This design comes from an exercise in tuning for small area on the open sky130 flow, not from production work. Function was checked by simulation only, so behaviour that the tests miss may differ from the original. Some runs may be left out. An edit can pass the tests and still lose a function that they never use. Power is estimated from default activity; no workload was simulated.

==> flow/design.v <==
module IKAOPLL_srlatch (
    input   wire            i_S,
    input   wire            i_R,
    output  reg             o_Q
);
always @(*) begin
    case({i_S, i_R})
        2'b00: o_Q = o_Q;
        2'b01: o_Q = 1'b0;
        2'b10: o_Q = 1'b1;
        2'b11: o_Q = 1'b0;  
    endcase
end
endmodule
module IKAOPLL_dlatch #(parameter WIDTH = 8) (
    input   wire                    i_EN,
    input   wire    [WIDTH-1:0]     i_D,
    output  reg     [WIDTH-1:0]     o_Q
);
always @(*) begin
    if(i_EN) o_Q = i_D;
    else o_Q = o_Q;
end
endmodule
module IKAOPLL_sr #(parameter WIDTH = 1, parameter LENGTH = 9, parameter TAP0 = LENGTH, parameter TAP1 = LENGTH, parameter TAP2 = LENGTH) (
    input   wire                    i_EMUCLK,
    input   wire                    i_CEN_n,
    input   wire    [WIDTH-1:0]     i_D,
    output  wire    [WIDTH-1:0]     o_Q_TAP0,
    output  wire    [WIDTH-1:0]     o_Q_TAP1,
    output  wire    [WIDTH-1:0]     o_Q_TAP2,
    output  wire    [WIDTH-1:0]     o_Q_LAST
);
reg     [WIDTH-1:0]     sr[0:LENGTH-1];
always @(posedge i_EMUCLK) if(!i_CEN_n) begin
    sr[0] <= i_D;
end
genvar stage;
generate
for(stage = 0; stage < LENGTH-1; stage = stage + 1) begin : primitive_sr
always @(posedge i_EMUCLK) if(!i_CEN_n) begin
    sr[stage + 1] <= sr[stage];
end
end
endgenerate
assign  o_Q_LAST = sr[LENGTH-1];
assign  o_Q_TAP0 = (TAP0 == 0) ? i_D : sr[TAP0-1];
assign  o_Q_TAP1 = (TAP1 == 0) ? i_D : sr[TAP1-1];
assign  o_Q_TAP2 = (TAP2 == 0) ? i_D : sr[TAP2-1];
endmodule
module IKAOPLL_timinggen #(parameter FULLY_SYNCHRONOUS = 1, parameter FAST_RESET = 0) (
    input   wire            i_EMUCLK,  
    input   wire            i_phiM_PCEN_n,
    input   wire            i_IC_n,
    output  wire            o_RST_n,
    output  wire            o_phi1_PCEN_n,  
    output  wire            o_phi1_NCEN_n,  
    output  wire            o_DAC_EN,
    input   wire            i_RHYTHM_EN,
    output  wire            o_CYCLE_00, o_CYCLE_12, o_CYCLE_17, o_CYCLE_20, o_CYCLE_21,
    output  wire            o_CYCLE_D3_ZZ, o_CYCLE_D4, o_CYCLE_D4_ZZ,
    output  wire            o_MnC_SEL, o_INHIBIT_FDBK,
    output  reg             o_HH_TT_SEL,
    output  wire            o_MO_CTRL, o_RO_CTRL
);
wire            phi1ncen_n = o_phi1_NCEN_n;
wire            ic_n_zzzz;
reg             ic_n_negedge;  
wire            phi1_init = ic_n_negedge;
generate
if(FULLY_SYNCHRONOUS == 0) begin : FULLY_SYNCHRONOUS_0_reset_syncchain
    reg     [2:0]   ic_n_internal;
    always @(posedge i_EMUCLK) if(!i_phiM_PCEN_n) begin 
        ic_n_internal[0] <= i_IC_n; 
        ic_n_internal[2:1] <= ic_n_internal[1:0];  
    end
    always @(posedge i_EMUCLK) if(!i_phiM_PCEN_n) begin
        ic_n_negedge <= ic_n_internal[0] & ~ic_n_internal[2];
    end
    assign  ic_n_zzzz = ic_n_internal[1];
    assign  o_RST_n = ic_n_internal[2];
end
else begin : FULLY_SYNCHRONOUS_1_reset_syncchain
    reg     [4:0]   ic_n_internal;
    always @(posedge i_EMUCLK) if(!i_phiM_PCEN_n) begin 
        ic_n_internal[0] <= i_IC_n; 
        ic_n_internal[4:1] <= ic_n_internal[3:0];  
    end
    always @(posedge i_EMUCLK) if(!i_phiM_PCEN_n) begin
        ic_n_negedge <= ic_n_internal[2] & ~ic_n_internal[4];
    end
    assign  ic_n_zzzz = ic_n_internal[3];
    assign  o_RST_n = ic_n_internal[4];
end
endgenerate
reg     [3:0]   phisr;
wire            phi1p = phisr[1];
wire            phi1n = phisr[3];
assign          o_DAC_EN = phisr[0];
generate
if(FAST_RESET == 0) begin : FAST_RESET_0_phi1gen
    always @(posedge i_EMUCLK) if(!i_phiM_PCEN_n) begin
        if(phi1_init)   phisr <= 4'b1111;  
        else      begin phisr[3:1] <= phisr[2:0]; phisr[0] <= ~&{phisr} & phisr[3]; end  
    end
end
else begin : FAST_RESET_1_phi1gen
    always @(posedge i_EMUCLK) if(!(i_phiM_PCEN_n & ic_n_zzzz)) begin
        if(phi1_init)   phisr <= 4'b1111;  
        else      begin phisr[3:1] <= phisr[2:0]; phisr[0] <= ~&{phisr} & phisr[3]; end  
    end
end
endgenerate
generate
if(FAST_RESET == 0) begin : FAST_RESET_0_cenout
    assign  o_phi1_PCEN_n = phi1p | i_phiM_PCEN_n;  
    assign  o_phi1_NCEN_n = phi1n | i_phiM_PCEN_n;
end
else begin : FAST_RESET_1_cenout
    assign  o_phi1_PCEN_n = (phi1p | i_phiM_PCEN_n | ic_n_negedge) & ic_n_zzzz;  
    assign  o_phi1_NCEN_n = (phi1n | i_phiM_PCEN_n | ic_n_negedge) & ic_n_zzzz;
end
endgenerate
reg     [2:0]   mcyccntr_lo;
reg     [1:0]   mcyccntr_hi;
wire    [4:0]   mc = {mcyccntr_hi, mcyccntr_lo};
always @(posedge i_EMUCLK) if(phi1_init ? !i_phiM_PCEN_n : !phi1ncen_n) begin
    if(phi1_init) begin
        mcyccntr_lo <= 3'd0;
        mcyccntr_hi <= 2'd0;
    end
    else begin
        mcyccntr_lo <= (mcyccntr_lo == 3'd5) ? 3'd0 : mcyccntr_lo + 3'd1;
        if(mcyccntr_lo == 3'd5) mcyccntr_hi <= (mcyccntr_hi == 2'd2) ? 2'd0 : mcyccntr_hi + 2'd1;
    end
end
assign  o_CYCLE_21 = mc == 5'd21;
assign  o_CYCLE_20 = mc == 5'd20;
assign  o_CYCLE_17 = mc == 5'd17;
assign  o_CYCLE_12 = mc == 5'd12;
assign  o_CYCLE_00 = mc == 5'd0;
reg     [1:0]   mc_d4_dly, mc_d3_dly;
assign  o_CYCLE_D4 = mc[4];
assign  o_CYCLE_D4_ZZ = mc_d4_dly[1];
assign  o_CYCLE_D3_ZZ = mc_d3_dly[1];
always @(posedge i_EMUCLK) if(!phi1ncen_n) begin
    mc_d4_dly[1] <= mc_d4_dly[0];
    mc_d4_dly[0] <= mc[4];
    mc_d3_dly[1] <= mc_d3_dly[0];
    mc_d3_dly[0] <= mc[3];
end
assign  o_MnC_SEL       =  &{(~mc[2] | mc[0]), (mc[2] | ~mc[1])};  
assign  o_INHIBIT_FDBK  = ~|{o_MnC_SEL, ((mc == 5'd20) & i_RHYTHM_EN), ((mc == 5'd19) & i_RHYTHM_EN)};
assign  o_MO_CTRL       = ~|{(i_RHYTHM_EN & o_CYCLE_D4_ZZ), ~o_MnC_SEL};
assign  o_RO_CTRL       =  &{(~o_MnC_SEL | o_CYCLE_D4_ZZ), ~(mc == 5'd18), ~(mc == 5'd12), i_RHYTHM_EN};  
always @(posedge i_EMUCLK) if(!phi1ncen_n) o_HH_TT_SEL <= &{o_MnC_SEL, ~((mc[4:1] == 4'b1000) & i_RHYTHM_EN)};
endmodule
module IKAOPLL_reg #(parameter FULLY_SYNCHRONOUS = 1, parameter ALTPATCH_CONFIG_MODE = 0, parameter INSTROM_STYLE = 0) (
    input   wire            i_EMUCLK,  
    input   wire            i_phiM_PCEN_n,
    input   wire            i_RST_n,
    input   wire            i_phi1_PCEN_n,  
    input   wire            i_phi1_NCEN_n,  
    input   wire            i_CS_n,
    input   wire            i_WR_n,
    input   wire            i_A0,
    input   wire    [7:0]   i_D,
    output  wire    [1:0]   o_D,
    output  wire            o_D_OE,
    input   wire            i_ALTPATCH_EN,
    input   wire            i_CYCLE_00, i_CYCLE_12, i_CYCLE_21, i_CYCLE_D3_ZZ, i_CYCLE_D4_ZZ, i_MnC_SEL,
    output  wire    [3:0]   o_TEST,
    output  wire            o_RHYTHM_EN,
    output  wire    [8:0]   o_FNUM,
    output  wire    [2:0]   o_BLOCK,
    output  reg             o_KON,
    output  wire            o_SUSEN,
    output  reg     [5:0]   o_TL,
    output  reg             o_DC, o_DM,
    output  reg     [2:0]   o_FB,
    output  reg             o_AM, o_PM, o_ETYP, o_KSR,
    output  reg     [3:0]   o_MUL,
    output  reg     [1:0]   o_KSL,
    output  wire    [3:0]   o_AR, o_DR, o_RR,
    output  reg     [3:0]   o_SL,
    output  wire            o_EG_ENVCNTR_TEST_DATA,
    input   wire    [9:0]   i_REG_TEST_PHASE,
    input   wire    [6:0]   i_REG_TEST_ATTNLV,
    input   wire    [8:0]   i_REG_TEST_SNDDATA
);
wire            emuclk = i_EMUCLK;
wire            phiMpcen_n = i_phiM_PCEN_n;
wire            phi1pcen_n = i_phi1_PCEN_n;
wire            phi1ncen_n = i_phi1_NCEN_n;
assign  o_D_OE = |{i_CS_n, ~i_WR_n, i_A0, ~i_RST_n};
wire            addrreg_wrrq, datareg_wrrq;
IKAOPLL_rw_synchronizer #(.FULLY_SYNCHRONOUS(FULLY_SYNCHRONOUS)) u_sync_addrreg(
    .i_EMUCLK(emuclk), .i_phiM_PCEN_n(phiMpcen_n), .i_phi1_PCEN_n(phi1pcen_n), .i_phi1_NCEN_n(phi1ncen_n),
    .i_RST_n(i_RST_n), .i_IN(~|{i_CS_n, i_WR_n, i_A0}), .o_OUT(addrreg_wrrq)
);
IKAOPLL_rw_synchronizer #(.FULLY_SYNCHRONOUS(FULLY_SYNCHRONOUS)) u_sync_datareg(
    .i_EMUCLK(emuclk), .i_phiM_PCEN_n(phiMpcen_n), .i_phi1_PCEN_n(phi1pcen_n), .i_phi1_NCEN_n(phi1ncen_n),
    .i_RST_n(i_RST_n), .i_IN(~|{i_CS_n, i_WR_n, ~i_A0}), .o_OUT(datareg_wrrq)
);
wire    [7:0]   dbus_inlatch;
assign  o_EG_ENVCNTR_TEST_DATA = dbus_inlatch[2];
generate
if(FULLY_SYNCHRONOUS == 0) begin : FULLY_SYNCHRONOUS_0_inlatch
wire    [7:0]   dbus_inlatch_temp;
IKAOPLL_dlatch #(.WIDTH(8)) u_dbus_inlatch_temp (
    .i_EN(~|{i_CS_n, i_WR_n, ~i_RST_n}), .i_D(i_D), .o_Q(dbus_inlatch_temp)
);
assign  dbus_inlatch = dbus_inlatch_temp;
end
else begin : FULLY_SYNCHRONOUS_1_inlatch
reg     [7:0]   din_syncchain[0:1];
reg     [1:0]   cs_n_syncchain, wr_n_syncchain;
reg     [7:0]   dbus_inlatch_temp;
wire            cs_n = cs_n_syncchain[1];
wire            wr_n = wr_n_syncchain[1];
wire    [7:0]   din = din_syncchain[1];
always @(posedge emuclk) begin
    din_syncchain[0] <= i_D;
    din_syncchain[1] <= din_syncchain[0];
    cs_n_syncchain[0] <= i_CS_n;
    cs_n_syncchain[1] <= cs_n_syncchain[0];
    wr_n_syncchain[0] <= i_WR_n;
    wr_n_syncchain[1] <= wr_n_syncchain[0];
    if(~|{cs_n, wr_n}) dbus_inlatch_temp <= din;
end
assign  dbus_inlatch = dbus_inlatch_temp;
end
endgenerate
reg     [7:0]   d1reg_addr;
always @(posedge emuclk) if(!phi1ncen_n) if(addrreg_wrrq) d1reg_addr <= dbus_inlatch;
reg     [1:0]   am_reg, pm_reg, etyp_reg, ksr_reg;
reg     [3:0]   mul_reg[0:1];
reg     [1:0]   ksl_reg[0:1];
reg     [3:0]   ar_reg[0:1];
reg     [3:0]   dr_reg[0:1];
reg     [3:0]   sl_reg[0:1];
reg     [3:0]   rr_reg[0:1];
reg     [5:0]   tl_reg;
reg             dc_reg, dm_reg;
reg     [2:0]   fb_reg;
reg     [3:0]   test_reg;
reg     [5:0]   rhythm_reg;
reg             altpatch_en_reg;
assign  o_TEST = test_reg;
assign  o_RHYTHM_EN = rhythm_reg[5];
always @(posedge emuclk)
begin
    if(!i_RST_n) begin
        am_reg <= 2'b00; pm_reg <= 2'b00; etyp_reg <= 2'b00; ksr_reg <= 2'b00;
        mul_reg[0] <= 4'd0; mul_reg[1] <= 4'd0;
        ksl_reg[0] <= 2'd0; ksl_reg[1] <= 2'd0;
        ar_reg[0] <= 4'd0; ar_reg[1] <= 4'd0;
        dr_reg[0] <= 4'd0; dr_reg[1] <= 4'd0;
        sl_reg[0] <= 4'd0; sl_reg[1] <= 4'd0;
        rr_reg[0] <= 4'd0; rr_reg[1] <= 4'd0;
        tl_reg <= 6'd0;
        dc_reg <= 1'b0; dm_reg <= 1'b0;
        fb_reg <= 1'b0;
        test_reg <= 4'b0000;
        rhythm_reg <= 6'b000000;
    end
    else begin if(!phi1ncen_n) begin
        if(datareg_wrrq) begin
                 if(d1reg_addr == 8'h0) {am_reg[0], pm_reg[0], etyp_reg[0], ksr_reg[0], mul_reg[0]} <= dbus_inlatch;
            else if(d1reg_addr == 8'h1) {am_reg[1], pm_reg[1], etyp_reg[1], ksr_reg[1], mul_reg[1]} <= dbus_inlatch;
            else if(d1reg_addr == 8'h2) {ksl_reg[0], tl_reg} <= dbus_inlatch;
            else if(d1reg_addr == 8'h3) {ksl_reg[1], dc_reg, dm_reg, fb_reg} <= {dbus_inlatch[7:6], dbus_inlatch[4:0]};
            else if(d1reg_addr == 8'h4) {ar_reg[0], dr_reg[0]} <= dbus_inlatch;
            else if(d1reg_addr == 8'h5) {ar_reg[1], dr_reg[1]} <= dbus_inlatch;
            else if(d1reg_addr == 8'h6) {sl_reg[0], rr_reg[0]} <= dbus_inlatch;
            else if(d1reg_addr == 8'h7) {sl_reg[1], rr_reg[1]} <= dbus_inlatch;
            else if(d1reg_addr == 8'hE) rhythm_reg <= dbus_inlatch[5:0];
            else if(d1reg_addr == 8'hF) {altpatch_en_reg, test_reg} <= dbus_inlatch[4:0];
        end
    end end
end
reg     [5:0]   d9reg_addr;
always @(posedge emuclk) if(!phi1ncen_n) if(addrreg_wrrq && dbus_inlatch[7:6] == 2'b00) d9reg_addr <= dbus_inlatch[5:0];
reg             d9reg_en;
always @(posedge emuclk) begin
    if(!i_RST_n) d9reg_en <= 1'b0;
    else begin if(!phi1ncen_n) begin
        if(addrreg_wrrq) d9reg_en <= dbus_inlatch[7:6] == 2'b00;
    end end
end
reg     [7:0]   d9reg_data;
always @(posedge emuclk) begin
    if(!i_RST_n) d9reg_data <= 8'h00;
    else begin if(!phi1ncen_n) begin
        if(d9reg_en && datareg_wrrq) d9reg_data <= dbus_inlatch;
    end end
end
reg     [4:0]   d9reg_addrcntr;
always @(posedge emuclk) if(!phi1ncen_n) begin
    if(i_CYCLE_21) d9reg_addrcntr <= 5'd0;
    else d9reg_addrcntr <= d9reg_addrcntr + 5'd1;
end
reg             d9reg_wrdata_queued_n;  
wire            trace_d9reg_addrcntr = ~|{~i_RST_n, addrreg_wrrq, d9reg_wrdata_queued_n};
always @(posedge emuclk) if(!phi1ncen_n) begin
    d9reg_wrdata_queued_n <= ~(trace_d9reg_addrcntr | (d9reg_en && datareg_wrrq));
end
wire            d9reg_addr_match = ~d9reg_addrcntr[4] & (d9reg_addrcntr[3:0] == d9reg_addr[3:0]) & trace_d9reg_addrcntr;
wire            reg10_18_en = ((d9reg_addr[5:4] == 2'b01) & d9reg_addr_match) | ~i_RST_n;
wire            reg20_28_en = ((d9reg_addr[5:4] == 2'b10) & d9reg_addr_match) | ~i_RST_n;
wire            reg30_38_en = ((d9reg_addr[5:4] == 2'b11) & d9reg_addr_match) | ~i_RST_n;
wire            kon_reg;
wire    [3:0]   vol_reg, inst_reg;
IKAOPLL_d9reg #(8) u_fnum_lsbs (.i_EMUCLK(emuclk), .i_phi1_NCEN_n(phi1ncen_n), 
                                .i_EN(reg10_18_en), .i_TAPSEL({i_CYCLE_D4_ZZ, i_CYCLE_D3_ZZ}), .i_D(i_RST_n ? d9reg_data : 8'd0), .o_Q(o_FNUM[7:0]));
IKAOPLL_d9reg #(1) u_fnum_msb  (.i_EMUCLK(emuclk), .i_phi1_NCEN_n(phi1ncen_n), 
                                .i_EN(reg20_28_en), .i_TAPSEL({i_CYCLE_D4_ZZ, i_CYCLE_D3_ZZ}), .i_D(i_RST_n ? d9reg_data[0]: 1'b0), .o_Q(o_FNUM[8]));
IKAOPLL_d9reg #(3) u_block     (.i_EMUCLK(emuclk), .i_phi1_NCEN_n(phi1ncen_n), 
                                .i_EN(reg20_28_en), .i_TAPSEL({i_CYCLE_D4_ZZ, i_CYCLE_D3_ZZ}), .i_D(i_RST_n ? d9reg_data[3:1] : 3'd0), .o_Q(o_BLOCK));
IKAOPLL_d9reg #(1) u_kon       (.i_EMUCLK(emuclk), .i_phi1_NCEN_n(phi1ncen_n), 
                                .i_EN(reg20_28_en), .i_TAPSEL({i_CYCLE_D4_ZZ, i_CYCLE_D3_ZZ}), .i_D(i_RST_n ? d9reg_data[4] : 1'b0), .o_Q(kon_reg));
IKAOPLL_d9reg #(1) u_susen     (.i_EMUCLK(emuclk), .i_phi1_NCEN_n(phi1ncen_n), 
                                .i_EN(reg20_28_en), .i_TAPSEL({i_CYCLE_D4_ZZ, i_CYCLE_D3_ZZ}), .i_D(i_RST_n ? d9reg_data[5] : 1'b0), .o_Q(o_SUSEN));
IKAOPLL_d9reg #(4) u_vol       (.i_EMUCLK(emuclk), .i_phi1_NCEN_n(phi1ncen_n), 
                                .i_EN(reg30_38_en), .i_TAPSEL({i_CYCLE_D4_ZZ, i_CYCLE_D3_ZZ}), .i_D(i_RST_n ? d9reg_data[3:0] : 4'd0), .o_Q(vol_reg));
IKAOPLL_d9reg #(4) u_inst      (.i_EMUCLK(emuclk), .i_phi1_NCEN_n(phi1ncen_n), 
                                .i_EN(reg30_38_en), .i_TAPSEL({i_CYCLE_D4_ZZ, i_CYCLE_D3_ZZ}), .i_D(i_RST_n ? d9reg_data[7:4] : 4'd0), .o_Q(inst_reg));
reg             cyc13;
always @(posedge i_EMUCLK) if(!phi1ncen_n) cyc13 <= i_CYCLE_12;
wire            perc_proc_d = rhythm_reg[5] & cyc13;
reg     [4:0]   perc_proc;
always @(posedge i_EMUCLK) if(!phi1ncen_n) begin
    perc_proc[0] <= perc_proc_d;
    perc_proc[4:1] <= perc_proc[3:0];
end
wire            am_rom, pm_rom, etyp_rom, ksr_rom;
wire    [3:0]   mul_rom;
wire    [1:0]   ksl_rom;
wire    [3:0]   ar_rom;
wire    [3:0]   dr_rom;
wire    [3:0]   sl_rom;
wire    [3:0]   rr_rom;
wire    [5:0]   tl_rom;
wire            dc_rom, dm_rom;
wire    [2:0]   fb_rom;
IKAOPLL_instrom #(INSTROM_STYLE) u_instrom (
    .i_EMUCLK                   (emuclk                     ),
    .i_phi1_PCEN_n              (phi1pcen_n                 ),
    .i_ALTPATCH_EN              (ALTPATCH_CONFIG_MODE ? altpatch_en_reg : i_ALTPATCH_EN),
    .i_INST_ADDR                (inst_reg                   ),
    .i_BD0_SEL(perc_proc_d), .i_HH_SEL(perc_proc[0]), .i_TT_SEL(perc_proc[1]), .i_BD1_SEL(perc_proc[2]), .i_SD_SEL(perc_proc[3]), .i_TC_SEL(perc_proc[4]), 
    .i_MnC_SEL(i_MnC_SEL),
    .o_TL_ROM(tl_rom), .o_DC_ROM(dc_rom), .o_DM_ROM(dm_rom), .o_FB_ROM(fb_rom),
    .o_AM_ROM(am_rom), .o_PM_ROM(pm_rom), .o_ETYP_ROM(etyp_rom), .o_KSR_ROM(ksr_rom),
    .o_MUL_ROM(mul_rom), .o_KSL_ROM(ksl_rom),
    .o_AR_ROM(ar_rom), .o_DR_ROM(dr_rom), .o_SL_ROM(sl_rom), .o_RR_ROM(rr_rom)
);
always @(*) begin
    o_KON = (rhythm_reg[4] & perc_proc_d) |
            (rhythm_reg[0] & perc_proc[0]) |
            (rhythm_reg[2] & perc_proc[1]) |
            (rhythm_reg[4] & perc_proc[2]) |
            (rhythm_reg[3] & perc_proc[3]) | 
            (rhythm_reg[1] & perc_proc[4]) | 
            kon_reg;
end
wire            cust_inst_sel = ~|{perc_proc_d, perc_proc[0], perc_proc[1], perc_proc[2], perc_proc[3], perc_proc[4]} & inst_reg == 4'h0;
reg             m_nc_sel_z, cust_inst_sel_z;
always @(posedge i_EMUCLK) if(!phi1pcen_n) begin  
    m_nc_sel_z <= i_MnC_SEL;
    cust_inst_sel_z <= cust_inst_sel;
end
wire            reg_mod_oe = cust_inst_sel_z &  m_nc_sel_z;  
wire            reg_car_oe = cust_inst_sel_z & ~m_nc_sel_z;  
wire            fdbk_reg_oe = cust_inst_sel_z;  
wire            vol_latch_oe = ~m_nc_sel_z;  
reg             inst_latch_oe;
always @(posedge i_EMUCLK) if(!phi1pcen_n) inst_latch_oe <= perc_proc[0] | perc_proc[1];
wire            rom_general_oe = ~cust_inst_sel_z;
wire            tl_rom_oe = ~|{inst_latch_oe, reg_mod_oe, vol_latch_oe};
reg     [3:0]   vol_reg_latch, inst_reg_latch;
always @(posedge i_EMUCLK) if(!phi1pcen_n) vol_reg_latch <= vol_reg;
always @(posedge i_EMUCLK) if(!phi1pcen_n) inst_reg_latch <= inst_reg;
reg             kon_z;
always @(posedge i_EMUCLK) if(!phi1pcen_n) begin
    kon_z <= o_KON;
end
wire            force_egparam_zero = ~inst_latch_oe & m_nc_sel_z & ~kon_z;
reg     [3:0]   ar_muxed, dr_muxed, rr_muxed;
assign  o_AR = force_egparam_zero ? 4'd0 : ar_muxed;
assign  o_DR = force_egparam_zero ? 4'd0 : dr_muxed;
assign  o_RR = force_egparam_zero ? 4'd0 : rr_muxed;
always @(*) begin
    case({tl_rom_oe, reg_mod_oe, vol_latch_oe, inst_latch_oe})
        4'b1000: o_TL = tl_rom;
        4'b0100: o_TL = tl_reg;
        4'b0010: o_TL = {vol_reg_latch, 2'b00};
        4'b0001: o_TL = {inst_reg_latch, 2'b00};
        default: o_TL = {6{1'b0}};
    endcase
    case({rom_general_oe, fdbk_reg_oe})
        2'b10:   begin o_DC = dc_rom; o_DM = dm_rom; o_FB = fb_rom; end
        2'b01:   begin o_DC = dc_reg; o_DM = dm_reg; o_FB = fb_reg; end
        default: begin o_DC = 1'b0; o_DM = 1'b0; o_FB = {3{1'b0}}; end
    endcase
    case({rom_general_oe, reg_mod_oe, reg_car_oe})
        3'b100: begin
            o_AM = am_rom; o_PM = pm_rom; o_ETYP = etyp_rom; o_KSR = ksr_rom;
            o_MUL = mul_rom;
            o_KSL = ksl_rom;
            ar_muxed = ar_rom; dr_muxed = dr_rom; rr_muxed = rr_rom; o_SL = sl_rom; 
        end
        3'b010: begin
            o_AM = am_reg[0]; o_PM = pm_reg[0]; o_ETYP = etyp_reg[0]; o_KSR = ksr_reg[0];
            o_MUL = mul_reg[0];
            o_KSL = ksl_reg[0];
            ar_muxed = ar_reg[0]; dr_muxed = dr_reg[0]; rr_muxed = rr_reg[0]; o_SL = sl_reg[0]; 
        end
        3'b001: begin
            o_AM = am_reg[1]; o_PM = pm_reg[1]; o_ETYP = etyp_reg[1]; o_KSR = ksr_reg[1];
            o_MUL = mul_reg[1];
            o_KSL = ksl_reg[1];
            ar_muxed = ar_reg[1]; dr_muxed = dr_reg[1]; rr_muxed = rr_reg[1]; o_SL = sl_reg[1]; 
        end
        default: begin
            o_AM = 1'b0; o_PM = 1'b0; o_ETYP = 1'b0; o_KSR = 1'b0;
            o_MUL = {4{1'b0}};
            o_KSL = {2{1'b0}};
            ar_muxed = {4{1'b0}}; dr_muxed = {4{1'b0}}; rr_muxed = {4{1'b0}}; o_SL = {4{1'b0}}; 
        end
    endcase
end
reg     [16:0]  d0_testreg;
reg     [8:0]   d1_testreg;
assign  o_D[0] = d0_testreg[0];
assign  o_D[1] = d1_testreg[8];
always @(posedge emuclk) if(!phi1ncen_n) begin
    if(i_CYCLE_00) d0_testreg <= {i_REG_TEST_ATTNLV, i_REG_TEST_PHASE};
    else d0_testreg <= d0_testreg >> 1;
    if(i_CYCLE_00) d1_testreg <= i_REG_TEST_SNDDATA;
    else d1_testreg <= d1_testreg << 1;
end
endmodule
module IKAOPLL_rw_synchronizer #(parameter FULLY_SYNCHRONOUS = 1) (
    input   wire            i_EMUCLK,
    input   wire            i_phiM_PCEN_n,
    input   wire            i_phi1_PCEN_n,
    input   wire            i_phi1_NCEN_n,
    input   wire            i_RST_n,
    input   wire            i_IN,
    output  wire            o_OUT
);
generate
if(FULLY_SYNCHRONOUS == 0) begin : FULLY_SYNCHRONOUS_0_busrq
wire            busrq_latched;
IKAOPLL_srlatch u_busrq_srlatch (
    .i_S((i_IN & i_RST_n) & ~o_OUT), .i_R(o_OUT | ~i_RST_n), .o_Q(busrq_latched)
);
reg     [2:0]   inreg;
assign          o_OUT = inreg[2];
always @(posedge i_EMUCLK) begin
    if(!i_RST_n) inreg <= 3'b000;
    else begin
        if(!i_phiM_PCEN_n) inreg[0] <= busrq_latched;
        if(!i_phi1_PCEN_n) inreg[1] <= inreg[0];
        if(!i_phi1_NCEN_n) inreg[2] <= inreg[1];
    end
end
end
else begin : FULLY_SYNCHRONOUS_1_busrq
reg     [2:0]   inreg;
assign          o_OUT = inreg[2];
always @(posedge i_EMUCLK) begin
    if(!i_RST_n) inreg <= 3'b000;
    else begin
        if(!i_phiM_PCEN_n) begin
            case({o_OUT, i_IN})
                2'b00: inreg[0] <= inreg[0];
                2'b01: inreg[0] <= 1'b1;
                2'b10: inreg[0] <= 1'b0;
                2'b11: inreg[0] <= 1'b0;
            endcase
        end
        if(!i_phi1_PCEN_n) inreg[1] <= inreg[0];
        if(!i_phi1_NCEN_n) inreg[2] <= inreg[1];
    end
end
end
endgenerate
endmodule
module IKAOPLL_d9reg #(parameter WIDTH = 1) (
    input   wire                    i_EMUCLK,
    input   wire                    i_phi1_NCEN_n,
    input   wire                    i_EN,
    input   wire    [1:0]           i_TAPSEL,
    input   wire    [WIDTH-1:0]     i_D,
    output  reg     [WIDTH-1:0]     o_Q
);
wire    [WIDTH-1:0]     d, q_0, q_1, q_2, q_last;
IKAOPLL_sr #(.WIDTH(WIDTH), .LENGTH(9), .TAP0(2), .TAP1(5), .TAP2(8)) u_d9reg 
(.i_EMUCLK(i_EMUCLK), .i_CEN_n(i_phi1_NCEN_n), .i_D(d), .o_Q_TAP0(q_0), .o_Q_TAP1(q_1), .o_Q_TAP2(q_2), .o_Q_LAST(q_last));
assign  d = i_EN ? i_D : q_last;
always @(*) begin
    case(i_TAPSEL)
        2'd0: o_Q = q_0;
        2'd1: o_Q = q_1;
        2'd2: o_Q = q_2;
        2'd3: o_Q = {WIDTH{1'b0}};
    endcase
end
endmodule
module IKAOPLL_instrom #(parameter INSTROM_STYLE = 0) (
    input   wire            i_EMUCLK,
    input   wire            i_phi1_PCEN_n,  
    input   wire            i_ALTPATCH_EN,
    input   wire    [3:0]   i_INST_ADDR,
    input   wire            i_BD0_SEL, i_HH_SEL, i_TT_SEL, i_BD1_SEL, i_SD_SEL, i_TC_SEL,
    input   wire            i_MnC_SEL,  
    output  wire    [5:0]   o_TL_ROM,
    output  wire            o_DC_ROM, o_DM_ROM,
    output  wire    [2:0]   o_FB_ROM,
    output  wire            o_AM_ROM, o_PM_ROM, o_ETYP_ROM, o_KSR_ROM,
    output  wire    [3:0]   o_MUL_ROM,
    output  wire    [1:0]   o_KSL_ROM,
    output  wire    [3:0]   o_AR_ROM, o_DR_ROM, o_SL_ROM, o_RR_ROM
);
wire            percussion_sel = |{i_BD0_SEL, i_HH_SEL, i_TT_SEL, i_BD1_SEL, i_SD_SEL, i_TC_SEL};
reg     [5:0]   mem_addr;
always @(*) begin
    if(percussion_sel) begin
        case({i_BD0_SEL, i_HH_SEL, i_TT_SEL, i_BD1_SEL, i_SD_SEL, i_TC_SEL})
            6'b100000: mem_addr = {i_ALTPATCH_EN, 1'b1, 4'h0};
            6'b010000: mem_addr = {i_ALTPATCH_EN, 1'b1, 4'h1};
            6'b001000: mem_addr = {i_ALTPATCH_EN, 1'b1, 4'h2};
            6'b000100: mem_addr = {i_ALTPATCH_EN, 1'b1, 4'h3};
            6'b000010: mem_addr = {i_ALTPATCH_EN, 1'b1, 4'h4};
            6'b000001: mem_addr = {i_ALTPATCH_EN, 1'b1, 4'h5};
            default:   mem_addr = {i_ALTPATCH_EN, 1'b1, 4'hF};
        endcase
    end
    else begin
        mem_addr = {i_ALTPATCH_EN, 1'b0, i_INST_ADDR};
    end
end
reg     [62:0]  mem_q;
generate
if(INSTROM_STYLE == 0) begin
always @(posedge i_EMUCLK) if(!i_phi1_PCEN_n) begin
    case(mem_addr)
        6'h00: mem_q <= 63'b000000_0_0_000_00_00_00_00_00000000_0000_00000000_00000000_00000000_00000000;
        6'h01: mem_q <= 63'b011110_1_0_111_00_11_11_10_00010001_0000_11010111_00001000_00000001_00000111;
        6'h02: mem_q <= 63'b011010_0_1_101_00_01_00_10_00110001_0000_11011111_10000111_00100001_00110011;
        6'h03: mem_q <= 63'b011001_0_0_000_00_00_00_10_00110001_1000_11111100_00100100_00010010_00010011;
        6'h04: mem_q <= 63'b001110_0_0_111_00_01_11_10_00010001_0000_10100110_10000100_01110010_00000111;
        6'h05: mem_q <= 63'b011110_0_0_110_00_00_11_10_00100001_0000_11100111_00000110_00000010_00001000;
        6'h06: mem_q <= 63'b010110_0_0_101_00_00_11_10_00010010_0000_11100111_00000001_00000001_00001000;
        6'h07: mem_q <= 63'b011101_0_0_111_00_01_11_00_00010001_0000_10001000_00100001_00010000_00000111;
        6'h08: mem_q <= 63'b101101_1_0_100_00_00_11_00_00110001_0000_10100111_00100010_00000000_00000111;
        6'h09: mem_q <= 63'b011011_0_0_110_00_11_11_00_00010001_0000_01100110_01000101_00010001_00000111;
        6'h0A: mem_q <= 63'b001011_1_1_000_00_11_01_00_00010001_0000_10001111_01010111_01110000_00010111;
        6'h0B: mem_q <= 63'b000011_1_0_001_00_00_00_10_00110001_1000_11111110_10100100_00010000_00000100;
        6'h0C: mem_q <= 63'b100100_0_0_111_01_01_00_10_01110001_0000_11111111_10001000_00100001_00100010;
        6'h0D: mem_q <= 63'b001100_0_0_101_00_11_10_01_00010000_0000_11001111_00100101_00100100_00000010;
        6'h0E: mem_q <= 63'b010101_0_0_011_00_00_00_00_00010001_0100_11001001_10010101_00000000_00110010;
        6'h0F: mem_q <= 63'b001001_0_0_011_00_11_10_00_00010001_1000_11111110_00010100_01000001_00000011;
        6'h10: mem_q <= 63'b011000_0_1_111_00_00_00_00_00010000_0000_11010000_11110000_01100000_10100000;  
        6'h11: mem_q <= 63'b000000_0_0_000_00_00_00_00_00010000_0000_11000000_10000000_10100000_01110000;  
        6'h12: mem_q <= 63'b000000_0_0_000_00_00_00_00_01010000_0000_11110000_10000000_01010000_10010000;  
        6'h13: mem_q <= 63'b000000_0_0_000_00_00_00_00_00000001_0000_00001111_00001000_00000110_00001101;  
        6'h14: mem_q <= 63'b000000_0_0_000_00_00_00_00_00000001_0000_00001101_00001000_00000100_00001000;  
        6'h15: mem_q <= 63'b000000_0_0_000_00_00_00_00_00000001_0000_00001010_00001010_00000101_00000101;  
        6'h16: mem_q <= 63'b000000_0_0_000_00_00_00_00_00000000_0000_00000000_00000000_00000000_00000000;
        6'h17: mem_q <= 63'b000000_0_0_000_00_00_00_00_00000000_0000_00000000_00000000_00000000_00000000;
        6'h18: mem_q <= 63'b000000_0_0_000_00_00_00_00_00000000_0000_00000000_00000000_00000000_00000000;
        6'h19: mem_q <= 63'b000000_0_0_000_00_00_00_00_00000000_0000_00000000_00000000_00000000_00000000;
        6'h1A: mem_q <= 63'b000000_0_0_000_00_00_00_00_00000000_0000_00000000_00000000_00000000_00000000;
        6'h1B: mem_q <= 63'b000000_0_0_000_00_00_00_00_00000000_0000_00000000_00000000_00000000_00000000;
        6'h1C: mem_q <= 63'b000000_0_0_000_00_00_00_00_00000000_0000_00000000_00000000_00000000_00000000;
        6'h1D: mem_q <= 63'b000000_0_0_000_00_00_00_00_00000000_0000_00000000_00000000_00000000_00000000;
        6'h1E: mem_q <= 63'b000000_0_0_000_00_00_00_00_00000000_0000_00000000_00000000_00000000_00000000;
        6'h1F: mem_q <= 63'b000000_0_0_000_00_00_00_00_00000000_0000_00000000_00000000_00000000_00000000;
        6'h20: mem_q <= 63'b000000_0_0_000_00_00_00_00_00000000_0000_00000000_00000000_00000000_00000000;
        6'h21: mem_q <= 63'b000101_0_0_110_00_00_01_00_00110001_0000_11101000_10000001_01000010_00100111;
        6'h22: mem_q <= 63'b010100_0_1_101_00_01_00_10_00110001_0000_11011111_10000110_00100001_00110010;
        6'h23: mem_q <= 63'b001000_0_1_000_00_00_00_11_00010001_0000_11111011_10100010_00100001_00000010;
        6'h24: mem_q <= 63'b001100_0_0_111_00_01_11_10_00010001_0000_10100110_10000100_01100010_00010111;
        6'h25: mem_q <= 63'b011110_0_0_110_00_00_11_10_00100001_0000_11100111_00010110_00000010_00011000;
        6'h26: mem_q <= 63'b000110_0_0_000_00_00_00_00_00100001_0000_10101110_00110010_11111111_01000100;
        6'h27: mem_q <= 63'b011101_0_0_111_00_01_11_00_00010001_0000_10001000_00100001_00010000_00010111;
        6'h28: mem_q <= 63'b100010_1_0_111_00_00_11_00_00110001_0000_10100111_00100010_00000001_00010111;
        6'h29: mem_q <= 63'b100101_0_0_000_00_00_10_11_01010001_0000_01000111_00000011_01110000_00100001;
        6'h2A: mem_q <= 63'b001111_0_1_111_10_00_10_10_01010001_0000_10101010_10000101_01010000_00010010;
        6'h2B: mem_q <= 63'b100100_0_0_111_01_01_00_10_01110001_0000_11111111_10001000_00100001_00100010;
        6'h2C: mem_q <= 63'b010001_0_0_110_00_10_11_10_00010011_0000_01100111_01010100_00010001_10000110;
        6'h2D: mem_q <= 63'b010011_0_0_101_00_00_00_00_00010010_1100_11001001_10010101_00000000_00110010;
        6'h2E: mem_q <= 63'b001100_0_0_000_00_11_11_00_00010011_0000_10011100_01000000_00111111_00110110;
        6'h2F: mem_q <= 63'b001101_0_0_000_00_01_11_01_00010010_0000_11001101_00010101_01010000_01100110;
        6'h30: mem_q <= 63'b011000_0_1_111_00_00_00_00_00010000_0000_11010000_11110000_01100000_10100000;  
        6'h31: mem_q <= 63'b000000_0_0_000_00_00_00_00_00010000_0000_11000000_10000000_10100000_01110000;  
        6'h32: mem_q <= 63'b000000_0_0_000_00_00_00_00_01010000_0000_11110000_10000000_01010000_10010000;  
        6'h33: mem_q <= 63'b000000_0_0_000_00_00_00_00_00000001_0000_00001111_00001000_00000110_00001101;  
        6'h34: mem_q <= 63'b000000_0_0_000_00_00_00_00_00000001_0000_00001101_00001000_00000100_00001000;  
        6'h35: mem_q <= 63'b000000_0_0_000_00_00_00_00_00000001_0000_00001010_00001010_00000101_00000101;  
        6'h36: mem_q <= 63'b000000_0_0_000_00_00_00_00_00000000_0000_00000000_00000000_00000000_00000000;
        6'h37: mem_q <= 63'b000000_0_0_000_00_00_00_00_00000000_0000_00000000_00000000_00000000_00000000;
        6'h38: mem_q <= 63'b000000_0_0_000_00_00_00_00_00000000_0000_00000000_00000000_00000000_00000000;
        6'h39: mem_q <= 63'b000000_0_0_000_00_00_00_00_00000000_0000_00000000_00000000_00000000_00000000;
        6'h3A: mem_q <= 63'b000000_0_0_000_00_00_00_00_00000000_0000_00000000_00000000_00000000_00000000;
        6'h3B: mem_q <= 63'b000000_0_0_000_00_00_00_00_00000000_0000_00000000_00000000_00000000_00000000;
        6'h3C: mem_q <= 63'b000000_0_0_000_00_00_00_00_00000000_0000_00000000_00000000_00000000_00000000;
        6'h3D: mem_q <= 63'b000000_0_0_000_00_00_00_00_00000000_0000_00000000_00000000_00000000_00000000;
        6'h3E: mem_q <= 63'b000000_0_0_000_00_00_00_00_00000000_0000_00000000_00000000_00000000_00000000;
        6'h3F: mem_q <= 63'b000000_0_0_000_00_00_00_00_00000000_0000_00000000_00000000_00000000_00000000;
    endcase
end
end
else if(INSTROM_STYLE == 1) begin
reg     [62:0]  inst_q;
reg     [62:0]  perc_q;
reg             ipsel;  
always @(posedge i_EMUCLK) if(!i_phi1_PCEN_n) ipsel <= mem_addr[4];  
always @(*) mem_q = ipsel ? perc_q : inst_q;
always @(posedge i_EMUCLK) if(!i_phi1_PCEN_n) begin
    case({mem_addr[5], mem_addr[3:0]})
        5'h00: inst_q <= 63'b000000_0_0_000_00_00_00_00_00000000_0000_00000000_00000000_00000000_00000000;
        5'h01: inst_q <= 63'b011110_1_0_111_00_11_11_10_00010001_0000_11010111_00001000_00000001_00000111;
        5'h02: inst_q <= 63'b011010_0_1_101_00_01_00_10_00110001_0000_11011111_10000111_00100001_00110011;
        5'h03: inst_q <= 63'b011001_0_0_000_00_00_00_10_00110001_1000_11111100_00100100_00010010_00010011;
        5'h04: inst_q <= 63'b001110_0_0_111_00_01_11_10_00010001_0000_10100110_10000100_01110010_00000111;
        5'h05: inst_q <= 63'b011110_0_0_110_00_00_11_10_00100001_0000_11100111_00000110_00000010_00001000;
        5'h06: inst_q <= 63'b010110_0_0_101_00_00_11_10_00010010_0000_11100111_00000001_00000001_00001000;
        5'h07: inst_q <= 63'b011101_0_0_111_00_01_11_00_00010001_0000_10001000_00100001_00010000_00000111;
        5'h08: inst_q <= 63'b101101_1_0_100_00_00_11_00_00110001_0000_10100111_00100010_00000000_00000111;
        5'h09: inst_q <= 63'b011011_0_0_110_00_11_11_00_00010001_0000_01100110_01000101_00010001_00000111;
        5'h0A: inst_q <= 63'b001011_1_1_000_00_11_01_00_00010001_0000_10001111_01010111_01110000_00010111;
        5'h0B: inst_q <= 63'b000011_1_0_001_00_00_00_10_00110001_1000_11111110_10100100_00010000_00000100;
        5'h0C: inst_q <= 63'b100100_0_0_111_01_01_00_10_01110001_0000_11111111_10001000_00100001_00100010;
        5'h0D: inst_q <= 63'b001100_0_0_101_00_11_10_01_00010000_0000_11001111_00100101_00100100_00000010;
        5'h0E: inst_q <= 63'b010101_0_0_011_00_00_00_00_00010001_0100_11001001_10010101_00000000_00110010;
        5'h0F: inst_q <= 63'b001001_0_0_011_00_11_10_00_00010001_1000_11111110_00010100_01000001_00000011;
        5'h10: inst_q <= 63'b000000_0_0_000_00_00_00_00_00000000_0000_00000000_00000000_00000000_00000000;
        5'h11: inst_q <= 63'b000101_0_0_110_00_00_01_00_00110001_0000_11101000_10000001_01000010_00100111;
        5'h12: inst_q <= 63'b010100_0_1_101_00_01_00_10_00110001_0000_11011111_10000110_00100001_00110010;
        5'h13: inst_q <= 63'b001000_0_1_000_00_00_00_11_00010001_0000_11111011_10100010_00100001_00000010;
        5'h14: inst_q <= 63'b001100_0_0_111_00_01_11_10_00010001_0000_10100110_10000100_01100010_00010111;
        5'h15: inst_q <= 63'b011110_0_0_110_00_00_11_10_00100001_0000_11100111_00010110_00000010_00011000;
        5'h16: inst_q <= 63'b000110_0_0_000_00_00_00_00_00100001_0000_10101110_00110010_11111111_01000100;
        5'h17: inst_q <= 63'b011101_0_0_111_00_01_11_00_00010001_0000_10001000_00100001_00010000_00010111;
        5'h18: inst_q <= 63'b100010_1_0_111_00_00_11_00_00110001_0000_10100111_00100010_00000001_00010111;
        5'h19: inst_q <= 63'b100101_0_0_000_00_00_10_11_01010001_0000_01000111_00000011_01110000_00100001;
        5'h1A: inst_q <= 63'b001111_0_1_111_10_00_10_10_01010001_0000_10101010_10000101_01010000_00010010;
        5'h1B: inst_q <= 63'b100100_0_0_111_01_01_00_10_01110001_0000_11111111_10001000_00100001_00100010;
        5'h1C: inst_q <= 63'b010001_0_0_110_00_10_11_10_00010011_0000_01100111_01010100_00010001_10000110;
        5'h1D: inst_q <= 63'b010011_0_0_101_00_00_00_00_00010010_1100_11001001_10010101_00000000_00110010;
        5'h1E: inst_q <= 63'b001100_0_0_000_00_11_11_00_00010011_0000_10011100_01000000_00111111_00110110;
        5'h1F: inst_q <= 63'b001101_0_0_000_00_01_11_01_00010010_0000_11001101_00010101_01010000_01100110;
    endcase
    case(mem_addr[2:0])
        3'h0:  perc_q <= 63'b011000_0_1_111_00_00_00_00_00010000_0000_11010000_11110000_01100000_10100000;  
        3'h1:  perc_q <= 63'b000000_0_0_000_00_00_00_00_00010000_0000_11000000_10000000_10100000_01110000;  
        3'h2:  perc_q <= 63'b000000_0_0_000_00_00_00_00_01010000_0000_11110000_10000000_01010000_10010000;  
        3'h3:  perc_q <= 63'b000000_0_0_000_00_00_00_00_00000001_0000_00001111_00001000_00000110_00001101;  
        3'h4:  perc_q <= 63'b000000_0_0_000_00_00_00_00_00000001_0000_00001101_00001000_00000100_00001000;  
        3'h5:  perc_q <= 63'b000000_0_0_000_00_00_00_00_00000001_0000_00001010_00001010_00000101_00000101;  
        default: perc_q <= 63'b000000_0_0_000_00_00_00_00_00000000_0000_00000000_00000000_00000000_00000000;  
    endcase
end
end
else if(INSTROM_STYLE == 2) begin
always @(posedge i_EMUCLK) if(!i_phi1_PCEN_n) begin
    case(mem_addr)
        6'h01: mem_q <= 63'b011110_1_0_111_00_11_11_10_00010001_0000_11010111_00001000_00000001_00000111;
        6'h02: mem_q <= 63'b011010_0_1_101_00_01_00_10_00110001_0000_11011111_10000111_00100001_00110011;
        6'h03: mem_q <= 63'b011001_0_0_000_00_00_00_10_00110001_1000_11111100_00100100_00010010_00010011;
        6'h04: mem_q <= 63'b001110_0_0_111_00_01_11_10_00010001_0000_10100110_10000100_01110010_00000111;
        6'h05: mem_q <= 63'b011110_0_0_110_00_00_11_10_00100001_0000_11100111_00000110_00000010_00001000;
        6'h06: mem_q <= 63'b010110_0_0_101_00_00_11_10_00010010_0000_11100111_00000001_00000001_00001000;
        6'h07: mem_q <= 63'b011101_0_0_111_00_01_11_00_00010001_0000_10001000_00100001_00010000_00000111;
        6'h08: mem_q <= 63'b101101_1_0_100_00_00_11_00_00110001_0000_10100111_00100010_00000000_00000111;
        6'h09: mem_q <= 63'b011011_0_0_110_00_11_11_00_00010001_0000_01100110_01000101_00010001_00000111;
        6'h0A: mem_q <= 63'b001011_1_1_000_00_11_01_00_00010001_0000_10001111_01010111_01110000_00010111;
        6'h0B: mem_q <= 63'b000011_1_0_001_00_00_00_10_00110001_1000_11111110_10100100_00010000_00000100;
        6'h0C: mem_q <= 63'b100100_0_0_111_01_01_00_10_01110001_0000_11111111_10001000_00100001_00100010;
        6'h0D: mem_q <= 63'b001100_0_0_101_00_11_10_01_00010000_0000_11001111_00100101_00100100_00000010;
        6'h0E: mem_q <= 63'b010101_0_0_011_00_00_00_00_00010001_0100_11001001_10010101_00000000_00110010;
        6'h0F: mem_q <= 63'b001001_0_0_011_00_11_10_00_00010001_1000_11111110_00010100_01000001_00000011;
        6'h10: mem_q <= 63'b011000_0_1_111_00_00_00_00_00010000_0000_11010000_11110000_01100000_10100000;  
        6'h11: mem_q <= 63'b000000_0_0_000_00_00_00_00_00010000_0000_11000000_10000000_10100000_01110000;  
        6'h12: mem_q <= 63'b000000_0_0_000_00_00_00_00_01010000_0000_11110000_10000000_01010000_10010000;  
        6'h13: mem_q <= 63'b000000_0_0_000_00_00_00_00_00000001_0000_00001111_00001000_00000110_00001101;  
        6'h14: mem_q <= 63'b000000_0_0_000_00_00_00_00_00000001_0000_00001101_00001000_00000100_00001000;  
        6'h15: mem_q <= 63'b000000_0_0_000_00_00_00_00_00000001_0000_00001010_00001010_00000101_00000101;  
        6'h21: mem_q <= 63'b000101_0_0_110_00_00_01_00_00110001_0000_11101000_10000001_01000010_00100111;
        6'h22: mem_q <= 63'b010100_0_1_101_00_01_00_10_00110001_0000_11011111_10000110_00100001_00110010;
        6'h23: mem_q <= 63'b001000_0_1_000_00_00_00_11_00010001_0000_11111011_10100010_00100001_00000010;
        6'h24: mem_q <= 63'b001100_0_0_111_00_01_11_10_00010001_0000_10100110_10000100_01100010_00010111;
        6'h25: mem_q <= 63'b011110_0_0_110_00_00_11_10_00100001_0000_11100111_00010110_00000010_00011000;
        6'h26: mem_q <= 63'b000110_0_0_000_00_00_00_00_00100001_0000_10101110_00110010_11111111_01000100;
        6'h27: mem_q <= 63'b011101_0_0_111_00_01_11_00_00010001_0000_10001000_00100001_00010000_00010111;
        6'h28: mem_q <= 63'b100010_1_0_111_00_00_11_00_00110001_0000_10100111_00100010_00000001_00010111;
        6'h29: mem_q <= 63'b100101_0_0_000_00_00_10_11_01010001_0000_01000111_00000011_01110000_00100001;
        6'h2A: mem_q <= 63'b001111_0_1_111_10_00_10_10_01010001_0000_10101010_10000101_01010000_00010010;
        6'h2B: mem_q <= 63'b100100_0_0_111_01_01_00_10_01110001_0000_11111111_10001000_00100001_00100010;
        6'h2C: mem_q <= 63'b010001_0_0_110_00_10_11_10_00010011_0000_01100111_01010100_00010001_10000110;
        6'h2D: mem_q <= 63'b010011_0_0_101_00_00_00_00_00010010_1100_11001001_10010101_00000000_00110010;
        6'h2E: mem_q <= 63'b001100_0_0_000_00_11_11_00_00010011_0000_10011100_01000000_00111111_00110110;
        6'h2F: mem_q <= 63'b001101_0_0_000_00_01_11_01_00010010_0000_11001101_00010101_01010000_01100110;
        6'h30: mem_q <= 63'b011000_0_1_111_00_00_00_00_00010000_0000_11010000_11110000_01100000_10100000;  
        6'h31: mem_q <= 63'b000000_0_0_000_00_00_00_00_00010000_0000_11000000_10000000_10100000_01110000;  
        6'h32: mem_q <= 63'b000000_0_0_000_00_00_00_00_01010000_0000_11110000_10000000_01010000_10010000;  
        6'h33: mem_q <= 63'b000000_0_0_000_00_00_00_00_00000001_0000_00001111_00001000_00000110_00001101;  
        6'h34: mem_q <= 63'b000000_0_0_000_00_00_00_00_00000001_0000_00001101_00001000_00000100_00001000;  
        6'h35: mem_q <= 63'b000000_0_0_000_00_00_00_00_00000001_0000_00001010_00001010_00000101_00000101;  
        default: mem_q <= 63'b000000_0_0_000_00_00_00_00_00000000_0000_00000000_00000000_00000000_00000000;   
    endcase
end
end
endgenerate
reg             m_nc_sel_z;
always @(posedge i_EMUCLK) if(!i_phi1_PCEN_n) m_nc_sel_z <= i_MnC_SEL;  
assign  o_RR_ROM   = m_nc_sel_z ? mem_q[7:4] : mem_q[3:0];
assign  o_SL_ROM   = m_nc_sel_z ? mem_q[15:12] : mem_q[11:8];
assign  o_DR_ROM   = m_nc_sel_z ? mem_q[23:20] : mem_q[19:16];
assign  o_AR_ROM   = m_nc_sel_z ? mem_q[31:28] : mem_q[27:24];
assign  o_KSL_ROM  = m_nc_sel_z ? mem_q[35:34] : mem_q[33:32];
assign  o_MUL_ROM  = m_nc_sel_z ? mem_q[43:40] : mem_q[39:36];
assign  o_KSR_ROM  = m_nc_sel_z ? mem_q[45] : mem_q[44];
assign  o_ETYP_ROM = m_nc_sel_z ? mem_q[47] : mem_q[46];
assign  o_PM_ROM   = m_nc_sel_z ? mem_q[49] : mem_q[48];
assign  o_AM_ROM   = m_nc_sel_z ? mem_q[51] : mem_q[50];
assign  o_FB_ROM   = mem_q[54:52];
assign  o_DM_ROM   = mem_q[55];
assign  o_DC_ROM   = mem_q[56];
assign  o_TL_ROM   = mem_q[62:57];
endmodule
module IKAOPLL_lfo (
    input   wire            i_EMUCLK,  
    input   wire            i_phi1_PCEN_n,  
    input   wire            i_phi1_NCEN_n,  
    input   wire            i_RST_n,
    input   wire            i_CYCLE_00, i_CYCLE_21, i_CYCLE_D4, i_CYCLE_D3_ZZ,
    input   wire    [3:0]   i_TEST,
    output  wire    [2:0]   o_PMVAL,
    output  reg     [3:0]   o_AMVAL
);
wire            emuclk = i_EMUCLK;
wire            phi1pcen_n = i_phi1_PCEN_n;
wire            phi1ncen_n = i_phi1_NCEN_n;
reg     [5:0]   prescaler;
wire            prescaler_co = (prescaler == 6'd63) & i_CYCLE_21;
always @(posedge emuclk) if(!phi1ncen_n) begin
    if(i_TEST[1] || ~i_RST_n) prescaler <= 6'd0;
    else begin
        if(i_CYCLE_21) prescaler <= prescaler + 6'd1;
    end
end
reg     [3:0]   pm_prescaler;
wire            pm_prescaler_co = (pm_prescaler == 4'd15) & prescaler_co;
always @(posedge emuclk) if(!phi1ncen_n) begin
    if(i_TEST[1] || ~i_RST_n) pm_prescaler <= 4'd0;
    else begin
        if(prescaler_co) pm_prescaler <= pm_prescaler + 4'd1;
    end
end
reg     [2:0]   pm_cntr;
always @(posedge emuclk) if(!phi1ncen_n) begin
    if(i_TEST[1] || ~i_RST_n) pm_cntr <= 3'd0;
    else begin
        if(pm_prescaler_co || (i_CYCLE_21 && i_TEST[3])) pm_cntr <= pm_cntr + 3'd1;
    end
end
assign  o_PMVAL = pm_cntr;
reg             amval_cntup;
always @(posedge emuclk) if(!phi1pcen_n) if(i_CYCLE_21) amval_cntup <= prescaler_co;
reg             cycle_d3_zzz;
always @(posedge emuclk) if(!phi1ncen_n) cycle_d3_zzz <= i_CYCLE_D3_ZZ;
wire            amval_addend_en0 = amval_cntup | i_TEST[3];  
wire            amval_addend_en1 = ~(i_CYCLE_D4 | cycle_d3_zzz);
wire            amval_addend_src0;  
wire            amval_addend_src1 = i_CYCLE_00;
reg             amval_addend_co_z;  
wire            amval_addend_cin = amval_addend_co_z & amval_addend_en1;
wire            amval_addend_a;  
wire            amval_addend_b = ((amval_addend_src0 & amval_addend_en0) | (amval_addend_src1 & amval_addend_en0)) & amval_addend_en1;
wire    [1:0]   sum = amval_addend_a + amval_addend_b + amval_addend_cin;
always @(posedge emuclk) if(!phi1ncen_n) amval_addend_co_z <= sum[1] & i_RST_n;
wire            amval_sr_000_000_0XX;
wire            amval_sr_1XX_1X1_1XX;
reg             amval_tff;
assign  amval_addend_src0 = amval_tff;
always @(posedge emuclk) if(!phi1ncen_n) begin
    if(i_TEST[1] || ~i_RST_n) amval_tff <= 1'b0;
    else begin
        if((amval_sr_000_000_0XX || amval_sr_1XX_1X1_1XX) && amval_cntup) amval_tff <= ~amval_tff;
    end    
end
reg     [8:0]   amval_sr;
wire            amval_sr_d = ~(~i_RST_n | i_TEST[1] | ~sum[0]);
assign  amval_addend_a = amval_sr[0];
always @(posedge emuclk) if(!phi1ncen_n) begin
    amval_sr[8] <= amval_sr_d;
    amval_sr[7:0] <= amval_sr[8:1];
end
assign  amval_sr_000_000_0XX = ~|{amval_sr[6:0], ~amval_tff, ~i_CYCLE_00};
assign  amval_sr_1XX_1X1_1XX = ~|{~amval_sr[6:5], ~amval_sr[3], ~amval_sr[0], amval_tff, ~i_CYCLE_00};
always @(posedge emuclk) if(!phi1pcen_n) if(i_CYCLE_00) o_AMVAL <= amval_sr[6:3];
endmodule
module IKAOPLL_pg #(parameter USE_PIPELINED_MULTIPLIER = 1) (
    input   wire            i_EMUCLK,  
    input   wire            i_RST_n,
    input   wire            i_phi1_PCEN_n,  
    input   wire            i_phi1_NCEN_n,  
    input   wire            i_CYCLE_17, i_CYCLE_20, i_CYCLE_21,
    input   wire    [3:0]   i_TEST,
    input   wire            i_RHYTHM_EN,
    input   wire    [8:0]   i_FNUM,
    input   wire    [2:0]   i_BLOCK,
    input   wire            i_PM,
    input   wire    [2:0]   i_PMVAL,
    input   wire    [3:0]   i_MUL,
    input   wire            i_PG_PHASE_RST,
    output  wire    [9:0]   o_OP_PHASE
);
wire            emuclk = i_EMUCLK;
wire            phi1pcen_n = i_phi1_PCEN_n;
wire            phi1ncen_n = i_phi1_NCEN_n;
reg     [8:0]   cyc0r_fnum;
reg     [2:0]   cyc0r_block;
reg     [3:0]   cyc0r_mul;
reg             cyc0r_pm;
always @(posedge emuclk) if(!phi1ncen_n) begin
    cyc0r_fnum <= i_FNUM;
    cyc0r_block <= i_BLOCK;
    cyc0r_mul <= i_MUL;
    cyc0r_pm <= i_PM;
end
reg     [18:0]  cyc3r_phase_current;
wire    [18:0]  cyc18r_phase_sr_out;
generate
if(USE_PIPELINED_MULTIPLIER == 1) begin : USE_PIPELINED_MULTIPLIER_1
wire            cyc1c_pmamt_sign = i_PMVAL[2] & cyc0r_pm;
reg     [2:0]   cyc1c_pmamt_val;
always @(*) begin
    case(i_PMVAL[1:0] & {2{cyc0r_pm}})
        2'b00: cyc1c_pmamt_val = 3'b000                  ^ {3{cyc1c_pmamt_sign}};
        2'b01: cyc1c_pmamt_val = {1'b0, cyc0r_fnum[8:7]} ^ {3{cyc1c_pmamt_sign}};
        2'b10: cyc1c_pmamt_val = {cyc0r_fnum[8:6]}       ^ {3{cyc1c_pmamt_sign}};
        2'b11: cyc1c_pmamt_val = {1'b0, cyc0r_fnum[8:7]} ^ {3{cyc1c_pmamt_sign}};
    endcase
end
wire    [9:0]   debug_cyc1c_pmamt_full = {{7{cyc1c_pmamt_sign}}, cyc1c_pmamt_val} + cyc1c_pmamt_sign;
wire    [10:0]  cyc1c_phase_modded_val = {cyc0r_fnum, 1'b0} + {{7{cyc1c_pmamt_sign}}, cyc1c_pmamt_val} + cyc1c_pmamt_sign;
wire            cyc1c_phase_modded_msb = cyc1c_phase_modded_val[10] & ~cyc1c_pmamt_sign;
wire    [10:0]  cyc1c_phase_modded = {cyc1c_phase_modded_msb, cyc1c_phase_modded_val[9:0]}; 
reg     [13:0]  cyc1c_blockshifter0;
reg     [16:0]  cyc1c_blockshifter1;
always @(*) begin
    case(cyc0r_block[1:0])
        2'b00: cyc1c_blockshifter0 = {3'b000, cyc1c_phase_modded};
        2'b01: cyc1c_blockshifter0 = {2'b00, cyc1c_phase_modded, 1'b0};
        2'b10: cyc1c_blockshifter0 = {1'b0, cyc1c_phase_modded, 2'b00};
        2'b11: cyc1c_blockshifter0 = {cyc1c_phase_modded, 3'b000};
    endcase
    case(cyc0r_block[2])
        1'b0: cyc1c_blockshifter1 = {4'b0000, cyc1c_blockshifter0[13:1]};
        1'b1: cyc1c_blockshifter1 = {cyc1c_blockshifter0, 3'b000};
    endcase
end
reg     [3:0]   cyc1r_mul;
reg     [16:0]  cyc1r_phase_shifted;
reg     [18:0]  cyc1r_phase_prev;
always @(posedge emuclk) if(!phi1ncen_n) begin
    case(cyc0r_mul)
        4'h0: cyc1r_mul <= 4'd0;
        4'h1: cyc1r_mul <= 4'd1;
        4'h2: cyc1r_mul <= 4'd2;
        4'h3: cyc1r_mul <= 4'd3;
        4'h4: cyc1r_mul <= 4'd4;
        4'h5: cyc1r_mul <= 4'd5;
        4'h6: cyc1r_mul <= 4'd6;
        4'h7: cyc1r_mul <= 4'd7;
        4'h8: cyc1r_mul <= 4'd8;
        4'h9: cyc1r_mul <= 4'd9;
        4'hA: cyc1r_mul <= 4'd10;
        4'hB: cyc1r_mul <= 4'd10;
        4'hC: cyc1r_mul <= 4'd12;
        4'hD: cyc1r_mul <= 4'd12;
        4'hE: cyc1r_mul <= 4'd15;
        4'hF: cyc1r_mul <= 4'd15;
    endcase
    cyc1r_phase_shifted <= cyc1c_blockshifter1;
    cyc1r_phase_prev <= ~(i_PG_PHASE_RST | i_TEST[2]) ? cyc18r_phase_sr_out : 19'd0;
end
reg     [20:0]  cyc2r_phase_multiplied;  
reg     [18:0]  cyc2r_phase_prev;
always @(posedge emuclk) if(!phi1ncen_n) begin
    if(cyc1r_mul == 4'd0) cyc2r_phase_multiplied <= {5'b00000, cyc1r_phase_shifted[16:1]};
    else begin
        cyc2r_phase_multiplied <= cyc1r_phase_shifted * cyc1r_mul;
    end
    cyc2r_phase_prev <= cyc1r_phase_prev;
end
always @(posedge emuclk) if(!phi1ncen_n) begin
    cyc3r_phase_current <= cyc2r_phase_multiplied[18:0] + cyc2r_phase_prev;
end
end
else begin : USE_PIPELINED_MULTIPLIER_0
wire            cyc1c_pmamt_sign = i_PMVAL[2] & cyc0r_pm;
reg     [2:0]   cyc1c_pmamt_val;
always @(*) begin
    case(i_PMVAL[1:0] & {2{cyc0r_pm}})
        2'b00: cyc1c_pmamt_val = 3'b000                  ^ {3{cyc1c_pmamt_sign}};
        2'b01: cyc1c_pmamt_val = {1'b0, cyc0r_fnum[8:7]} ^ {3{cyc1c_pmamt_sign}};
        2'b10: cyc1c_pmamt_val = {cyc0r_fnum[8:6]}       ^ {3{cyc1c_pmamt_sign}};
        2'b11: cyc1c_pmamt_val = {1'b0, cyc0r_fnum[8:7]} ^ {3{cyc1c_pmamt_sign}};
    endcase
end
wire    [10:0]  cyc1c_phase_modded_val = {cyc0r_fnum, 1'b0} + {{7{cyc1c_pmamt_sign}}, cyc1c_pmamt_val} + cyc1c_pmamt_sign;
wire            cyc1c_phase_modded_sign = cyc1c_phase_modded_val[10] & ~cyc1c_pmamt_sign;
wire    [10:0]  cyc1c_phase_modded = {cyc1c_phase_modded_sign, cyc1c_phase_modded_val[9:0]}; 
reg     [13:0]  cyc1c_blockshifter0;
reg     [16:0]  cyc1c_blockshifter1;
always @(*) begin
    case(cyc0r_block[1:0])
        2'b00: cyc1c_blockshifter0 = {3'b000, cyc1c_phase_modded};
        2'b01: cyc1c_blockshifter0 = {2'b00, cyc1c_phase_modded, 1'b0};
        2'b10: cyc1c_blockshifter0 = {1'b0, cyc1c_phase_modded, 2'b00};
        2'b11: cyc1c_blockshifter0 = {cyc1c_phase_modded, 3'b000};
    endcase
    case(cyc0r_block[2])
        1'b0: cyc1c_blockshifter1 = {4'b0000, cyc1c_blockshifter0[13:1]};
        1'b1: cyc1c_blockshifter1 = {cyc1c_blockshifter0, 3'b000};
    endcase
end
reg     [20:0]  cyc1c_phase_multiplied;
always @(*) begin
    case(cyc0r_mul)
        4'h0: cyc1c_phase_multiplied = {5'b00000, cyc1c_blockshifter1[16:1]};
        4'h1: cyc1c_phase_multiplied = cyc1c_blockshifter1 * 4'd1;
        4'h2: cyc1c_phase_multiplied = cyc1c_blockshifter1 * 4'd2;
        4'h3: cyc1c_phase_multiplied = cyc1c_blockshifter1 * 4'd3;
        4'h4: cyc1c_phase_multiplied = cyc1c_blockshifter1 * 4'd4;
        4'h5: cyc1c_phase_multiplied = cyc1c_blockshifter1 * 4'd5;
        4'h6: cyc1c_phase_multiplied = cyc1c_blockshifter1 * 4'd6;
        4'h7: cyc1c_phase_multiplied = cyc1c_blockshifter1 * 4'd7;
        4'h8: cyc1c_phase_multiplied = cyc1c_blockshifter1 * 4'd8;
        4'h9: cyc1c_phase_multiplied = cyc1c_blockshifter1 * 4'd9;
        4'hA: cyc1c_phase_multiplied = cyc1c_blockshifter1 * 4'd10;
        4'hB: cyc1c_phase_multiplied = cyc1c_blockshifter1 * 4'd10;
        4'hC: cyc1c_phase_multiplied = cyc1c_blockshifter1 * 4'd12;
        4'hD: cyc1c_phase_multiplied = cyc1c_blockshifter1 * 4'd12;
        4'hE: cyc1c_phase_multiplied = cyc1c_blockshifter1 * 4'd15;
        4'hF: cyc1c_phase_multiplied = cyc1c_blockshifter1 * 4'd15;
    endcase
end
wire    [18:0]  cyc1c_phase_prev;
reg     [18:0]  cyc1r_phase_multiplied;
reg     [18:0]  cyc1r_phase_prev;
always @(posedge emuclk) if(!phi1ncen_n) begin
    cyc1r_phase_multiplied <= cyc1c_phase_multiplied[18:0];
    cyc1r_phase_prev <= ~(~i_PG_PHASE_RST | i_TEST[2]) ? cyc18r_phase_sr_out : 19'd0;
end
reg     [18:0]  cyc2r_phase_current;
always @(posedge emuclk) if(!phi1ncen_n) begin
    cyc2r_phase_current <= cyc1r_phase_multiplied + cyc1r_phase_prev;
end
always @(posedge emuclk) if(!phi1ncen_n) begin
    cyc3r_phase_current <= cyc2r_phase_current;
end
end
endgenerate
IKAOPLL_sr #(.WIDTH(19), .LENGTH(15)) u_cyc4r_cyc18r_phase_sr
(.i_EMUCLK(emuclk), .i_CEN_n(phi1ncen_n), .i_D(i_RST_n ? cyc3r_phase_current : 19'd0), .o_Q_LAST(cyc18r_phase_sr_out),
 .o_Q_TAP0(), .o_Q_TAP1(), .o_Q_TAP2());  
wire            hh_phase_en = i_CYCLE_17 & i_RHYTHM_EN;
wire            sd_phase_en = i_CYCLE_20 & i_RHYTHM_EN;
wire            tc_phase_en = i_CYCLE_21 & i_RHYTHM_EN;
reg     [3:0]   hh_phase_z;
reg     [1:0]   tc_phase_z;
always @(posedge emuclk) if(!phi1pcen_n) begin
    if(i_CYCLE_17)  hh_phase_z <= {cyc18r_phase_sr_out[17:16], cyc18r_phase_sr_out[12:11]};
    if(!i_RST_n) tc_phase_z <= 2'b00;  
    else if(tc_phase_en) tc_phase_z <= {cyc18r_phase_sr_out[14], cyc18r_phase_sr_out[12]};
end
wire            hh_phase_z_d17 = hh_phase_z[3];
wire            hh_phase_z_d16 = hh_phase_z[2];
wire            hh_phase_z_d12 = hh_phase_z[1];
wire            hh_phase_z_d11 = hh_phase_z[0];
wire            tc_phase_z_d14 = tc_phase_z[1];
wire            tc_phase_z_d12 = tc_phase_z[0];
wire            scramble_phase = |{(hh_phase_z_d16 ^ hh_phase_z_d11),
                                   (hh_phase_z_d12 ^ tc_phase_z_d14),
                                   (tc_phase_z_d14 ^ tc_phase_z_d12)};
wire            noise_out;
wire            noise_inv = noise_out ^ scramble_phase;
reg     [9:0]   rhythm_phase;
always @(*) begin
    case({hh_phase_en, sd_phase_en, tc_phase_en})
        3'b100:  rhythm_phase = {scramble_phase, 1'b0, {2{noise_inv}}, ~noise_inv, 1'b1, 1'b0, ~noise_inv, 2'b00};  
        3'b010:  rhythm_phase = {hh_phase_z_d17, noise_out ^ hh_phase_z_d17, 8'b0000_0000};  
        3'b001:  rhythm_phase = {scramble_phase, 1'b1, 8'b0000_0000};
        default: rhythm_phase = 10'b00_0000_0000;
    endcase
end
wire            pgmem_out_en = ~((i_CYCLE_17 | i_CYCLE_20 | i_CYCLE_21) & i_RHYTHM_EN);
assign  o_OP_PHASE = rhythm_phase | (cyc18r_phase_sr_out[18:9] & {10{pgmem_out_en}});
reg     [22:0]  noise_lfsr;
wire            noise_lfsr_zero = noise_lfsr == 23'd0;
assign  noise_out = noise_lfsr[22];
always @(posedge emuclk) begin
    if(!i_RST_n) noise_lfsr <= 23'd0;  
    else begin if(!phi1ncen_n) begin
        noise_lfsr[0] <= (noise_lfsr[22] ^ noise_lfsr[8]) | noise_lfsr_zero | i_TEST[1];
        noise_lfsr[22:1] <= noise_lfsr[21:0];
    end end
end
reg     [4:0]   debug_cyccntr;
reg     [9:0]   debug_phasereg_static[0:17];
always @(posedge emuclk) if(!phi1ncen_n) begin
    if(i_CYCLE_21) debug_cyccntr <= 5'd0;
    else debug_cyccntr <= debug_cyccntr + 5'd1;
    case(debug_cyccntr)
        5'd0 : debug_phasereg_static[0]  <= o_OP_PHASE;  
        5'd3 : debug_phasereg_static[1]  <= o_OP_PHASE;  
        5'd1 : debug_phasereg_static[2]  <= o_OP_PHASE;  
        5'd4 : debug_phasereg_static[3]  <= o_OP_PHASE;  
        5'd2 : debug_phasereg_static[4]  <= o_OP_PHASE;  
        5'd5 : debug_phasereg_static[5]  <= o_OP_PHASE;  
        5'd6 : debug_phasereg_static[6]  <= o_OP_PHASE;  
        5'd9 : debug_phasereg_static[7]  <= o_OP_PHASE;  
        5'd7 : debug_phasereg_static[8]  <= o_OP_PHASE;  
        5'd10: debug_phasereg_static[9]  <= o_OP_PHASE;  
        5'd8 : debug_phasereg_static[10] <= o_OP_PHASE;  
        5'd11: debug_phasereg_static[11] <= o_OP_PHASE;  
        5'd12: debug_phasereg_static[12] <= o_OP_PHASE;  
        5'd15: debug_phasereg_static[13] <= o_OP_PHASE;  
        5'd13: debug_phasereg_static[14] <= o_OP_PHASE;  
        5'd16: debug_phasereg_static[15] <= o_OP_PHASE;  
        5'd14: debug_phasereg_static[16] <= o_OP_PHASE;  
        5'd17: debug_phasereg_static[17] <= o_OP_PHASE;  
        default: ;
    endcase
end
endmodule
module IKAOPLL_eg (
    input   wire            i_EMUCLK,  
    input   wire            i_RST_n,
    input   wire            i_phi1_PCEN_n,  
    input   wire            i_phi1_NCEN_n,  
    input   wire            i_CYCLE_00, i_CYCLE_21, i_MnC_SEL, i_HH_TT_SEL,
    input   wire    [3:0]   i_TEST,
    input   wire    [8:0]   i_FNUM,
    input   wire    [2:0]   i_BLOCK,
    input   wire            i_KON,
    input   wire            i_SUSEN,
    input   wire    [5:0]   i_TL,
    input   wire            i_ETYP,
    input   wire            i_AM,
    input   wire    [3:0]   i_AMVAL,
    input   wire            i_KSR,
    input   wire    [1:0]   i_KSL,
    input   wire    [3:0]   i_AR, i_DR, i_RR, i_SL,
    input   wire            i_EG_ENVCNTR_TEST_DATA,
    output  wire            o_PG_PHASE_RST,
    output  wire    [6:0]   o_OP_ATTNLV,
    output  wire            o_OP_ATTNLV_MAX
);
wire            emuclk = i_EMUCLK;
wire            phi1pcen_n = i_phi1_PCEN_n;
wire            phi1ncen_n = i_phi1_NCEN_n;
reg     [1:0]   eg_prescaler;
reg             eg_prescaler_d0_z;
wire            serial_val_latch = i_CYCLE_00 & eg_prescaler_d0_z;
always @(posedge emuclk) begin
    if(!i_RST_n) eg_prescaler <= 2'd0;
    else begin if(!phi1ncen_n) begin
        if(i_CYCLE_21) eg_prescaler <= eg_prescaler + 2'd1;
    end end
    if(!phi1ncen_n) eg_prescaler_d0_z <= eg_prescaler[0];
end
reg     [17:0]  envcntr_sr;
reg             envcntr_adder_co_z;
wire    [1:0]   envcntr_adder = ((envcntr_adder_co_z | i_CYCLE_00) & eg_prescaler == 2'd3) + envcntr_sr[0];
always @(posedge emuclk) if(!phi1ncen_n) begin
    envcntr_adder_co_z <= envcntr_adder[1] & i_RST_n;  
    envcntr_sr[17] <= envcntr_adder[0] & i_RST_n;
    envcntr_sr[16] <= i_TEST[3] ? i_EG_ENVCNTR_TEST_DATA : envcntr_sr[17];
    envcntr_sr[15:0] <= envcntr_sr[16:1]; 
end
reg     [1:0]   envcntr;
always @(posedge emuclk) if(!phi1pcen_n) if(serial_val_latch) envcntr <= envcntr_sr[1:0];
reg     [16:0]  debug_envcntr;
always @(posedge emuclk) if(!phi1pcen_n) if(serial_val_latch) debug_envcntr <= envcntr_sr[16:0];
reg             rst_z;
reg             det_one;
reg     [16:0]  zb_sr;
always @(posedge emuclk) if(!phi1ncen_n) begin
    rst_z <= ~i_RST_n;
    det_one <= ~(~(i_CYCLE_00 | rst_z) & (envcntr_sr[17] | ~det_one));
    zb_sr[16] <= det_one & envcntr_sr[17];
    zb_sr[15:0] <= zb_sr[16:1];
end
reg     [3:0]   conseczerobitcntr;
always @(posedge emuclk) if(!phi1pcen_n) if(serial_val_latch) begin
    conseczerobitcntr[3] <= zb_sr[7] | zb_sr[8] | zb_sr[9] | zb_sr[10] | zb_sr[11] | zb_sr[12];
    conseczerobitcntr[2] <= zb_sr[3] | zb_sr[4] | zb_sr[5] | zb_sr[6]  | zb_sr[11] | zb_sr[12];
    conseczerobitcntr[1] <= zb_sr[1] | zb_sr[2] | zb_sr[5] | zb_sr[6]  | zb_sr[9]  | zb_sr[10];
    conseczerobitcntr[0] <= zb_sr[0] | zb_sr[2] | zb_sr[4] | zb_sr[6]  | zb_sr[8]  | zb_sr[10] | zb_sr[12];
end
wire    [1:0]   cyc2c_next_envstat;
wire    [1:0]   cyc17r_envstat, cyc19r_envstat;
IKAOPLL_sr #(.WIDTH(2), .LENGTH(18), .TAP0(16)) u_cyc2r_cyc19r_envstatreg
(.i_EMUCLK(i_EMUCLK), .i_CEN_n(i_phi1_NCEN_n), .i_D(cyc2c_next_envstat), .o_Q_TAP0(cyc17r_envstat), .o_Q_LAST(cyc19r_envstat),
 .o_Q_TAP1(), .o_Q_TAP2());
wire            cyc2c_decay_end, cyc2c_attnlv_min, cyc18c_attnlv_quite;  
reg             cyc18r_kon, cyc19r_kon;
reg             cyc18r_attnlv_quite, cyc19r_attnlv_quite;
always @(posedge emuclk) if(!phi1ncen_n) begin
    cyc18r_kon <= i_KON;
    cyc19r_kon <= cyc18r_kon;
    cyc18r_attnlv_quite <= cyc18c_attnlv_quite;
    cyc19r_attnlv_quite <= cyc18r_attnlv_quite;
end
wire            cyc18c_start_attack = cyc17r_envstat == 2'd3 & cyc18c_attnlv_quite & i_KON;
reg             cyc18r_start_attack, cyc19r_start_attack;
always @(posedge emuclk) if(!phi1ncen_n) begin
    cyc18r_start_attack <= cyc18c_start_attack;
    cyc19r_start_attack <= cyc18r_start_attack;
end
reg     [14:0]  hh_tt_start_attack_dly;  
assign  o_PG_PHASE_RST = i_HH_TT_SEL ? hh_tt_start_attack_dly[14] : cyc18r_start_attack;
always @(posedge emuclk) if(!phi1ncen_n) begin
    hh_tt_start_attack_dly[0] <= cyc18r_start_attack;
    hh_tt_start_attack_dly[14:1] <= hh_tt_start_attack_dly[13:0];
end
wire    [1:0]   envstat_masked = cyc17r_envstat & {2{~cyc18c_start_attack}};
assign  cyc2c_next_envstat[1] = |{~i_RST_n,
                                  ~cyc19r_start_attack & ~cyc19r_kon,
                                  ~cyc19r_start_attack &  cyc19r_envstat == 2'd3,
                                  ~cyc19r_start_attack &  cyc19r_envstat == 2'd2,
                                  ~cyc19r_start_attack &  cyc19r_envstat == 2'd1 &  cyc2c_decay_end};
assign  cyc2c_next_envstat[0] = |{~i_RST_n,
                                  ~cyc19r_start_attack & ~cyc19r_kon,
                                  ~cyc19r_start_attack &  cyc19r_envstat == 2'd3,
                                  ~cyc19r_start_attack &  cyc19r_envstat == 2'd1 & ~cyc2c_decay_end,
                                  ~cyc19r_start_attack &  cyc19r_envstat == 2'd0 &  cyc2c_attnlv_min};
wire    [1:0]   cyc0c_egparam_sel = {( i_KON & cyc17r_envstat == 2'd3 & ~cyc18c_attnlv_quite), (~i_KON & ~i_SUSEN & ~i_MnC_SEL & ~i_ETYP)};
reg     [3:0]   cyc0r_egparam_muxed;
reg     [3:0]   cyc0r_ksr_factor;
always @(posedge emuclk) if(!phi1ncen_n) begin
    case(cyc0c_egparam_sel)
        2'b10: cyc0r_egparam_muxed <= 4'd12;  
        2'b01: cyc0r_egparam_muxed <= 4'd7;   
        2'b00: begin
            case(envstat_masked)
                2'd0: cyc0r_egparam_muxed <= i_AR;
                2'd1: cyc0r_egparam_muxed <= i_DR;
                2'd2: cyc0r_egparam_muxed <= i_ETYP ? 4'd0 : i_RR;
                2'd3: cyc0r_egparam_muxed <= i_SUSEN ? 4'd5 : i_RR;
            endcase
        end
        2'b11: cyc0r_egparam_muxed <= 4'd15;  
    endcase
    cyc0r_ksr_factor <= i_KSR ? {i_BLOCK[2:0], i_FNUM[8]} : {2'b00, i_BLOCK[2:1]};
end
wire    [4:0]   cyc1c_egparam_scaled = cyc0r_egparam_muxed + cyc0r_ksr_factor[3:2];
wire    [3:0]   cyc1c_egparam_saturated = cyc1c_egparam_scaled[4] ? 4'd15 : cyc1c_egparam_scaled[3:0];  
reg     [1:0]   cyc1r_eg_prescaler;
reg     [3:0]   cyc1r_egparam_saturated;
reg     [3:0]   cyc1r_attenrate;  
reg             cyc1r_envdeltaweight_intensity;
reg     [1:0]   cyc1r_ksr_factor_lo;
reg             cyc1r_egparam_zero;
always @(posedge emuclk) if(!phi1ncen_n) begin
    cyc1r_eg_prescaler <= eg_prescaler;
    cyc1r_egparam_saturated <= cyc1c_egparam_saturated;
    cyc1r_attenrate <= conseczerobitcntr;
    cyc1r_envdeltaweight_intensity <= (cyc0r_ksr_factor[1]      & ~envcntr[0]) |
							          (cyc0r_ksr_factor[0]      &  envcntr == 2'd0) |
							          (cyc0r_ksr_factor == 2'd3 &  envcntr == 2'd1);
    cyc1r_ksr_factor_lo <= cyc0r_ksr_factor[1:0];
    cyc1r_egparam_zero <= cyc0r_egparam_muxed == 4'd0;
end
wire    [3:0]   cyc2c_egparam_final = cyc1r_egparam_saturated + cyc1r_attenrate;  
wire            cyc2c_slow_atten = (cyc2c_egparam_final == 4'd12 & cyc1r_egparam_saturated < 4'd12 & ~cyc1r_egparam_zero) |
                                   (cyc2c_egparam_final == 4'd13 & cyc1r_egparam_saturated < 4'd12 & ~cyc1r_egparam_zero & cyc1r_ksr_factor_lo[1]) |
                                   (cyc2c_egparam_final == 4'd14 & cyc1r_egparam_saturated < 4'd12 & ~cyc1r_egparam_zero & cyc1r_ksr_factor_lo[0]);
wire            cyc2c_attn_act = (~cyc19r_attnlv_quite & cyc19r_envstat[1]      & ~cyc19r_start_attack) |
                                 (~cyc19r_attnlv_quite & cyc19r_envstat == 2'd1 & ~cyc19r_start_attack & ~cyc2c_decay_end);
wire    [3:0]   cyc2c_attndelta_sel;
assign  cyc2c_attndelta_sel[0] =  cyc2c_slow_atten | 
                                 (cyc1r_egparam_saturated == 4'd12 & ~cyc1r_envdeltaweight_intensity);
assign  cyc2c_attndelta_sel[1] = (cyc1r_egparam_saturated == 4'd12 &  cyc1r_envdeltaweight_intensity) |
                                 (cyc1r_egparam_saturated == 4'd13 & ~cyc1r_envdeltaweight_intensity);
assign  cyc2c_attndelta_sel[2] = (cyc1r_egparam_saturated == 4'd13 &                               cyc1r_envdeltaweight_intensity) |
                                 (cyc1r_egparam_saturated == 4'd14 &                              ~cyc1r_envdeltaweight_intensity) |
                                 (cyc1r_egparam_saturated == 4'd12 & cyc1r_eg_prescaler == 2'd3 & ~cyc1r_envdeltaweight_intensity & cyc2c_attn_act) |
                                 (cyc1r_egparam_saturated == 4'd12 & cyc1r_eg_prescaler[0]      &  cyc1r_envdeltaweight_intensity & cyc2c_attn_act) |
                                 (cyc1r_egparam_saturated == 4'd13 & cyc1r_eg_prescaler[0]      & ~cyc1r_envdeltaweight_intensity & cyc2c_attn_act) |
                                 (cyc2c_slow_atten                 & cyc1r_eg_prescaler == 2'd3                                   & cyc2c_attn_act);
assign  cyc2c_attndelta_sel[3] = (cyc1r_egparam_saturated == 4'd14 &  cyc1r_envdeltaweight_intensity) |
                                  cyc1r_egparam_saturated == 4'd15;
wire            cyc2c_dec_attnlv = cyc19r_envstat == 2'd0 & cyc19r_kon & cyc1r_egparam_saturated != 4'd15 & ~cyc2c_attnlv_min;
wire    [6:0]   cyc19r_attnlv;
wire    [6:0]   cyc19r_attnlv_masked = cyc2c_dec_attnlv ? ~cyc19r_attnlv : 7'd0;
wire    [6:0]   cyc2c_attndelta_in0 = cyc2c_attndelta_sel[0] ? {{4{cyc2c_dec_attnlv}}, cyc19r_attnlv_masked[6:4]} : 7'd0;
wire    [6:0]   cyc2c_attndelta_in1 = cyc2c_attndelta_sel[1] ? {{3{cyc2c_dec_attnlv}}, cyc19r_attnlv_masked[6:3]} : 7'd0;
wire    [6:0]   cyc2c_attndelta_in2 = cyc2c_attndelta_sel[2] ? {{2{cyc2c_dec_attnlv}}, cyc19r_attnlv_masked[6:3], cyc2c_attn_act | cyc19r_attnlv_masked[2]} : 7'd0;
wire    [6:0]   cyc2c_attndelta_in3 = cyc2c_attndelta_sel[3] ? {{1{cyc2c_dec_attnlv}}, cyc19r_attnlv_masked[6:3], cyc2c_attn_act | cyc19r_attnlv_masked[2], cyc19r_attnlv_masked[1]} : 7'd0;
wire    [6:0]   cyc2c_attndelta = cyc2c_attndelta_in0 | cyc2c_attndelta_in1 | cyc2c_attndelta_in2 | cyc2c_attndelta_in3;
wire            cyc2c_curr_attnlv_en = ~(cyc1r_egparam_saturated == 4'd15 & cyc19r_start_attack);
wire            cyc2c_curr_attnlv_force_max = (cyc19r_attnlv_quite & |{cyc19r_envstat} & ~cyc19r_start_attack) | ~i_RST_n;
wire    [6:0]   cyc2c_curr_attnlv = cyc2c_curr_attnlv_force_max ? 7'd127 :
                                                                  cyc2c_curr_attnlv_en ? cyc19r_attnlv : 7'd0;
wire    [6:0]   cyc2c_next_attnlv = cyc2c_curr_attnlv + cyc2c_attndelta;  
reg     [6:0]   cyc2r_attnlv;
always @(posedge emuclk) if(!phi1ncen_n) cyc2r_attnlv <= i_RST_n ? cyc2c_next_attnlv : 7'd127;
wire    [6:0]   cyc17r_attnlv, cyc18r_attnlv;
IKAOPLL_sr #(.WIDTH(7), .LENGTH(17), .TAP0(15), .TAP1(16)) u_cyc3r_cyc19r_attnlvreg
(.i_EMUCLK(i_EMUCLK), .i_CEN_n(phi1ncen_n), .i_D(cyc2r_attnlv), .o_Q_TAP0(cyc17r_attnlv), .o_Q_TAP1(cyc18r_attnlv), .o_Q_LAST(cyc19r_attnlv),
 .o_Q_TAP2());
assign  cyc18c_attnlv_quite = cyc17r_attnlv[6:2] == 5'b11111;
reg     [3:0]   cyc18r_sl;
always @(posedge emuclk) if(!phi1ncen_n) cyc18r_sl <= i_SL;
reg     [3:0]   cyc19r_sl;
always @(posedge emuclk) if(!phi1ncen_n) cyc19r_sl <= cyc18r_sl;
assign  cyc2c_attnlv_min = cyc19r_attnlv == 7'd0;
assign  o_OP_ATTNLV_MAX = cyc19r_attnlv == 7'd127;
assign  cyc2c_decay_end = cyc19r_attnlv[6:3] == cyc19r_sl;
reg     [6:0]   cyc18c_ksval_base;
always @(*) begin
    case(i_FNUM[8:5])
        4'h0: cyc18c_ksval_base = 7'd0;
        4'h1: cyc18c_ksval_base = 7'd32;
        4'h2: cyc18c_ksval_base = 7'd40;
        4'h3: cyc18c_ksval_base = 7'd45;
        4'h4: cyc18c_ksval_base = 7'd48;
        4'h5: cyc18c_ksval_base = 7'd51;
        4'h6: cyc18c_ksval_base = 7'd53;
        4'h7: cyc18c_ksval_base = 7'd55;
        4'h8: cyc18c_ksval_base = 7'd56;
        4'h9: cyc18c_ksval_base = 7'd58;
        4'hA: cyc18c_ksval_base = 7'd59;
        4'hB: cyc18c_ksval_base = 7'd60;
        4'hC: cyc18c_ksval_base = 7'd61;
        4'hD: cyc18c_ksval_base = 7'd62;
        4'hE: cyc18c_ksval_base = 7'd63;
        4'hF: cyc18c_ksval_base = 7'd64;
    endcase
end
wire    [3:0]   cyc18c_ksval_adder_hi = cyc18c_ksval_base[5:3] + i_BLOCK;
wire    [5:0]   cyc18c_ksval = (cyc18c_ksval_adder_hi[3] | cyc18c_ksval_base[6]) ? {cyc18c_ksval_adder_hi[2:0], cyc18c_ksval_base[2:0]} : 6'd0;
reg     [6:0]   cyc18c_ksval_shifted;
always @(*) begin
    case(i_KSL)
        2'd0: cyc18c_ksval_shifted = 7'd0;
        2'd1: cyc18c_ksval_shifted = {2'b00, cyc18c_ksval[5:1]};
        2'd2: cyc18c_ksval_shifted = {1'b0, cyc18c_ksval};
        2'd3: cyc18c_ksval_shifted = {cyc18c_ksval, 1'b0};
    endcase
end
reg     [7:0]   cyc18r_ksval_tl;
always @(posedge emuclk) if(!phi1ncen_n) cyc18r_ksval_tl <= cyc18c_ksval_shifted + {i_TL, 1'b0};
reg     [7:0]   cyc18r_am;
always @(posedge emuclk) if(!phi1ncen_n) cyc18r_am <= i_AM;
wire    [7:0]   cyc19c_ksval_am = cyc18r_ksval_tl[6:0] + (cyc18r_am ? i_AMVAL : 4'd0);
wire    [7:0]   cyc19c_attnlv_scaled = cyc19c_ksval_am[6:0] + cyc18r_attnlv;
wire            cyc19c_ksval_ovfl = cyc18r_ksval_tl[7] | cyc19c_ksval_am[7] | cyc19c_attnlv_scaled[7];
wire    [6:0]   cyc19c_attnlv_saturated = cyc19c_ksval_ovfl ? 7'd127 : cyc19c_attnlv_scaled[6:0];
reg     [6:0]   cyc19r_final_attnlv;
always @(posedge emuclk) if(!phi1ncen_n) cyc19r_final_attnlv <= i_TEST[0] ? 7'd0 : cyc19c_attnlv_saturated;
assign  o_OP_ATTNLV = cyc19r_final_attnlv;
reg     [4:0]   debug_cyccntr;
reg     [6:0]   debug_envreg_static[0:17];
reg     [1:0]   debug_envstat_static[0:17];
reg     [1:0]   debug_cyc2r_next_envstat;
always @(posedge emuclk) if(!phi1ncen_n) begin
    if(i_CYCLE_21) debug_cyccntr <= 5'd0;
    else debug_cyccntr <= debug_cyccntr + 5'd1;
    case(debug_cyccntr)
        5'd1 : debug_envreg_static[0]  <= ~o_OP_ATTNLV;  
        5'd4 : debug_envreg_static[1]  <= ~o_OP_ATTNLV;  
        5'd2 : debug_envreg_static[2]  <= ~o_OP_ATTNLV;  
        5'd5 : debug_envreg_static[3]  <= ~o_OP_ATTNLV;  
        5'd3 : debug_envreg_static[4]  <= ~o_OP_ATTNLV;  
        5'd6 : debug_envreg_static[5]  <= ~o_OP_ATTNLV;  
        5'd7 : debug_envreg_static[6]  <= ~o_OP_ATTNLV;  
        5'd10: debug_envreg_static[7]  <= ~o_OP_ATTNLV;  
        5'd8 : debug_envreg_static[8]  <= ~o_OP_ATTNLV;  
        5'd11: debug_envreg_static[9]  <= ~o_OP_ATTNLV;  
        5'd9 : debug_envreg_static[10] <= ~o_OP_ATTNLV;  
        5'd12: debug_envreg_static[11] <= ~o_OP_ATTNLV;  
        5'd13: debug_envreg_static[12] <= ~o_OP_ATTNLV;  
        5'd16: debug_envreg_static[13] <= ~o_OP_ATTNLV;  
        5'd14: debug_envreg_static[14] <= ~o_OP_ATTNLV;  
        5'd17: debug_envreg_static[15] <= ~o_OP_ATTNLV;  
        5'd15: debug_envreg_static[16] <= ~o_OP_ATTNLV;  
        5'd0 : debug_envreg_static[17] <= ~o_OP_ATTNLV;  
        default: ;
    endcase
    debug_cyc2r_next_envstat <= cyc2c_next_envstat;
    case(debug_cyccntr)
        5'd2 : debug_envstat_static[0]  <= debug_cyc2r_next_envstat;  
        5'd5 : debug_envstat_static[1]  <= debug_cyc2r_next_envstat;  
        5'd3 : debug_envstat_static[2]  <= debug_cyc2r_next_envstat;  
        5'd6 : debug_envstat_static[3]  <= debug_cyc2r_next_envstat;  
        5'd4 : debug_envstat_static[4]  <= debug_cyc2r_next_envstat;  
        5'd7 : debug_envstat_static[5]  <= debug_cyc2r_next_envstat;  
        5'd8 : debug_envstat_static[6]  <= debug_cyc2r_next_envstat;  
        5'd11: debug_envstat_static[7]  <= debug_cyc2r_next_envstat;  
        5'd9 : debug_envstat_static[8]  <= debug_cyc2r_next_envstat;  
        5'd12: debug_envstat_static[9]  <= debug_cyc2r_next_envstat;  
        5'd10: debug_envstat_static[10] <= debug_cyc2r_next_envstat;  
        5'd13: debug_envstat_static[11] <= debug_cyc2r_next_envstat;  
        5'd14: debug_envstat_static[12] <= debug_cyc2r_next_envstat;  
        5'd17: debug_envstat_static[13] <= debug_cyc2r_next_envstat;  
        5'd15: debug_envstat_static[14] <= debug_cyc2r_next_envstat;  
        5'd0 : debug_envstat_static[15] <= debug_cyc2r_next_envstat;  
        5'd16: debug_envstat_static[16] <= debug_cyc2r_next_envstat;  
        5'd1 : debug_envstat_static[17] <= debug_cyc2r_next_envstat;  
        default: ;
    endcase
end
endmodule
module IKAOPLL_op (
    input   wire            i_EMUCLK,  
    input   wire            i_RST_n,
    input   wire            i_phi1_PCEN_n,  
    input   wire            i_phi1_NCEN_n,  
    input   wire            i_CYCLE_00, i_CYCLE_21, i_HH_TT_SEL, i_INHIBIT_FDBK,
    input   wire    [3:0]   i_TEST,
    input   wire            i_DC, i_DM,
    input   wire    [2:0]   i_FB,
    input   wire    [9:0]   i_OP_PHASE,
    input   wire    [6:0]   i_OP_ATTNLV,
    input   wire            i_OP_ATTNLV_MAX,
    output  wire    [8:0]   o_DAC_OPDATA
);
wire            emuclk = i_EMUCLK;
wire            phi1pcen_n = i_phi1_PCEN_n;
wire            phi1ncen_n = i_phi1_NCEN_n;
reg             cyc18r_dc, cyc18r_dm;
reg     [2:0]   cyc18r_fb;
always @(posedge emuclk) if(!phi1ncen_n) begin
    cyc18r_dc <= i_DC;
    cyc18r_dm <= i_DM;
    cyc18r_fb <= i_FB;
end
reg     [9:0]   cyc19c_op_fdbk;
wire    [9:0]   cyc19c_phase_modded = i_OP_PHASE + cyc19c_op_fdbk;
wire    [7:0]   cyc19c_logsin_addr = cyc19c_phase_modded[8] ? ~cyc19c_phase_modded[7:0] : cyc19c_phase_modded[7:0];  
wire    [45:0]  cyc19c_logsin_data;
IKAOPLL_logsinrom u_cyc19c_logsinrom (.i_EMUCLK(emuclk), .i_CEN_n(phi1pcen_n), .i_ADDR(cyc19c_logsin_addr[5:1]), .o_DATA(cyc19c_logsin_data));
wire    [45:0]  ls = cyc19c_logsin_data;
reg     [10:0]  cyc19c_logsin_op0, cyc19c_logsin_op1;
always @(*) begin
    case(cyc19c_logsin_addr[7:6])
        2'd0: cyc19c_logsin_op0 = {ls[45], ls[44], ls[42], ls[40], ls[36], ls[32], ls[27], ls[22], ls[17], ls[11],  ls[4]};
        2'd1: cyc19c_logsin_op0 = {  1'b0,   1'b0, ls[43], ls[41], ls[37], ls[33], ls[28], ls[23], ls[18], ls[12],  ls[5]};
        2'd2: cyc19c_logsin_op0 = {  1'b0,   1'b0,   1'b0,   1'b0, ls[38], ls[34], ls[29], ls[24], ls[19], ls[13],  ls[6]};
        2'd3: cyc19c_logsin_op0 = {  1'b0,   1'b0,   1'b0,   1'b0,   1'b0,   1'b0, ls[30], ls[25], ls[20], ls[14],  ls[7]};
    endcase
    case(cyc19c_logsin_addr[7:6])
        2'd0: cyc19c_logsin_op1 = {  1'b0,   1'b0, ls[39], ls[39], ls[35], ls[31], ls[26], ls[21], ls[15],  ls[8],  ls[0]} & {10{~cyc19c_logsin_addr[0]}};
        2'd1: cyc19c_logsin_op1 = {  1'b0,   1'b0,   1'b0,   1'b0,   1'b0,   1'b0,   1'b0,   1'b0, ls[16],  ls[9],  ls[1]} & {10{~cyc19c_logsin_addr[0]}};
        2'd2: cyc19c_logsin_op1 = {  1'b0,   1'b0,   1'b0,   1'b0,   1'b0,   1'b0,   1'b0,   1'b0,   1'b0, ls[10],  ls[2]} & {10{~cyc19c_logsin_addr[0]}};
        2'd3: cyc19c_logsin_op1 = {  1'b0,   1'b0,   1'b0,   1'b0,   1'b0,   1'b0,   1'b0,   1'b0,   1'b0,   1'b0,  ls[3]} & {10{~cyc19c_logsin_addr[0]}};
    endcase 
end
reg     [11:0]  cyc19r_lswave_raw;
reg             cyc19r_lswave_sign;
reg             cyc19r_dc, cyc19r_dm;
always @(posedge emuclk) if(!phi1ncen_n) begin
    cyc19r_lswave_raw <= cyc19c_logsin_op0 + cyc19c_logsin_op1;
    cyc19r_lswave_sign <= cyc19c_phase_modded[9];
    cyc19r_dc <= cyc18r_dc;
    cyc19r_dm <= cyc18r_dm;
end
wire    [12:0]  cyc20c_lswave_attenuated = cyc19r_lswave_raw + {i_OP_ATTNLV, 4'd0};  
wire    [11:0]  cyc20c_lswave_saturated = cyc20c_lswave_attenuated[12] ? 11'd0 : ~cyc20c_lswave_attenuated[11:0];  
wire    [47:0]  cyc20c_exp_data;
IKAOPLL_exprom u_cyc20c_exprom (.i_EMUCLK(emuclk), .i_CEN_n(phi1pcen_n), .i_ADDR(cyc20c_lswave_saturated[5:1]), .o_DATA(cyc20c_exp_data));
wire    [47:0]  e = cyc20c_exp_data;
reg     [9:0]   cyc20c_exp_op0, cyc20c_exp_op1;
always @(*) begin
    case(cyc20c_lswave_saturated[7:6])
        2'd0: cyc20c_exp_op0 = {  1'b0,   1'b0,  e[39],  e[35],  e[31],  e[27],  e[23],  e[15],   e[8],   e[0]};
        2'd1: cyc20c_exp_op0 = {  1'b0,  e[43],  e[40],  e[36],  e[32],  e[28],  e[24],  e[16],   e[9],   e[1]};
        2'd2: cyc20c_exp_op0 = { e[46],  e[44],  e[41],  e[37],  e[33],  e[29],  e[25],  e[17],  e[10],   e[2]};
        2'd3: cyc20c_exp_op0 = { e[47],  e[45],  e[42],  e[38],  e[34],  e[30],  e[26],  e[18],  e[11],   e[3]};
    endcase
    case(cyc20c_lswave_saturated[7:6])
        2'd0: cyc20c_exp_op1 = {  1'b0,   1'b0,   1'b0,   1'b0,   1'b0,   1'b0,   1'b0,  e[19],  e[12],   e[4]} & {7'b0000000, {3{cyc20c_lswave_saturated[0]}}};
        2'd1: cyc20c_exp_op1 = {  1'b0,   1'b0,   1'b0,   1'b0,   1'b0,   1'b0,   1'b0,  e[20],  e[13],   e[5]} & {7'b0000000, {3{cyc20c_lswave_saturated[0]}}};
        2'd2: cyc20c_exp_op1 = {  1'b0,   1'b0,   1'b0,   1'b0,   1'b0,   1'b0,   1'b0,  e[21],   1'b0,   e[6]} & {7'b0000000, {3{cyc20c_lswave_saturated[0]}}};
        2'd3: cyc20c_exp_op1 = {  1'b0,   1'b0,   1'b0,   1'b0,   1'b0,   1'b0,   1'b0,  e[22],  e[14],   e[7]} & {7'b0000000, {3{cyc20c_lswave_saturated[0]}}};
    endcase 
end
reg     [9:0]   cyc20r_fpwave_mantissa;
reg     [3:0]   cyc20r_fpwave_exponent;
reg             cyc20r_fpwave_sign;
reg             cyc20r_dc, cyc20r_dm, cyc20r_attnlv_max;
always @(posedge emuclk) if(!phi1ncen_n) begin
    cyc20r_fpwave_mantissa <= cyc20c_exp_op0 + cyc20c_exp_op1;  
    cyc20r_fpwave_exponent <= cyc20c_lswave_saturated[11:8];
    cyc20r_fpwave_sign <= cyc19r_lswave_sign;
    cyc20r_dc <= cyc19r_dc;
    cyc20r_dm <= cyc19r_dm;
    cyc20r_attnlv_max <= i_OP_ATTNLV_MAX;
end
wire            cyc21c_fpwave_shifter_mute =  cyc20r_attnlv_max | 
                                             ( i_INHIBIT_FDBK & cyc20r_dm & cyc20r_fpwave_sign) | 
                                             (~i_INHIBIT_FDBK & cyc20r_dc & cyc20r_fpwave_sign);
wire            cyc21c_intwave_flip = cyc20r_fpwave_sign & ~cyc20r_attnlv_max;
reg     [10:0]  cyc21c_fpwave_shifter0, cyc21c_fpwave_shifter1;
always @(*) begin
    case(cyc20r_fpwave_exponent[1:0])
        2'd0: cyc21c_fpwave_shifter0 = {4'b0001, cyc20r_fpwave_mantissa[9:3]};
        2'd1: cyc21c_fpwave_shifter0 = {3'b001, cyc20r_fpwave_mantissa[9:2]};
        2'd2: cyc21c_fpwave_shifter0 = {2'b01, cyc20r_fpwave_mantissa[9:1]};
        2'd3: cyc21c_fpwave_shifter0 = {1'b1, cyc20r_fpwave_mantissa[9:0]};
    endcase
    if(cyc21c_fpwave_shifter_mute) cyc21c_fpwave_shifter1 = 11'd0;
    else begin
        case(cyc20r_fpwave_exponent[3:2])
            2'd0: cyc21c_fpwave_shifter1 = 11'd0;
            2'd1: cyc21c_fpwave_shifter1 = {8'b0, cyc21c_fpwave_shifter0[10:8]};
            2'd2: cyc21c_fpwave_shifter1 = {4'b0, cyc21c_fpwave_shifter0[10:4]};
            2'd3: cyc21c_fpwave_shifter1 = cyc21c_fpwave_shifter0;
        endcase
    end
end
wire    [11:0]  cyc21c_intwave_flipped = cyc21c_intwave_flip ? {1'b1, ~cyc21c_fpwave_shifter1} : {1'b0, cyc21c_fpwave_shifter1};
assign  o_DAC_OPDATA = cyc21c_intwave_flipped[11:3];
wire    [11:0]  cyc21c_mod_z_tap6, cyc21c_mod_zz_tap6;
wire    [11:0]  cyc21c_mod_z_tap9, cyc21c_mod_zz_tap9;
wire    [12:0]  cyc21c_modsum = {cyc21c_mod_z_tap6[11], cyc21c_mod_z_tap6} + {cyc21c_mod_zz_tap6[11], cyc21c_mod_zz_tap6};
wire    [11:0]  op_z_reg_d = i_RST_n ? (i_INHIBIT_FDBK ? cyc21c_intwave_flipped : cyc21c_mod_z_tap9) : 12'd0;
IKAOPLL_sr #(.WIDTH(12), .LENGTH(9), .TAP0(6)) u_op_z_reg
(.i_EMUCLK(i_EMUCLK), .i_CEN_n(phi1ncen_n), .i_D(op_z_reg_d), .o_Q_TAP0(cyc21c_mod_z_tap6), .o_Q_LAST(cyc21c_mod_z_tap9),
 .o_Q_TAP1(), .o_Q_TAP2());
wire    [11:0]  op_zz_reg_d = i_RST_n ? (i_INHIBIT_FDBK ? cyc21c_mod_z_tap9 : cyc21c_mod_zz_tap9) : 12'd0;
IKAOPLL_sr #(.WIDTH(12), .LENGTH(9), .TAP0(6)) u_op_zz_reg
(.i_EMUCLK(i_EMUCLK), .i_CEN_n(phi1ncen_n), .i_D(op_zz_reg_d), .o_Q_TAP0(cyc21c_mod_zz_tap6), .o_Q_LAST(cyc21c_mod_zz_tap9),
 .o_Q_TAP1(), .o_Q_TAP2());
reg     [8:0]   cyc21r_intwave;
reg     [11:0]  cyc21r_modsum;
reg             cyc21r_inhibit_fdbk;
always @(posedge emuclk) if(!phi1ncen_n) begin
    cyc21r_intwave <= cyc21c_intwave_flipped[8:0];  
    cyc21r_modsum <= cyc21c_modsum[12:1];  
    cyc21r_inhibit_fdbk <= i_INHIBIT_FDBK;
end
always @(*) begin
    case({i_HH_TT_SEL, cyc21r_inhibit_fdbk})
        2'b10: begin
            case(cyc18r_fb)
                3'd1: cyc19c_op_fdbk = {{4{cyc21r_modsum[11]}}, cyc21r_modsum[11:6]}; 
                3'd2: cyc19c_op_fdbk = {{3{cyc21r_modsum[11]}}, cyc21r_modsum[11:5]}; 
                3'd3: cyc19c_op_fdbk = {{2{cyc21r_modsum[11]}}, cyc21r_modsum[11:4]}; 
                3'd4: cyc19c_op_fdbk = {{1{cyc21r_modsum[11]}}, cyc21r_modsum[11:3]}; 
                3'd5: cyc19c_op_fdbk = cyc21r_modsum[11:2];
                3'd6: cyc19c_op_fdbk = cyc21r_modsum[10:1];
                3'd7: cyc19c_op_fdbk = cyc21r_modsum[9:0];
                3'd0: cyc19c_op_fdbk = 10'd0;
            endcase
        end
        2'b01: cyc19c_op_fdbk = {cyc21r_intwave, 1'b0};
        default: cyc19c_op_fdbk = 10'd0;
    endcase
end
reg     [4:0]   debug_cyccntr;
reg     [11:0]  debug_opwavereg_static[0:17];
always @(posedge emuclk) if(!phi1ncen_n) begin
    if(i_CYCLE_21) debug_cyccntr <= 5'd0;
    else debug_cyccntr <= debug_cyccntr + 5'd1;
    case(debug_cyccntr)
        5'd2 : debug_opwavereg_static[0]  <= cyc21c_intwave_flipped;  
        5'd5 : debug_opwavereg_static[1]  <= cyc21c_intwave_flipped;  
        5'd3 : debug_opwavereg_static[2]  <= cyc21c_intwave_flipped;  
        5'd6 : debug_opwavereg_static[3]  <= cyc21c_intwave_flipped;  
        5'd4 : debug_opwavereg_static[4]  <= cyc21c_intwave_flipped;  
        5'd7 : debug_opwavereg_static[5]  <= cyc21c_intwave_flipped;  
        5'd8 : debug_opwavereg_static[6]  <= cyc21c_intwave_flipped;  
        5'd11: debug_opwavereg_static[7]  <= cyc21c_intwave_flipped;  
        5'd9 : debug_opwavereg_static[8]  <= cyc21c_intwave_flipped;  
        5'd12: debug_opwavereg_static[9]  <= cyc21c_intwave_flipped;  
        5'd10: debug_opwavereg_static[10] <= cyc21c_intwave_flipped;  
        5'd13: debug_opwavereg_static[11] <= cyc21c_intwave_flipped;  
        5'd14: debug_opwavereg_static[12] <= cyc21c_intwave_flipped;  
        5'd17: debug_opwavereg_static[13] <= cyc21c_intwave_flipped;  
        5'd15: debug_opwavereg_static[14] <= cyc21c_intwave_flipped;  
        5'd0 : debug_opwavereg_static[15] <= cyc21c_intwave_flipped;  
        5'd16: debug_opwavereg_static[16] <= cyc21c_intwave_flipped;  
        5'd1 : debug_opwavereg_static[17] <= cyc21c_intwave_flipped;  
        default: ;
    endcase
end
endmodule
module IKAOPLL_logsinrom (
    input   wire            i_EMUCLK,  
    input   wire            i_CEN_n,  
    input   wire    [4:0]   i_ADDR,
    output  reg     [45:0]  o_DATA
);
always @(posedge i_EMUCLK) if(!i_CEN_n) begin
    case(i_ADDR)
        5'd0 : o_DATA <= 46'b11100111110100011101111_00110011001110101111010;
        5'd1 : o_DATA <= 46'b10110101101100111101110_11000011100110000011010;
        5'd2 : o_DATA <= 46'b10100101111101011000100_01011110001010100001010;
        5'd3 : o_DATA <= 46'b10100001010111111111001_00101011100010010010011;
        5'd4 : o_DATA <= 46'b10100001000110110110010_11110010001110010101001;
        5'd5 : o_DATA <= 46'b01110101010110110010011_00100010000110100110010;
        5'd6 : o_DATA <= 46'b01110101000110010011000_11010011100010000101001;
        5'd7 : o_DATA <= 46'b01110001010101010101001_01000110000010010010001;
        5'd8 : o_DATA <= 46'b01110001000001001011111_10111011101010010111011;
        5'd9 : o_DATA <= 46'b01110001000000001011110_00101010101010101111001;
        5'd10: o_DATA <= 46'b01001101110011001101101_10111110001010111110000;
        5'd11: o_DATA <= 46'b01001101110010001100101_11100101010001100010111;
        5'd12: o_DATA <= 46'b01001101100011000100110_11010111110110100011000;
        5'd13: o_DATA <= 46'b01001101100010000010111_01000001010111011111011;
        5'd14: o_DATA <= 46'b01001001110011000010110_11000001001011000011011;
        5'd15: o_DATA <= 46'b01001001110001000100001_01110001101001011111110;
        5'd16: o_DATA <= 46'b01001001110000000100000_11101000110101110010111;
        5'd17: o_DATA <= 46'b01001000100101001010011_01111110110100101100100;
        5'd18: o_DATA <= 46'b01001000100101001000010_01111000001111110100010;
        5'd19: o_DATA <= 46'b01001000100100001000010_11100100000111001111011;
        5'd20: o_DATA <= 46'b00011100010111001110001_11110100011001001110111;
        5'd21: o_DATA <= 46'b00011100010111001100000_11011100100001010100111;
        5'd22: o_DATA <= 46'b00011100010110001010001_11001100101011001101010;
        5'd23: o_DATA <= 46'b00011100010110000000011_10010101110001101110111;
        5'd24: o_DATA <= 46'b00011100000111000010010_10011101000101111001111;
        5'd25: o_DATA <= 46'b00011100000101000110011_00001001011001110100101;
        5'd26: o_DATA <= 46'b00011100000101000100011_00000001000101110100111;
        5'd27: o_DATA <= 46'b00011100000100000110000_00011101010001110010110;
        5'd28: o_DATA <= 46'b00011100000100000000001_10011001001001100100111;
        5'd29: o_DATA <= 46'b00011000010101000010001_10000101011001100000110;
        5'd30: o_DATA <= 46'b00011000010101000010000_00001001001001100010100;
        5'd31: o_DATA <= 46'b00011000010001001000010_00010101010101000100101;
    endcase
end
endmodule
module IKAOPLL_exprom (
    input   wire            i_EMUCLK,  
    input   wire            i_CEN_n,  
    input   wire    [4:0]   i_ADDR,
    output  reg     [47:0]  o_DATA
);
always @(posedge i_EMUCLK) if(!i_CEN_n) begin
    case(i_ADDR)
        5'd0 : o_DATA <= 48'b1001011100010110010001100_11000000011101010110000;
        5'd1 : o_DATA <= 48'b1001011101010010001000010_11101001001000100000000;
        5'd2 : o_DATA <= 48'b1001011101010010001001111_11001010011001110111011;
        5'd3 : o_DATA <= 48'b1001011101110000010110000_11001010011101010110001;
        5'd4 : o_DATA <= 48'b1001011101110100000110110_11100011001000110010000;
        5'd5 : o_DATA <= 48'b1001011101110101001011001_11100001001001010011010;
        5'd6 : o_DATA <= 48'b1001011101110101111000110_11000000011101110111000;
        5'd7 : o_DATA <= 48'b1001011101110111110101001_11001000011000010101010;
        5'd8 : o_DATA <= 48'b1011001100110011100100111_11001001011100010110001;
        5'd9 : o_DATA <= 48'b1011001100110011111110010_11000010011001111110011;
        5'd10: o_DATA <= 48'b1011101000100010111011101_11000010011101010110101;
        5'd11: o_DATA <= 48'b1110100000000100100010011_11101011001000110010101;
        5'd12: o_DATA <= 48'b1110100000001100000101100_11001011011100011110101;
        5'd13: o_DATA <= 48'b1110100000001100011101011_11000000011011110110011;
        5'd14: o_DATA <= 48'b1110100001001001001010100_11000000011111010110001;
        5'd15: o_DATA <= 48'b1110100001001011000011010_11001001011010110110111;
        5'd16: o_DATA <= 48'b1110100001001011010110101_11101001001110011010101;
        5'd17: o_DATA <= 48'b1110100001001111101100000_11100110001001110010011;
        5'd18: o_DATA <= 48'b1110100001001111101101111_11100110101101001010001;
        5'd19: o_DATA <= 48'b1110100001111100110000001_11001111011001110111101;
        5'd20: o_DATA <= 48'b1110100001111100110011110_11101111001110010011011;
        5'd21: o_DATA <= 48'b1110110000111000101111001_11100110001110110010101;
        5'd22: o_DATA <= 48'b1110110010110000011100110_11101110001010111010100;
        5'd23: o_DATA <= 48'b1110110010110011010001101_11101000001101011011010;
        5'd24: o_DATA <= 48'b1110110010110111001001011_11100001001001111011110;
        5'd25: o_DATA <= 48'b1110110010110111011110100_11111001000011011000000;
        5'd26: o_DATA <= 48'b1110111010010101010111011_11101000001111111011101;
        5'd27: o_DATA <= 48'b1110111111000000100001100_11100100101000001011011;
        5'd28: o_DATA <= 48'b1110111111000000111000011_11101100101000001010110;
        5'd29: o_DATA <= 48'b1110111111000000111101101_11101101001110111011010;
        5'd30: o_DATA <= 48'b1110111111000110100111110_11000001011100010110011;
        5'd31: o_DATA <= 48'b1110111111000111111010001_11101000001000110011101;
    endcase
end
endmodule
module IKAOPLL_dac (
    input   wire            i_EMUCLK,  
    input   wire            i_RST_n,
    input   wire            i_phi1_NCEN_n,  
    input   wire            i_DAC_EN, i_CYCLE_00, i_MO_CTRL, i_RO_CTRL, i_INHIBIT_FDBK,
    input   wire            i_RHYTHM_EN,
    output  wire    [8:0]   o_REG_TEST_SNDDATA,
    input   wire    [8:0]   i_DAC_OPDATA,
    output  wire                o_DAC_EN_MO,
    output  wire                o_DAC_EN_RO,
    output  wire                o_IMP_NOFLUC_SIGN,
    output  wire        [7:0]   o_IMP_NOFLUC_MAG,
    output  wire signed [9:0]   o_IMP_FLUC_SIGNED_MO,    
    output  wire signed [9:0]   o_IMP_FLUC_SIGNED_RO,
    input   wire signed [4:0]   i_ACC_SIGNED_MOVOL,
    input   wire signed [4:0]   i_ACC_SIGNED_ROVOL,
    output  reg                 o_ACC_SIGNED_STRB,
    output  reg  signed [15:0]  o_ACC_SIGNED
);
wire            emuclk = i_EMUCLK;
wire            phi1ncen_n = i_phi1_NCEN_n;
wire            perc_sr_shift_n = ~(~i_RHYTHM_EN | i_RO_CTRL) & i_RST_n;
wire    [8:0]   perc_sr_q;
wire    [8:0]   perc_sr_d = i_INHIBIT_FDBK ? ((i_RHYTHM_EN & i_RST_n) ? perc_sr_q : 9'd0) : i_DAC_OPDATA;
IKAOPLL_sr #(.WIDTH(9), .LENGTH(5)) u_percussion_sr
(.i_EMUCLK(emuclk), .i_CEN_n(phi1ncen_n | perc_sr_shift_n), .i_D(perc_sr_d), .o_Q_LAST(perc_sr_q),
 .o_Q_TAP0(), .o_Q_TAP1(), .o_Q_TAP2());
reg     [8:0]   snddata_signmag;
assign  o_REG_TEST_SNDDATA = snddata_signmag;
always @(posedge emuclk) if(!phi1ncen_n) begin
    snddata_signmag[8] <= perc_sr_d[8];
    snddata_signmag[7:0] <= perc_sr_d[8] ? ~perc_sr_d[7:0] : perc_sr_d[7:0];
end
reg             mo_ctrl_z, ro_ctrl_z;
wire            fm_dac_en = mo_ctrl_z & i_DAC_EN;
wire            perc_dac_en = ro_ctrl_z & i_DAC_EN;
assign  o_DAC_EN_MO = fm_dac_en;
assign  o_DAC_EN_RO = perc_dac_en;
always @(posedge emuclk) if(!phi1ncen_n) begin
    mo_ctrl_z <= i_MO_CTRL;
    ro_ctrl_z <= i_RO_CTRL;
end
assign  o_IMP_NOFLUC_SIGN = snddata_signmag[8];
assign  o_IMP_NOFLUC_MAG = snddata_signmag[7:0];
wire signed [9:0]   dac_out = snddata_signmag[8] ? {2'b11, ~snddata_signmag[7:0]}: {2'b00, snddata_signmag[7:0]} + 10'b1;
wire signed [9:0]   dac_zlv = snddata_signmag[8] ? 10'h3FF : 10'h1;  
assign  o_IMP_FLUC_SIGNED_MO = fm_dac_en   ? dac_out : dac_zlv;
assign  o_IMP_FLUC_SIGNED_RO = perc_dac_en ? dac_out : dac_zlv;
reg         [2:0]   cyc0_dly;
reg                 dac_acc_en;
reg signed  [16:0]  dac_acc;
always @(posedge emuclk) if(!phi1ncen_n) begin
    cyc0_dly[0] <= i_CYCLE_00;
    cyc0_dly[2:1] <= cyc0_dly[1:0];
    dac_acc_en <= ~i_INHIBIT_FDBK;
    if(cyc0_dly[2]) begin
        dac_acc <= 17'sd0;
             if(dac_acc >  17'sd32767) o_ACC_SIGNED <= 16'sd32767;
        else if(dac_acc < -17'sd32768) o_ACC_SIGNED <= -16'sd32768;
        else o_ACC_SIGNED <= dac_acc[15:0];
    end
    else begin if(dac_acc_en) begin
        if(ro_ctrl_z) dac_acc <= dac_acc + ($signed(snddata_signmag[8] ? {1'b1, ~snddata_signmag[7:0]} : {1'b0, snddata_signmag[7:0]}) * i_ACC_SIGNED_ROVOL);
        else          dac_acc <= dac_acc + ($signed(snddata_signmag[8] ? {1'b1, ~snddata_signmag[7:0]} : {1'b0, snddata_signmag[7:0]}) * i_ACC_SIGNED_MOVOL);
    end end
end
reg     [4:0]   dac_acc_outcyc;
always @(posedge emuclk) if(!phi1ncen_n) begin
    if(cyc0_dly[2]) dac_acc_outcyc <= 5'd0;
    else dac_acc_outcyc <= dac_acc_outcyc + 5'd1;
    if(dac_acc_outcyc == 5'd1) o_ACC_SIGNED_STRB <= 1'b1;
    else if(dac_acc_outcyc == 5'd10) o_ACC_SIGNED_STRB <= 1'b0;
end
endmodule
module IKAOPLL #(
    parameter FULLY_SYNCHRONOUS = 1,         
    parameter FAST_RESET = 0,                
    parameter ALTPATCH_CONFIG_MODE = 0,      
    parameter USE_PIPELINED_MULTIPLIER = 0   
    ) (
    input   wire                i_XIN_EMUCLK,  
    output  wire                o_XOUT,
    input   wire                i_phiM_PCEN_n,  
    input   wire                i_IC_n,
    input   wire                i_ALTPATCH_EN,
    input   wire                i_CS_n,
    input   wire                i_WR_n,
    input   wire                i_A0,
    input   wire        [7:0]   i_D,
    output  wire        [1:0]   o_D,  
    output  wire                o_D_OE,
    output  wire                o_DAC_EN_MO,
    output  wire                o_DAC_EN_RO,
    output  wire                o_IMP_NOFLUC_SIGN,
    output  wire        [7:0]   o_IMP_NOFLUC_MAG,
    output  wire signed [9:0]   o_IMP_FLUC_SIGNED_MO,    
    output  wire signed [9:0]   o_IMP_FLUC_SIGNED_RO,
    input   wire signed [4:0]   i_ACC_SIGNED_MOVOL,
    input   wire signed [4:0]   i_ACC_SIGNED_ROVOL,
    output  wire                o_ACC_SIGNED_STRB,
    output  wire signed [15:0]  o_ACC_SIGNED
);
wire            emuclk = i_XIN_EMUCLK;
assign  o_XOUT = ~emuclk;
wire            phi1pcen_n, phi1ncen_n, dac_en;
wire            rst_n;
wire            cycle_00, cycle_12, cycle_17, cycle_20, cycle_21;
wire            cycle_d4, cycle_d3_zz, cycle_d4_zz;
wire            m_nc_sel, inhibit_fdbk, hh_tt_sel;
wire            mo_ctrl, ro_ctrl;
wire    [3:0]   test;
wire            rhythm_en;
wire    [8:0]   fnum;
wire    [2:0]   block;
wire            kon, susen;
wire    [5:0]   tl;
wire            dc, dm;
wire    [2:0]   fb;
wire            am, pm, etyp, ksr;
wire    [3:0]   mul;
wire    [1:0]   ksl;
wire    [3:0]   ar, dr, rr, sl;
wire            eg_envcntr_test_data;
wire    [8:0]   reg_test_snddata;
wire    [2:0]   pmval;  
wire    [3:0]   amval;
wire            pg_phase_rst;
wire    [9:0]   op_phase;
wire    [6:0]   op_attnlv;
wire            op_attnlv_max;
wire    [8:0]   dac_opdata;
IKAOPLL_timinggen #(.FULLY_SYNCHRONOUS(FULLY_SYNCHRONOUS), .FAST_RESET(FAST_RESET)) u_TIMINGGEN (
    .i_EMUCLK                   (emuclk                     ),
    .i_phiM_PCEN_n              (i_phiM_PCEN_n              ),
    .i_IC_n                     (i_IC_n                     ),
    .o_RST_n                    (rst_n                      ),
    .o_phi1_PCEN_n              (phi1pcen_n                 ),
    .o_phi1_NCEN_n              (phi1ncen_n                 ),
    .o_DAC_EN                   (dac_en                     ),
    .i_RHYTHM_EN                (rhythm_en                  ),
    .o_CYCLE_00                 (cycle_00                   ), 
    .o_CYCLE_12                 (cycle_12                   ), 
    .o_CYCLE_17                 (cycle_17                   ), 
    .o_CYCLE_20                 (cycle_20                   ), 
    .o_CYCLE_21                 (cycle_21                   ),
    .o_CYCLE_D4                 (cycle_d4                   ),
    .o_CYCLE_D3_ZZ              (cycle_d3_zz                ),
    .o_CYCLE_D4_ZZ              (cycle_d4_zz                ),
    .o_MnC_SEL                  (m_nc_sel                   ),
    .o_INHIBIT_FDBK             (inhibit_fdbk               ),
    .o_HH_TT_SEL                (hh_tt_sel                  ),
    .o_MO_CTRL                  (mo_ctrl                    ),
    .o_RO_CTRL                  (ro_ctrl                    )
);
IKAOPLL_reg #(.FULLY_SYNCHRONOUS(FULLY_SYNCHRONOUS), .ALTPATCH_CONFIG_MODE(ALTPATCH_CONFIG_MODE), .INSTROM_STYLE(0)) u_REG (
    .i_EMUCLK                   (emuclk                     ),
    .i_phiM_PCEN_n              (i_phiM_PCEN_n              ),
    .i_RST_n                    (rst_n                      ),
    .i_phi1_PCEN_n              (phi1pcen_n                 ),
    .i_phi1_NCEN_n              (phi1ncen_n                 ),
    .i_CS_n                     (i_CS_n                     ),
    .i_WR_n                     (i_WR_n                     ),
    .i_A0                       (i_A0                       ),
    .i_D                        (i_D                        ),
    .o_D                        (o_D                        ),
    .o_D_OE                     (o_D_OE                     ),
    .i_ALTPATCH_EN              (i_ALTPATCH_EN              ),
    .i_CYCLE_00                 (cycle_00                   ),
    .i_CYCLE_12                 (cycle_12                   ),
    .i_CYCLE_21                 (cycle_21                   ),
    .i_CYCLE_D3_ZZ              (cycle_d3_zz                ),
    .i_CYCLE_D4_ZZ              (cycle_d4_zz                ),
    .i_MnC_SEL                  (m_nc_sel                   ),
    .o_TEST                     (test                       ),
    .o_RHYTHM_EN                (rhythm_en                  ),
    .o_FNUM                     (fnum                       ),
    .o_BLOCK                    (block                      ),
    .o_KON                      (kon                        ),
    .o_SUSEN                    (susen                      ),
    .o_TL                       (tl                         ),
    .o_DC                       (dc                         ), 
    .o_DM                       (dm                         ),
    .o_FB                       (fb                         ),
    .o_AM                       (am                         ),
    .o_PM                       (pm                         ),
    .o_ETYP                     (etyp                       ),
    .o_KSR                      (ksr                        ),
    .o_MUL                      (mul                        ),
    .o_KSL                      (ksl                        ),
    .o_AR                       (ar                         ),
    .o_DR                       (dr                         ),
    .o_RR                       (rr                         ),
    .o_SL                       (sl                         ),
    .o_EG_ENVCNTR_TEST_DATA     (eg_envcntr_test_data       ),
    .i_REG_TEST_PHASE           (op_phase                   ),
    .i_REG_TEST_ATTNLV          (op_attnlv                  ),
    .i_REG_TEST_SNDDATA         (reg_test_snddata           )
);
IKAOPLL_lfo u_LFO (
    .i_EMUCLK                   (emuclk                     ),
    .i_RST_n                    (rst_n                      ),
    .i_phi1_PCEN_n              (phi1pcen_n                 ),
    .i_phi1_NCEN_n              (phi1ncen_n                 ),
    .i_CYCLE_00                 (cycle_00                   ),
    .i_CYCLE_21                 (cycle_21                   ),
    .i_CYCLE_D4                 (cycle_d4                   ),
    .i_CYCLE_D3_ZZ              (cycle_d3_zz                ),
    .i_TEST                     (test                       ),
    .o_PMVAL                    (pmval                      ),
    .o_AMVAL                    (amval                      )
);
IKAOPLL_pg #(.USE_PIPELINED_MULTIPLIER(USE_PIPELINED_MULTIPLIER)) u_PG (
    .i_EMUCLK                   (emuclk                     ),
    .i_RST_n                    (rst_n                      ),
    .i_phi1_PCEN_n              (phi1pcen_n                 ),
    .i_phi1_NCEN_n              (phi1ncen_n                 ),
    .i_CYCLE_17                 (cycle_17                   ),
    .i_CYCLE_20                 (cycle_20                   ),
    .i_CYCLE_21                 (cycle_21                   ),
    .i_TEST                     (test                       ),
    .i_RHYTHM_EN                (rhythm_en                  ),
    .i_FNUM                     (fnum                       ),
    .i_BLOCK                    (block                      ),
    .i_PM                       (pm                         ),
    .i_PMVAL                    (pmval                      ),
    .i_MUL                      (mul                        ),
    .i_PG_PHASE_RST             (pg_phase_rst               ),
    .o_OP_PHASE                 (op_phase                   )
);
IKAOPLL_eg u_EG (
    .i_EMUCLK                   (emuclk                     ),
    .i_RST_n                    (rst_n                      ),
    .i_phi1_PCEN_n              (phi1pcen_n                 ),
    .i_phi1_NCEN_n              (phi1ncen_n                 ),
    .i_CYCLE_00                 (cycle_00                   ),
    .i_CYCLE_21                 (cycle_21                   ),
    .i_MnC_SEL                  (m_nc_sel                   ),
    .i_HH_TT_SEL                (hh_tt_sel                  ),
    .i_TEST                     (test                       ),
    .i_FNUM                     (fnum                       ),
    .i_BLOCK                    (block                      ),
    .i_KON                      (kon                        ),
    .i_SUSEN                    (susen                      ),
    .i_TL                       (tl                         ),
    .i_ETYP                     (etyp                       ),
    .i_AM                       (am                         ),
    .i_AMVAL                    (amval                      ),
    .i_KSR                      (ksr                        ),
    .i_KSL                      (ksl                        ),
    .i_AR                       (ar                         ),
    .i_DR                       (dr                         ),
    .i_RR                       (rr                         ),
    .i_SL                       (sl                         ),
    .i_EG_ENVCNTR_TEST_DATA     (eg_envcntr_test_data       ),
    .o_PG_PHASE_RST             (pg_phase_rst               ),
    .o_OP_ATTNLV                (op_attnlv                  ),
    .o_OP_ATTNLV_MAX            (op_attnlv_max              )
);
IKAOPLL_op u_OP (
    .i_EMUCLK                   (emuclk                     ),
    .i_RST_n                    (rst_n                      ),
    .i_phi1_PCEN_n              (phi1pcen_n                 ),
    .i_phi1_NCEN_n              (phi1ncen_n                 ),
    .i_CYCLE_00                 (cycle_00                   ),
    .i_CYCLE_21                 (cycle_21                   ),
    .i_HH_TT_SEL                (hh_tt_sel                  ),
    .i_INHIBIT_FDBK             (inhibit_fdbk               ),
    .i_TEST                     (test                       ),
    .i_DC                       (dc                         ),
    .i_DM                       (dm                         ),
    .i_FB                       (fb                         ),
    .i_OP_PHASE                 (op_phase                   ),
    .i_OP_ATTNLV                (op_attnlv                  ),
    .i_OP_ATTNLV_MAX            (op_attnlv_max              ),
    .o_DAC_OPDATA               (dac_opdata                 )
);
IKAOPLL_dac u_DAC (
    .i_EMUCLK                   (emuclk                     ),
    .i_RST_n                    (rst_n                      ),
    .i_phi1_NCEN_n              (phi1ncen_n                 ),
    .i_DAC_EN                   (dac_en                     ),
    .i_CYCLE_00                 (cycle_00                   ),
    .i_MO_CTRL                  (mo_ctrl                    ),
    .i_RO_CTRL                  (ro_ctrl                    ),
    .i_INHIBIT_FDBK             (inhibit_fdbk               ),
    .i_RHYTHM_EN                (rhythm_en                  ),
    .o_REG_TEST_SNDDATA         (reg_test_snddata           ),
    .i_DAC_OPDATA               (dac_opdata                 ),
    .o_DAC_EN_MO                (o_DAC_EN_MO                ),
    .o_DAC_EN_RO                (o_DAC_EN_RO                ),
    .o_IMP_NOFLUC_SIGN          (o_IMP_NOFLUC_SIGN          ),
    .o_IMP_NOFLUC_MAG           (o_IMP_NOFLUC_MAG           ),
    .o_IMP_FLUC_SIGNED_MO       (o_IMP_FLUC_SIGNED_MO       ),
    .o_IMP_FLUC_SIGNED_RO       (o_IMP_FLUC_SIGNED_RO       ),
    .i_ACC_SIGNED_MOVOL         (i_ACC_SIGNED_MOVOL         ),
    .i_ACC_SIGNED_ROVOL         (i_ACC_SIGNED_ROVOL         ),
    .o_ACC_SIGNED_STRB          (o_ACC_SIGNED_STRB          ),
    .o_ACC_SIGNED               (o_ACC_SIGNED               )
);
endmodule 
module ikaopll_top (
    input   wire                i_EMUCLK,
    input   wire                i_phiM_PCEN_n,
    input   wire                i_IC_n,
    input   wire                i_ALTPATCH_EN,
    input   wire                i_CS_n,
    input   wire                i_WR_n,
    input   wire                i_A0,
    input   wire        [7:0]   i_D,
    output  wire        [1:0]   o_D,
    output  wire                o_D_OE,
    output  wire                o_DAC_EN_MO,
    output  wire                o_DAC_EN_RO,
    output  wire                o_IMP_NOFLUC_SIGN,
    output  wire        [7:0]   o_IMP_NOFLUC_MAG,
    output  wire signed [9:0]   o_IMP_FLUC_SIGNED_MO,
    output  wire signed [9:0]   o_IMP_FLUC_SIGNED_RO,
    input   wire signed [4:0]   i_ACC_SIGNED_MOVOL,
    input   wire signed [4:0]   i_ACC_SIGNED_ROVOL,
    output  wire                o_ACC_SIGNED_STRB,
    output  wire signed [15:0]  o_ACC_SIGNED
);
IKAOPLL #(
    .FULLY_SYNCHRONOUS          (1),
    .FAST_RESET                 (1),
    .ALTPATCH_CONFIG_MODE       (0),
    .USE_PIPELINED_MULTIPLIER   (1)
) u_opll (
    .i_XIN_EMUCLK               (i_EMUCLK),
    .o_XOUT                     (),
    .i_phiM_PCEN_n              (i_phiM_PCEN_n),
    .i_IC_n                     (i_IC_n),
    .i_ALTPATCH_EN              (i_ALTPATCH_EN),
    .i_CS_n                     (i_CS_n),
    .i_WR_n                     (i_WR_n),
    .i_A0                       (i_A0),
    .i_D                        (i_D),
    .o_D                        (o_D),
    .o_D_OE                     (o_D_OE),
    .o_DAC_EN_MO                (o_DAC_EN_MO),
    .o_DAC_EN_RO                (o_DAC_EN_RO),
    .o_IMP_NOFLUC_SIGN          (o_IMP_NOFLUC_SIGN),
    .o_IMP_NOFLUC_MAG           (o_IMP_NOFLUC_MAG),
    .o_IMP_FLUC_SIGNED_MO       (o_IMP_FLUC_SIGNED_MO),
    .o_IMP_FLUC_SIGNED_RO       (o_IMP_FLUC_SIGNED_RO),
    .i_ACC_SIGNED_MOVOL         (i_ACC_SIGNED_MOVOL),
    .i_ACC_SIGNED_ROVOL         (i_ACC_SIGNED_ROVOL),
    .o_ACC_SIGNED_STRB          (o_ACC_SIGNED_STRB),
    .o_ACC_SIGNED               (o_ACC_SIGNED)
);
endmodule
==> flow/run.sh <==
#!/bin/bash
# synth_recipe.tcl (not shown) runs the flow's synth.tcl, then flattens the netlist and writes it again
# the make line also repeats each setting of config.mk as NAME=value (left out here)
make -C /OpenROAD-flow-scripts/flow DESIGN_CONFIG=/design/flow/config.mk WORK_HOME=/design/flow/orfs CLKGATE_MAP_FILE= SYNTH_SCRIPT=/design/flow/synth_recipe.tcl finish
==> flow/config.mk <==
export PLATFORM = sky130hd
export DESIGN_NAME = ikaopll_top
export DESIGN_NICKNAME = ikaopll_top
export VERILOG_FILES = /design/flow/design.v
export SDC_FILE = /design/flow/constraint.sdc
export NUM_CORES = 4
export LEC_CHECK = 0
export CAP_MARGIN = 20
export CORE_MARGIN = 2
export CORE_UTILIZATION = 45
export SLEW_MARGIN = 20
==> flow/constraint.sdc <==
create_clock -name core_clock -period 10.0 [get_ports {i_EMUCLK}]
set_input_delay 2.0000 -clock core_clock [delete_from_list [all_inputs] [get_ports {i_EMUCLK}]]
set_output_delay 2.0000 -clock core_clock [all_outputs]
set_load 0.01 [all_outputs]
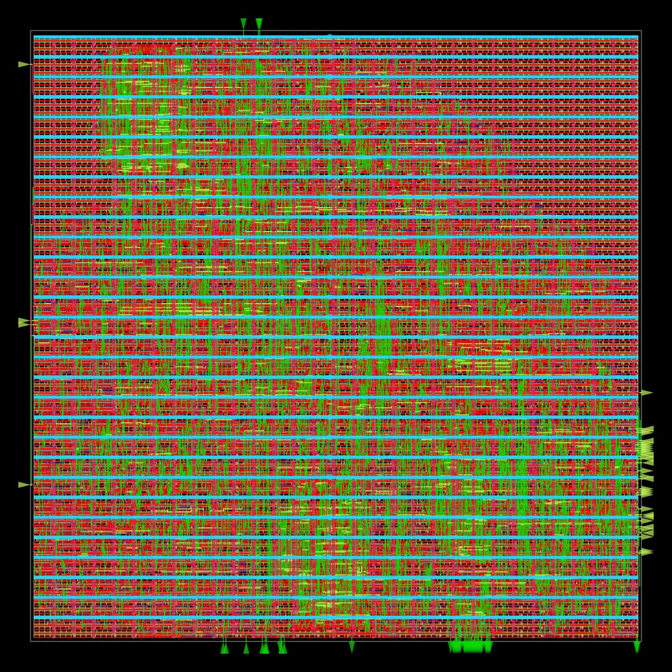
(run_1/chip.png)
final WL: 174.4 mm
die width: 415.0 µm

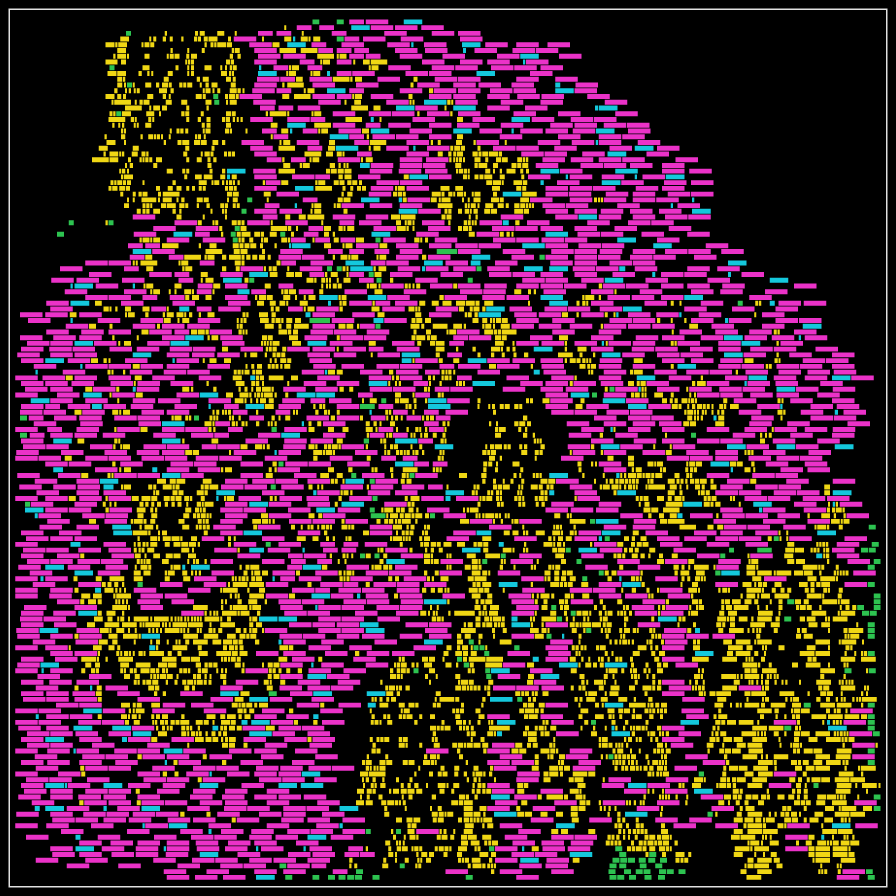
(run_1/class_map.png)
yellow -> remaining logic cells  # cells 3843
cyan -> clock drivers and dummy loads  # cells 319
magenta -> sequential cells  # cells 1653
green -> remaining buffers and delay cells  # cells 163

==> impl_metrics.env, run 1 <==
export IMPL_yosys_area_top_type="edfxtp_1"
export IMPL_avgSynthCellArea_um2=13.14
export IMPL_clock_skew_ns=0.06986
export IMPL_synthSimpleGateAreaFrac=0.09480
export IMPL_min_path_type="reg -> reg"
export IMPL_setup_viol=0
export IMPL_synthArstFlopShare=0
export IMPL_use_met3=0.02843
export IMPL_status="timing/DRC/antenna clean"
export IMPL_synth_seq_cells=1653
export IMPL_largest_reg_flops=285
export IMPL_grt_max_degree=207
export IMPL_ir_worst_vdd_uv=192.9
export IMPL_grt_use_met2=0.3190
export IMPL_maxCapViolCount=0
export IMPL_finalCritPeriodShare=0.7833
export IMPL_required_ns=10.55
export IMPL_power_leader="registers"
export IMPL_final_util=0.5078
export IMPL_powerSeq_mw=9.42
export IMPL_clock_sinks=1653
export IMPL_top_register="u_opll.u_PG.u_cyc4r_cyc18r_phase_sr.sr"
export IMPL_initial_core_util=0.4540
export IMPL_use_met1=0.2836
export IMPL_final_setup_tns_ns=0
export IMPL_h_tree_depth=4
export IMPL_ys_top_cells_by_area="edfxtp_1 60%, ha_1 4.2%, fa_1 3.8%"
export IMPL_fp_coreArea_mm2=0.1674
export IMPL_layout_setup_ws_ns=2.167
export IMPL_die_area_mm2=0.1722
export IMPL_netSwitchingPower_mw=8.847
export IMPL_seq_power_share=0.376
export IMPL_synth_mux_area_fraction=0.04226
export IMPL_yosysMostFrequentCell="edfxtp_1"
export IMPL_io_pins=76
export IMPL_ctsResizeCount=0
export IMPL_drc=0
export IMPL_fin_crit_ns=7.833
export IMPL_numCtsBuffers=171
export IMPL_layout_common_cells="1520 x edfxtp_1, 572 x nand2_1, 448 x nor2_1"
export IMPL_fillers=14350
export IMPL_area_delta_synth_final_pct=11.85
export IMPL_hold_path_depth=0
export IMPL_reg2reg_to="u_opll.u_OP.cyc19r_lswave_raw[10]"
export IMPL_seq_area_frac_synth=0.6356
export IMPL_critPathKind="reg -> reg"
export IMPL_clock_latency_ns=0.84
export IMPL_clk_path_buf_depth=3
export IMPL_reg_top3="u_opll.u_PG.u_cyc4r_cyc18r_phase_sr.sr (285), u_opll.u_EG.u_cyc3r_cyc19r_attnlvreg.sr (119)"
export IMPL_fmax_mhz=127.7
export IMPL_syn_inst=5785
export IMPL_crit_path_frequent_cell="o21a_1"
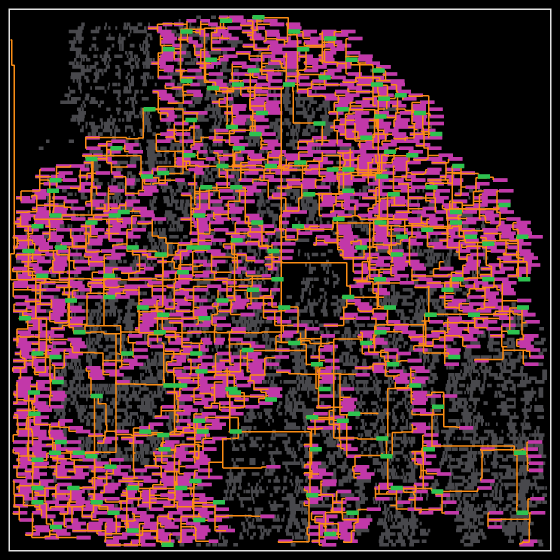
(run_1/clock_wires.png)
green -> clock-net drivers  # count 171
orange -> clock wires  # length 20.2 mm
magenta -> flip-flops  # count 1653
flops lie = spread over the die
routed clock nets = 172

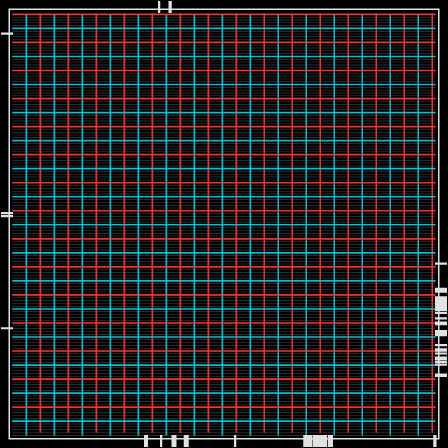
(run_1/floorplan.png)
Pins as bars on the die edge.
red -> VDD
cyan -> VSS
signal pins = 76
met4 straps = 30
rows = 150

-- run 1: worst max-delay path, delay by kind of cell, from the launching register on --
family | cells | cell delay, ns
AO/OA/AOI/OAI | 14 | 3.35
XOR/XNOR | 1 | 0.62
adder cells (fa/ha/maj) | 4 | 1.12
buffers and inverters | 2 | 0.53
flip-flops | 1 | 0.87
multiplexers | 1 | 0.57
AND/OR/NAND/NOR | 4 | 0.48
-- run 1: final cells by class --
| cell class | instances | area (µm²) | area share |
|---|---|---|---|
| repair buffers | 163 | 1493 | 0.01756 |
| clock buffers | 210 | 4558 | 0.05362 |
| clock inverters | 109 | 1237 | 0.01456 |
| well taps | 2204 | 2758 | 0.03244 |
| inverters | 247 | 942.2 | 0.01108 |
| diodes | 3 | 7.507 | 0.00008830 |
| multi-input cells | 3596 | 25710 | 0.3025 |
| flip-flops and latches | 1653 | 48310 | 0.5682 |
-- run 1: per-stage QoR --
step	area [µm²]	total power [mW]	instances	hold WS [ns]
2_1_floorplan	76020	16.12	5785	0.3096
3_3_place_gp	79140	18.60	7860	0.3107
3_5_place_dp	79140	18.69	7860	0.3121
4_1_cts	84940	25.26	8179	0.3274
5_1_grt	85010	26.72	8182	0.3338
6_report	85020	25.05	8185	0.3256
==> run_1/layers.png <==
The bar under the picture is 100 µm long. Only two layers are drawn.
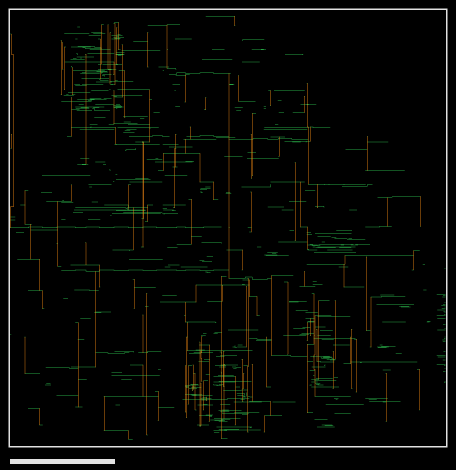

==> run 2, diff against run 1 <==
--- a/flow/design.v
+++ b/flow/design.v
@@ -545,72 +545,74 @@
 reg     [62:0]  mem_q;
 generate
 if(INSTROM_STYLE == 0) begin
-always @(posedge i_EMUCLK) if(!i_phi1_PCEN_n) begin
-    case(mem_addr)
-        6'h00: mem_q <= 63'b000000_0_0_000_00_00_00_00_00000000_0000_00000000_00000000_00000000_00000000;
-        6'h01: mem_q <= 63'b011110_1_0_111_00_11_11_10_00010001_0000_11010111_00001000_00000001_00000111;
-        6'h02: mem_q <= 63'b011010_0_1_101_00_01_00_10_00110001_0000_11011111_10000111_00100001_00110011;
-        6'h03: mem_q <= 63'b011001_0_0_000_00_00_00_10_00110001_1000_11111100_00100100_00010010_00010011;
-        6'h04: mem_q <= 63'b001110_0_0_111_00_01_11_10_00010001_0000_10100110_10000100_01110010_00000111;
-        6'h05: mem_q <= 63'b011110_0_0_110_00_00_11_10_00100001_0000_11100111_00000110_00000010_00001000;
-        6'h06: mem_q <= 63'b010110_0_0_101_00_00_11_10_00010010_0000_11100111_00000001_00000001_00001000;
-        6'h07: mem_q <= 63'b011101_0_0_111_00_01_11_00_00010001_0000_10001000_00100001_00010000_00000111;
-        6'h08: mem_q <= 63'b101101_1_0_100_00_00_11_00_00110001_0000_10100111_00100010_00000000_00000111;
-        6'h09: mem_q <= 63'b011011_0_0_110_00_11_11_00_00010001_0000_01100110_01000101_00010001_00000111;
-        6'h0A: mem_q <= 63'b001011_1_1_000_00_11_01_00_00010001_0000_10001111_01010111_01110000_00010111;
-        6'h0B: mem_q <= 63'b000011_1_0_001_00_00_00_10_00110001_1000_11111110_10100100_00010000_00000100;
-        6'h0C: mem_q <= 63'b100100_0_0_111_01_01_00_10_01110001_0000_11111111_10001000_00100001_00100010;
-        6'h0D: mem_q <= 63'b001100_0_0_101_00_11_10_01_00010000_0000_11001111_00100101_00100100_00000010;
-        6'h0E: mem_q <= 63'b010101_0_0_011_00_00_00_00_00010001_0100_11001001_10010101_00000000_00110010;
-        6'h0F: mem_q <= 63'b001001_0_0_011_00_11_10_00_00010001_1000_11111110_00010100_01000001_00000011;
-        6'h10: mem_q <= 63'b011000_0_1_111_00_00_00_00_00010000_0000_11010000_11110000_01100000_10100000;  
-        6'h11: mem_q <= 63'b000000_0_0_000_00_00_00_00_00010000_0000_11000000_10000000_10100000_01110000;  
-        6'h12: mem_q <= 63'b000000_0_0_000_00_00_00_00_01010000_0000_11110000_10000000_01010000_10010000;  
-        6'h13: mem_q <= 63'b000000_0_0_000_00_00_00_00_00000001_0000_00001111_00001000_00000110_00001101;  
-        6'h14: mem_q <= 63'b000000_0_0_000_00_00_00_00_00000001_0000_00001101_00001000_00000100_00001000;  
-        6'h15: mem_q <= 63'b000000_0_0_000_00_00_00_00_00000001_0000_00001010_00001010_00000101_00000101;  
-        6'h16: mem_q <= 63'b000000_0_0_000_00_00_00_00_00000000_0000_00000000_00000000_00000000_00000000;
-        6'h17: mem_q <= 63'b000000_0_0_000_00_00_00_00_00000000_0000_00000000_00000000_00000000_00000000;
-        6'h18: mem_q <= 63'b000000_0_0_000_00_00_00_00_00000000_0000_00000000_00000000_00000000_00000000;
-        6'h19: mem_q <= 63'b000000_0_0_000_00_00_00_00_00000000_0000_00000000_00000000_00000000_00000000;
-        6'h1A: mem_q <= 63'b000000_0_0_000_00_00_00_00_00000000_0000_00000000_00000000_00000000_00000000;
-        6'h1B: mem_q <= 63'b000000_0_0_000_00_00_00_00_00000000_0000_00000000_00000000_00000000_00000000;
-        6'h1C: mem_q <= 63'b000000_0_0_000_00_00_00_00_00000000_0000_00000000_00000000_00000000_00000000;
-        6'h1D: mem_q <= 63'b000000_0_0_000_00_00_00_00_00000000_0000_00000000_00000000_00000000_00000000;
-        6'h1E: mem_q <= 63'b000000_0_0_000_00_00_00_00_00000000_0000_00000000_00000000_00000000_00000000;
-        6'h1F: mem_q <= 63'b000000_0_0_000_00_00_00_00_00000000_0000_00000000_00000000_00000000_00000000;
-        6'h20: mem_q <= 63'b000000_0_0_000_00_00_00_00_00000000_0000_00000000_00000000_00000000_00000000;
-        6'h21: mem_q <= 63'b000101_0_0_110_00_00_01_00_00110001_0000_11101000_10000001_01000010_00100111;
-        6'h22: mem_q <= 63'b010100_0_1_101_00_01_00_10_00110001_0000_11011111_10000110_00100001_00110010;
-        6'h23: mem_q <= 63'b001000_0_1_000_00_00_00_11_00010001_0000_11111011_10100010_00100001_00000010;
-        6'h24: mem_q <= 63'b001100_0_0_111_00_01_11_10_00010001_0000_10100110_10000100_01100010_00010111;
-        6'h25: mem_q <= 63'b011110_0_0_110_00_00_11_10_00100001_0000_11100111_00010110_00000010_00011000;
-        6'h26: mem_q <= 63'b000110_0_0_000_00_00_00_00_00100001_0000_10101110_00110010_11111111_01000100;
-        6'h27: mem_q <= 63'b011101_0_0_111_00_01_11_00_00010001_0000_10001000_00100001_00010000_00010111;
-        6'h28: mem_q <= 63'b100010_1_0_111_00_00_11_00_00110001_0000_10100111_00100010_00000001_00010111;
-        6'h29: mem_q <= 63'b100101_0_0_000_00_00_10_11_01010001_0000_01000111_00000011_01110000_00100001;
-        6'h2A: mem_q <= 63'b001111_0_1_111_10_00_10_10_01010001_0000_10101010_10000101_01010000_00010010;
-        6'h2B: mem_q <= 63'b100100_0_0_111_01_01_00_10_01110001_0000_11111111_10001000_00100001_00100010;
-        6'h2C: mem_q <= 63'b010001_0_0_110_00_10_11_10_00010011_0000_01100111_01010100_00010001_10000110;
-        6'h2D: mem_q <= 63'b010011_0_0_101_00_00_00_00_00010010_1100_11001001_10010101_00000000_00110010;
-        6'h2E: mem_q <= 63'b001100_0_0_000_00_11_11_00_00010011_0000_10011100_01000000_00111111_00110110;
-        6'h2F: mem_q <= 63'b001101_0_0_000_00_01_11_01_00010010_0000_11001101_00010101_01010000_01100110;
-        6'h30: mem_q <= 63'b011000_0_1_111_00_00_00_00_00010000_0000_11010000_11110000_01100000_10100000;  
-        6'h31: mem_q <= 63'b000000_0_0_000_00_00_00_00_00010000_0000_11000000_10000000_10100000_01110000;  
-        6'h32: mem_q <= 63'b000000_0_0_000_00_00_00_00_01010000_0000_11110000_10000000_01010000_10010000;  
-        6'h33: mem_q <= 63'b000000_0_0_000_00_00_00_00_00000001_0000_00001111_00001000_00000110_00001101;  
-        6'h34: mem_q <= 63'b000000_0_0_000_00_00_00_00_00000001_0000_00001101_00001000_00000100_00001000;  
-        6'h35: mem_q <= 63'b000000_0_0_000_00_00_00_00_00000001_0000_00001010_00001010_00000101_00000101;  
-        6'h36: mem_q <= 63'b000000_0_0_000_00_00_00_00_00000000_0000_00000000_00000000_00000000_00000000;
-        6'h37: mem_q <= 63'b000000_0_0_000_00_00_00_00_00000000_0000_00000000_00000000_00000000_00000000;
-        6'h38: mem_q <= 63'b000000_0_0_000_00_00_00_00_00000000_0000_00000000_00000000_00000000_00000000;
-        6'h39: mem_q <= 63'b000000_0_0_000_00_00_00_00_00000000_0000_00000000_00000000_00000000_00000000;
-        6'h3A: mem_q <= 63'b000000_0_0_000_00_00_00_00_00000000_0000_00000000_00000000_00000000_00000000;
-        6'h3B: mem_q <= 63'b000000_0_0_000_00_00_00_00_00000000_0000_00000000_00000000_00000000_00000000;
-        6'h3C: mem_q <= 63'b000000_0_0_000_00_00_00_00_00000000_0000_00000000_00000000_00000000_00000000;
-        6'h3D: mem_q <= 63'b000000_0_0_000_00_00_00_00_00000000_0000_00000000_00000000_00000000_00000000;
-        6'h3E: mem_q <= 63'b000000_0_0_000_00_00_00_00_00000000_0000_00000000_00000000_00000000_00000000;
-        6'h3F: mem_q <= 63'b000000_0_0_000_00_00_00_00_00000000_0000_00000000_00000000_00000000_00000000;
+reg     [5:0]   mem_addr_z;
+always @(posedge i_EMUCLK) if(!i_phi1_PCEN_n) mem_addr_z <= mem_addr;
+always @(*) begin
+    case(mem_addr_z)
+        6'h00: mem_q = 63'b000000_0_0_000_00_00_00_00_00000000_0000_00000000_00000000_00000000_00000000;
+        6'h01: mem_q = 63'b011110_1_0_111_00_11_11_10_00010001_0000_11010111_00001000_00000001_00000111;
+        6'h02: mem_q = 63'b011010_0_1_101_00_01_00_10_00110001_0000_11011111_10000111_00100001_00110011;
+        6'h03: mem_q = 63'b011001_0_0_000_00_00_00_10_00110001_1000_11111100_00100100_00010010_00010011;
+        6'h04: mem_q = 63'b001110_0_0_111_00_01_11_10_00010001_0000_10100110_10000100_01110010_00000111;
+        6'h05: mem_q = 63'b011110_0_0_110_00_00_11_10_00100001_0000_11100111_00000110_00000010_00001000;
+        6'h06: mem_q = 63'b010110_0_0_101_00_00_11_10_00010010_0000_11100111_00000001_00000001_00001000;
+        6'h07: mem_q = 63'b011101_0_0_111_00_01_11_00_00010001_0000_10001000_00100001_00010000_00000111;
+        6'h08: mem_q = 63'b101101_1_0_100_00_00_11_00_00110001_0000_10100111_00100010_00000000_00000111;
+        6'h09: mem_q = 63'b011011_0_0_110_00_11_11_00_00010001_0000_01100110_01000101_00010001_00000111;
+        6'h0A: mem_q = 63'b001011_1_1_000_00_11_01_00_00010001_0000_10001111_01010111_01110000_00010111;
+        6'h0B: mem_q = 63'b000011_1_0_001_00_00_00_10_00110001_1000_11111110_10100100_00010000_00000100;
+        6'h0C: mem_q = 63'b100100_0_0_111_01_01_00_10_01110001_0000_11111111_10001000_00100001_00100010;
+        6'h0D: mem_q = 63'b001100_0_0_101_00_11_10_01_00010000_0000_11001111_00100101_00100100_00000010;
+        6'h0E: mem_q = 63'b010101_0_0_011_00_00_00_00_00010001_0100_11001001_10010101_00000000_00110010;
+        6'h0F: mem_q = 63'b001001_0_0_011_00_11_10_00_00010001_1000_11111110_00010100_01000001_00000011;
+        6'h10: mem_q = 63'b011000_0_1_111_00_00_00_00_00010000_0000_11010000_11110000_01100000_10100000;  
+        6'h11: mem_q = 63'b000000_0_0_000_00_00_00_00_00010000_0000_11000000_10000000_10100000_01110000;  
+        6'h12: mem_q = 63'b000000_0_0_000_00_00_00_00_01010000_0000_11110000_10000000_01010000_10010000;  
+        6'h13: mem_q = 63'b000000_0_0_000_00_00_00_00_00000001_0000_00001111_00001000_00000110_00001101;  
+        6'h14: mem_q = 63'b000000_0_0_000_00_00_00_00_00000001_0000_00001101_00001000_00000100_00001000;  
+        6'h15: mem_q = 63'b000000_0_0_000_00_00_00_00_00000001_0000_00001010_00001010_00000101_00000101;  
+        6'h16: mem_q = 63'b000000_0_0_000_00_00_00_00_00000000_0000_00000000_00000000_00000000_00000000;
+        6'h17: mem_q = 63'b000000_0_0_000_00_00_00_00_00000000_0000_00000000_00000000_00000000_00000000;
+        6'h18: mem_q = 63'b000000_0_0_000_00_00_00_00_00000000_0000_00000000_00000000_00000000_00000000;
+        6'h19: mem_q = 63'b000000_0_0_000_00_00_00_00_00000000_0000_00000000_00000000_00000000_00000000;
+        6'h1A: mem_q = 63'b000000_0_0_000_00_00_00_00_00000000_0000_00000000_00000000_00000000_00000000;
+        6'h1B: mem_q = 63'b000000_0_0_000_00_00_00_00_00000000_0000_00000000_00000000_00000000_00000000;
+        6'h1C: mem_q = 63'b000000_0_0_000_00_00_00_00_00000000_0000_00000000_00000000_00000000_00000000;
+        6'h1D: mem_q = 63'b000000_0_0_000_00_00_00_00_00000000_0000_00000000_00000000_00000000_00000000;
+        6'h1E: mem_q = 63'b000000_0_0_000_00_00_00_00_00000000_0000_00000000_00000000_00000000_00000000;
+        6'h1F: mem_q = 63'b000000_0_0_000_00_00_00_00_00000000_0000_00000000_00000000_00000000_00000000;
+        6'h20: mem_q = 63'b000000_0_0_000_00_00_00_00_00000000_0000_00000000_00000000_00000000_00000000;
+        6'h21: mem_q = 63'b000101_0_0_110_00_00_01_00_00110001_0000_11101000_10000001_01000010_00100111;
+        6'h22: mem_q = 63'b010100_0_1_101_00_01_00_10_00110001_0000_11011111_10000110_00100001_00110010;
+        6'h23: mem_q = 63'b001000_0_1_000_00_00_00_11_00010001_0000_11111011_10100010_00100001_00000010;
+        6'h24: mem_q = 63'b001100_0_0_111_00_01_11_10_00010001_0000_10100110_10000100_01100010_00010111;
+        6'h25: mem_q = 63'b011110_0_0_110_00_00_11_10_00100001_0000_11100111_00010110_00000010_00011000;
+        6'h26: mem_q = 63'b000110_0_0_000_00_00_00_00_00100001_0000_10101110_00110010_11111111_01000100;
+        6'h27: mem_q = 63'b011101_0_0_111_00_01_11_00_00010001_0000_10001000_00100001_00010000_00010111;
+        6'h28: mem_q = 63'b100010_1_0_111_00_00_11_00_00110001_0000_10100111_00100010_00000001_00010111;
+        6'h29: mem_q = 63'b100101_0_0_000_00_00_10_11_01010001_0000_01000111_00000011_01110000_00100001;
+        6'h2A: mem_q = 63'b001111_0_1_111_10_00_10_10_01010001_0000_10101010_10000101_01010000_00010010;
+        6'h2B: mem_q = 63'b100100_0_0_111_01_01_00_10_01110001_0000_11111111_10001000_00100001_00100010;
+        6'h2C: mem_q = 63'b010001_0_0_110_00_10_11_10_00010011_0000_01100111_01010100_00010001_10000110;
+        6'h2D: mem_q = 63'b010011_0_0_101_00_00_00_00_00010010_1100_11001001_10010101_00000000_00110010;
+        6'h2E: mem_q = 63'b001100_0_0_000_00_11_11_00_00010011_0000_10011100_01000000_00111111_00110110;
+        6'h2F: mem_q = 63'b001101_0_0_000_00_01_11_01_00010010_0000_11001101_00010101_01010000_01100110;
+        6'h30: mem_q = 63'b011000_0_1_111_00_00_00_00_00010000_0000_11010000_11110000_01100000_10100000;  
+        6'h31: mem_q = 63'b000000_0_0_000_00_00_00_00_00010000_0000_11000000_10000000_10100000_01110000;  
+        6'h32: mem_q = 63'b000000_0_0_000_00_00_00_00_01010000_0000_11110000_10000000_01010000_10010000;  
+        6'h33: mem_q = 63'b000000_0_0_000_00_00_00_00_00000001_0000_00001111_00001000_00000110_00001101;  
+        6'h34: mem_q = 63'b000000_0_0_000_00_00_00_00_00000001_0000_00001101_00001000_00000100_00001000;  
+        6'h35: mem_q = 63'b000000_0_0_000_00_00_00_00_00000001_0000_00001010_00001010_00000101_00000101;  
+        6'h36: mem_q = 63'b000000_0_0_000_00_00_00_00_00000000_0000_00000000_00000000_00000000_00000000;
+        6'h37: mem_q = 63'b000000_0_0_000_00_00_00_00_00000000_0000_00000000_00000000_00000000_00000000;
+        6'h38: mem_q = 63'b000000_0_0_000_00_00_00_00_00000000_0000_00000000_00000000_00000000_00000000;
+        6'h39: mem_q = 63'b000000_0_0_000_00_00_00_00_00000000_0000_00000000_00000000_00000000_00000000;
+        6'h3A: mem_q = 63'b000000_0_0_000_00_00_00_00_00000000_0000_00000000_00000000_00000000_00000000;
+        6'h3B: mem_q = 63'b000000_0_0_000_00_00_00_00_00000000_0000_00000000_00000000_00000000_00000000;
+        6'h3C: mem_q = 63'b000000_0_0_000_00_00_00_00_00000000_0000_00000000_00000000_00000000_00000000;
+        6'h3D: mem_q = 63'b000000_0_0_000_00_00_00_00_00000000_0000_00000000_00000000_00000000_00000000;
+        6'h3E: mem_q = 63'b000000_0_0_000_00_00_00_00_00000000_0000_00000000_00000000_00000000_00000000;
+        6'h3F: mem_q = 63'b000000_0_0_000_00_00_00_00_00000000_0000_00000000_00000000_00000000_00000000;
     endcase
 end
 end
@@ -866,42 +868,21 @@
         1'b1: cyc1c_blockshifter1 = {cyc1c_blockshifter0, 3'b000};
     endcase
 end
-reg     [3:0]   cyc1r_mul;
-reg     [16:0]  cyc1r_phase_shifted;
-reg     [18:0]  cyc1r_phase_prev;
-always @(posedge emuclk) if(!phi1ncen_n) begin
+reg     [3:0]   cyc1c_mul;
+always @(*) begin
     case(cyc0r_mul)
-        4'h0: cyc1r_mul <= 4'd0;
-        4'h1: cyc1r_mul <= 4'd1;
-        4'h2: cyc1r_mul <= 4'd2;
-        4'h3: cyc1r_mul <= 4'd3;
-        4'h4: cyc1r_mul <= 4'd4;
-        4'h5: cyc1r_mul <= 4'd5;
-        4'h6: cyc1r_mul <= 4'd6;
-        4'h7: cyc1r_mul <= 4'd7;
-        4'h8: cyc1r_mul <= 4'd8;
-        4'h9: cyc1r_mul <= 4'd9;
-        4'hA: cyc1r_mul <= 4'd10;
-        4'hB: cyc1r_mul <= 4'd10;
-        4'hC: cyc1r_mul <= 4'd12;
-        4'hD: cyc1r_mul <= 4'd12;
-        4'hE: cyc1r_mul <= 4'd15;
-        4'hF: cyc1r_mul <= 4'd15;
+        4'hB:    cyc1c_mul = 4'd10;
+        4'hD:    cyc1c_mul = 4'd12;
+        4'hE:    cyc1c_mul = 4'd15;
+        default: cyc1c_mul = cyc0r_mul;
     endcase
-    cyc1r_phase_shifted <= cyc1c_blockshifter1;
-    cyc1r_phase_prev <= ~(i_PG_PHASE_RST | i_TEST[2]) ? cyc18r_phase_sr_out : 19'd0;
-end
-reg     [20:0]  cyc2r_phase_multiplied;  
-reg     [18:0]  cyc2r_phase_prev;
-always @(posedge emuclk) if(!phi1ncen_n) begin
-    if(cyc1r_mul == 4'd0) cyc2r_phase_multiplied <= {5'b00000, cyc1r_phase_shifted[16:1]};
-    else begin
-        cyc2r_phase_multiplied <= cyc1r_phase_shifted * cyc1r_mul;
-    end
-    cyc2r_phase_prev <= cyc1r_phase_prev;
 end
+wire    [18:0]  cyc1c_phase_delta = (cyc0r_mul == 4'd0) ? {3'b000, cyc1c_blockshifter1[16:1]} : cyc1c_blockshifter1 * cyc1c_mul;
+reg     [18:0]  cyc1r_phase_current, cyc2r_phase_current;
 always @(posedge emuclk) if(!phi1ncen_n) begin
-    cyc3r_phase_current <= cyc2r_phase_multiplied[18:0] + cyc2r_phase_prev;
+    cyc1r_phase_current <= cyc1c_phase_delta + (~(i_PG_PHASE_RST | i_TEST[2]) ? cyc18r_phase_sr_out : 19'd0);
+    cyc2r_phase_current <= cyc1r_phase_current;
+    cyc3r_phase_current <= cyc2r_phase_current;
 end
 end
 else begin : USE_PIPELINED_MULTIPLIER_0
@@ -1501,87 +1482,207 @@
     input   wire            i_EMUCLK,  
     input   wire            i_CEN_n,  
     input   wire    [4:0]   i_ADDR,
-    output  reg     [45:0]  o_DATA
+    output  wire    [45:0]  o_DATA
 );
-always @(posedge i_EMUCLK) if(!i_CEN_n) begin
-    case(i_ADDR)
-        5'd0 : o_DATA <= 46'b11100111110100011101111_00110011001110101111010;
-        5'd1 : o_DATA <= 46'b10110101101100111101110_11000011100110000011010;
-        5'd2 : o_DATA <= 46'b10100101111101011000100_01011110001010100001010;
-        5'd3 : o_DATA <= 46'b10100001010111111111001_00101011100010010010011;
-        5'd4 : o_DATA <= 46'b10100001000110110110010_11110010001110010101001;
-        5'd5 : o_DATA <= 46'b01110101010110110010011_00100010000110100110010;
-        5'd6 : o_DATA <= 46'b01110101000110010011000_11010011100010000101001;
-        5'd7 : o_DATA <= 46'b01110001010101010101001_01000110000010010010001;
-        5'd8 : o_DATA <= 46'b01110001000001001011111_10111011101010010111011;
-        5'd9 : o_DATA <= 46'b01110001000000001011110_00101010101010101111001;
-        5'd10: o_DATA <= 46'b01001101110011001101101_10111110001010111110000;
-        5'd11: o_DATA <= 46'b01001101110010001100101_11100101010001100010111;
-        5'd12: o_DATA <= 46'b01001101100011000100110_11010111110110100011000;
-        5'd13: o_DATA <= 46'b01001101100010000010111_01000001010111011111011;
-        5'd14: o_DATA <= 46'b01001001110011000010110_11000001001011000011011;
-        5'd15: o_DATA <= 46'b01001001110001000100001_01110001101001011111110;
-        5'd16: o_DATA <= 46'b01001001110000000100000_11101000110101110010111;
-        5'd17: o_DATA <= 46'b01001000100101001010011_01111110110100101100100;
-        5'd18: o_DATA <= 46'b01001000100101001000010_01111000001111110100010;
-        5'd19: o_DATA <= 46'b01001000100100001000010_11100100000111001111011;
-        5'd20: o_DATA <= 46'b00011100010111001110001_11110100011001001110111;
-        5'd21: o_DATA <= 46'b00011100010111001100000_11011100100001010100111;
-        5'd22: o_DATA <= 46'b00011100010110001010001_11001100101011001101010;
-        5'd23: o_DATA <= 46'b00011100010110000000011_10010101110001101110111;
-        5'd24: o_DATA <= 46'b00011100000111000010010_10011101000101111001111;
-        5'd25: o_DATA <= 46'b00011100000101000110011_00001001011001110100101;
-        5'd26: o_DATA <= 46'b00011100000101000100011_00000001000101110100111;
-        5'd27: o_DATA <= 46'b00011100000100000110000_00011101010001110010110;
-        5'd28: o_DATA <= 46'b00011100000100000000001_10011001001001100100111;
-        5'd29: o_DATA <= 46'b00011000010101000010001_10000101011001100000110;
-        5'd30: o_DATA <= 46'b00011000010101000010000_00001001001001100010100;
-        5'd31: o_DATA <= 46'b00011000010001001000010_00010101010101000100101;
-    endcase
-end
+reg     [4:0]   addr_z;
+always @(posedge i_EMUCLK) if(!i_CEN_n) addr_z <= i_ADDR;
+wire    [31:0]  col0 = 32'b10010111101110010110101111011000;
+assign  o_DATA[0] = col0[addr_z];
+wire    [31:0]  col1 = 32'b00111101111111011110100100101111;
+assign  o_DATA[1] = col1[addr_z];
+wire    [31:0]  col2 = 32'b11111111101100111000100000000000;
+assign  o_DATA[2] = col2[addr_z];
+wire    [31:0]  col3 = 32'b00000001010010001111001101010111;
+assign  o_DATA[3] = col3[addr_z];
+wire    [31:0]  col4 = 32'b01001000100110011111111110101011;
+assign  o_DATA[4] = col4[addr_z];
+wire    [31:0]  col5 = 32'b10010110111111101010011101110001;
+assign  o_DATA[5] = col5[addr_z];
+wire    [31:0]  col6 = 32'b00000001110110101010011000000001;
+assign  o_DATA[6] = col6[addr_z];
+wire    [31:0]  col7 = 32'b00001111001001011010010110011000;
+assign  o_DATA[7] = col7[addr_z];
+wire    [31:0]  col8 = 32'b01111111100001110001111000100101;
+assign  o_DATA[8] = col8[addr_z];
+wire    [31:0]  col9 = 32'b11111111111111011110100000000000;
+assign  o_DATA[9] = col9[addr_z];
+wire    [31:0]  col10 = 32'b00000000010011000111011111111111;
+assign  o_DATA[10] = col10[addr_z];
+wire    [31:0]  col11 = 32'b10000101000011110011000000110011;
+assign  o_DATA[11] = col11[addr_z];
+wire    [31:0]  col12 = 32'b01110010010101001100011100010101;
+assign  o_DATA[12] = col12[addr_z];
+wire    [31:0]  col13 = 32'b10101010100100110011100000000000;
+assign  o_DATA[13] = col13[addr_z];
+wire    [31:0]  col14 = 32'b00000000111000111001001101001010;
+assign  o_DATA[14] = col14[addr_z];
+wire    [31:0]  col15 = 32'b11111111100000001111100101001011;
+assign  o_DATA[15] = col15[addr_z];
+wire    [31:0]  col16 = 32'b00000000000000100001011111111111;
+assign  o_DATA[16] = col16[addr_z];
+wire    [31:0]  col17 = 32'b10101001111110100001110010000100;
+assign  o_DATA[17] = col17[addr_z];
+wire    [31:0]  col18 = 32'b01011011011001110000011100001100;
+assign  o_DATA[18] = col18[addr_z];
+wire    [31:0]  col19 = 32'b10011001101101101001010101010101;
+assign  o_DATA[19] = col19[addr_z];
+wire    [31:0]  col20 = 32'b00000000000111111000111100111001;
+assign  o_DATA[20] = col20[addr_z];
+wire    [31:0]  col21 = 32'b00000000011111111111100011010110;
+assign  o_DATA[21] = col21[addr_z];
+wire    [31:0]  col22 = 32'b00110001111110010101110101010010;
+assign  o_DATA[22] = col22[addr_z];
+wire    [31:0]  col23 = 32'b00110110110100101010110110101001;
+assign  o_DATA[23] = col23[addr_z];
+wire    [31:0]  col24 = 32'b10000111100011100111001100110011;
+assign  o_DATA[24] = col24[addr_z];
+wire    [31:0]  col25 = 32'b00000000000000000111111100000111;
+assign  o_DATA[25] = col25[addr_z];
+wire    [31:0]  col26 = 32'b00000000000000000000011111001011;
+assign  o_DATA[26] = col26[addr_z];
+wire    [31:0]  col27 = 32'b01101011010100100110001101111000;
+assign  o_DATA[27] = col27[addr_z];
+wire    [31:0]  col28 = 32'b00001110001100011001110010011011;
+assign  o_DATA[28] = col28[addr_z];
+wire    [31:0]  col29 = 32'b10000000011111100000111100001111;
+assign  o_DATA[29] = col29[addr_z];
+wire    [31:0]  col30 = 32'b00000000000000000000000011111111;
+assign  o_DATA[30] = col30[addr_z];
+wire    [31:0]  col31 = 32'b00000000000000000000000000111010;
+assign  o_DATA[31] = col31[addr_z];
+wire    [31:0]  col32 = 32'b11100111001101101101010110001100;
+assign  o_DATA[32] = col32[addr_z];
+wire    [31:0]  col33 = 32'b00000001111100000111110001111000;
+assign  o_DATA[33] = col33[addr_z];
+wire    [31:0]  col34 = 32'b01111111111111100000000011111111;
+assign  o_DATA[34] = col34[addr_z];
+wire    [31:0]  col35 = 32'b00000000000000000000000000000110;
+assign  o_DATA[35] = col35[addr_z];
+wire    [31:0]  col36 = 32'b11100000111100011100110010101101;
+assign  o_DATA[36] = col36[addr_z];
+wire    [31:0]  col37 = 32'b00000000000011111111110000000111;
+assign  o_DATA[37] = col37[addr_z];
+wire    [31:0]  col38 = 32'b00000000000000011111111111111111;
+assign  o_DATA[38] = col38[addr_z];
+wire    [31:0]  col39 = 32'b00000000000000000000000000000001;
+assign  o_DATA[39] = col39[addr_z];
+wire    [31:0]  col40 = 32'b00011111111100000011110001100111;
+assign  o_DATA[40] = col40[addr_z];
+wire    [31:0]  col41 = 32'b11111111111111111111110000000000;
+assign  o_DATA[41] = col41[addr_z];
+wire    [31:0]  col42 = 32'b11111111111100000000001111100010;
+assign  o_DATA[42] = col42[addr_z];
+wire    [31:0]  col43 = 32'b00000000000000000000001111111111;
+assign  o_DATA[43] = col43[addr_z];
+wire    [31:0]  col44 = 32'b00000000000011111111111111100001;
+assign  o_DATA[44] = col44[addr_z];
+wire    [31:0]  col45 = 32'b00000000000000000000000000011111;
+assign  o_DATA[45] = col45[addr_z];
 endmodule
 module IKAOPLL_exprom (
     input   wire            i_EMUCLK,  
     input   wire            i_CEN_n,  
     input   wire    [4:0]   i_ADDR,
-    output  reg     [47:0]  o_DATA
+    output  wire    [47:0]  o_DATA
 );
-always @(posedge i_EMUCLK) if(!i_CEN_n) begin
-    case(i_ADDR)
-        5'd0 : o_DATA <= 48'b1001011100010110010001100_11000000011101010110000;
-        5'd1 : o_DATA <= 48'b1001011101010010001000010_11101001001000100000000;
-        5'd2 : o_DATA <= 48'b1001011101010010001001111_11001010011001110111011;
-        5'd3 : o_DATA <= 48'b1001011101110000010110000_11001010011101010110001;
-        5'd4 : o_DATA <= 48'b1001011101110100000110110_11100011001000110010000;
-        5'd5 : o_DATA <= 48'b1001011101110101001011001_11100001001001010011010;
-        5'd6 : o_DATA <= 48'b1001011101110101111000110_11000000011101110111000;
-        5'd7 : o_DATA <= 48'b1001011101110111110101001_11001000011000010101010;
-        5'd8 : o_DATA <= 48'b1011001100110011100100111_11001001011100010110001;
-        5'd9 : o_DATA <= 48'b1011001100110011111110010_11000010011001111110011;
-        5'd10: o_DATA <= 48'b1011101000100010111011101_11000010011101010110101;
-        5'd11: o_DATA <= 48'b1110100000000100100010011_11101011001000110010101;
-        5'd12: o_DATA <= 48'b1110100000001100000101100_11001011011100011110101;
-        5'd13: o_DATA <= 48'b1110100000001100011101011_11000000011011110110011;
-        5'd14: o_DATA <= 48'b1110100001001001001010100_11000000011111010110001;
-        5'd15: o_DATA <= 48'b1110100001001011000011010_11001001011010110110111;
-        5'd16: o_DATA <= 48'b1110100001001011010110101_11101001001110011010101;
-        5'd17: o_DATA <= 48'b1110100001001111101100000_11100110001001110010011;
-        5'd18: o_DATA <= 48'b1110100001001111101101111_11100110101101001010001;
-        5'd19: o_DATA <= 48'b1110100001111100110000001_11001111011001110111101;
-        5'd20: o_DATA <= 48'b1110100001111100110011110_11101111001110010011011;
-        5'd21: o_DATA <= 48'b1110110000111000101111001_11100110001110110010101;
-        5'd22: o_DATA <= 48'b1110110010110000011100110_11101110001010111010100;
-        5'd23: o_DATA <= 48'b1110110010110011010001101_11101000001101011011010;
-        5'd24: o_DATA <= 48'b1110110010110111001001011_11100001001001111011110;
-        5'd25: o_DATA <= 48'b1110110010110111011110100_11111001000011011000000;
-        5'd26: o_DATA <= 48'b1110111010010101010111011_11101000001111111011101;
-        5'd27: o_DATA <= 48'b1110111111000000100001100_11100100101000001011011;
-        5'd28: o_DATA <= 48'b1110111111000000111000011_11101100101000001010110;
-        5'd29: o_DATA <= 48'b1110111111000000111101101_11101101001110111011010;
-        5'd30: o_DATA <= 48'b1110111111000110100111110_11000001011100010110011;
-        5'd31: o_DATA <= 48'b1110111111000111111010001_11101000001000110011101;
-    endcase
-end
+reg     [4:0]   addr_z;
+always @(posedge i_EMUCLK) if(!i_CEN_n) addr_z <= i_ADDR;
+wire    [31:0]  col0 = 32'b11001100001111111111111100001100;
+assign  o_DATA[0] = col0[addr_z];
+wire    [31:0]  col1 = 32'b01111001100100101010001010100100;
+assign  o_DATA[1] = col1[addr_z];
+wire    [31:0]  col2 = 32'b10010101011010011001110000000000;
+assign  o_DATA[2] = col2[addr_z];
+wire    [31:0]  col3 = 32'b10101101100110000000000011100100;
+assign  o_DATA[3] = col3[addr_z];
+wire    [31:0]  col4 = 32'b11111101111111111111111101111101;
+assign  o_DATA[4] = col4[addr_z];
+wire    [31:0]  col5 = 32'b01000000000010001111011111001101;
+assign  o_DATA[5] = col5[addr_z];
+wire    [31:0]  col6 = 32'b00111111110001010001001000000000;
+assign  o_DATA[6] = col6[addr_z];
+wire    [31:0]  col7 = 32'b11100111111110111111111111111101;
+assign  o_DATA[7] = col7[addr_z];
+wire    [31:0]  col8 = 32'b10100101011010101010101001010110;
+assign  o_DATA[8] = col8[addr_z];
+wire    [31:0]  col9 = 32'b00000111100011100110011001101101;
+assign  o_DATA[9] = col9[addr_z];
+wire    [31:0]  col10 = 32'b00100110011100011110000000000000;
+assign  o_DATA[10] = col10[addr_z];
+wire    [31:0]  col11 = 32'b01100100101101010101010101001001;
+assign  o_DATA[11] = col11[addr_z];
+wire    [31:0]  col12 = 32'b11111101111111111111111111111111;
+assign  o_DATA[12] = col12[addr_z];
+wire    [31:0]  col13 = 32'b01000000000010001111011111001101;
+assign  o_DATA[13] = col13[addr_z];
+wire    [31:0]  col14 = 32'b00011000000001000000000000000000;
+assign  o_DATA[14] = col14[addr_z];
+wire    [31:0]  col15 = 32'b01100011000110011001100100110010;
+assign  o_DATA[15] = col15[addr_z];
+wire    [31:0]  col16 = 32'b00000000011111100001111000011100;
+assign  o_DATA[16] = col16[addr_z];
+wire    [31:0]  col17 = 32'b00111000011111100000000000000000;
+assign  o_DATA[17] = col17[addr_z];
+wire    [31:0]  col18 = 32'b10110110110110011001100110001110;
+assign  o_DATA[18] = col18[addr_z];
+wire    [31:0]  col19 = 32'b00000010000000000000000000000000;
+assign  o_DATA[19] = col19[addr_z];
+wire    [31:0]  col20 = 32'b10111111111101110000100000110010;
+assign  o_DATA[20] = col20[addr_z];
+wire    [31:0]  col21 = 32'b11111111111111111111111111111111;
+assign  o_DATA[21] = col21[addr_z];
+wire    [31:0]  col22 = 32'b11111111111111111111111111111111;
+assign  o_DATA[22] = col22[addr_z];
+wire    [31:0]  col23 = 32'b10110101101011010010110110100100;
+assign  o_DATA[23] = col23[addr_z];
+wire    [31:0]  col24 = 32'b01010101010101001010101101010110;
+assign  o_DATA[24] = col24[addr_z];
+wire    [31:0]  col25 = 32'b01101010110101010101010101010101;
+assign  o_DATA[25] = col25[addr_z];
+wire    [31:0]  col26 = 32'b01101101101101001011010010100101;
+assign  o_DATA[26] = col26[addr_z];
+wire    [31:0]  col27 = 32'b11000110001100011100111000111000;
+assign  o_DATA[27] = col27[addr_z];
+wire    [31:0]  col28 = 32'b01100110011001110011001110011000;
+assign  o_DATA[28] = col28[addr_z];
+wire    [31:0]  col29 = 32'b10110011011001100110011001100110;
+assign  o_DATA[29] = col29[addr_z];
+wire    [31:0]  col30 = 32'b10110110110110010010011011001001;
+assign  o_DATA[30] = col30[addr_z];
+wire    [31:0]  col31 = 32'b11111000001111100000111111000000;
+assign  o_DATA[31] = col31[addr_z];
+wire    [31:0]  col32 = 32'b10000111100001111100001111100000;
+assign  o_DATA[32] = col32[addr_z];
+wire    [31:0]  col33 = 32'b11000011100001111000011110000111;
+assign  o_DATA[33] = col33[addr_z];
+wire    [31:0]  col34 = 32'b11000111000111100011100011110001;
+assign  o_DATA[34] = col34[addr_z];
+wire    [31:0]  col35 = 32'b00000000001111111111000000000000;
+assign  o_DATA[35] = col35[addr_z];
+wire    [31:0]  col36 = 32'b00000111111110000000001111111111;
+assign  o_DATA[36] = col36[addr_z];
+wire    [31:0]  col37 = 32'b00000011111110000000011111111000;
+assign  o_DATA[37] = col37[addr_z];
+wire    [31:0]  col38 = 32'b11111000000111111100000011111110;
+assign  o_DATA[38] = col38[addr_z];
+wire    [31:0]  col39 = 32'b11111111110000000000000000000000;
+assign  o_DATA[39] = col39[addr_z];
+wire    [31:0]  col40 = 32'b11111000000000000000001111111111;
+assign  o_DATA[40] = col40[addr_z];
+wire    [31:0]  col41 = 32'b11111100000000000000011111111111;
+assign  o_DATA[41] = col41[addr_z];
+wire    [31:0]  col42 = 32'b11111111111000000000000011111111;
+assign  o_DATA[42] = col42[addr_z];
+wire    [31:0]  col43 = 32'b11111111111111111111110000000000;
+assign  o_DATA[43] = col43[addr_z];
+wire    [31:0]  col44 = 32'b00000000000000000000011111111111;
+assign  o_DATA[44] = col44[addr_z];
+wire    [31:0]  col45 = 32'b11111111111111111111111100000000;
+assign  o_DATA[45] = col45[addr_z];
+wire    [31:0]  col46 = 32'b11111111111111111111100000000000;
+assign  o_DATA[46] = col46[addr_z];
+wire    [31:0]  col47 = 32'b11111111111111111111111111111111;
+assign  o_DATA[47] = col47[addr_z];
 endmodule
 module IKAOPLL_dac (
     input   wire            i_EMUCLK,  
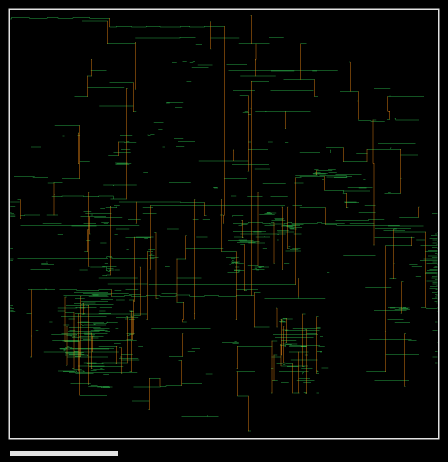
(run_2/layers.png)
The bar under the picture is 100 µm long. Only two layers are drawn.
orange -> M4  # wire length 4080 µm
green -> M3  # wire length 7950 µm

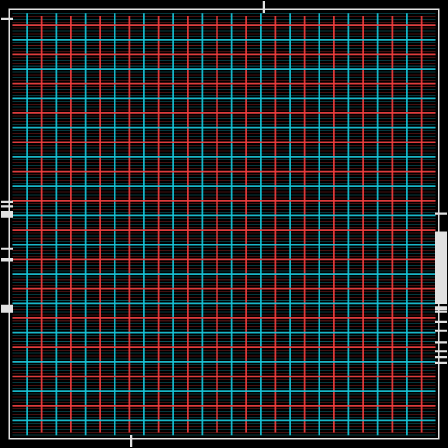
(run_2/floorplan.png)
Pins as bars on the die edge.
cyan -> VSS
red -> VDD
signal pins = 76
met1 rails = 145

==> impl_metrics.env, run 2 <==
export IMPL_status="timing/DRC/antenna clean"
export IMPL_power_leader="combinational logic"
export IMPL_whs_ns=0.3090
export IMPL_stdcell_count=7721
export IMPL_multi_input_area_share=0.3167
export IMPL_drc=0
export IMPL_fp_dieW_um=397.6
export IMPL_use_met1=0.2833
export IMPL_seq_area_frac_synth=0.6189
export IMPL_num_antenna_cells=2
export IMPL_area_dominant_class="registers"
export IMPL_critPathKind="reg -> reg"
export IMPL_critical_path_top_delay_family="compound AO/OA/AOI/OAI gates"
export IMPL_seq_power_share=0.365
export IMPL_finalCritPeriodShare=0.8692
export IMPL_design_seq_count=1481
export IMPL_seq_area_mm2=0.04314
export IMPL_seq_share=0.5563
export IMPL_syn_inst=5544
export IMPL_multi_input_area_mm2=0.02456
export IMPL_grt_max_degree=199
export IMPL_taps=2044
export IMPL_min_path_type="reg -> reg"
export IMPL_ir_worst_vdd_uv=237.8
export IMPL_final_clkbuf_count=197
export IMPL_largest_reg_flops=285
export IMPL_path_buf_inv=4
export IMPL_avgSynthCellArea_um2=12.57
export IMPL_die_area_mm2=0.1581
export IMPL_fmax_mhz=115.1
export IMPL_top_register="u_opll.u_PG.u_cyc4r_cyc18r_phase_sr.sr"
export IMPL_clock_skew_ns=0.03861
export IMPL_numCtsBuffers=153
export IMPL_crit_path_frequent_cell="a21oi_1"
export IMPL_yosys_area_top_type="edfxtp_1"
export IMPL_nonClkBufAreaFrac=0.01731
export IMPL_clock_latency_ns=0.79
export IMPL_required_ns=10.60
export IMPL_stdcell_area_mm2=0.07755
export IMPL_initial_core_util=0.4530
export IMPL_wirelength_mm=154.7
export IMPL_yosysMostFrequentCell="edfxtp_1"
export IMPL_io_pins=76
export IMPL_clock_area_frac=0.06479
export IMPL_fin_crit_ns=8.692
export IMPL_synth_seq_cells=1481
export IMPL_maxCapViolCount=0
export IMPL_reg_top3="u_opll.u_PG.u_cyc4r_cyc18r_phase_sr.sr (285), u_opll.u_EG.u_cyc3r_cyc19r_attnlvreg.sr (119)"
export IMPL_fp_coreArea_mm2=0.1539
export IMPL_clk_path_buf_depth=3
export IMPL_power_mw=22.27
export IMPL_nNonClkInverters=243
export IMPL_ys_top_cells_by_area="edfxtp_1 58%, ha_1 4.3%, fa_1 4.2%"
export IMPL_setup_viol=0
export IMPL_use_met3=0.02973
export IMPL_clock_sinks=1481
export IMPL_area_delta_synth_final_pct=11.26
export IMPL_fillers=13340
export IMPL_h_tree_depth=4
export IMPL_dp_slack_ns=1.372
export IMPL_p_sw_frac=0.3574
export IMPL_layout_setup_ws_ns=1.308
export IMPL_netSwitchingPower_mw=7.959
export IMPL_n_all_buffers=144
export IMPL_synthArstFlopShare=0
==> run 2: cell types whose count changed in the layout (fill, tap and decap cells not counted), sizes merged, moves of 17 or more <==
| cell | previous run | this run |
|---|---|---|
| buf | 88 | 69 |
| o21ai | 278 | 257 |
| xor2 | 61 | 79 |
| ha | 255 | 237 |
| mux2i | 205 | 174 |
| nand2 | 572 | 545 |
| edfxtp | 1520 | 1348 |
| nand2b | 37 | 61 |
| a21oi | 335 | 385 |
| mux4 | 36 | 12 |
| o22ai | 47 | 30 |
==> run 2: kinds of logic after synthesis <==
group | synth area share
AOI/OAI and AO/OA | 0.1048
xor gates and xnor gates | 0.02585
adders and majority gates | 0.08447
buffers and inverters | 0.02933
DFF | 0.6189
muxes | 0.03468
and+or+nand+nor | 0.1020
==> run 2: worst paths after layout <==
path	slack, ns	cells past startpoint	endpoint	start
worst max-delay path	1.31	38	u_opll.u_OP.cyc19r_lswave_raw[10]	u_opll.u_OP.cyc18r_fb[2]
worst max register to register	1.31	38	u_opll.u_OP.cyc19r_lswave_raw[10]	u_opll.u_OP.cyc18r_fb[2]
worst min register to register	0.31	0	flop	flop
worst min-delay path	0.31	0	flop	flop
==> run_2/class_map.png <==
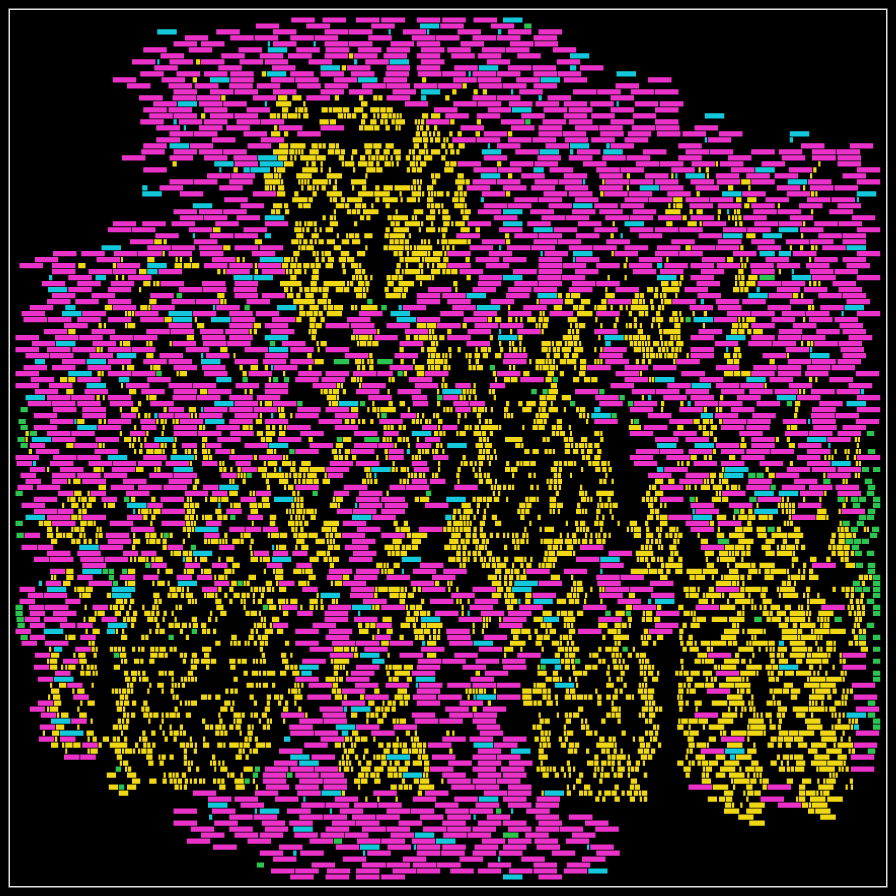

==> run 3, diff against run 2 <==
--- a/flow/design.v
+++ b/flow/design.v
@@ -365,26 +365,18 @@
             kon_reg;
 end
 wire            cust_inst_sel = ~|{perc_proc_d, perc_proc[0], perc_proc[1], perc_proc[2], perc_proc[3], perc_proc[4]} & inst_reg == 4'h0;
-reg             m_nc_sel_z, cust_inst_sel_z;
-always @(posedge i_EMUCLK) if(!phi1pcen_n) begin  
-    m_nc_sel_z <= i_MnC_SEL;
-    cust_inst_sel_z <= cust_inst_sel;
-end
+wire            m_nc_sel_z = i_MnC_SEL;
+wire            cust_inst_sel_z = cust_inst_sel;
 wire            reg_mod_oe = cust_inst_sel_z &  m_nc_sel_z;  
 wire            reg_car_oe = cust_inst_sel_z & ~m_nc_sel_z;  
 wire            fdbk_reg_oe = cust_inst_sel_z;  
 wire            vol_latch_oe = ~m_nc_sel_z;  
-reg             inst_latch_oe;
-always @(posedge i_EMUCLK) if(!phi1pcen_n) inst_latch_oe <= perc_proc[0] | perc_proc[1];
+wire            inst_latch_oe = perc_proc[0] | perc_proc[1];
 wire            rom_general_oe = ~cust_inst_sel_z;
 wire            tl_rom_oe = ~|{inst_latch_oe, reg_mod_oe, vol_latch_oe};
-reg     [3:0]   vol_reg_latch, inst_reg_latch;
-always @(posedge i_EMUCLK) if(!phi1pcen_n) vol_reg_latch <= vol_reg;
-always @(posedge i_EMUCLK) if(!phi1pcen_n) inst_reg_latch <= inst_reg;
-reg             kon_z;
-always @(posedge i_EMUCLK) if(!phi1pcen_n) begin
-    kon_z <= o_KON;
-end
+wire    [3:0]   vol_reg_latch = vol_reg;
+wire    [3:0]   inst_reg_latch = inst_reg;
+wire            kon_z = o_KON;
 wire            force_egparam_zero = ~inst_latch_oe & m_nc_sel_z & ~kon_z;
 reg     [3:0]   ar_muxed, dr_muxed, rr_muxed;
 assign  o_AR = force_egparam_zero ? 4'd0 : ar_muxed;
@@ -524,29 +516,30 @@
     output  wire    [1:0]   o_KSL_ROM,
     output  wire    [3:0]   o_AR_ROM, o_DR_ROM, o_SL_ROM, o_RR_ROM
 );
+reg             altpatch_en_z;
+always @(posedge i_EMUCLK) if(!i_phi1_PCEN_n) altpatch_en_z <= i_ALTPATCH_EN;
 wire            percussion_sel = |{i_BD0_SEL, i_HH_SEL, i_TT_SEL, i_BD1_SEL, i_SD_SEL, i_TC_SEL};
 reg     [5:0]   mem_addr;
 always @(*) begin
     if(percussion_sel) begin
         case({i_BD0_SEL, i_HH_SEL, i_TT_SEL, i_BD1_SEL, i_SD_SEL, i_TC_SEL})
-            6'b100000: mem_addr = {i_ALTPATCH_EN, 1'b1, 4'h0};
-            6'b010000: mem_addr = {i_ALTPATCH_EN, 1'b1, 4'h1};
-            6'b001000: mem_addr = {i_ALTPATCH_EN, 1'b1, 4'h2};
-            6'b000100: mem_addr = {i_ALTPATCH_EN, 1'b1, 4'h3};
-            6'b000010: mem_addr = {i_ALTPATCH_EN, 1'b1, 4'h4};
-            6'b000001: mem_addr = {i_ALTPATCH_EN, 1'b1, 4'h5};
-            default:   mem_addr = {i_ALTPATCH_EN, 1'b1, 4'hF};
+            6'b100000: mem_addr = {altpatch_en_z, 1'b1, 4'h0};
+            6'b010000: mem_addr = {altpatch_en_z, 1'b1, 4'h1};
+            6'b001000: mem_addr = {altpatch_en_z, 1'b1, 4'h2};
+            6'b000100: mem_addr = {altpatch_en_z, 1'b1, 4'h3};
+            6'b000010: mem_addr = {altpatch_en_z, 1'b1, 4'h4};
+            6'b000001: mem_addr = {altpatch_en_z, 1'b1, 4'h5};
+            default:   mem_addr = {altpatch_en_z, 1'b1, 4'hF};
         endcase
     end
     else begin
-        mem_addr = {i_ALTPATCH_EN, 1'b0, i_INST_ADDR};
+        mem_addr = {altpatch_en_z, 1'b0, i_INST_ADDR};
     end
 end
 reg     [62:0]  mem_q;
 generate
 if(INSTROM_STYLE == 0) begin
-reg     [5:0]   mem_addr_z;
-always @(posedge i_EMUCLK) if(!i_phi1_PCEN_n) mem_addr_z <= mem_addr;
+wire    [5:0]   mem_addr_z = mem_addr;
 always @(*) begin
     case(mem_addr_z)
         6'h00: mem_q = 63'b000000_0_0_000_00_00_00_00_00000000_0000_00000000_00000000_00000000_00000000;
@@ -718,8 +711,7 @@
 end
 end
 endgenerate
-reg             m_nc_sel_z;
-always @(posedge i_EMUCLK) if(!i_phi1_PCEN_n) m_nc_sel_z <= i_MnC_SEL;  
+wire            m_nc_sel_z = i_MnC_SEL;
 assign  o_RR_ROM   = m_nc_sel_z ? mem_q[7:4] : mem_q[3:0];
 assign  o_SL_ROM   = m_nc_sel_z ? mem_q[15:12] : mem_q[11:8];
 assign  o_DR_ROM   = m_nc_sel_z ? mem_q[23:20] : mem_q[19:16];
@@ -1585,8 +1577,7 @@
     input   wire    [4:0]   i_ADDR,
     output  wire    [47:0]  o_DATA
 );
-reg     [4:0]   addr_z;
-always @(posedge i_EMUCLK) if(!i_CEN_n) addr_z <= i_ADDR;
+wire    [4:0]   addr_z = i_ADDR;
 wire    [31:0]  col0 = 32'b11001100001111111111111100001100;
 assign  o_DATA[0] = col0[addr_z];
 wire    [31:0]  col1 = 32'b01111001100100101010001010100100;
@@ -1746,8 +1737,7 @@
         else o_ACC_SIGNED <= dac_acc[15:0];
     end
     else begin if(dac_acc_en) begin
-        if(ro_ctrl_z) dac_acc <= dac_acc + ($signed(snddata_signmag[8] ? {1'b1, ~snddata_signmag[7:0]} : {1'b0, snddata_signmag[7:0]}) * i_ACC_SIGNED_ROVOL);
-        else          dac_acc <= dac_acc + ($signed(snddata_signmag[8] ? {1'b1, ~snddata_signmag[7:0]} : {1'b0, snddata_signmag[7:0]}) * i_ACC_SIGNED_MOVOL);
+        dac_acc <= dac_acc + ($signed(snddata_signmag[8] ? {1'b1, ~snddata_signmag[7:0]} : {1'b0, snddata_signmag[7:0]}) * (ro_ctrl_z ? i_ACC_SIGNED_ROVOL : i_ACC_SIGNED_MOVOL));
     end end
 end
 reg     [4:0]   dac_acc_outcyc;
--- a/flow/config.mk
+++ b/flow/config.mk
@@ -8,4 +8,6 @@
 export CAP_MARGIN = 20
 export CORE_MARGIN = 2
 export CORE_UTILIZATION = 45
+export CTS_CLUSTER_DIAMETER = 100
+export CTS_CLUSTER_SIZE = 20
 export SLEW_MARGIN = 20
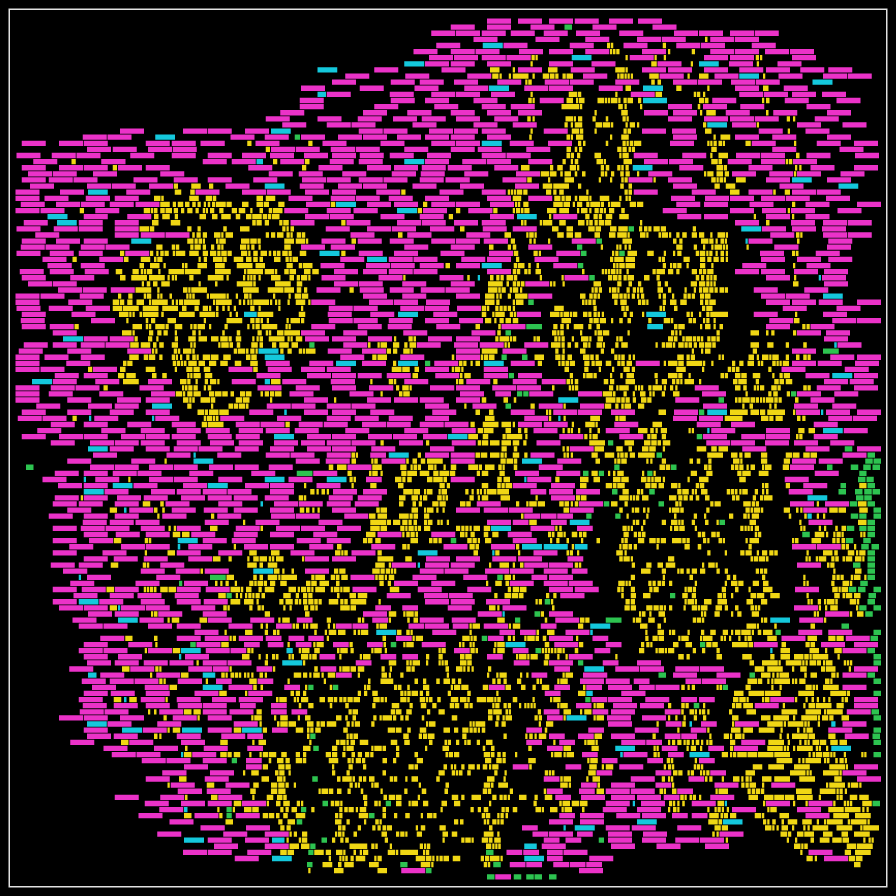
(run_3/class_map.png)
cyan -> clock drivers and dummy loads  # cells 134
magenta -> sequential cells  # cells 1459
yellow -> remaining logic cells  # cells 3607
green -> remaining buffers and delay cells  # cells 156

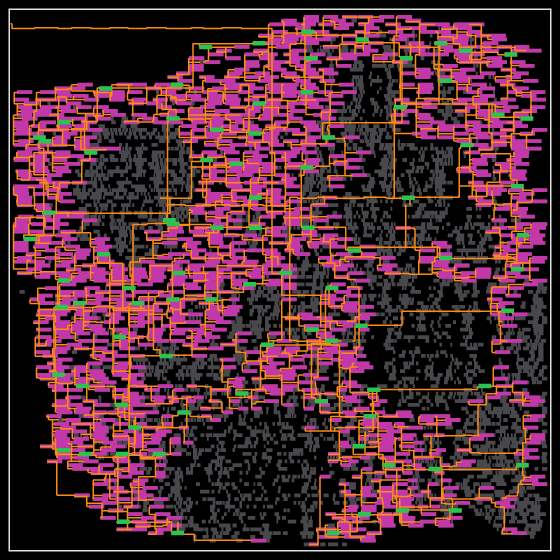
(run_3/clock_wires.png)
magenta -> flip-flops  # count 1459
green -> clock-net drivers  # count 86
orange -> clock wires  # length 16300 µm
flops lie = spread over the die

==> impl_metrics.env, run 3 <==
export IMPL_status="timing/DRC/antenna clean"
export IMPL_ant_nets=0
export IMPL_netlist_area_leader_share=0.5945
export IMPL_num_antenna_cells=4
export IMPL_reg_top3="u_opll.u_PG.u_cyc4r_cyc18r_phase_sr.sr (285), u_opll.u_EG.u_cyc3r_cyc19r_attnlvreg.sr (119)"
export IMPL_grt_use_met2=0.3170
export IMPL_clk_path_buf_depth=3
export IMPL_dp_slack_ns=1.467
export IMPL_multi_input_area_share=0.3135
export IMPL_area_delta_synth_final_pct=7.990
export IMPL_io_pins=76
export IMPL_setup_viol=0
export IMPL_cp_slowest_cell="edfxtp_1"
export IMPL_area_dominant_class="registers"
export IMPL_fp_dieW_um=389.8
export IMPL_synthArstFlopShare=0
export IMPL_n_all_buffers=156
export IMPL_synth_seq_cells=1459
export IMPL_powerClk_mw=3.60
export IMPL_numCtsBuffers=86
export IMPL_power_mw=19.22
export IMPL_nonClkBufAreaFrac=0.01962
export IMPL_clock_area_frac=0.03462
export IMPL_cts_tree="done"
export IMPL_crit_path_frequent_cell="a21oi_1"
export IMPL_yosys_area_top_type="edfxtp_1"
export IMPL_initial_core_util=0.4530
export IMPL_critPathKind="reg -> reg"
export IMPL_top_register="u_opll.u_PG.u_cyc4r_cyc18r_phase_sr.sr"
export IMPL_die_area_mm2=0.1519
export IMPL_largest_reg_flops=285
export IMPL_die_y_um=389.8
export IMPL_final_util=0.4892
export IMPL_min_path_type="reg -> reg"
export IMPL_required_ns=10.48
export IMPL_ir_worst_vdd_uv=276.5
export IMPL_stdcell_count=7290
export IMPL_netSwitchingPower_mw=7.153
export IMPL_maxCapViolCount=0
export IMPL_use_met3=0.03204
export IMPL_avgSynthCellArea_um2=12.53
export IMPL_start_kind="flop"
export IMPL_placed_area_mm2=0.06979
export IMPL_fp_coreArea_mm2=0.1478
export IMPL_final_setup_tns_ns=0
export IMPL_h_tree_depth=3
export IMPL_dp_cells=7151
export IMPL_design_seq_count=1459
export IMPL_multi_input_area_mm2=0.02268
export IMPL_drc=0
export IMPL_taps=1930
export IMPL_fillers=12950
export IMPL_fmax_mhz=114.9
export IMPL_p_sw_frac=0.3721
export IMPL_portBuffers=75
export IMPL_seq_power_share=0.413
export IMPL_ys_top_cells_by_area="edfxtp_1 59%, ha_1 4.0%, dfxtp_1 4.0%"
export IMPL_antenna_found_initial=4
export IMPL_powerSeq_mw=7.94
export IMPL_path_buf_inv=3
export IMPL_critical_path_top_delay_family="compound AO/OA/AOI/OAI gates"
export IMPL_final_clkbuf_count=117
export IMPL_syn_inst=5345
export IMPL_stdcell_area_mm2=0.07233
export IMPL_wirelength_mm=157.4
export IMPL_seq_area_frac_synth=0.6343
export IMPL_slew_viol_final=0
export IMPL_ctsResizeCount=0
export IMPL_fin_crit_ns=8.703
export IMPL_grt_max_degree=193
export IMPL_finalCritPeriodShare=0.8703
export IMPL_rsz0062_at_grt="false"
export IMPL_yosysMostFrequentCell="edfxtp_1"
export IMPL_synth_area_mm2=0.06698
export IMPL_clock_latency_ns=0.71
export IMPL_clock_skew_ns=0.02756
export IMPL_clock_sinks=1459
export IMPL_use_met1=0.2958
export IMPL_power_leader="registers"
export IMPL_power_frac_clock=0.187
export IMPL_whs_ns=0.3180
export IMPL_multi_input_gates=3391
## run 3: cell types whose count changed in the layout (fill, tap and decap cells not counted), moves of 25 or more
cell | before | now
fa_1 | 145 | 96
and2_1 | 148 | 85
nor2_1 | 450 | 497
clkbuf_16 | 156 | 86
o21ai_0 | 251 | 224
nand2_1 | 545 | 520
inv_1 | 235 | 201
## run 3: cells by family (layout without fill, tap and decap cells)
logic type,after synthesis,in the layout,share of synthesized area
DFF,1459,1459,0.6343
AOI/OAI and AO/OA,1141,1141,0.1071
muxes,200,200,0.03165
adders and majority gates,323,323,0.07065
other,0,4,0
buffers and inverters,495,506,0.02825
xor gates and xnor gates,190,190,0.02485
and+or+nand+nor,1537,1537,0.1032
## run 3: final timing paths
kind                                 start                           endpoint  slack (ns)  cells after the start
hold / removal                        flop                               flop        0.32                      0
hold reg to reg                       flop                               flop        0.32                      0
setup reg to reg  u_opll.u_OP.cyc18r_fb[2]  u_opll.u_OP.cyc19r_lswave_raw[10]        1.30                     35
setup / recovery  u_opll.u_OP.cyc18r_fb[2]  u_opll.u_OP.cyc19r_lswave_raw[10]        1.30                     35
==> run_3/chip.png <==
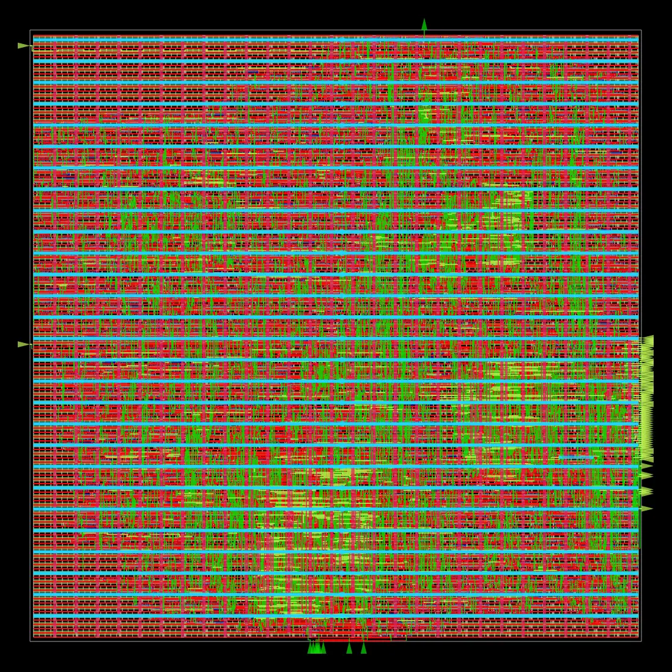

==> run 4, diff against run 3 <==
--- a/flow/design.v
+++ b/flow/design.v
@@ -59,6 +59,8 @@
     input   wire            i_RHYTHM_EN,
     output  wire            o_CYCLE_00, o_CYCLE_12, o_CYCLE_17, o_CYCLE_20, o_CYCLE_21,
     output  wire            o_CYCLE_D3_ZZ, o_CYCLE_D4, o_CYCLE_D4_ZZ,
+    output  wire            o_CYCLE_03, o_CYCLE_13, o_ACC_STRB_WINDOW,
+    output  reg     [4:0]   o_SLOT_INDEX,
     output  wire            o_MnC_SEL, o_INHIBIT_FDBK,
     output  reg             o_HH_TT_SEL,
     output  wire            o_MO_CTRL, o_RO_CTRL
@@ -139,15 +141,18 @@
 assign  o_CYCLE_17 = mc == 5'd17;
 assign  o_CYCLE_12 = mc == 5'd12;
 assign  o_CYCLE_00 = mc == 5'd0;
-reg     [1:0]   mc_d4_dly, mc_d3_dly;
 assign  o_CYCLE_D4 = mc[4];
-assign  o_CYCLE_D4_ZZ = mc_d4_dly[1];
-assign  o_CYCLE_D3_ZZ = mc_d3_dly[1];
-always @(posedge i_EMUCLK) if(!phi1ncen_n) begin
-    mc_d4_dly[1] <= mc_d4_dly[0];
-    mc_d4_dly[0] <= mc[4];
-    mc_d3_dly[1] <= mc_d3_dly[0];
-    mc_d3_dly[0] <= mc[3];
+assign  o_CYCLE_D4_ZZ = (mc == 5'd0) | (mc == 5'd1) | (mc[4] & (mc[2:1] != 2'b00));  
+assign  o_CYCLE_D3_ZZ = (~mc[4] & mc[3] & (mc[2:1] != 2'b00)) | (mc == 5'd16) | (mc == 5'd17);  
+assign  o_CYCLE_03 = mc == 5'd3;
+assign  o_CYCLE_13 = mc == 5'd13;
+assign  o_ACC_STRB_WINDOW = (mc >= 5'd8) & (mc <= 5'd18);
+always @(*) begin
+    case(mc[4:3])
+        2'd0:    o_SLOT_INDEX = {2'b00, mc[2:0]};
+        2'd1:    o_SLOT_INDEX = 5'd6 + {2'b00, mc[2:0]};
+        default: o_SLOT_INDEX = 5'd12 + {2'b00, mc[2:0]};
+    endcase
 end
 assign  o_MnC_SEL       =  &{(~mc[2] | mc[0]), (mc[2] | ~mc[1])};  
 assign  o_INHIBIT_FDBK  = ~|{o_MnC_SEL, ((mc == 5'd20) & i_RHYTHM_EN), ((mc == 5'd19) & i_RHYTHM_EN)};
@@ -168,7 +173,8 @@
     output  wire    [1:0]   o_D,
     output  wire            o_D_OE,
     input   wire            i_ALTPATCH_EN,
-    input   wire            i_CYCLE_00, i_CYCLE_12, i_CYCLE_21, i_CYCLE_D3_ZZ, i_CYCLE_D4_ZZ, i_MnC_SEL,
+    input   wire            i_CYCLE_00, i_CYCLE_13, i_CYCLE_21, i_CYCLE_D3_ZZ, i_CYCLE_D4_ZZ, i_MnC_SEL,
+    input   wire    [4:0]   i_SLOT_INDEX,
     output  wire    [3:0]   o_TEST,
     output  wire            o_RHYTHM_EN,
     output  wire    [8:0]   o_FNUM,
@@ -295,11 +301,7 @@
         if(d9reg_en && datareg_wrrq) d9reg_data <= dbus_inlatch;
     end end
 end
-reg     [4:0]   d9reg_addrcntr;
-always @(posedge emuclk) if(!phi1ncen_n) begin
-    if(i_CYCLE_21) d9reg_addrcntr <= 5'd0;
-    else d9reg_addrcntr <= d9reg_addrcntr + 5'd1;
-end
+wire    [4:0]   d9reg_addrcntr = i_SLOT_INDEX;
 reg             d9reg_wrdata_queued_n;  
 wire            trace_d9reg_addrcntr = ~|{~i_RST_n, addrreg_wrrq, d9reg_wrdata_queued_n};
 always @(posedge emuclk) if(!phi1ncen_n) begin
@@ -325,8 +327,7 @@
                                 .i_EN(reg30_38_en), .i_TAPSEL({i_CYCLE_D4_ZZ, i_CYCLE_D3_ZZ}), .i_D(i_RST_n ? d9reg_data[3:0] : 4'd0), .o_Q(vol_reg));
 IKAOPLL_d9reg #(4) u_inst      (.i_EMUCLK(emuclk), .i_phi1_NCEN_n(phi1ncen_n), 
                                 .i_EN(reg30_38_en), .i_TAPSEL({i_CYCLE_D4_ZZ, i_CYCLE_D3_ZZ}), .i_D(i_RST_n ? d9reg_data[7:4] : 4'd0), .o_Q(inst_reg));
-reg             cyc13;
-always @(posedge i_EMUCLK) if(!phi1ncen_n) cyc13 <= i_CYCLE_12;
+wire            cyc13 = i_CYCLE_13;
 wire            perc_proc_d = rhythm_reg[5] & cyc13;
 reg     [4:0]   perc_proc;
 always @(posedge i_EMUCLK) if(!phi1ncen_n) begin
@@ -846,30 +847,22 @@
 wire    [10:0]  cyc1c_phase_modded_val = {cyc0r_fnum, 1'b0} + {{7{cyc1c_pmamt_sign}}, cyc1c_pmamt_val} + cyc1c_pmamt_sign;
 wire            cyc1c_phase_modded_msb = cyc1c_phase_modded_val[10] & ~cyc1c_pmamt_sign;
 wire    [10:0]  cyc1c_phase_modded = {cyc1c_phase_modded_msb, cyc1c_phase_modded_val[9:0]}; 
-reg     [13:0]  cyc1c_blockshifter0;
-reg     [16:0]  cyc1c_blockshifter1;
-always @(*) begin
-    case(cyc0r_block[1:0])
-        2'b00: cyc1c_blockshifter0 = {3'b000, cyc1c_phase_modded};
-        2'b01: cyc1c_blockshifter0 = {2'b00, cyc1c_phase_modded, 1'b0};
-        2'b10: cyc1c_blockshifter0 = {1'b0, cyc1c_phase_modded, 2'b00};
-        2'b11: cyc1c_blockshifter0 = {cyc1c_phase_modded, 3'b000};
-    endcase
-    case(cyc0r_block[2])
-        1'b0: cyc1c_blockshifter1 = {4'b0000, cyc1c_blockshifter0[13:1]};
-        1'b1: cyc1c_blockshifter1 = {cyc1c_blockshifter0, 3'b000};
-    endcase
-end
 reg     [3:0]   cyc1c_mul;
 always @(*) begin
     case(cyc0r_mul)
+        4'h0:    cyc1c_mul = 4'd1;
         4'hB:    cyc1c_mul = 4'd10;
         4'hD:    cyc1c_mul = 4'd12;
         4'hE:    cyc1c_mul = 4'd15;
         default: cyc1c_mul = cyc0r_mul;
     endcase
 end
-wire    [18:0]  cyc1c_phase_delta = (cyc0r_mul == 4'd0) ? {3'b000, cyc1c_blockshifter1[16:1]} : cyc1c_blockshifter1 * cyc1c_mul;
+wire            cyc1c_mul_zero = cyc0r_mul == 4'd0;
+wire    [10:0]  cyc1c_phase_masked = {cyc1c_phase_modded[10:1], cyc1c_phase_modded[0] & ~(cyc0r_block == 3'd0 & ~cyc1c_mul_zero)};
+wire    [14:0]  cyc1c_phase_product = cyc1c_phase_masked * cyc1c_mul;
+wire    [17:0]  cyc1c_blockshifter0 = {3'b000, cyc1c_phase_product} << cyc0r_block[1:0];
+wire    [21:0]  cyc1c_blockshifter1 = cyc0r_block[2] ? {cyc1c_blockshifter0, 4'b0000} : {4'b0000, cyc1c_blockshifter0};
+wire    [18:0]  cyc1c_phase_delta = cyc1c_mul_zero ? cyc1c_blockshifter1[20:2] : cyc1c_blockshifter1[19:1];
 reg     [18:0]  cyc1r_phase_current, cyc2r_phase_current;
 always @(posedge emuclk) if(!phi1ncen_n) begin
     cyc1r_phase_current <= cyc1c_phase_delta + (~(i_PG_PHASE_RST | i_TEST[2]) ? cyc18r_phase_sr_out : 19'd0);
@@ -1679,7 +1672,7 @@
     input   wire            i_EMUCLK,  
     input   wire            i_RST_n,
     input   wire            i_phi1_NCEN_n,  
-    input   wire            i_DAC_EN, i_CYCLE_00, i_MO_CTRL, i_RO_CTRL, i_INHIBIT_FDBK,
+    input   wire            i_DAC_EN, i_CYCLE_03, i_ACC_STRB_WINDOW, i_MO_CTRL, i_RO_CTRL, i_INHIBIT_FDBK,
     input   wire            i_RHYTHM_EN,
     output  wire    [8:0]   o_REG_TEST_SNDDATA,
     input   wire    [8:0]   i_DAC_OPDATA,
@@ -1691,7 +1684,7 @@
     output  wire signed [9:0]   o_IMP_FLUC_SIGNED_RO,
     input   wire signed [4:0]   i_ACC_SIGNED_MOVOL,
     input   wire signed [4:0]   i_ACC_SIGNED_ROVOL,
-    output  reg                 o_ACC_SIGNED_STRB,
+    output  wire                o_ACC_SIGNED_STRB,
     output  reg  signed [15:0]  o_ACC_SIGNED
 );
 wire            emuclk = i_EMUCLK;
@@ -1723,12 +1716,10 @@
 wire signed [9:0]   dac_zlv = snddata_signmag[8] ? 10'h3FF : 10'h1;  
 assign  o_IMP_FLUC_SIGNED_MO = fm_dac_en   ? dac_out : dac_zlv;
 assign  o_IMP_FLUC_SIGNED_RO = perc_dac_en ? dac_out : dac_zlv;
-reg         [2:0]   cyc0_dly;
+wire        [2:0]   cyc0_dly = {i_CYCLE_03, 2'b00};
 reg                 dac_acc_en;
 reg signed  [16:0]  dac_acc;
 always @(posedge emuclk) if(!phi1ncen_n) begin
-    cyc0_dly[0] <= i_CYCLE_00;
-    cyc0_dly[2:1] <= cyc0_dly[1:0];
     dac_acc_en <= ~i_INHIBIT_FDBK;
     if(cyc0_dly[2]) begin
         dac_acc <= 17'sd0;
@@ -1740,13 +1731,7 @@
         dac_acc <= dac_acc + ($signed(snddata_signmag[8] ? {1'b1, ~snddata_signmag[7:0]} : {1'b0, snddata_signmag[7:0]}) * (ro_ctrl_z ? i_ACC_SIGNED_ROVOL : i_ACC_SIGNED_MOVOL));
     end end
 end
-reg     [4:0]   dac_acc_outcyc;
-always @(posedge emuclk) if(!phi1ncen_n) begin
-    if(cyc0_dly[2]) dac_acc_outcyc <= 5'd0;
-    else dac_acc_outcyc <= dac_acc_outcyc + 5'd1;
-    if(dac_acc_outcyc == 5'd1) o_ACC_SIGNED_STRB <= 1'b1;
-    else if(dac_acc_outcyc == 5'd10) o_ACC_SIGNED_STRB <= 1'b0;
-end
+assign  o_ACC_SIGNED_STRB = i_ACC_STRB_WINDOW;
 endmodule
 module IKAOPLL #(
     parameter FULLY_SYNCHRONOUS = 1,         
@@ -1782,6 +1767,8 @@
 wire            rst_n;
 wire            cycle_00, cycle_12, cycle_17, cycle_20, cycle_21;
 wire            cycle_d4, cycle_d3_zz, cycle_d4_zz;
+wire            cycle_03, cycle_13, acc_strb_window;
+wire    [4:0]   slot_index;
 wire            m_nc_sel, inhibit_fdbk, hh_tt_sel;
 wire            mo_ctrl, ro_ctrl;
 wire    [3:0]   test;
@@ -1822,6 +1809,10 @@
     .o_CYCLE_D4                 (cycle_d4                   ),
     .o_CYCLE_D3_ZZ              (cycle_d3_zz                ),
     .o_CYCLE_D4_ZZ              (cycle_d4_zz                ),
+    .o_CYCLE_03                 (cycle_03                   ),
+    .o_CYCLE_13                 (cycle_13                   ),
+    .o_ACC_STRB_WINDOW          (acc_strb_window            ),
+    .o_SLOT_INDEX               (slot_index                 ),
     .o_MnC_SEL                  (m_nc_sel                   ),
     .o_INHIBIT_FDBK             (inhibit_fdbk               ),
     .o_HH_TT_SEL                (hh_tt_sel                  ),
@@ -1842,7 +1833,8 @@
     .o_D_OE                     (o_D_OE                     ),
     .i_ALTPATCH_EN              (i_ALTPATCH_EN              ),
     .i_CYCLE_00                 (cycle_00                   ),
-    .i_CYCLE_12                 (cycle_12                   ),
+    .i_CYCLE_13                 (cycle_13                   ),
+    .i_SLOT_INDEX               (slot_index                 ),
     .i_CYCLE_21                 (cycle_21                   ),
     .i_CYCLE_D3_ZZ              (cycle_d3_zz                ),
     .i_CYCLE_D4_ZZ              (cycle_d4_zz                ),
@@ -1955,7 +1947,8 @@
     .i_RST_n                    (rst_n                      ),
     .i_phi1_NCEN_n              (phi1ncen_n                 ),
     .i_DAC_EN                   (dac_en                     ),
-    .i_CYCLE_00                 (cycle_00                   ),
+    .i_CYCLE_03                 (cycle_03                   ),
+    .i_ACC_STRB_WINDOW          (acc_strb_window            ),
     .i_MO_CTRL                  (mo_ctrl                    ),
     .i_RO_CTRL                  (ro_ctrl                    ),
     .i_INHIBIT_FDBK             (inhibit_fdbk               ),
--- a/flow/config.mk
+++ b/flow/config.mk
@@ -5,9 +5,10 @@
 export SDC_FILE = /design/flow/constraint.sdc
 export NUM_CORES = 4
 export LEC_CHECK = 0
+export ABC_AREA = 1
 export CAP_MARGIN = 20
 export CORE_MARGIN = 2
-export CORE_UTILIZATION = 45
+export CORE_UTILIZATION = 60
 export CTS_CLUSTER_DIAMETER = 100
 export CTS_CLUSTER_SIZE = 20
 export SLEW_MARGIN = 20
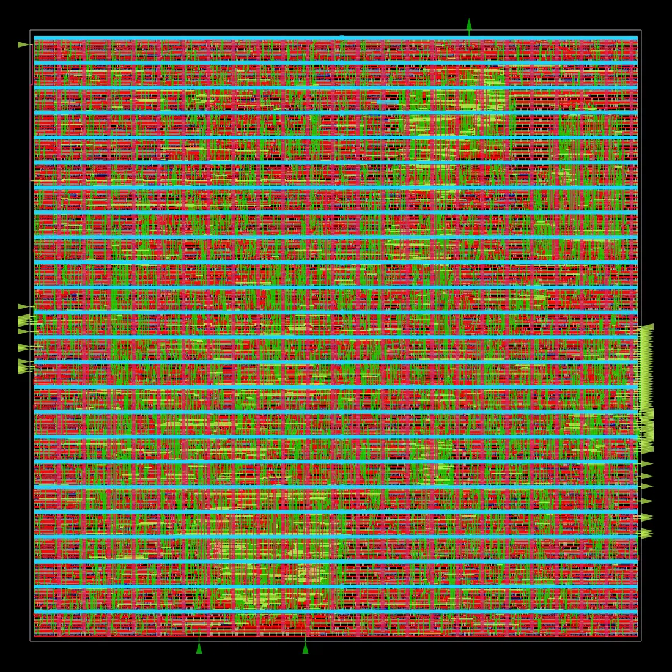
(run_4/chip.png)
Cell Rows: 120
die width: 333.4 µm
final cell utilization of the core: 0.6494
Ports: 76

==> impl_metrics.env, run 4 <==
export IMPL_portBuffers=75
export IMPL_final_clkbuf_count=122
export IMPL_layout_setup_ws_ns=1.911
export IMPL_cp_slowest_cell="fa_1"
export IMPL_path_buf_inv=5
export IMPL_clock_sinks=1440
export IMPL_r2r_setup_slack_ns=1.91
export IMPL_dp_slack_ns=1.938
export IMPL_fin_crit_ns=8.089
export IMPL_stdcell_area_mm2=0.06972
export IMPL_status="timing/DRC/antenna clean"
export IMPL_syn_inst=5681
export IMPL_design_seq_count=1440
export IMPL_seq_area_mm2=0.04191
export IMPL_synthArstFlopShare=0
export IMPL_fmax_mhz=123.6
export IMPL_synth_area_mm2=0.06510
export IMPL_synth_seq_cells=1440
export IMPL_synth_compound_area_frac=0.09671
export IMPL_multi_input_area_mm2=0.01996
export IMPL_h_tree_depth=3
export IMPL_synthFlopType="edfxtp_1"
export IMPL_final_setup_tns_ns=0
export IMPL_layout_common_cells="1307 x edfxtp_1, 1002 x nand2_1, 622 x inv_1"
export IMPL_critPathKind="reg -> reg"
export IMPL_power_frac_clock=0.183
export IMPL_required_ns=10.42
export IMPL_clock_area_frac=0.03426
export IMPL_area_delta_synth_final_pct=7.084
export IMPL_seq_share=0.6011
export IMPL_nonClkBufAreaFrac=0.01705
export IMPL_reg_top3="u_opll.u_PG.u_cyc4r_cyc18r_phase_sr.sr (285), u_opll.u_EG.u_cyc3r_cyc19r_attnlvreg.sr (119)"
export IMPL_maxCapViolCount=0
export IMPL_p_sw_frac=0.3823
export IMPL_ys_top_cells_by_area="edfxtp_1 60%, nand2_1 5.8%, ha_1 4.1%"
export IMPL_slew_viol_final=0
export IMPL_finalCritPeriodShare=0.8089
export IMPL_numCtsBuffers=84
export IMPL_timing_hold_violations_final=0
export IMPL_crit_path_frequent_cell="nand2_1"
export IMPL_drc=0
export IMPL_largest_reg_flops=285
export IMPL_ctsResizeCount=0
export IMPL_synth_xor_area_frac=0.01814
export IMPL_slowest_delay_ns=0.54
export IMPL_seq_area_frac_synth=0.6437
export IMPL_synth_mux_area_fraction=0.001076
export IMPL_fp_coreArea_mm2=0.1074
export IMPL_nNonClkInverters=668
export IMPL_start_kind="flop"
export IMPL_ir_worst_vdd_uv=241.7
export IMPL_yosys_area_top_type="edfxtp_1"
export IMPL_avgSynthCellArea_um2=11.46
export IMPL_fillers=8161
export IMPL_power_leader="registers"
export IMPL_whs_ns=0.3356
export IMPL_synth_top_family_by_area="simple AND/OR/NAND/NOR gates"
export IMPL_vias=41940
export IMPL_yosysMostFrequentCell="edfxtp_1"
export IMPL_synthSimpleGateAreaFrac=0.1234
export IMPL_seq_power_share=0.418
export IMPL_top_register="u_opll.u_PG.u_cyc4r_cyc18r_phase_sr.sr"
export IMPL_initial_core_util=0.6065
export IMPL_multi_input_area_share=0.2863
export IMPL_n_all_buffers=124
export IMPL_clock_latency_ns=0.68
export IMPL_clk_path_buf_depth=3
export IMPL_critical_path_top_delay_family="adder cells"
export IMPL_netSwitchingPower_mw=7.229
export IMPL_grt_use_met2=0.4172
export IMPL_setup_viol=0
export IMPL_powerClk_mw=3.45
export IMPL_die_area_mm2=0.1112
export IMPL_placed_area_mm2=0.06731
export IMPL_netlist_area_leader_share=0.6028
export IMPL_clock_skew_ns=0.03270
export IMPL_taps=1403
export IMPL_wirelength_mm=151.4
export IMPL_use_met3=0.03396
export IMPL_synth_adder_area_share=0.06665
export IMPL_antenna_found_initial=5
export IMPL_powerSeq_mw=7.89
export IMPL_ant_nets=0
export IMPL_rsz0062_at_grt="false"
export IMPL_area_dominant_class="registers"
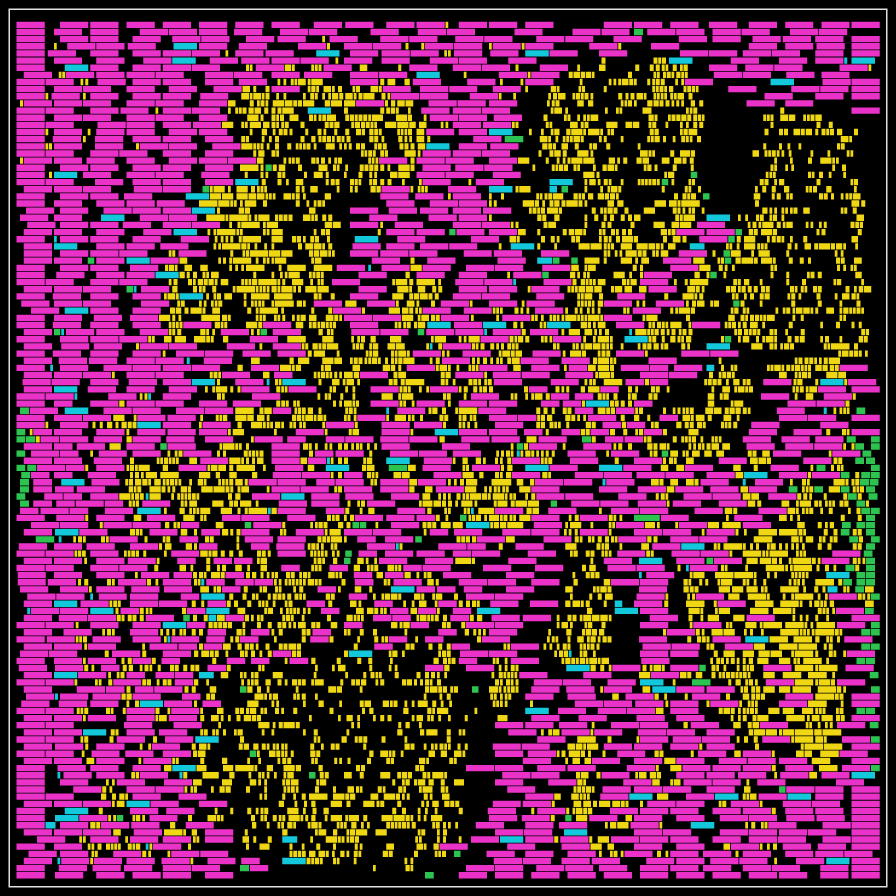
(run_4/class_map.png)
yellow -> remaining logic cells  # cells 4071
magenta -> sequential cells  # cells 1440
green -> remaining buffers and delay cells  # cells 124
cyan -> clock drivers and dummy loads  # cells 132

[run 4: cell count changes after synthesis, moves of 38 or more]
cell and delta:
clkbuf_1 -111, and2_1 -79, o21ai_0 +164, nand2_1 +483, nand2b_1 -38, nor2_1 -72, inv_1 +420, nor2b_1 -41
mux2i_1 -162, nand3_1 +150, a21o_1 -51, nor3_1 -49, xnor2_1 -64
[run 4: layer usage]
metal,up-vias,routed length [µm],part of all wire
met5,-,10,0.000066
met4,2,5733,0.038
met3,289,9454,0.062
met2,1464,68400,0.45
met1,20360,67830,0.45
li1,19830,-,-
[run 4: path summary, 6_finish.rpt]
check | end | depth (start not counted) | startpoint
setup / recovery | flop | 44 | u_opll.u_LFO.pm_cntr[2]
hold / removal | flop | 0 | flop
setup reg to reg | flop | 44 | u_opll.u_LFO.pm_cntr[2]
hold reg to reg | flop | 0 | flop
[run 4: through the flow]
step                total power, mW  std cells    util
floorplan                     13.32       5681       -
global placement              15.38       7036  0.6267
detailed placement            15.45       7037  0.6270
CTS                           18.93       7169  0.6493
global route                  20.15       7170  0.6494
finish                        18.91       7171  0.6494
==> run_4/layers.png <==
The bar under the picture is 100 µm long. Only two layers are drawn.
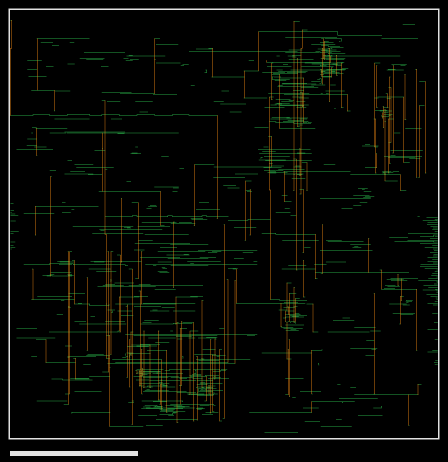

--- run 5: outline of the changes from run 4 ---
flow/design.v: 2020 -> 1898 lines; modules unchanged: 15
  IKAOPLL_instrom: edited, 226 -> 84 lines
  IKAOPLL_dac: edited, 65 -> 85 lines
==> module IKAOPLL_instrom as of run 5 <==
module IKAOPLL_instrom #(parameter INSTROM_STYLE = 0) (
    input   wire            i_EMUCLK,
    input   wire            i_phi1_PCEN_n,  
    input   wire            i_ALTPATCH_EN,
    input   wire    [3:0]   i_INST_ADDR,
    input   wire            i_BD0_SEL, i_HH_SEL, i_TT_SEL, i_BD1_SEL, i_SD_SEL, i_TC_SEL,
    input   wire            i_MnC_SEL,  
    output  wire    [5:0]   o_TL_ROM,
    output  wire            o_DC_ROM, o_DM_ROM,
    output  wire    [2:0]   o_FB_ROM,
    output  wire            o_AM_ROM, o_PM_ROM, o_ETYP_ROM, o_KSR_ROM,
    output  wire    [3:0]   o_MUL_ROM,
    output  wire    [1:0]   o_KSL_ROM,
    output  wire    [3:0]   o_AR_ROM, o_DR_ROM, o_SL_ROM, o_RR_ROM
);
reg             altpatch_en_z;
always @(posedge i_EMUCLK) if(!i_phi1_PCEN_n) altpatch_en_z <= i_ALTPATCH_EN;
wire            percussion_sel = |{i_BD0_SEL, i_HH_SEL, i_TT_SEL, i_BD1_SEL, i_SD_SEL, i_TC_SEL};
reg     [62:0]  mem_q;
always @(*) begin
    case({altpatch_en_z, i_INST_ADDR})
        5'h00: mem_q = 63'b000000000000000000000000000000000000000000000000000000000000000;
        5'h01: mem_q = 63'b011110101110011111000010001000011010111000010000000000100000111;
        5'h02: mem_q = 63'b011010011010001001000110001000011011111100001110010000100110011;
        5'h03: mem_q = 63'b011001000000000001000110001100011111100001001000001001000010011;
        5'h04: mem_q = 63'b001110001110001111000010001000010100110100001000111001000000111;
        5'h05: mem_q = 63'b011110001100000111000100001000011100111000001100000001000001000;
        5'h06: mem_q = 63'b010110001010000111000010010000011100111000000010000000100001000;
        5'h07: mem_q = 63'b011101001110001110000010001000010001000001000010001000000000111;
        5'h08: mem_q = 63'b101101101000000110000110001000010100111001000100000000000000111;
        5'h09: mem_q = 63'b011011001100011110000010001000001100110010001010001000100000111;
        5'h0A: mem_q = 63'b001011110000011010000010001000010001111010101110111000000010111;
        5'h0B: mem_q = 63'b000011100010000001000110001100011111110101001000001000000000100;
        5'h0C: mem_q = 63'b100100001110101001001110001000011111111100010000010000100100010;
        5'h0D: mem_q = 63'b001100001010011100100010000000011001111001001010010010000000010;
        5'h0E: mem_q = 63'b010101000110000000000010001010011001001100101010000000000110010;
        5'h0F: mem_q = 63'b001001000110011100000010001100011111110000101000100000100000011;
        5'h10: mem_q = 63'b000000000000000000000000000000000000000000000000000000000000000;
        5'h11: mem_q = 63'b000101001100000010000110001000011101000100000010100001000100111;
        5'h12: mem_q = 63'b010100011010001001000110001000011011111100001100010000100110010;
        5'h13: mem_q = 63'b001000010000000001100010001000011111011101000100010000100000010;
        5'h14: mem_q = 63'b001100001110001111000010001000010100110100001000110001000010111;
        5'h15: mem_q = 63'b011110001100000111000100001000011100111000101100000001000011000;
        5'h16: mem_q = 63'b000110000000000000000100001000010101110001100101111111101000100;
        5'h17: mem_q = 63'b011101001110001110000010001000010001000001000010001000000010111;
        5'h18: mem_q = 63'b100010101110000110000110001000010100111001000100000000100010111;
        5'h19: mem_q = 63'b100101000000000101101010001000001000111000000110111000000100001;
        5'h1A: mem_q = 63'b001111011111000101001010001000010101010100001010101000000010010;
        5'h1B: mem_q = 63'b100100001110101001001110001000011111111100010000010000100100010;
        5'h1C: mem_q = 63'b010001001100010111000010011000001100111010101000001000110000110;
        5'h1D: mem_q = 63'b010011001010000000000010010110011001001100101010000000000110010;
        5'h1E: mem_q = 63'b001100000000011110000010011000010011100010000000011111100110110;
        5'h1F: mem_q = 63'b001101000000001110100010010000011001101000101010101000001100110;
    endcase
end
wire    [3:0]   perc_rr = ({4{i_BD0_SEL}} & 4'b1010) | ({4{i_HH_SEL}} & 4'b0111) | ({4{i_TT_SEL}} & 4'b1001) | ({4{i_BD1_SEL}} & 4'b1101) | ({4{i_SD_SEL}} & 4'b1000) | ({4{i_TC_SEL}} & 4'b0101);
wire    [3:0]   perc_sl = ({4{i_BD0_SEL}} & 4'b0110) | ({4{i_HH_SEL}} & 4'b1010) | ({4{i_TT_SEL}} & 4'b0101) | ({4{i_BD1_SEL}} & 4'b0110) | ({4{i_SD_SEL}} & 4'b0100) | ({4{i_TC_SEL}} & 4'b0101);
wire    [3:0]   perc_dr = ({4{i_BD0_SEL}} & 4'b1111) | ({4{i_HH_SEL}} & 4'b1000) | ({4{i_TT_SEL}} & 4'b1000) | ({4{i_BD1_SEL}} & 4'b1000) | ({4{i_SD_SEL}} & 4'b1000) | ({4{i_TC_SEL}} & 4'b1010);
wire    [3:0]   perc_ar = ({4{i_BD0_SEL}} & 4'b1101) | ({4{i_HH_SEL}} & 4'b1100) | ({4{i_TT_SEL}} & 4'b1111) | ({4{i_BD1_SEL}} & 4'b1111) | ({4{i_SD_SEL}} & 4'b1101) | ({4{i_TC_SEL}} & 4'b1010);
wire    [1:0]   perc_ksl = 2'b0;
wire    [3:0]   perc_mul = ({4{i_BD0_SEL}} & 4'b0001) | ({4{i_HH_SEL}} & 4'b0001) | ({4{i_TT_SEL}} & 4'b0101) | ({4{i_BD1_SEL}} & 4'b0001) | ({4{i_SD_SEL}} & 4'b0001) | ({4{i_TC_SEL}} & 4'b0001);
wire    [0:0]   perc_ksr = 1'b0;
wire    [0:0]   perc_etyp = 1'b0;
wire    [0:0]   perc_pm = 1'b0;
wire    [0:0]   perc_am = 1'b0;
wire    [2:0]   perc_fb = ({3{i_BD0_SEL}} & 3'b111);
wire    [0:0]   perc_dm = ({1{i_BD0_SEL}} & 1'b1);
wire    [0:0]   perc_dc = 1'b0;
wire    [5:0]   perc_tl = ({6{i_BD0_SEL}} & 6'b011000);
assign  o_RR_ROM = percussion_sel ? perc_rr : (i_MnC_SEL ? mem_q[7:4] : mem_q[3:0]);
assign  o_SL_ROM = percussion_sel ? perc_sl : (i_MnC_SEL ? mem_q[15:12] : mem_q[11:8]);
assign  o_DR_ROM = percussion_sel ? perc_dr : (i_MnC_SEL ? mem_q[23:20] : mem_q[19:16]);
assign  o_AR_ROM = percussion_sel ? perc_ar : (i_MnC_SEL ? mem_q[31:28] : mem_q[27:24]);
assign  o_KSL_ROM = percussion_sel ? perc_ksl : (i_MnC_SEL ? mem_q[35:34] : mem_q[33:32]);
assign  o_MUL_ROM = percussion_sel ? perc_mul : (i_MnC_SEL ? mem_q[43:40] : mem_q[39:36]);
assign  o_KSR_ROM = percussion_sel ? perc_ksr : (i_MnC_SEL ? mem_q[45] : mem_q[44]);
assign  o_ETYP_ROM = percussion_sel ? perc_etyp : (i_MnC_SEL ? mem_q[47] : mem_q[46]);
assign  o_PM_ROM = percussion_sel ? perc_pm : (i_MnC_SEL ? mem_q[49] : mem_q[48]);
assign  o_AM_ROM = percussion_sel ? perc_am : (i_MnC_SEL ? mem_q[51] : mem_q[50]);
assign  o_FB_ROM = percussion_sel ? perc_fb : mem_q[54:52];
assign  o_DM_ROM = percussion_sel ? perc_dm : mem_q[55];
assign  o_DC_ROM = percussion_sel ? perc_dc : mem_q[56];
assign  o_TL_ROM = percussion_sel ? perc_tl : mem_q[62:57];
endmodule
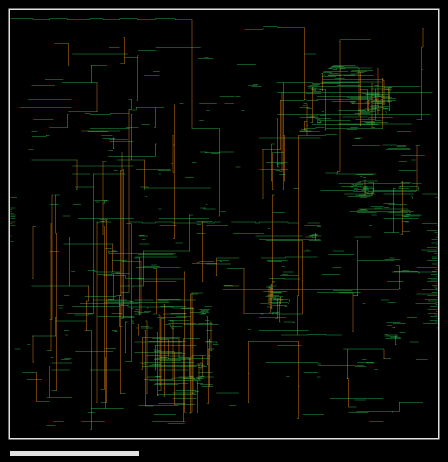
(run_5/layers.png)
The bar under the picture is 100 µm long. Only two layers are drawn.
green -> M3  # wire length 9010 µm
orange -> M4  # wire length 5660 µm

==> impl_metrics.env, run 5 <==
export IMPL_reg_top3="u_opll.u_PG.u_cyc4r_cyc18r_phase_sr.sr (285), u_opll.u_EG.u_cyc3r_cyc19r_attnlvreg.sr (119)"
export IMPL_layout_common_cells="1307 x edfxtp_1, 1028 x nand2_1, 580 x inv_1"
export IMPL_top_layer="met4"
export IMPL_cp_slowest_cell="fa_1"
export IMPL_r2r_setup_slack_ns=1.82
export IMPL_drt_met1_wl_mm=66.22
export IMPL_finalCritPeriodShare=0.8176
export IMPL_slowest_delay_ns=0.52
export IMPL_largest_reg_flops=285
export IMPL_numCtsBuffers=83
export IMPL_status="timing/DRC/antenna clean"
export IMPL_use_met1=0.3879
export IMPL_synth_seq_cells=1440
export IMPL_top_register="u_opll.u_PG.u_cyc4r_cyc18r_phase_sr.sr"
export IMPL_ant_nets=0
export IMPL_vias=41620
export IMPL_critical_path_top_delay_family="simple AND/OR/NAND/NOR gates"
export IMPL_yosys_area_top_type="edfxtp_1"
export IMPL_layout_setup_ws_ns=1.824
export IMPL_wl_met3_mm=9.006
export IMPL_die_y_um=332.3
export IMPL_min_path_type="reg -> reg"
export IMPL_seq_area_frac_synth=0.6483
export IMPL_netSwitchingPower_mw=6.691
export IMPL_critPathKind="reg -> reg"
export IMPL_synth_area_mm2=0.06465
export IMPL_antenna_found_initial=2
export IMPL_die_area_mm2=0.1104
export IMPL_dp_cells=7027
export IMPL_start_kind="flop"
export IMPL_grt_max_degree=216
export IMPL_hold_path_depth=0
export IMPL_slew_viol_final=0
export IMPL_portBuffers=75
export IMPL_use_met3=0.03439
export IMPL_fp_coreArea_mm2=0.1069
export IMPL_initial_core_util=0.6048
export IMPL_clock_skew_ns=0.04151
export IMPL_timing_rr_start="u_opll.u_LFO.pm_cntr[2]"
export IMPL_fillers=8230
export IMPL_fmax_mhz=122.3
export IMPL_synthArstFlopShare=0
export IMPL_rows=120
export IMPL_io_pins=76
export IMPL_path_buf_inv=5
export IMPL_clock_latency_ns=0.71
export IMPL_maxCapViolCount=0
export IMPL_avgSynthCellArea_um2=11.38
export IMPL_power_frac_clock=0.193
export IMPL_syn_inst=5681
export IMPL_ctsResizeCount=0
export IMPL_synthFlopType="edfxtp_1"
export IMPL_clk_path_buf_depth=3
export IMPL_yosysMostFrequentCell="edfxtp_1"
export IMPL_required_ns=10.44
export IMPL_grt_use_met2=0.4128
export IMPL_drc=0
export IMPL_h_tree_depth=3
export IMPL_rsz0062_at_grt="false"
export IMPL_cts_tree="done"
export IMPL_final_util=0.6477
export IMPL_fin_crit_ns=8.176
export IMPL_power_leader="registers"
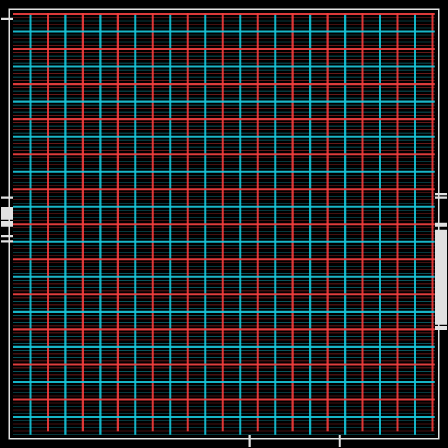
(run_5/floorplan.png)
Pins as bars on the die edge.
cyan -> VSS
red -> VDD
met1 rails = 121
met4 straps = 24
rows = 120
signal pins = 76
met5 straps = 24

-- run 5: changes by cell type in the layout (fill, tap and decap cells not counted), sizes merged, moves of 21 or more --
cell | previous run | this run
inv | 660 | 621
a211oi | 38 | 16
fa | 83 | 62
nand2 | 1027 | 1058
xor2 | 89 | 112
nor2 | 443 | 420
o21ai | 426 | 487
a21oi | 360 | 410
-- run 5: cell families after synthesis --
group	count (synthesis)	synth area share
muxes	7	0.001084
adders and majority gates	261	0.05771
AOI/OAI and AO/OA	1151	0.09981
and+or+nand+nor	1870	0.1240
xor gates and xnor gates	148	0.02005
buffers and inverters	804	0.04904
DFF	1440	0.6483
-- run 5: per-stage QoR --
step	power, mW	area (µm²)
finish	17.90	69240
global route	19.08	69240
CTS	17.92	69230
detailed placement	14.45	66820
global placement	14.41	66780
floorplan	12.66	64660
-- run 5: cell type report --
type	instances	area [µm²]	area share
timing repair buffer	115	1166	0.01684
clock inverter	11	161.4	0.002331
clock buffer	123	2247	0.03245
tap	1403	1755	0.02535
sequential	1440	41910	0.6053
inverter	632	2384	0.03442
multi-input combinational	3437	19620	0.2833
==> run_5/class_map.png <==
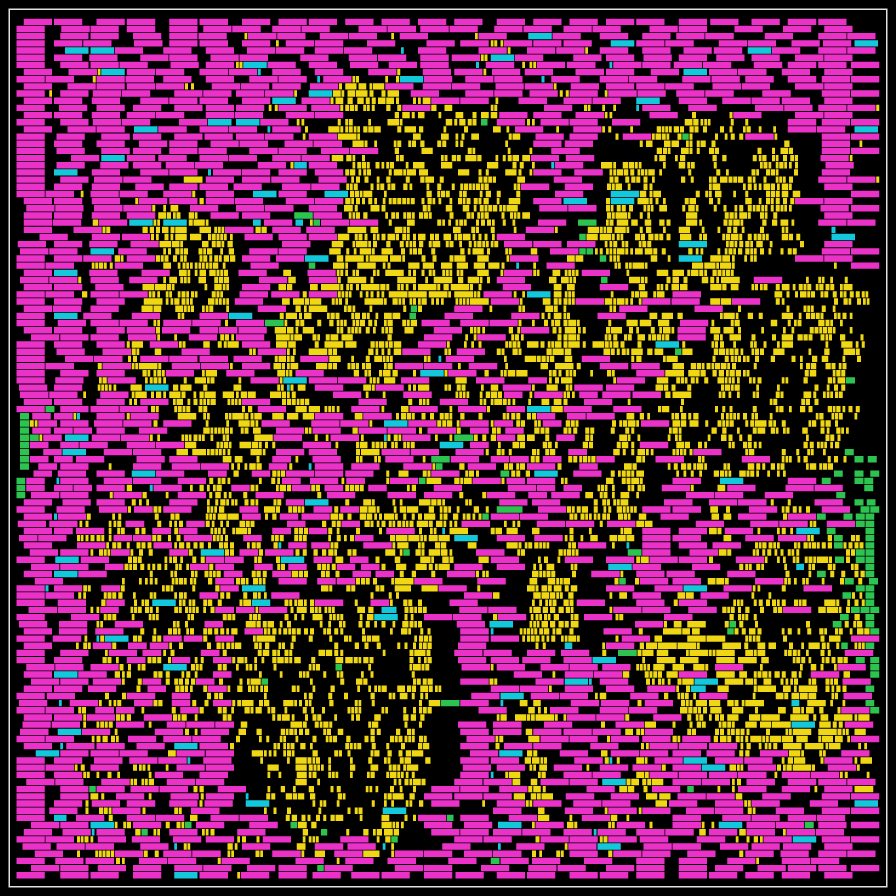

==> run 6, diff against run 5 <==
--- a/flow/design.v
+++ b/flow/design.v
@@ -892,6 +892,20 @@
 wire            emuclk = i_EMUCLK;
 wire            phi1pcen_n = i_phi1_PCEN_n;
 wire            phi1ncen_n = i_phi1_NCEN_n;
+function automatic [16:0] rca16;
+    input   [15:0]  a, b;
+    input           ci;
+    integer         k;
+    reg             c;
+    begin
+        c = ci;
+        for(k = 0; k < 16; k = k + 1) begin
+            rca16[k] = a[k] ^ b[k] ^ c;
+            c = (a[k] & b[k]) | (c & (a[k] ^ b[k]));
+        end
+        rca16[16] = c;
+    end
+endfunction
 reg     [1:0]   eg_prescaler;
 reg             eg_prescaler_d0_z;
 wire            serial_val_latch = i_CYCLE_00 & eg_prescaler_d0_z;
@@ -987,7 +1001,8 @@
     endcase
     cyc0r_ksr_factor <= i_KSR ? {i_BLOCK[2:0], i_FNUM[8]} : {2'b00, i_BLOCK[2:1]};
 end
-wire    [4:0]   cyc1c_egparam_scaled = cyc0r_egparam_muxed + cyc0r_ksr_factor[3:2];
+wire    [16:0]  cyc1c_egparam_scaled_w = rca16({12'd0, cyc0r_egparam_muxed}, {14'd0, cyc0r_ksr_factor[3:2]}, 1'b0);
+wire    [4:0]   cyc1c_egparam_scaled = cyc1c_egparam_scaled_w[4:0];
 wire    [3:0]   cyc1c_egparam_saturated = cyc1c_egparam_scaled[4] ? 4'd15 : cyc1c_egparam_scaled[3:0];  
 reg     [1:0]   cyc1r_eg_prescaler;
 reg     [3:0]   cyc1r_egparam_saturated;
@@ -1005,7 +1020,8 @@
     cyc1r_ksr_factor_lo <= cyc0r_ksr_factor[1:0];
     cyc1r_egparam_zero <= cyc0r_egparam_muxed == 4'd0;
 end
-wire    [3:0]   cyc2c_egparam_final = cyc1r_egparam_saturated + cyc1r_attenrate;  
+wire    [16:0]  cyc2c_egparam_final_w = rca16({12'd0, cyc1r_egparam_saturated}, {12'd0, cyc1r_attenrate}, 1'b0);
+wire    [3:0]   cyc2c_egparam_final = cyc2c_egparam_final_w[3:0];  
 wire            cyc2c_slow_atten = (cyc2c_egparam_final == 4'd12 & cyc1r_egparam_saturated < 4'd12 & ~cyc1r_egparam_zero) |
                                    (cyc2c_egparam_final == 4'd13 & cyc1r_egparam_saturated < 4'd12 & ~cyc1r_egparam_zero & cyc1r_ksr_factor_lo[1]) |
                                    (cyc2c_egparam_final == 4'd14 & cyc1r_egparam_saturated < 4'd12 & ~cyc1r_egparam_zero & cyc1r_ksr_factor_lo[0]);
@@ -1036,7 +1052,8 @@
 wire            cyc2c_curr_attnlv_force_max = (cyc19r_attnlv_quite & |{cyc19r_envstat} & ~cyc19r_start_attack) | ~i_RST_n;
 wire    [6:0]   cyc2c_curr_attnlv = cyc2c_curr_attnlv_force_max ? 7'd127 :
                                                                   cyc2c_curr_attnlv_en ? cyc19r_attnlv : 7'd0;
-wire    [6:0]   cyc2c_next_attnlv = cyc2c_curr_attnlv + cyc2c_attndelta;  
+wire    [16:0]  cyc2c_next_attnlv_w = rca16({9'd0, cyc2c_curr_attnlv}, {9'd0, cyc2c_attndelta}, 1'b0);
+wire    [6:0]   cyc2c_next_attnlv = cyc2c_next_attnlv_w[6:0];  
 reg     [6:0]   cyc2r_attnlv;
 always @(posedge emuclk) if(!phi1ncen_n) cyc2r_attnlv <= i_RST_n ? cyc2c_next_attnlv : 7'd127;
 wire    [6:0]   cyc17r_attnlv, cyc18r_attnlv;
@@ -1072,7 +1089,8 @@
         4'hF: cyc18c_ksval_base = 7'd64;
     endcase
 end
-wire    [3:0]   cyc18c_ksval_adder_hi = cyc18c_ksval_base[5:3] + i_BLOCK;
+wire    [16:0]  cyc18c_ksval_adder_hi_w = rca16({13'd0, cyc18c_ksval_base[5:3]}, {13'd0, i_BLOCK}, 1'b0);
+wire    [3:0]   cyc18c_ksval_adder_hi = cyc18c_ksval_adder_hi_w[3:0];
 wire    [5:0]   cyc18c_ksval = (cyc18c_ksval_adder_hi[3] | cyc18c_ksval_base[6]) ? {cyc18c_ksval_adder_hi[2:0], cyc18c_ksval_base[2:0]} : 6'd0;
 reg     [6:0]   cyc18c_ksval_shifted;
 always @(*) begin
@@ -1084,11 +1102,14 @@
     endcase
 end
 reg     [7:0]   cyc18r_ksval_tl;
-always @(posedge emuclk) if(!phi1ncen_n) cyc18r_ksval_tl <= cyc18c_ksval_shifted + {i_TL, 1'b0};
+wire    [16:0]  cyc18c_ksval_tl_w = rca16({9'd0, cyc18c_ksval_shifted}, {9'd0, i_TL, 1'b0}, 1'b0);
+always @(posedge emuclk) if(!phi1ncen_n) cyc18r_ksval_tl <= cyc18c_ksval_tl_w[7:0];
 reg     [7:0]   cyc18r_am;
 always @(posedge emuclk) if(!phi1ncen_n) cyc18r_am <= i_AM;
-wire    [7:0]   cyc19c_ksval_am = cyc18r_ksval_tl[6:0] + (cyc18r_am ? i_AMVAL : 4'd0);
-wire    [7:0]   cyc19c_attnlv_scaled = cyc19c_ksval_am[6:0] + cyc18r_attnlv;
+wire    [16:0]  cyc19c_ksval_am_w = rca16({9'd0, cyc18r_ksval_tl[6:0]}, {12'd0, (cyc18r_am ? i_AMVAL : 4'd0)}, 1'b0);
+wire    [7:0]   cyc19c_ksval_am = cyc19c_ksval_am_w[7:0];
+wire    [16:0]  cyc19c_attnlv_scaled_w = rca16({9'd0, cyc19c_ksval_am[6:0]}, {9'd0, cyc18r_attnlv}, 1'b0);
+wire    [7:0]   cyc19c_attnlv_scaled = cyc19c_attnlv_scaled_w[7:0];
 wire            cyc19c_ksval_ovfl = cyc18r_ksval_tl[7] | cyc19c_ksval_am[7] | cyc19c_attnlv_scaled[7];
 wire    [6:0]   cyc19c_attnlv_saturated = cyc19c_ksval_ovfl ? 7'd127 : cyc19c_attnlv_scaled[6:0];
 reg     [6:0]   cyc19r_final_attnlv;
@@ -1163,6 +1184,20 @@
 wire            emuclk = i_EMUCLK;
 wire            phi1pcen_n = i_phi1_PCEN_n;
 wire            phi1ncen_n = i_phi1_NCEN_n;
+function automatic [16:0] rca16;
+    input   [15:0]  a, b;
+    input           ci;
+    integer         k;
+    reg             c;
+    begin
+        c = ci;
+        for(k = 0; k < 16; k = k + 1) begin
+            rca16[k] = a[k] ^ b[k] ^ c;
+            c = (a[k] & b[k]) | (c & (a[k] ^ b[k]));
+        end
+        rca16[16] = c;
+    end
+endfunction
 reg             cyc18r_dc, cyc18r_dm;
 reg     [2:0]   cyc18r_fb;
 always @(posedge emuclk) if(!phi1ncen_n) begin
@@ -1171,7 +1206,8 @@
     cyc18r_fb <= i_FB;
 end
 reg     [9:0]   cyc19c_op_fdbk;
-wire    [9:0]   cyc19c_phase_modded = i_OP_PHASE + cyc19c_op_fdbk;
+wire    [16:0]  cyc19c_phase_modded_w = {7'd0, i_OP_PHASE + cyc19c_op_fdbk};  
+wire    [9:0]   cyc19c_phase_modded = cyc19c_phase_modded_w[9:0];
 wire    [7:0]   cyc19c_logsin_addr = cyc19c_phase_modded[8] ? ~cyc19c_phase_modded[7:0] : cyc19c_phase_modded[7:0];  
 wire    [45:0]  cyc19c_logsin_data;
 IKAOPLL_logsinrom u_cyc19c_logsinrom (.i_EMUCLK(emuclk), .i_CEN_n(phi1pcen_n), .i_ADDR(cyc19c_logsin_addr[5:1]), .o_DATA(cyc19c_logsin_data));
@@ -1191,16 +1227,18 @@
         2'd3: cyc19c_logsin_op1 = {  1'b0,   1'b0,   1'b0,   1'b0,   1'b0,   1'b0,   1'b0,   1'b0,   1'b0,   1'b0,  ls[3]} & {10{~cyc19c_logsin_addr[0]}};
     endcase 
 end
+wire    [16:0]  cyc19c_lswave_sum = rca16({5'd0, cyc19c_logsin_op0}, {5'd0, cyc19c_logsin_op1}, 1'b0);
 reg     [11:0]  cyc19r_lswave_raw;
 reg             cyc19r_lswave_sign;
 reg             cyc19r_dc, cyc19r_dm;
 always @(posedge emuclk) if(!phi1ncen_n) begin
-    cyc19r_lswave_raw <= cyc19c_logsin_op0 + cyc19c_logsin_op1;
+    cyc19r_lswave_raw <= cyc19c_lswave_sum[11:0];
     cyc19r_lswave_sign <= cyc19c_phase_modded[9];
     cyc19r_dc <= cyc18r_dc;
     cyc19r_dm <= cyc18r_dm;
 end
-wire    [12:0]  cyc20c_lswave_attenuated = cyc19r_lswave_raw + {i_OP_ATTNLV, 4'd0};  
+wire    [16:0]  cyc20c_lswave_attenuated_w = rca16({8'd0, cyc19r_lswave_raw[11:4]}, {9'd0, i_OP_ATTNLV}, 1'b0);
+wire    [12:0]  cyc20c_lswave_attenuated = {cyc20c_lswave_attenuated_w[8:0], cyc19r_lswave_raw[3:0]};  
 wire    [11:0]  cyc20c_lswave_saturated = cyc20c_lswave_attenuated[12] ? 11'd0 : ~cyc20c_lswave_attenuated[11:0];  
 wire    [47:0]  cyc20c_exp_data;
 IKAOPLL_exprom u_cyc20c_exprom (.i_EMUCLK(emuclk), .i_CEN_n(phi1pcen_n), .i_ADDR(cyc20c_lswave_saturated[5:1]), .o_DATA(cyc20c_exp_data));
@@ -1258,7 +1296,8 @@
 assign  o_DAC_OPDATA = cyc21c_intwave_flipped[11:3];
 wire    [11:0]  cyc21c_mod_z_tap6, cyc21c_mod_zz_tap6;
 wire    [11:0]  cyc21c_mod_z_tap9, cyc21c_mod_zz_tap9;
-wire    [12:0]  cyc21c_modsum = {cyc21c_mod_z_tap6[11], cyc21c_mod_z_tap6} + {cyc21c_mod_zz_tap6[11], cyc21c_mod_zz_tap6};
+wire    [16:0]  cyc21c_modsum_w = rca16({{4{cyc21c_mod_z_tap6[11]}}, cyc21c_mod_z_tap6}, {{4{cyc21c_mod_zz_tap6[11]}}, cyc21c_mod_zz_tap6}, 1'b0);
+wire    [12:0]  cyc21c_modsum = cyc21c_modsum_w[12:0];
 wire    [11:0]  op_z_reg_d = i_RST_n ? (i_INHIBIT_FDBK ? cyc21c_intwave_flipped : cyc21c_mod_z_tap9) : 12'd0;
 IKAOPLL_sr #(.WIDTH(12), .LENGTH(9), .TAP0(6)) u_op_z_reg
 (.i_EMUCLK(i_EMUCLK), .i_CEN_n(phi1ncen_n), .i_D(op_z_reg_d), .o_Q_TAP0(cyc21c_mod_z_tap6), .o_Q_LAST(cyc21c_mod_z_tap9),
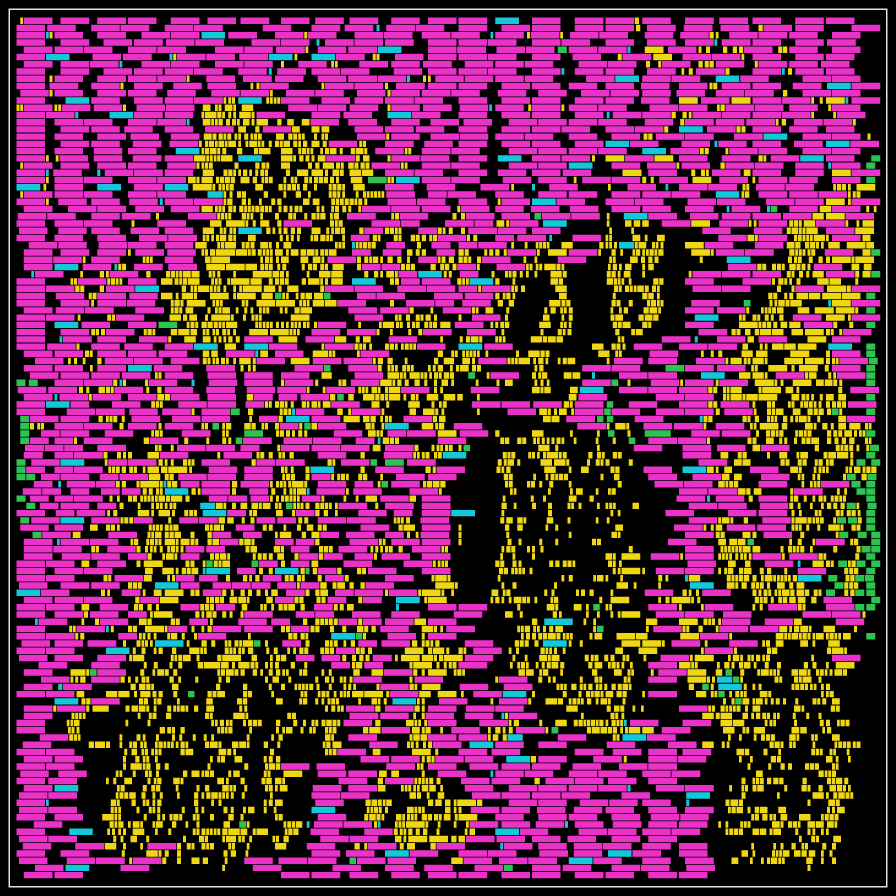
(run_6/class_map.png)
green -> remaining buffers and delay cells  # cells 122
yellow -> remaining logic cells  # cells 3768
magenta -> sequential cells  # cells 1440
cyan -> clock drivers and dummy loads  # cells 154

==> impl_metrics.env, run 6 <==
export IMPL_path_buf_inv=6
export IMPL_required_ns=10.46
export IMPL_crit_path_frequent_cell="nand2_1"
export IMPL_design_seq_count=1440
export IMPL_critPathKind="reg -> reg"
export IMPL_yosysMostFrequentCell="edfxtp_1"
export IMPL_slew_viol_final=0
export IMPL_status="timing/DRC/antenna clean"
export IMPL_clk_path_buf_depth=3
export IMPL_netlist_area_leader_share=0.6189
export IMPL_r2r_cells=41
export IMPL_path_depth=41
export IMPL_avgSynthCellArea_um2=11.79
export IMPL_start_kind="flop"
export IMPL_syn_inst=5378
export IMPL_area_dominant_class="registers"
export IMPL_rsz0062_at_grt="false"
export IMPL_multi_input_area_share=0.2711
export IMPL_crit_end="u_opll.u_OP.cyc19r_lswave_raw[10]"
export IMPL_taps=1391
export IMPL_cp_slowest_cell="ha_1"
export IMPL_top_register="u_opll.u_PG.u_cyc4r_cyc18r_phase_sr.sr"
export IMPL_drt_met1_wl_mm=62.05
export IMPL_clock_sinks=1440
export IMPL_placed_area_mm2=0.06564
export IMPL_cts_tree="done"
export IMPL_synthArstFlopShare=0
export IMPL_h_tree_depth=3
export IMPL_fp_coreArea_mm2=0.1051
export IMPL_powerClk_mw=3.49
export IMPL_synthFlopType="edfxtp_1"
export IMPL_grt_use_met2=0.4145
export IMPL_setup_viol=0
export IMPL_timing_hold_violations_final=0
export IMPL_power_frac_clock=0.199
export IMPL_io_pins=76
export IMPL_nNonClkInverters=626
export IMPL_finalCritPeriodShare=0.8827
export IMPL_fp_dieW_um=329.1
export IMPL_fillers=7970
export IMPL_multi_input_gates=3142
export IMPL_ctsResizeCount=0
export IMPL_seq_power_share=0.441
export IMPL_yosys_area_top_type="edfxtp_1"
export IMPL_die_y_um=329.1
export IMPL_numCtsBuffers=82
export IMPL_maxCapViolCount=0
export IMPL_nonClkBufAreaFrac=0.01737
export IMPL_slowest_delay_ns=0.50
export IMPL_antenna_found_initial=6
export IMPL_power_leader="registers"
export IMPL_multi_input_area_mm2=0.01847
export IMPL_reg2reg_to="u_opll.u_OP.cyc19r_lswave_raw[10]"
export IMPL_final_clkbuf_count=146
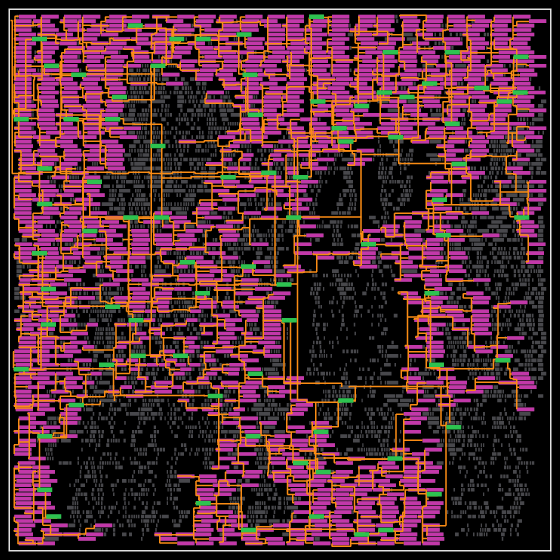
(run_6/clock_wires.png)
magenta -> flip-flops  # count 1440
orange -> clock wires  # length 14500 µm
green -> clock-net drivers  # count 82
flops lie = spread over the die

==> run 6: changes by cell type in the layout (fill, tap and decap cells not counted), moves of 11 or more <==
cell	before	now
nand2_1	1028	885
fa_1	62	102
inv_1	580	596
a21oi_1	410	311
xor2_1	112	85
nand3_1	235	215
xnor2_1	36	25
ha_1	199	163
o21ai_1	33	18
clkbuf_1	38	62
nand2_2	23	11
a22oi_1	11	31
inv_2	34	15
==> run 6: kinds of logic (layout without fill, tap and decap cells) <==
family	after synthesis	after routing	share of synthesized area
AO/OA/AOI/OAI	1081	1081	0.09816
AND/OR/NAND/NOR	1682	1682	0.1123
flip-flops	1440	1440	0.6609
multiplexers	4	4	0.0006314
XOR/XNOR	110	110	0.01519
buffers and inverters	796	902	0.04842
other	0	2	0
adder cells (fa/ha/maj)	265	265	0.06436
==> run 6: stage by stage <==
step	power [mW]	hold WS, ns	setup slack (ns)	instances
after detailed placement	14.07	0.3121	1.247	6720
after floorplan	12.28	0.3096	1.413	5378
after CTS	17.59	0.3305	1.238	6874
after global routing	18.65	0.3344	0.5078	6875
after global placement	14.08	0.3133	1.290	6719
final	17.56	0.3234	1.173	6877
==> run_6/floorplan.png <==
Pins as bars on the die edge.
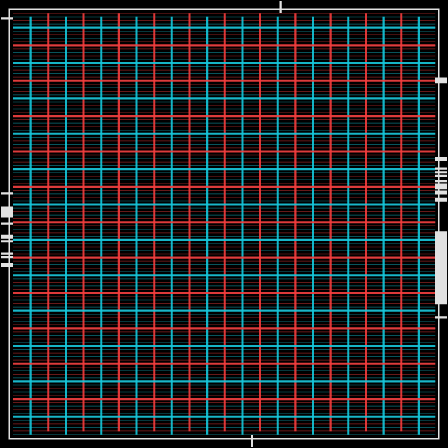

==> run 7: too many edits to list; what changed since run 6 <==
flow/design.v: 1937 -> 1879 lines; modules unchanged: 13
  IKAOPLL_lfo: edited, 72 -> 71 lines
  IKAOPLL_pg: edited, 208 -> 149 lines
  IKAOPLL_op: edited, 193 -> 193 lines
  IKAOPLL: edited, 234 -> 236 lines
==> module IKAOPLL_lfo as of run 7 <==
module IKAOPLL_lfo (
    input   wire            i_EMUCLK,  
    input   wire            i_phi1_PCEN_n,  
    input   wire            i_phi1_NCEN_n,  
    input   wire            i_RST_n,
    input   wire            i_CYCLE_00, i_CYCLE_21, i_CYCLE_D4, i_CYCLE_D3_ZZ,
    input   wire    [3:0]   i_TEST,
    output  wire    [2:0]   o_PMVAL,
    output  wire    [2:0]   o_PMVAL_NEXT,  
    output  reg     [3:0]   o_AMVAL
);
wire            emuclk = i_EMUCLK;
wire            phi1pcen_n = i_phi1_PCEN_n;
wire            phi1ncen_n = i_phi1_NCEN_n;
reg     [5:0]   prescaler;
wire            prescaler_co = (prescaler == 6'd63) & i_CYCLE_21;
always @(posedge emuclk) if(!phi1ncen_n) begin
    if(i_TEST[1] || ~i_RST_n) prescaler <= 6'd0;
    else begin
        if(i_CYCLE_21) prescaler <= prescaler + 6'd1;
    end
end
reg     [3:0]   pm_prescaler;
wire            pm_prescaler_co = (pm_prescaler == 4'd15) & prescaler_co;
always @(posedge emuclk) if(!phi1ncen_n) begin
    if(i_TEST[1] || ~i_RST_n) pm_prescaler <= 4'd0;
    else begin
        if(prescaler_co) pm_prescaler <= pm_prescaler + 4'd1;
    end
end
reg     [2:0]   pm_cntr;
wire    [2:0]   pm_cntr_next = (i_TEST[1] || ~i_RST_n) ? 3'd0 :
                               (pm_prescaler_co || (i_CYCLE_21 && i_TEST[3])) ? pm_cntr + 3'd1 : pm_cntr;
always @(posedge emuclk) if(!phi1ncen_n) pm_cntr <= pm_cntr_next;
assign  o_PMVAL_NEXT = pm_cntr_next;
assign  o_PMVAL = pm_cntr;
reg             amval_cntup;
always @(posedge emuclk) if(!phi1pcen_n) if(i_CYCLE_21) amval_cntup <= prescaler_co;
reg             cycle_d3_zzz;
always @(posedge emuclk) if(!phi1ncen_n) cycle_d3_zzz <= i_CYCLE_D3_ZZ;
wire            amval_addend_en0 = amval_cntup | i_TEST[3];  
wire            amval_addend_en1 = ~(i_CYCLE_D4 | cycle_d3_zzz);
wire            amval_addend_src0;  
wire            amval_addend_src1 = i_CYCLE_00;
reg             amval_addend_co_z;  
wire            amval_addend_cin = amval_addend_co_z & amval_addend_en1;
wire            amval_addend_a;  
wire            amval_addend_b = ((amval_addend_src0 & amval_addend_en0) | (amval_addend_src1 & amval_addend_en0)) & amval_addend_en1;
wire    [1:0]   sum = amval_addend_a + amval_addend_b + amval_addend_cin;
always @(posedge emuclk) if(!phi1ncen_n) amval_addend_co_z <= sum[1] & i_RST_n;
wire            amval_sr_000_000_0XX;
wire            amval_sr_1XX_1X1_1XX;
reg             amval_tff;
assign  amval_addend_src0 = amval_tff;
always @(posedge emuclk) if(!phi1ncen_n) begin
    if(i_TEST[1] || ~i_RST_n) amval_tff <= 1'b0;
    else begin
        if((amval_sr_000_000_0XX || amval_sr_1XX_1X1_1XX) && amval_cntup) amval_tff <= ~amval_tff;
    end    
end
reg     [8:0]   amval_sr;
wire            amval_sr_d = ~(~i_RST_n | i_TEST[1] | ~sum[0]);
assign  amval_addend_a = amval_sr[0];
always @(posedge emuclk) if(!phi1ncen_n) begin
    amval_sr[8] <= amval_sr_d;
    amval_sr[7:0] <= amval_sr[8:1];
end
assign  amval_sr_000_000_0XX = ~|{amval_sr[6:0], ~amval_tff, ~i_CYCLE_00};
assign  amval_sr_1XX_1X1_1XX = ~|{~amval_sr[6:5], ~amval_sr[3], ~amval_sr[0], amval_tff, ~i_CYCLE_00};
always @(posedge emuclk) if(!phi1pcen_n) if(i_CYCLE_00) o_AMVAL <= amval_sr[6:3];
endmodule
--- a/flow/config.mk
+++ b/flow/config.mk
@@ -10,5 +10,5 @@
 export CORE_MARGIN = 2
 export CORE_UTILIZATION = 60
-export CTS_CLUSTER_DIAMETER = 100
-export CTS_CLUSTER_SIZE = 20
+export CTS_CLUSTER_DIAMETER = 120
+export CTS_CLUSTER_SIZE = 28
 export SLEW_MARGIN = 20
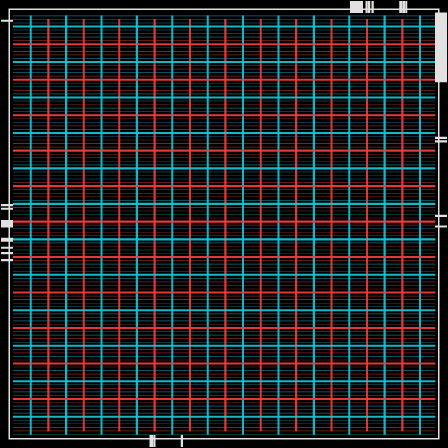
(run_7/floorplan.png)
Pins as bars on the die edge.
cyan -> VSS
red -> VDD
signal pins = 76
met5 straps = 23
met1 rails = 119
met4 straps = 23
rows = 118

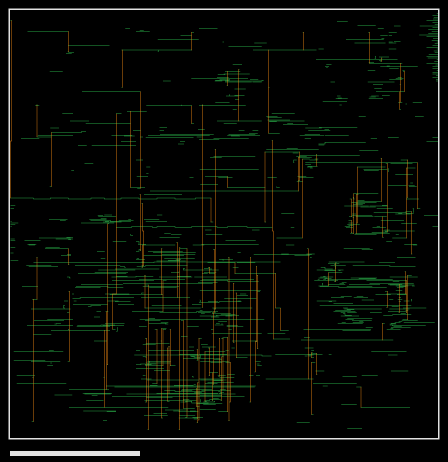
(run_7/layers.png)
The bar under the picture is 100 µm long. Only two layers are drawn.
green -> M3  # wire length 10100 µm
orange -> M4  # wire length 4520 µm

==> impl_metrics.env, run 7 <==
export IMPL_status="timing/DRC/antenna clean"
export IMPL_synth_nets=5590
export IMPL_top_register="u_opll.u_PG.u_cyc4r_cyc18r_phase_sr.sr"
export IMPL_ant_nets=0
export IMPL_place_gp_congestion=0.9767
export IMPL_maxCapViolCount=0
export IMPL_start_kind="flop"
export IMPL_slew_viol_final=0
export IMPL_netSwitchingPower_mw=5.801
export IMPL_rsz0062_at_grt="false"
export IMPL_portBuffers=75
export IMPL_path_depth=48
export IMPL_cp_slowest_cell="fa_1"
export IMPL_reg_top3="u_opll.u_PG.u_cyc4r_cyc18r_phase_sr.sr (285), u_opll.u_EG.u_cyc3r_cyc19r_attnlvreg.sr (119)"
export IMPL_required_ns=10.48
export IMPL_critPathKind="reg -> reg"
export IMPL_whs_ns=0.3371
export IMPL_clock_skew_ns=0.03669
export IMPL_mostFrequentLayoutCell="edfxtp_1"
export IMPL_setup_viol=0
export IMPL_p_per_area_mw_per_mm2=241.0
export IMPL_clock_sinks=1442
export IMPL_yosysMostFrequentCell="edfxtp_1"
export IMPL_ctsResizeCount=0
export IMPL_seq_power_share=0.477
export IMPL_power_frac_clock=0.178
export IMPL_placed_area_mm2=0.06546
export IMPL_fmax_mhz=108.7
export IMPL_hold_path_depth=0
export IMPL_dp_cells=6656
export IMPL_power_mw=16.21
export IMPL_dp_slack_ns=0.9223
export IMPL_fp_coreArea_mm2=0.1039
export IMPL_layout_setup_ws_ns=0.8041
export IMPL_grt_util_all_layers=0.2673
export IMPL_stdcell_area_mm2=0.06726
export IMPL_synth_area_mm2=0.06305
export IMPL_synth_seq_cells=1442
export IMPL_crit_path_frequent_cell="nand2_1"
export IMPL_final_util=0.6471
export IMPL_area_delta_synth_final_pct=6.672
export IMPL_path_buf_inv=10
export IMPL_initial_core_util=0.6066
export IMPL_root_buffer="clkbuf_16"
export IMPL_r2r_setup_slack_ns=0.80
export IMPL_min_path_type="reg -> reg"
export IMPL_drc=0
export IMPL_critical_path_top_delay_family="adder cells"
export IMPL_fin_crit_ns=9.196
export IMPL_slowest_delay_ns=0.53
export IMPL_power_leader="registers"
export IMPL_largest_reg_flops=285
export IMPL_clock_latency_ns=0.73
export IMPL_rows=118
export IMPL_routed_via_density=5.865
export IMPL_initialDrtViolationCount=4612
export IMPL_ys_top_cells_by_area="edfxtp_1 62%, nand2_1 5.2%, dfxtp_1 4.2%"
export IMPL_avgSynthCellArea_um2=11.89
export IMPL_synthFlopType="edfxtp_1"
export IMPL_die_area_mm2=0.1077
export IMPL_fillers=7997
export IMPL_io_pins=76
export IMPL_netlist_area_leader_share=0.6234
export IMPL_startpoint="u_opll.u_TIMINGGEN.mcyccntr_lo[2]"
export IMPL_stdcell_count=6768
export IMPL_slew_limit_headroom=0.2663
export IMPL_cts_tree="done"
export IMPL_synth_cell_types=66
export IMPL_synthTopCellsByCount="1309 x edfxtp_1, 875 x nand2_1, 590 x inv_1"
export IMPL_dr_pass1_iters=7
export IMPL_first_global_vias=37160
export IMPL_vias=39690
export IMPL_timing_rr_start="u_opll.u_TIMINGGEN.mcyccntr_lo[2]"
export IMPL_clk_pin_slew_ns=0.11
export IMPL_fp_dieW_um=328.2
export IMPL_comb_cell_power_mw=5.59
export IMPL_layout_common_cells="1309 x edfxtp_1, 875 x nand2_1, 588 x inv_1"
export IMPL_die_y_um=328.2
export IMPL_powerSeq_mw=7.73
export IMPL_reg2reg_to="u_opll.u_PG.cyc0r_phase_product[14]"
export IMPL_clk_path_buf_depth=3
export IMPL_r2r_cells=48
export IMPL_powerClk_mw=2.89
export IMPL_grt_max_degree=192
export IMPL_yosys_area_top_type="edfxtp_1"
export IMPL_worstPathMaxFanout=9
export IMPL_seq_area_mm2=0.04197
export IMPL_drive_above_1_share=0.04010
export IMPL_ys_warn_count=43
export IMPL_numCtsBuffers=58
export IMPL_timing_hold_violations_final=0
export IMPL_cts_setup_buffers=0
export IMPL_finalCritPeriodShare=0.9196
export IMPL_cts_hold_buf=0
export IMPL_synthArstFlopShare=0
export IMPL_antenna_found_initial=4
export IMPL_h_tree_depth=2
export IMPL_crit_end="u_opll.u_PG.cyc0r_phase_product[14]"
export IMPL_p_sw_frac=0.3578
export IMPL_syn_inst=5301
export IMPL_synth_edf_count=1309
export IMPL_routedWlPerCell_um=21.38
export IMPL_final_setup_tns_ns=0
export IMPL_dp_hpwl_mm=102.2
export IMPL_intPower_mw=10.41
export IMPL_seq_area_frac_synth=0.6656
export IMPL_wirelength_mm=144.7
export IMPL_ir_worst_vdd_uv=224.5
export IMPL_overflow=0
export IMPL_multi_input_area_mm2=0.01816
==> run 7: changes by cell type in the layout (fill, tap and decap cells not counted), moves of 9 or more <==
cell / change
xor2_1: -10
a21oi_1: -10
ha_1: -10
o21ai_0: -22
o21a_1: -13
nor2_1: +24
o211ai_1: -9
nand3_1: -21
clkbuf_16: -26
buf_4: +14
nand2_1: -10
fa_1: +9
clkbuf_1: -18
==> run 7: cell families after synthesis <==
| kind of cell | Yosys count | synth area share |
|---|---|---|
| flip-flops | 1442 | 0.6656 |
| multiplexers | 5 | 0.0007938 |
| AND/OR/NAND/NOR | 1669 | 0.1107 |
| buffers and inverters | 777 | 0.04723 |
| AO/OA/AOI/OAI | 1042 | 0.09587 |
| XOR/XNOR | 102 | 0.01417 |
| adder cells (fa/ha/maj) | 264 | 0.06560 |
==> run 7: layer usage <==
metal  wire [µm]  global-route usage
met1       65400              0.4075
met5          13                   0
met2       64650              0.4071
met3       10140             0.03267
met4        4523             0.08170
==> run 7: cell type report <==
type	count	share of cell area
clock buffer	104	0.02444
multi-input combinational	3082	0.2700
antenna	1	0.00003721
tap	1380	0.02567
timing repair buffer	137	0.01922
inverter	616	0.03449
clock inverter	6	0.002102
sequential	1442	0.6240

## Gallery

Clock network drawn from the DEF.
(a)
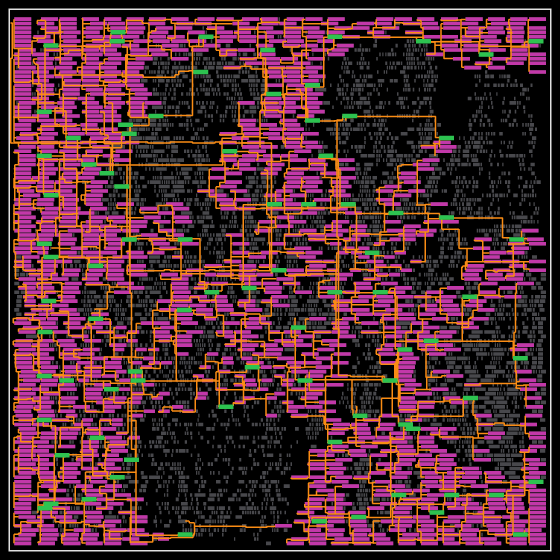
(b)
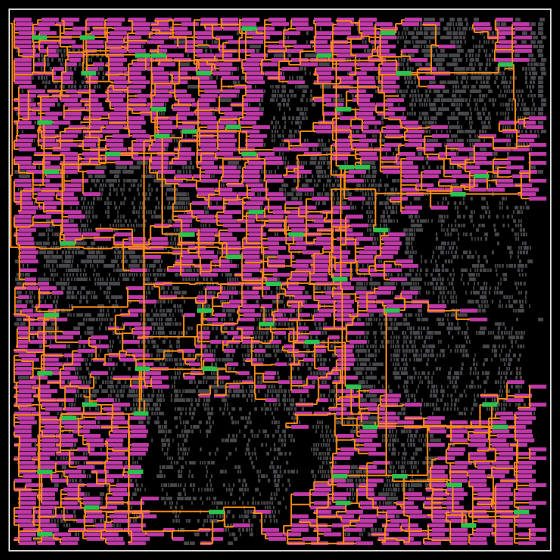
(c)
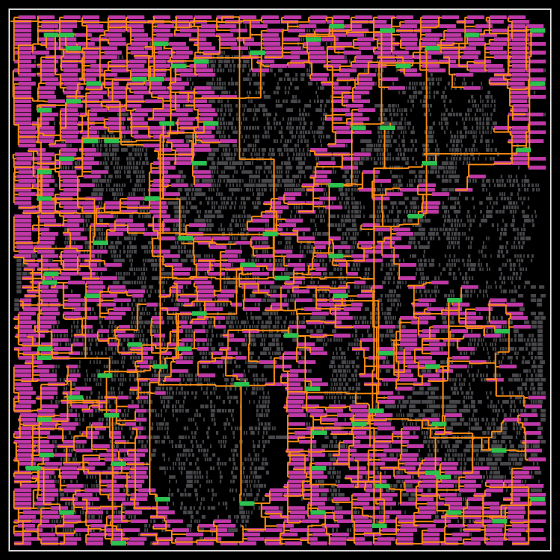
(d)
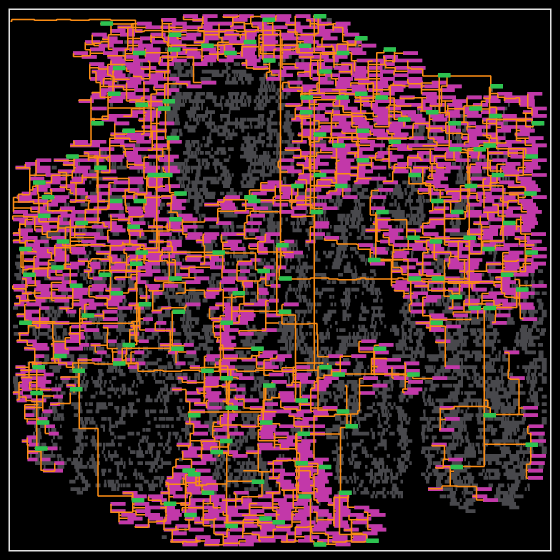
(c) comes from run 5.
(b) comes from run 7.
(d) comes from run 2.
(a) comes from run 4.

Key to (b):
magenta -> flip-flops  # count 1442
green -> clock-net drivers  # count 58
orange -> clock wires  # length 13300 µm
flops lie = spread over the die
routed clock nets = 59


==> gallery <==
Top view of the die.
Plate I
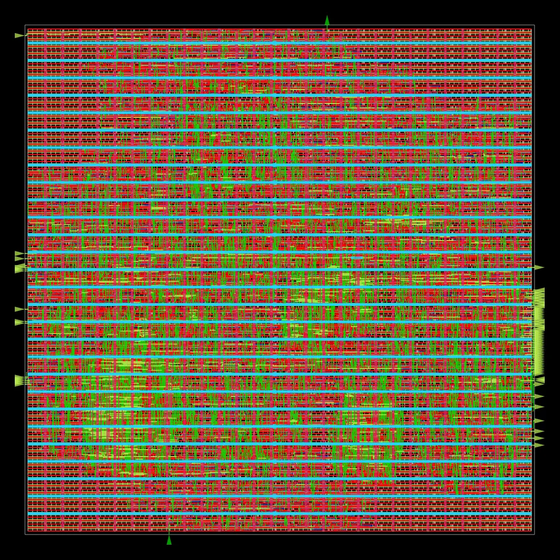
Plate II
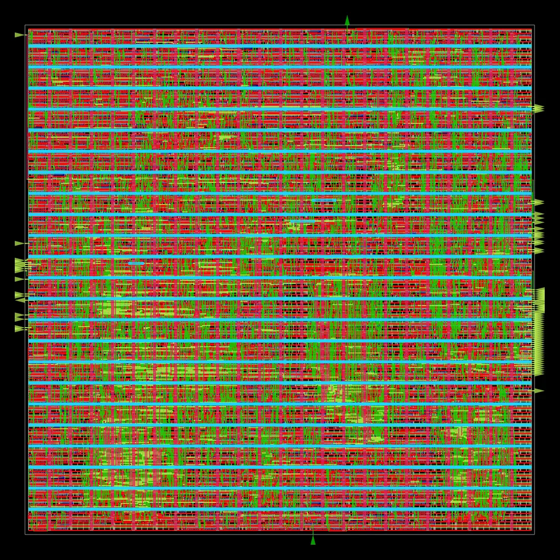
Plate III
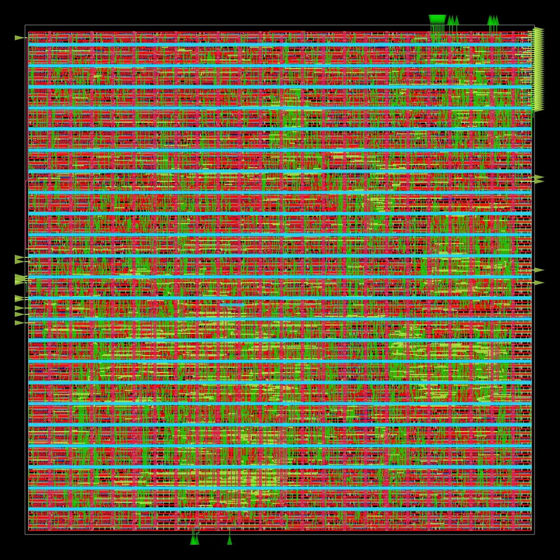
- largest die: Plate I
- lowest utilization: Plate I
run 2: Plate I
run 6: Plate II
run 7: Plate III

[afterwards: timing with drivers on the ports]
The results above use ideal ports. As a check the final layouts listed here were re-extracted and re-timed, cells and wires unchanged. Step 1 (the two cells are an assumption about what drives the block):
set clk [get_ports {i_EMUCLK}]
set_driving_cell -lib_cell sky130_fd_sc_hd__clkbuf_16 $clk
set_driving_cell -lib_cell sky130_fd_sc_hd__buf_2 [delete_from_list [all_inputs] $clk]
Step 2 times the ports against the registers' clock, not the clock port: input delays grow and output delays shrink by t, the midpoint of the rising clock arrivals with the driver on. a / b / c = ideal ports / drivers / drivers and shift; a / b = the first two.
| run | shift t [ns] | setup WS [ns] | slew at the worst register clock pin (ns) | cell pins on the clock port's net |
|---|---|---|---|---|
| run 1 | 0.882 | 2.167 / 2.167 / 2.167 | 0.07 / 0.07 | 1 |
| run 2 | 0.856 | 1.308 / 1.308 / 1.308 | 0.07 / 0.07 | 1 |
| run 3 | 0.770 | 1.297 / 1.297 / 1.297 | 0.09 / 0.09 | 1 |
| run 4 | 0.740 | 1.911 / 1.911 / 1.911 | 0.09 / 0.09 | 1 |
| run 5 | 0.760 | 1.824 / 1.824 / 1.824 | 0.09 / 0.09 | 1 |
| run 6 | 0.758 | 1.173 / 1.173 / 1.173 | 0.09 / 0.09 | 1 |
| run 7 | 0.778 | 0.804 / 0.804 / 0.804 | 0.12 / 0.12 | 1 |
After both steps setup and hold are still met in every run listed.
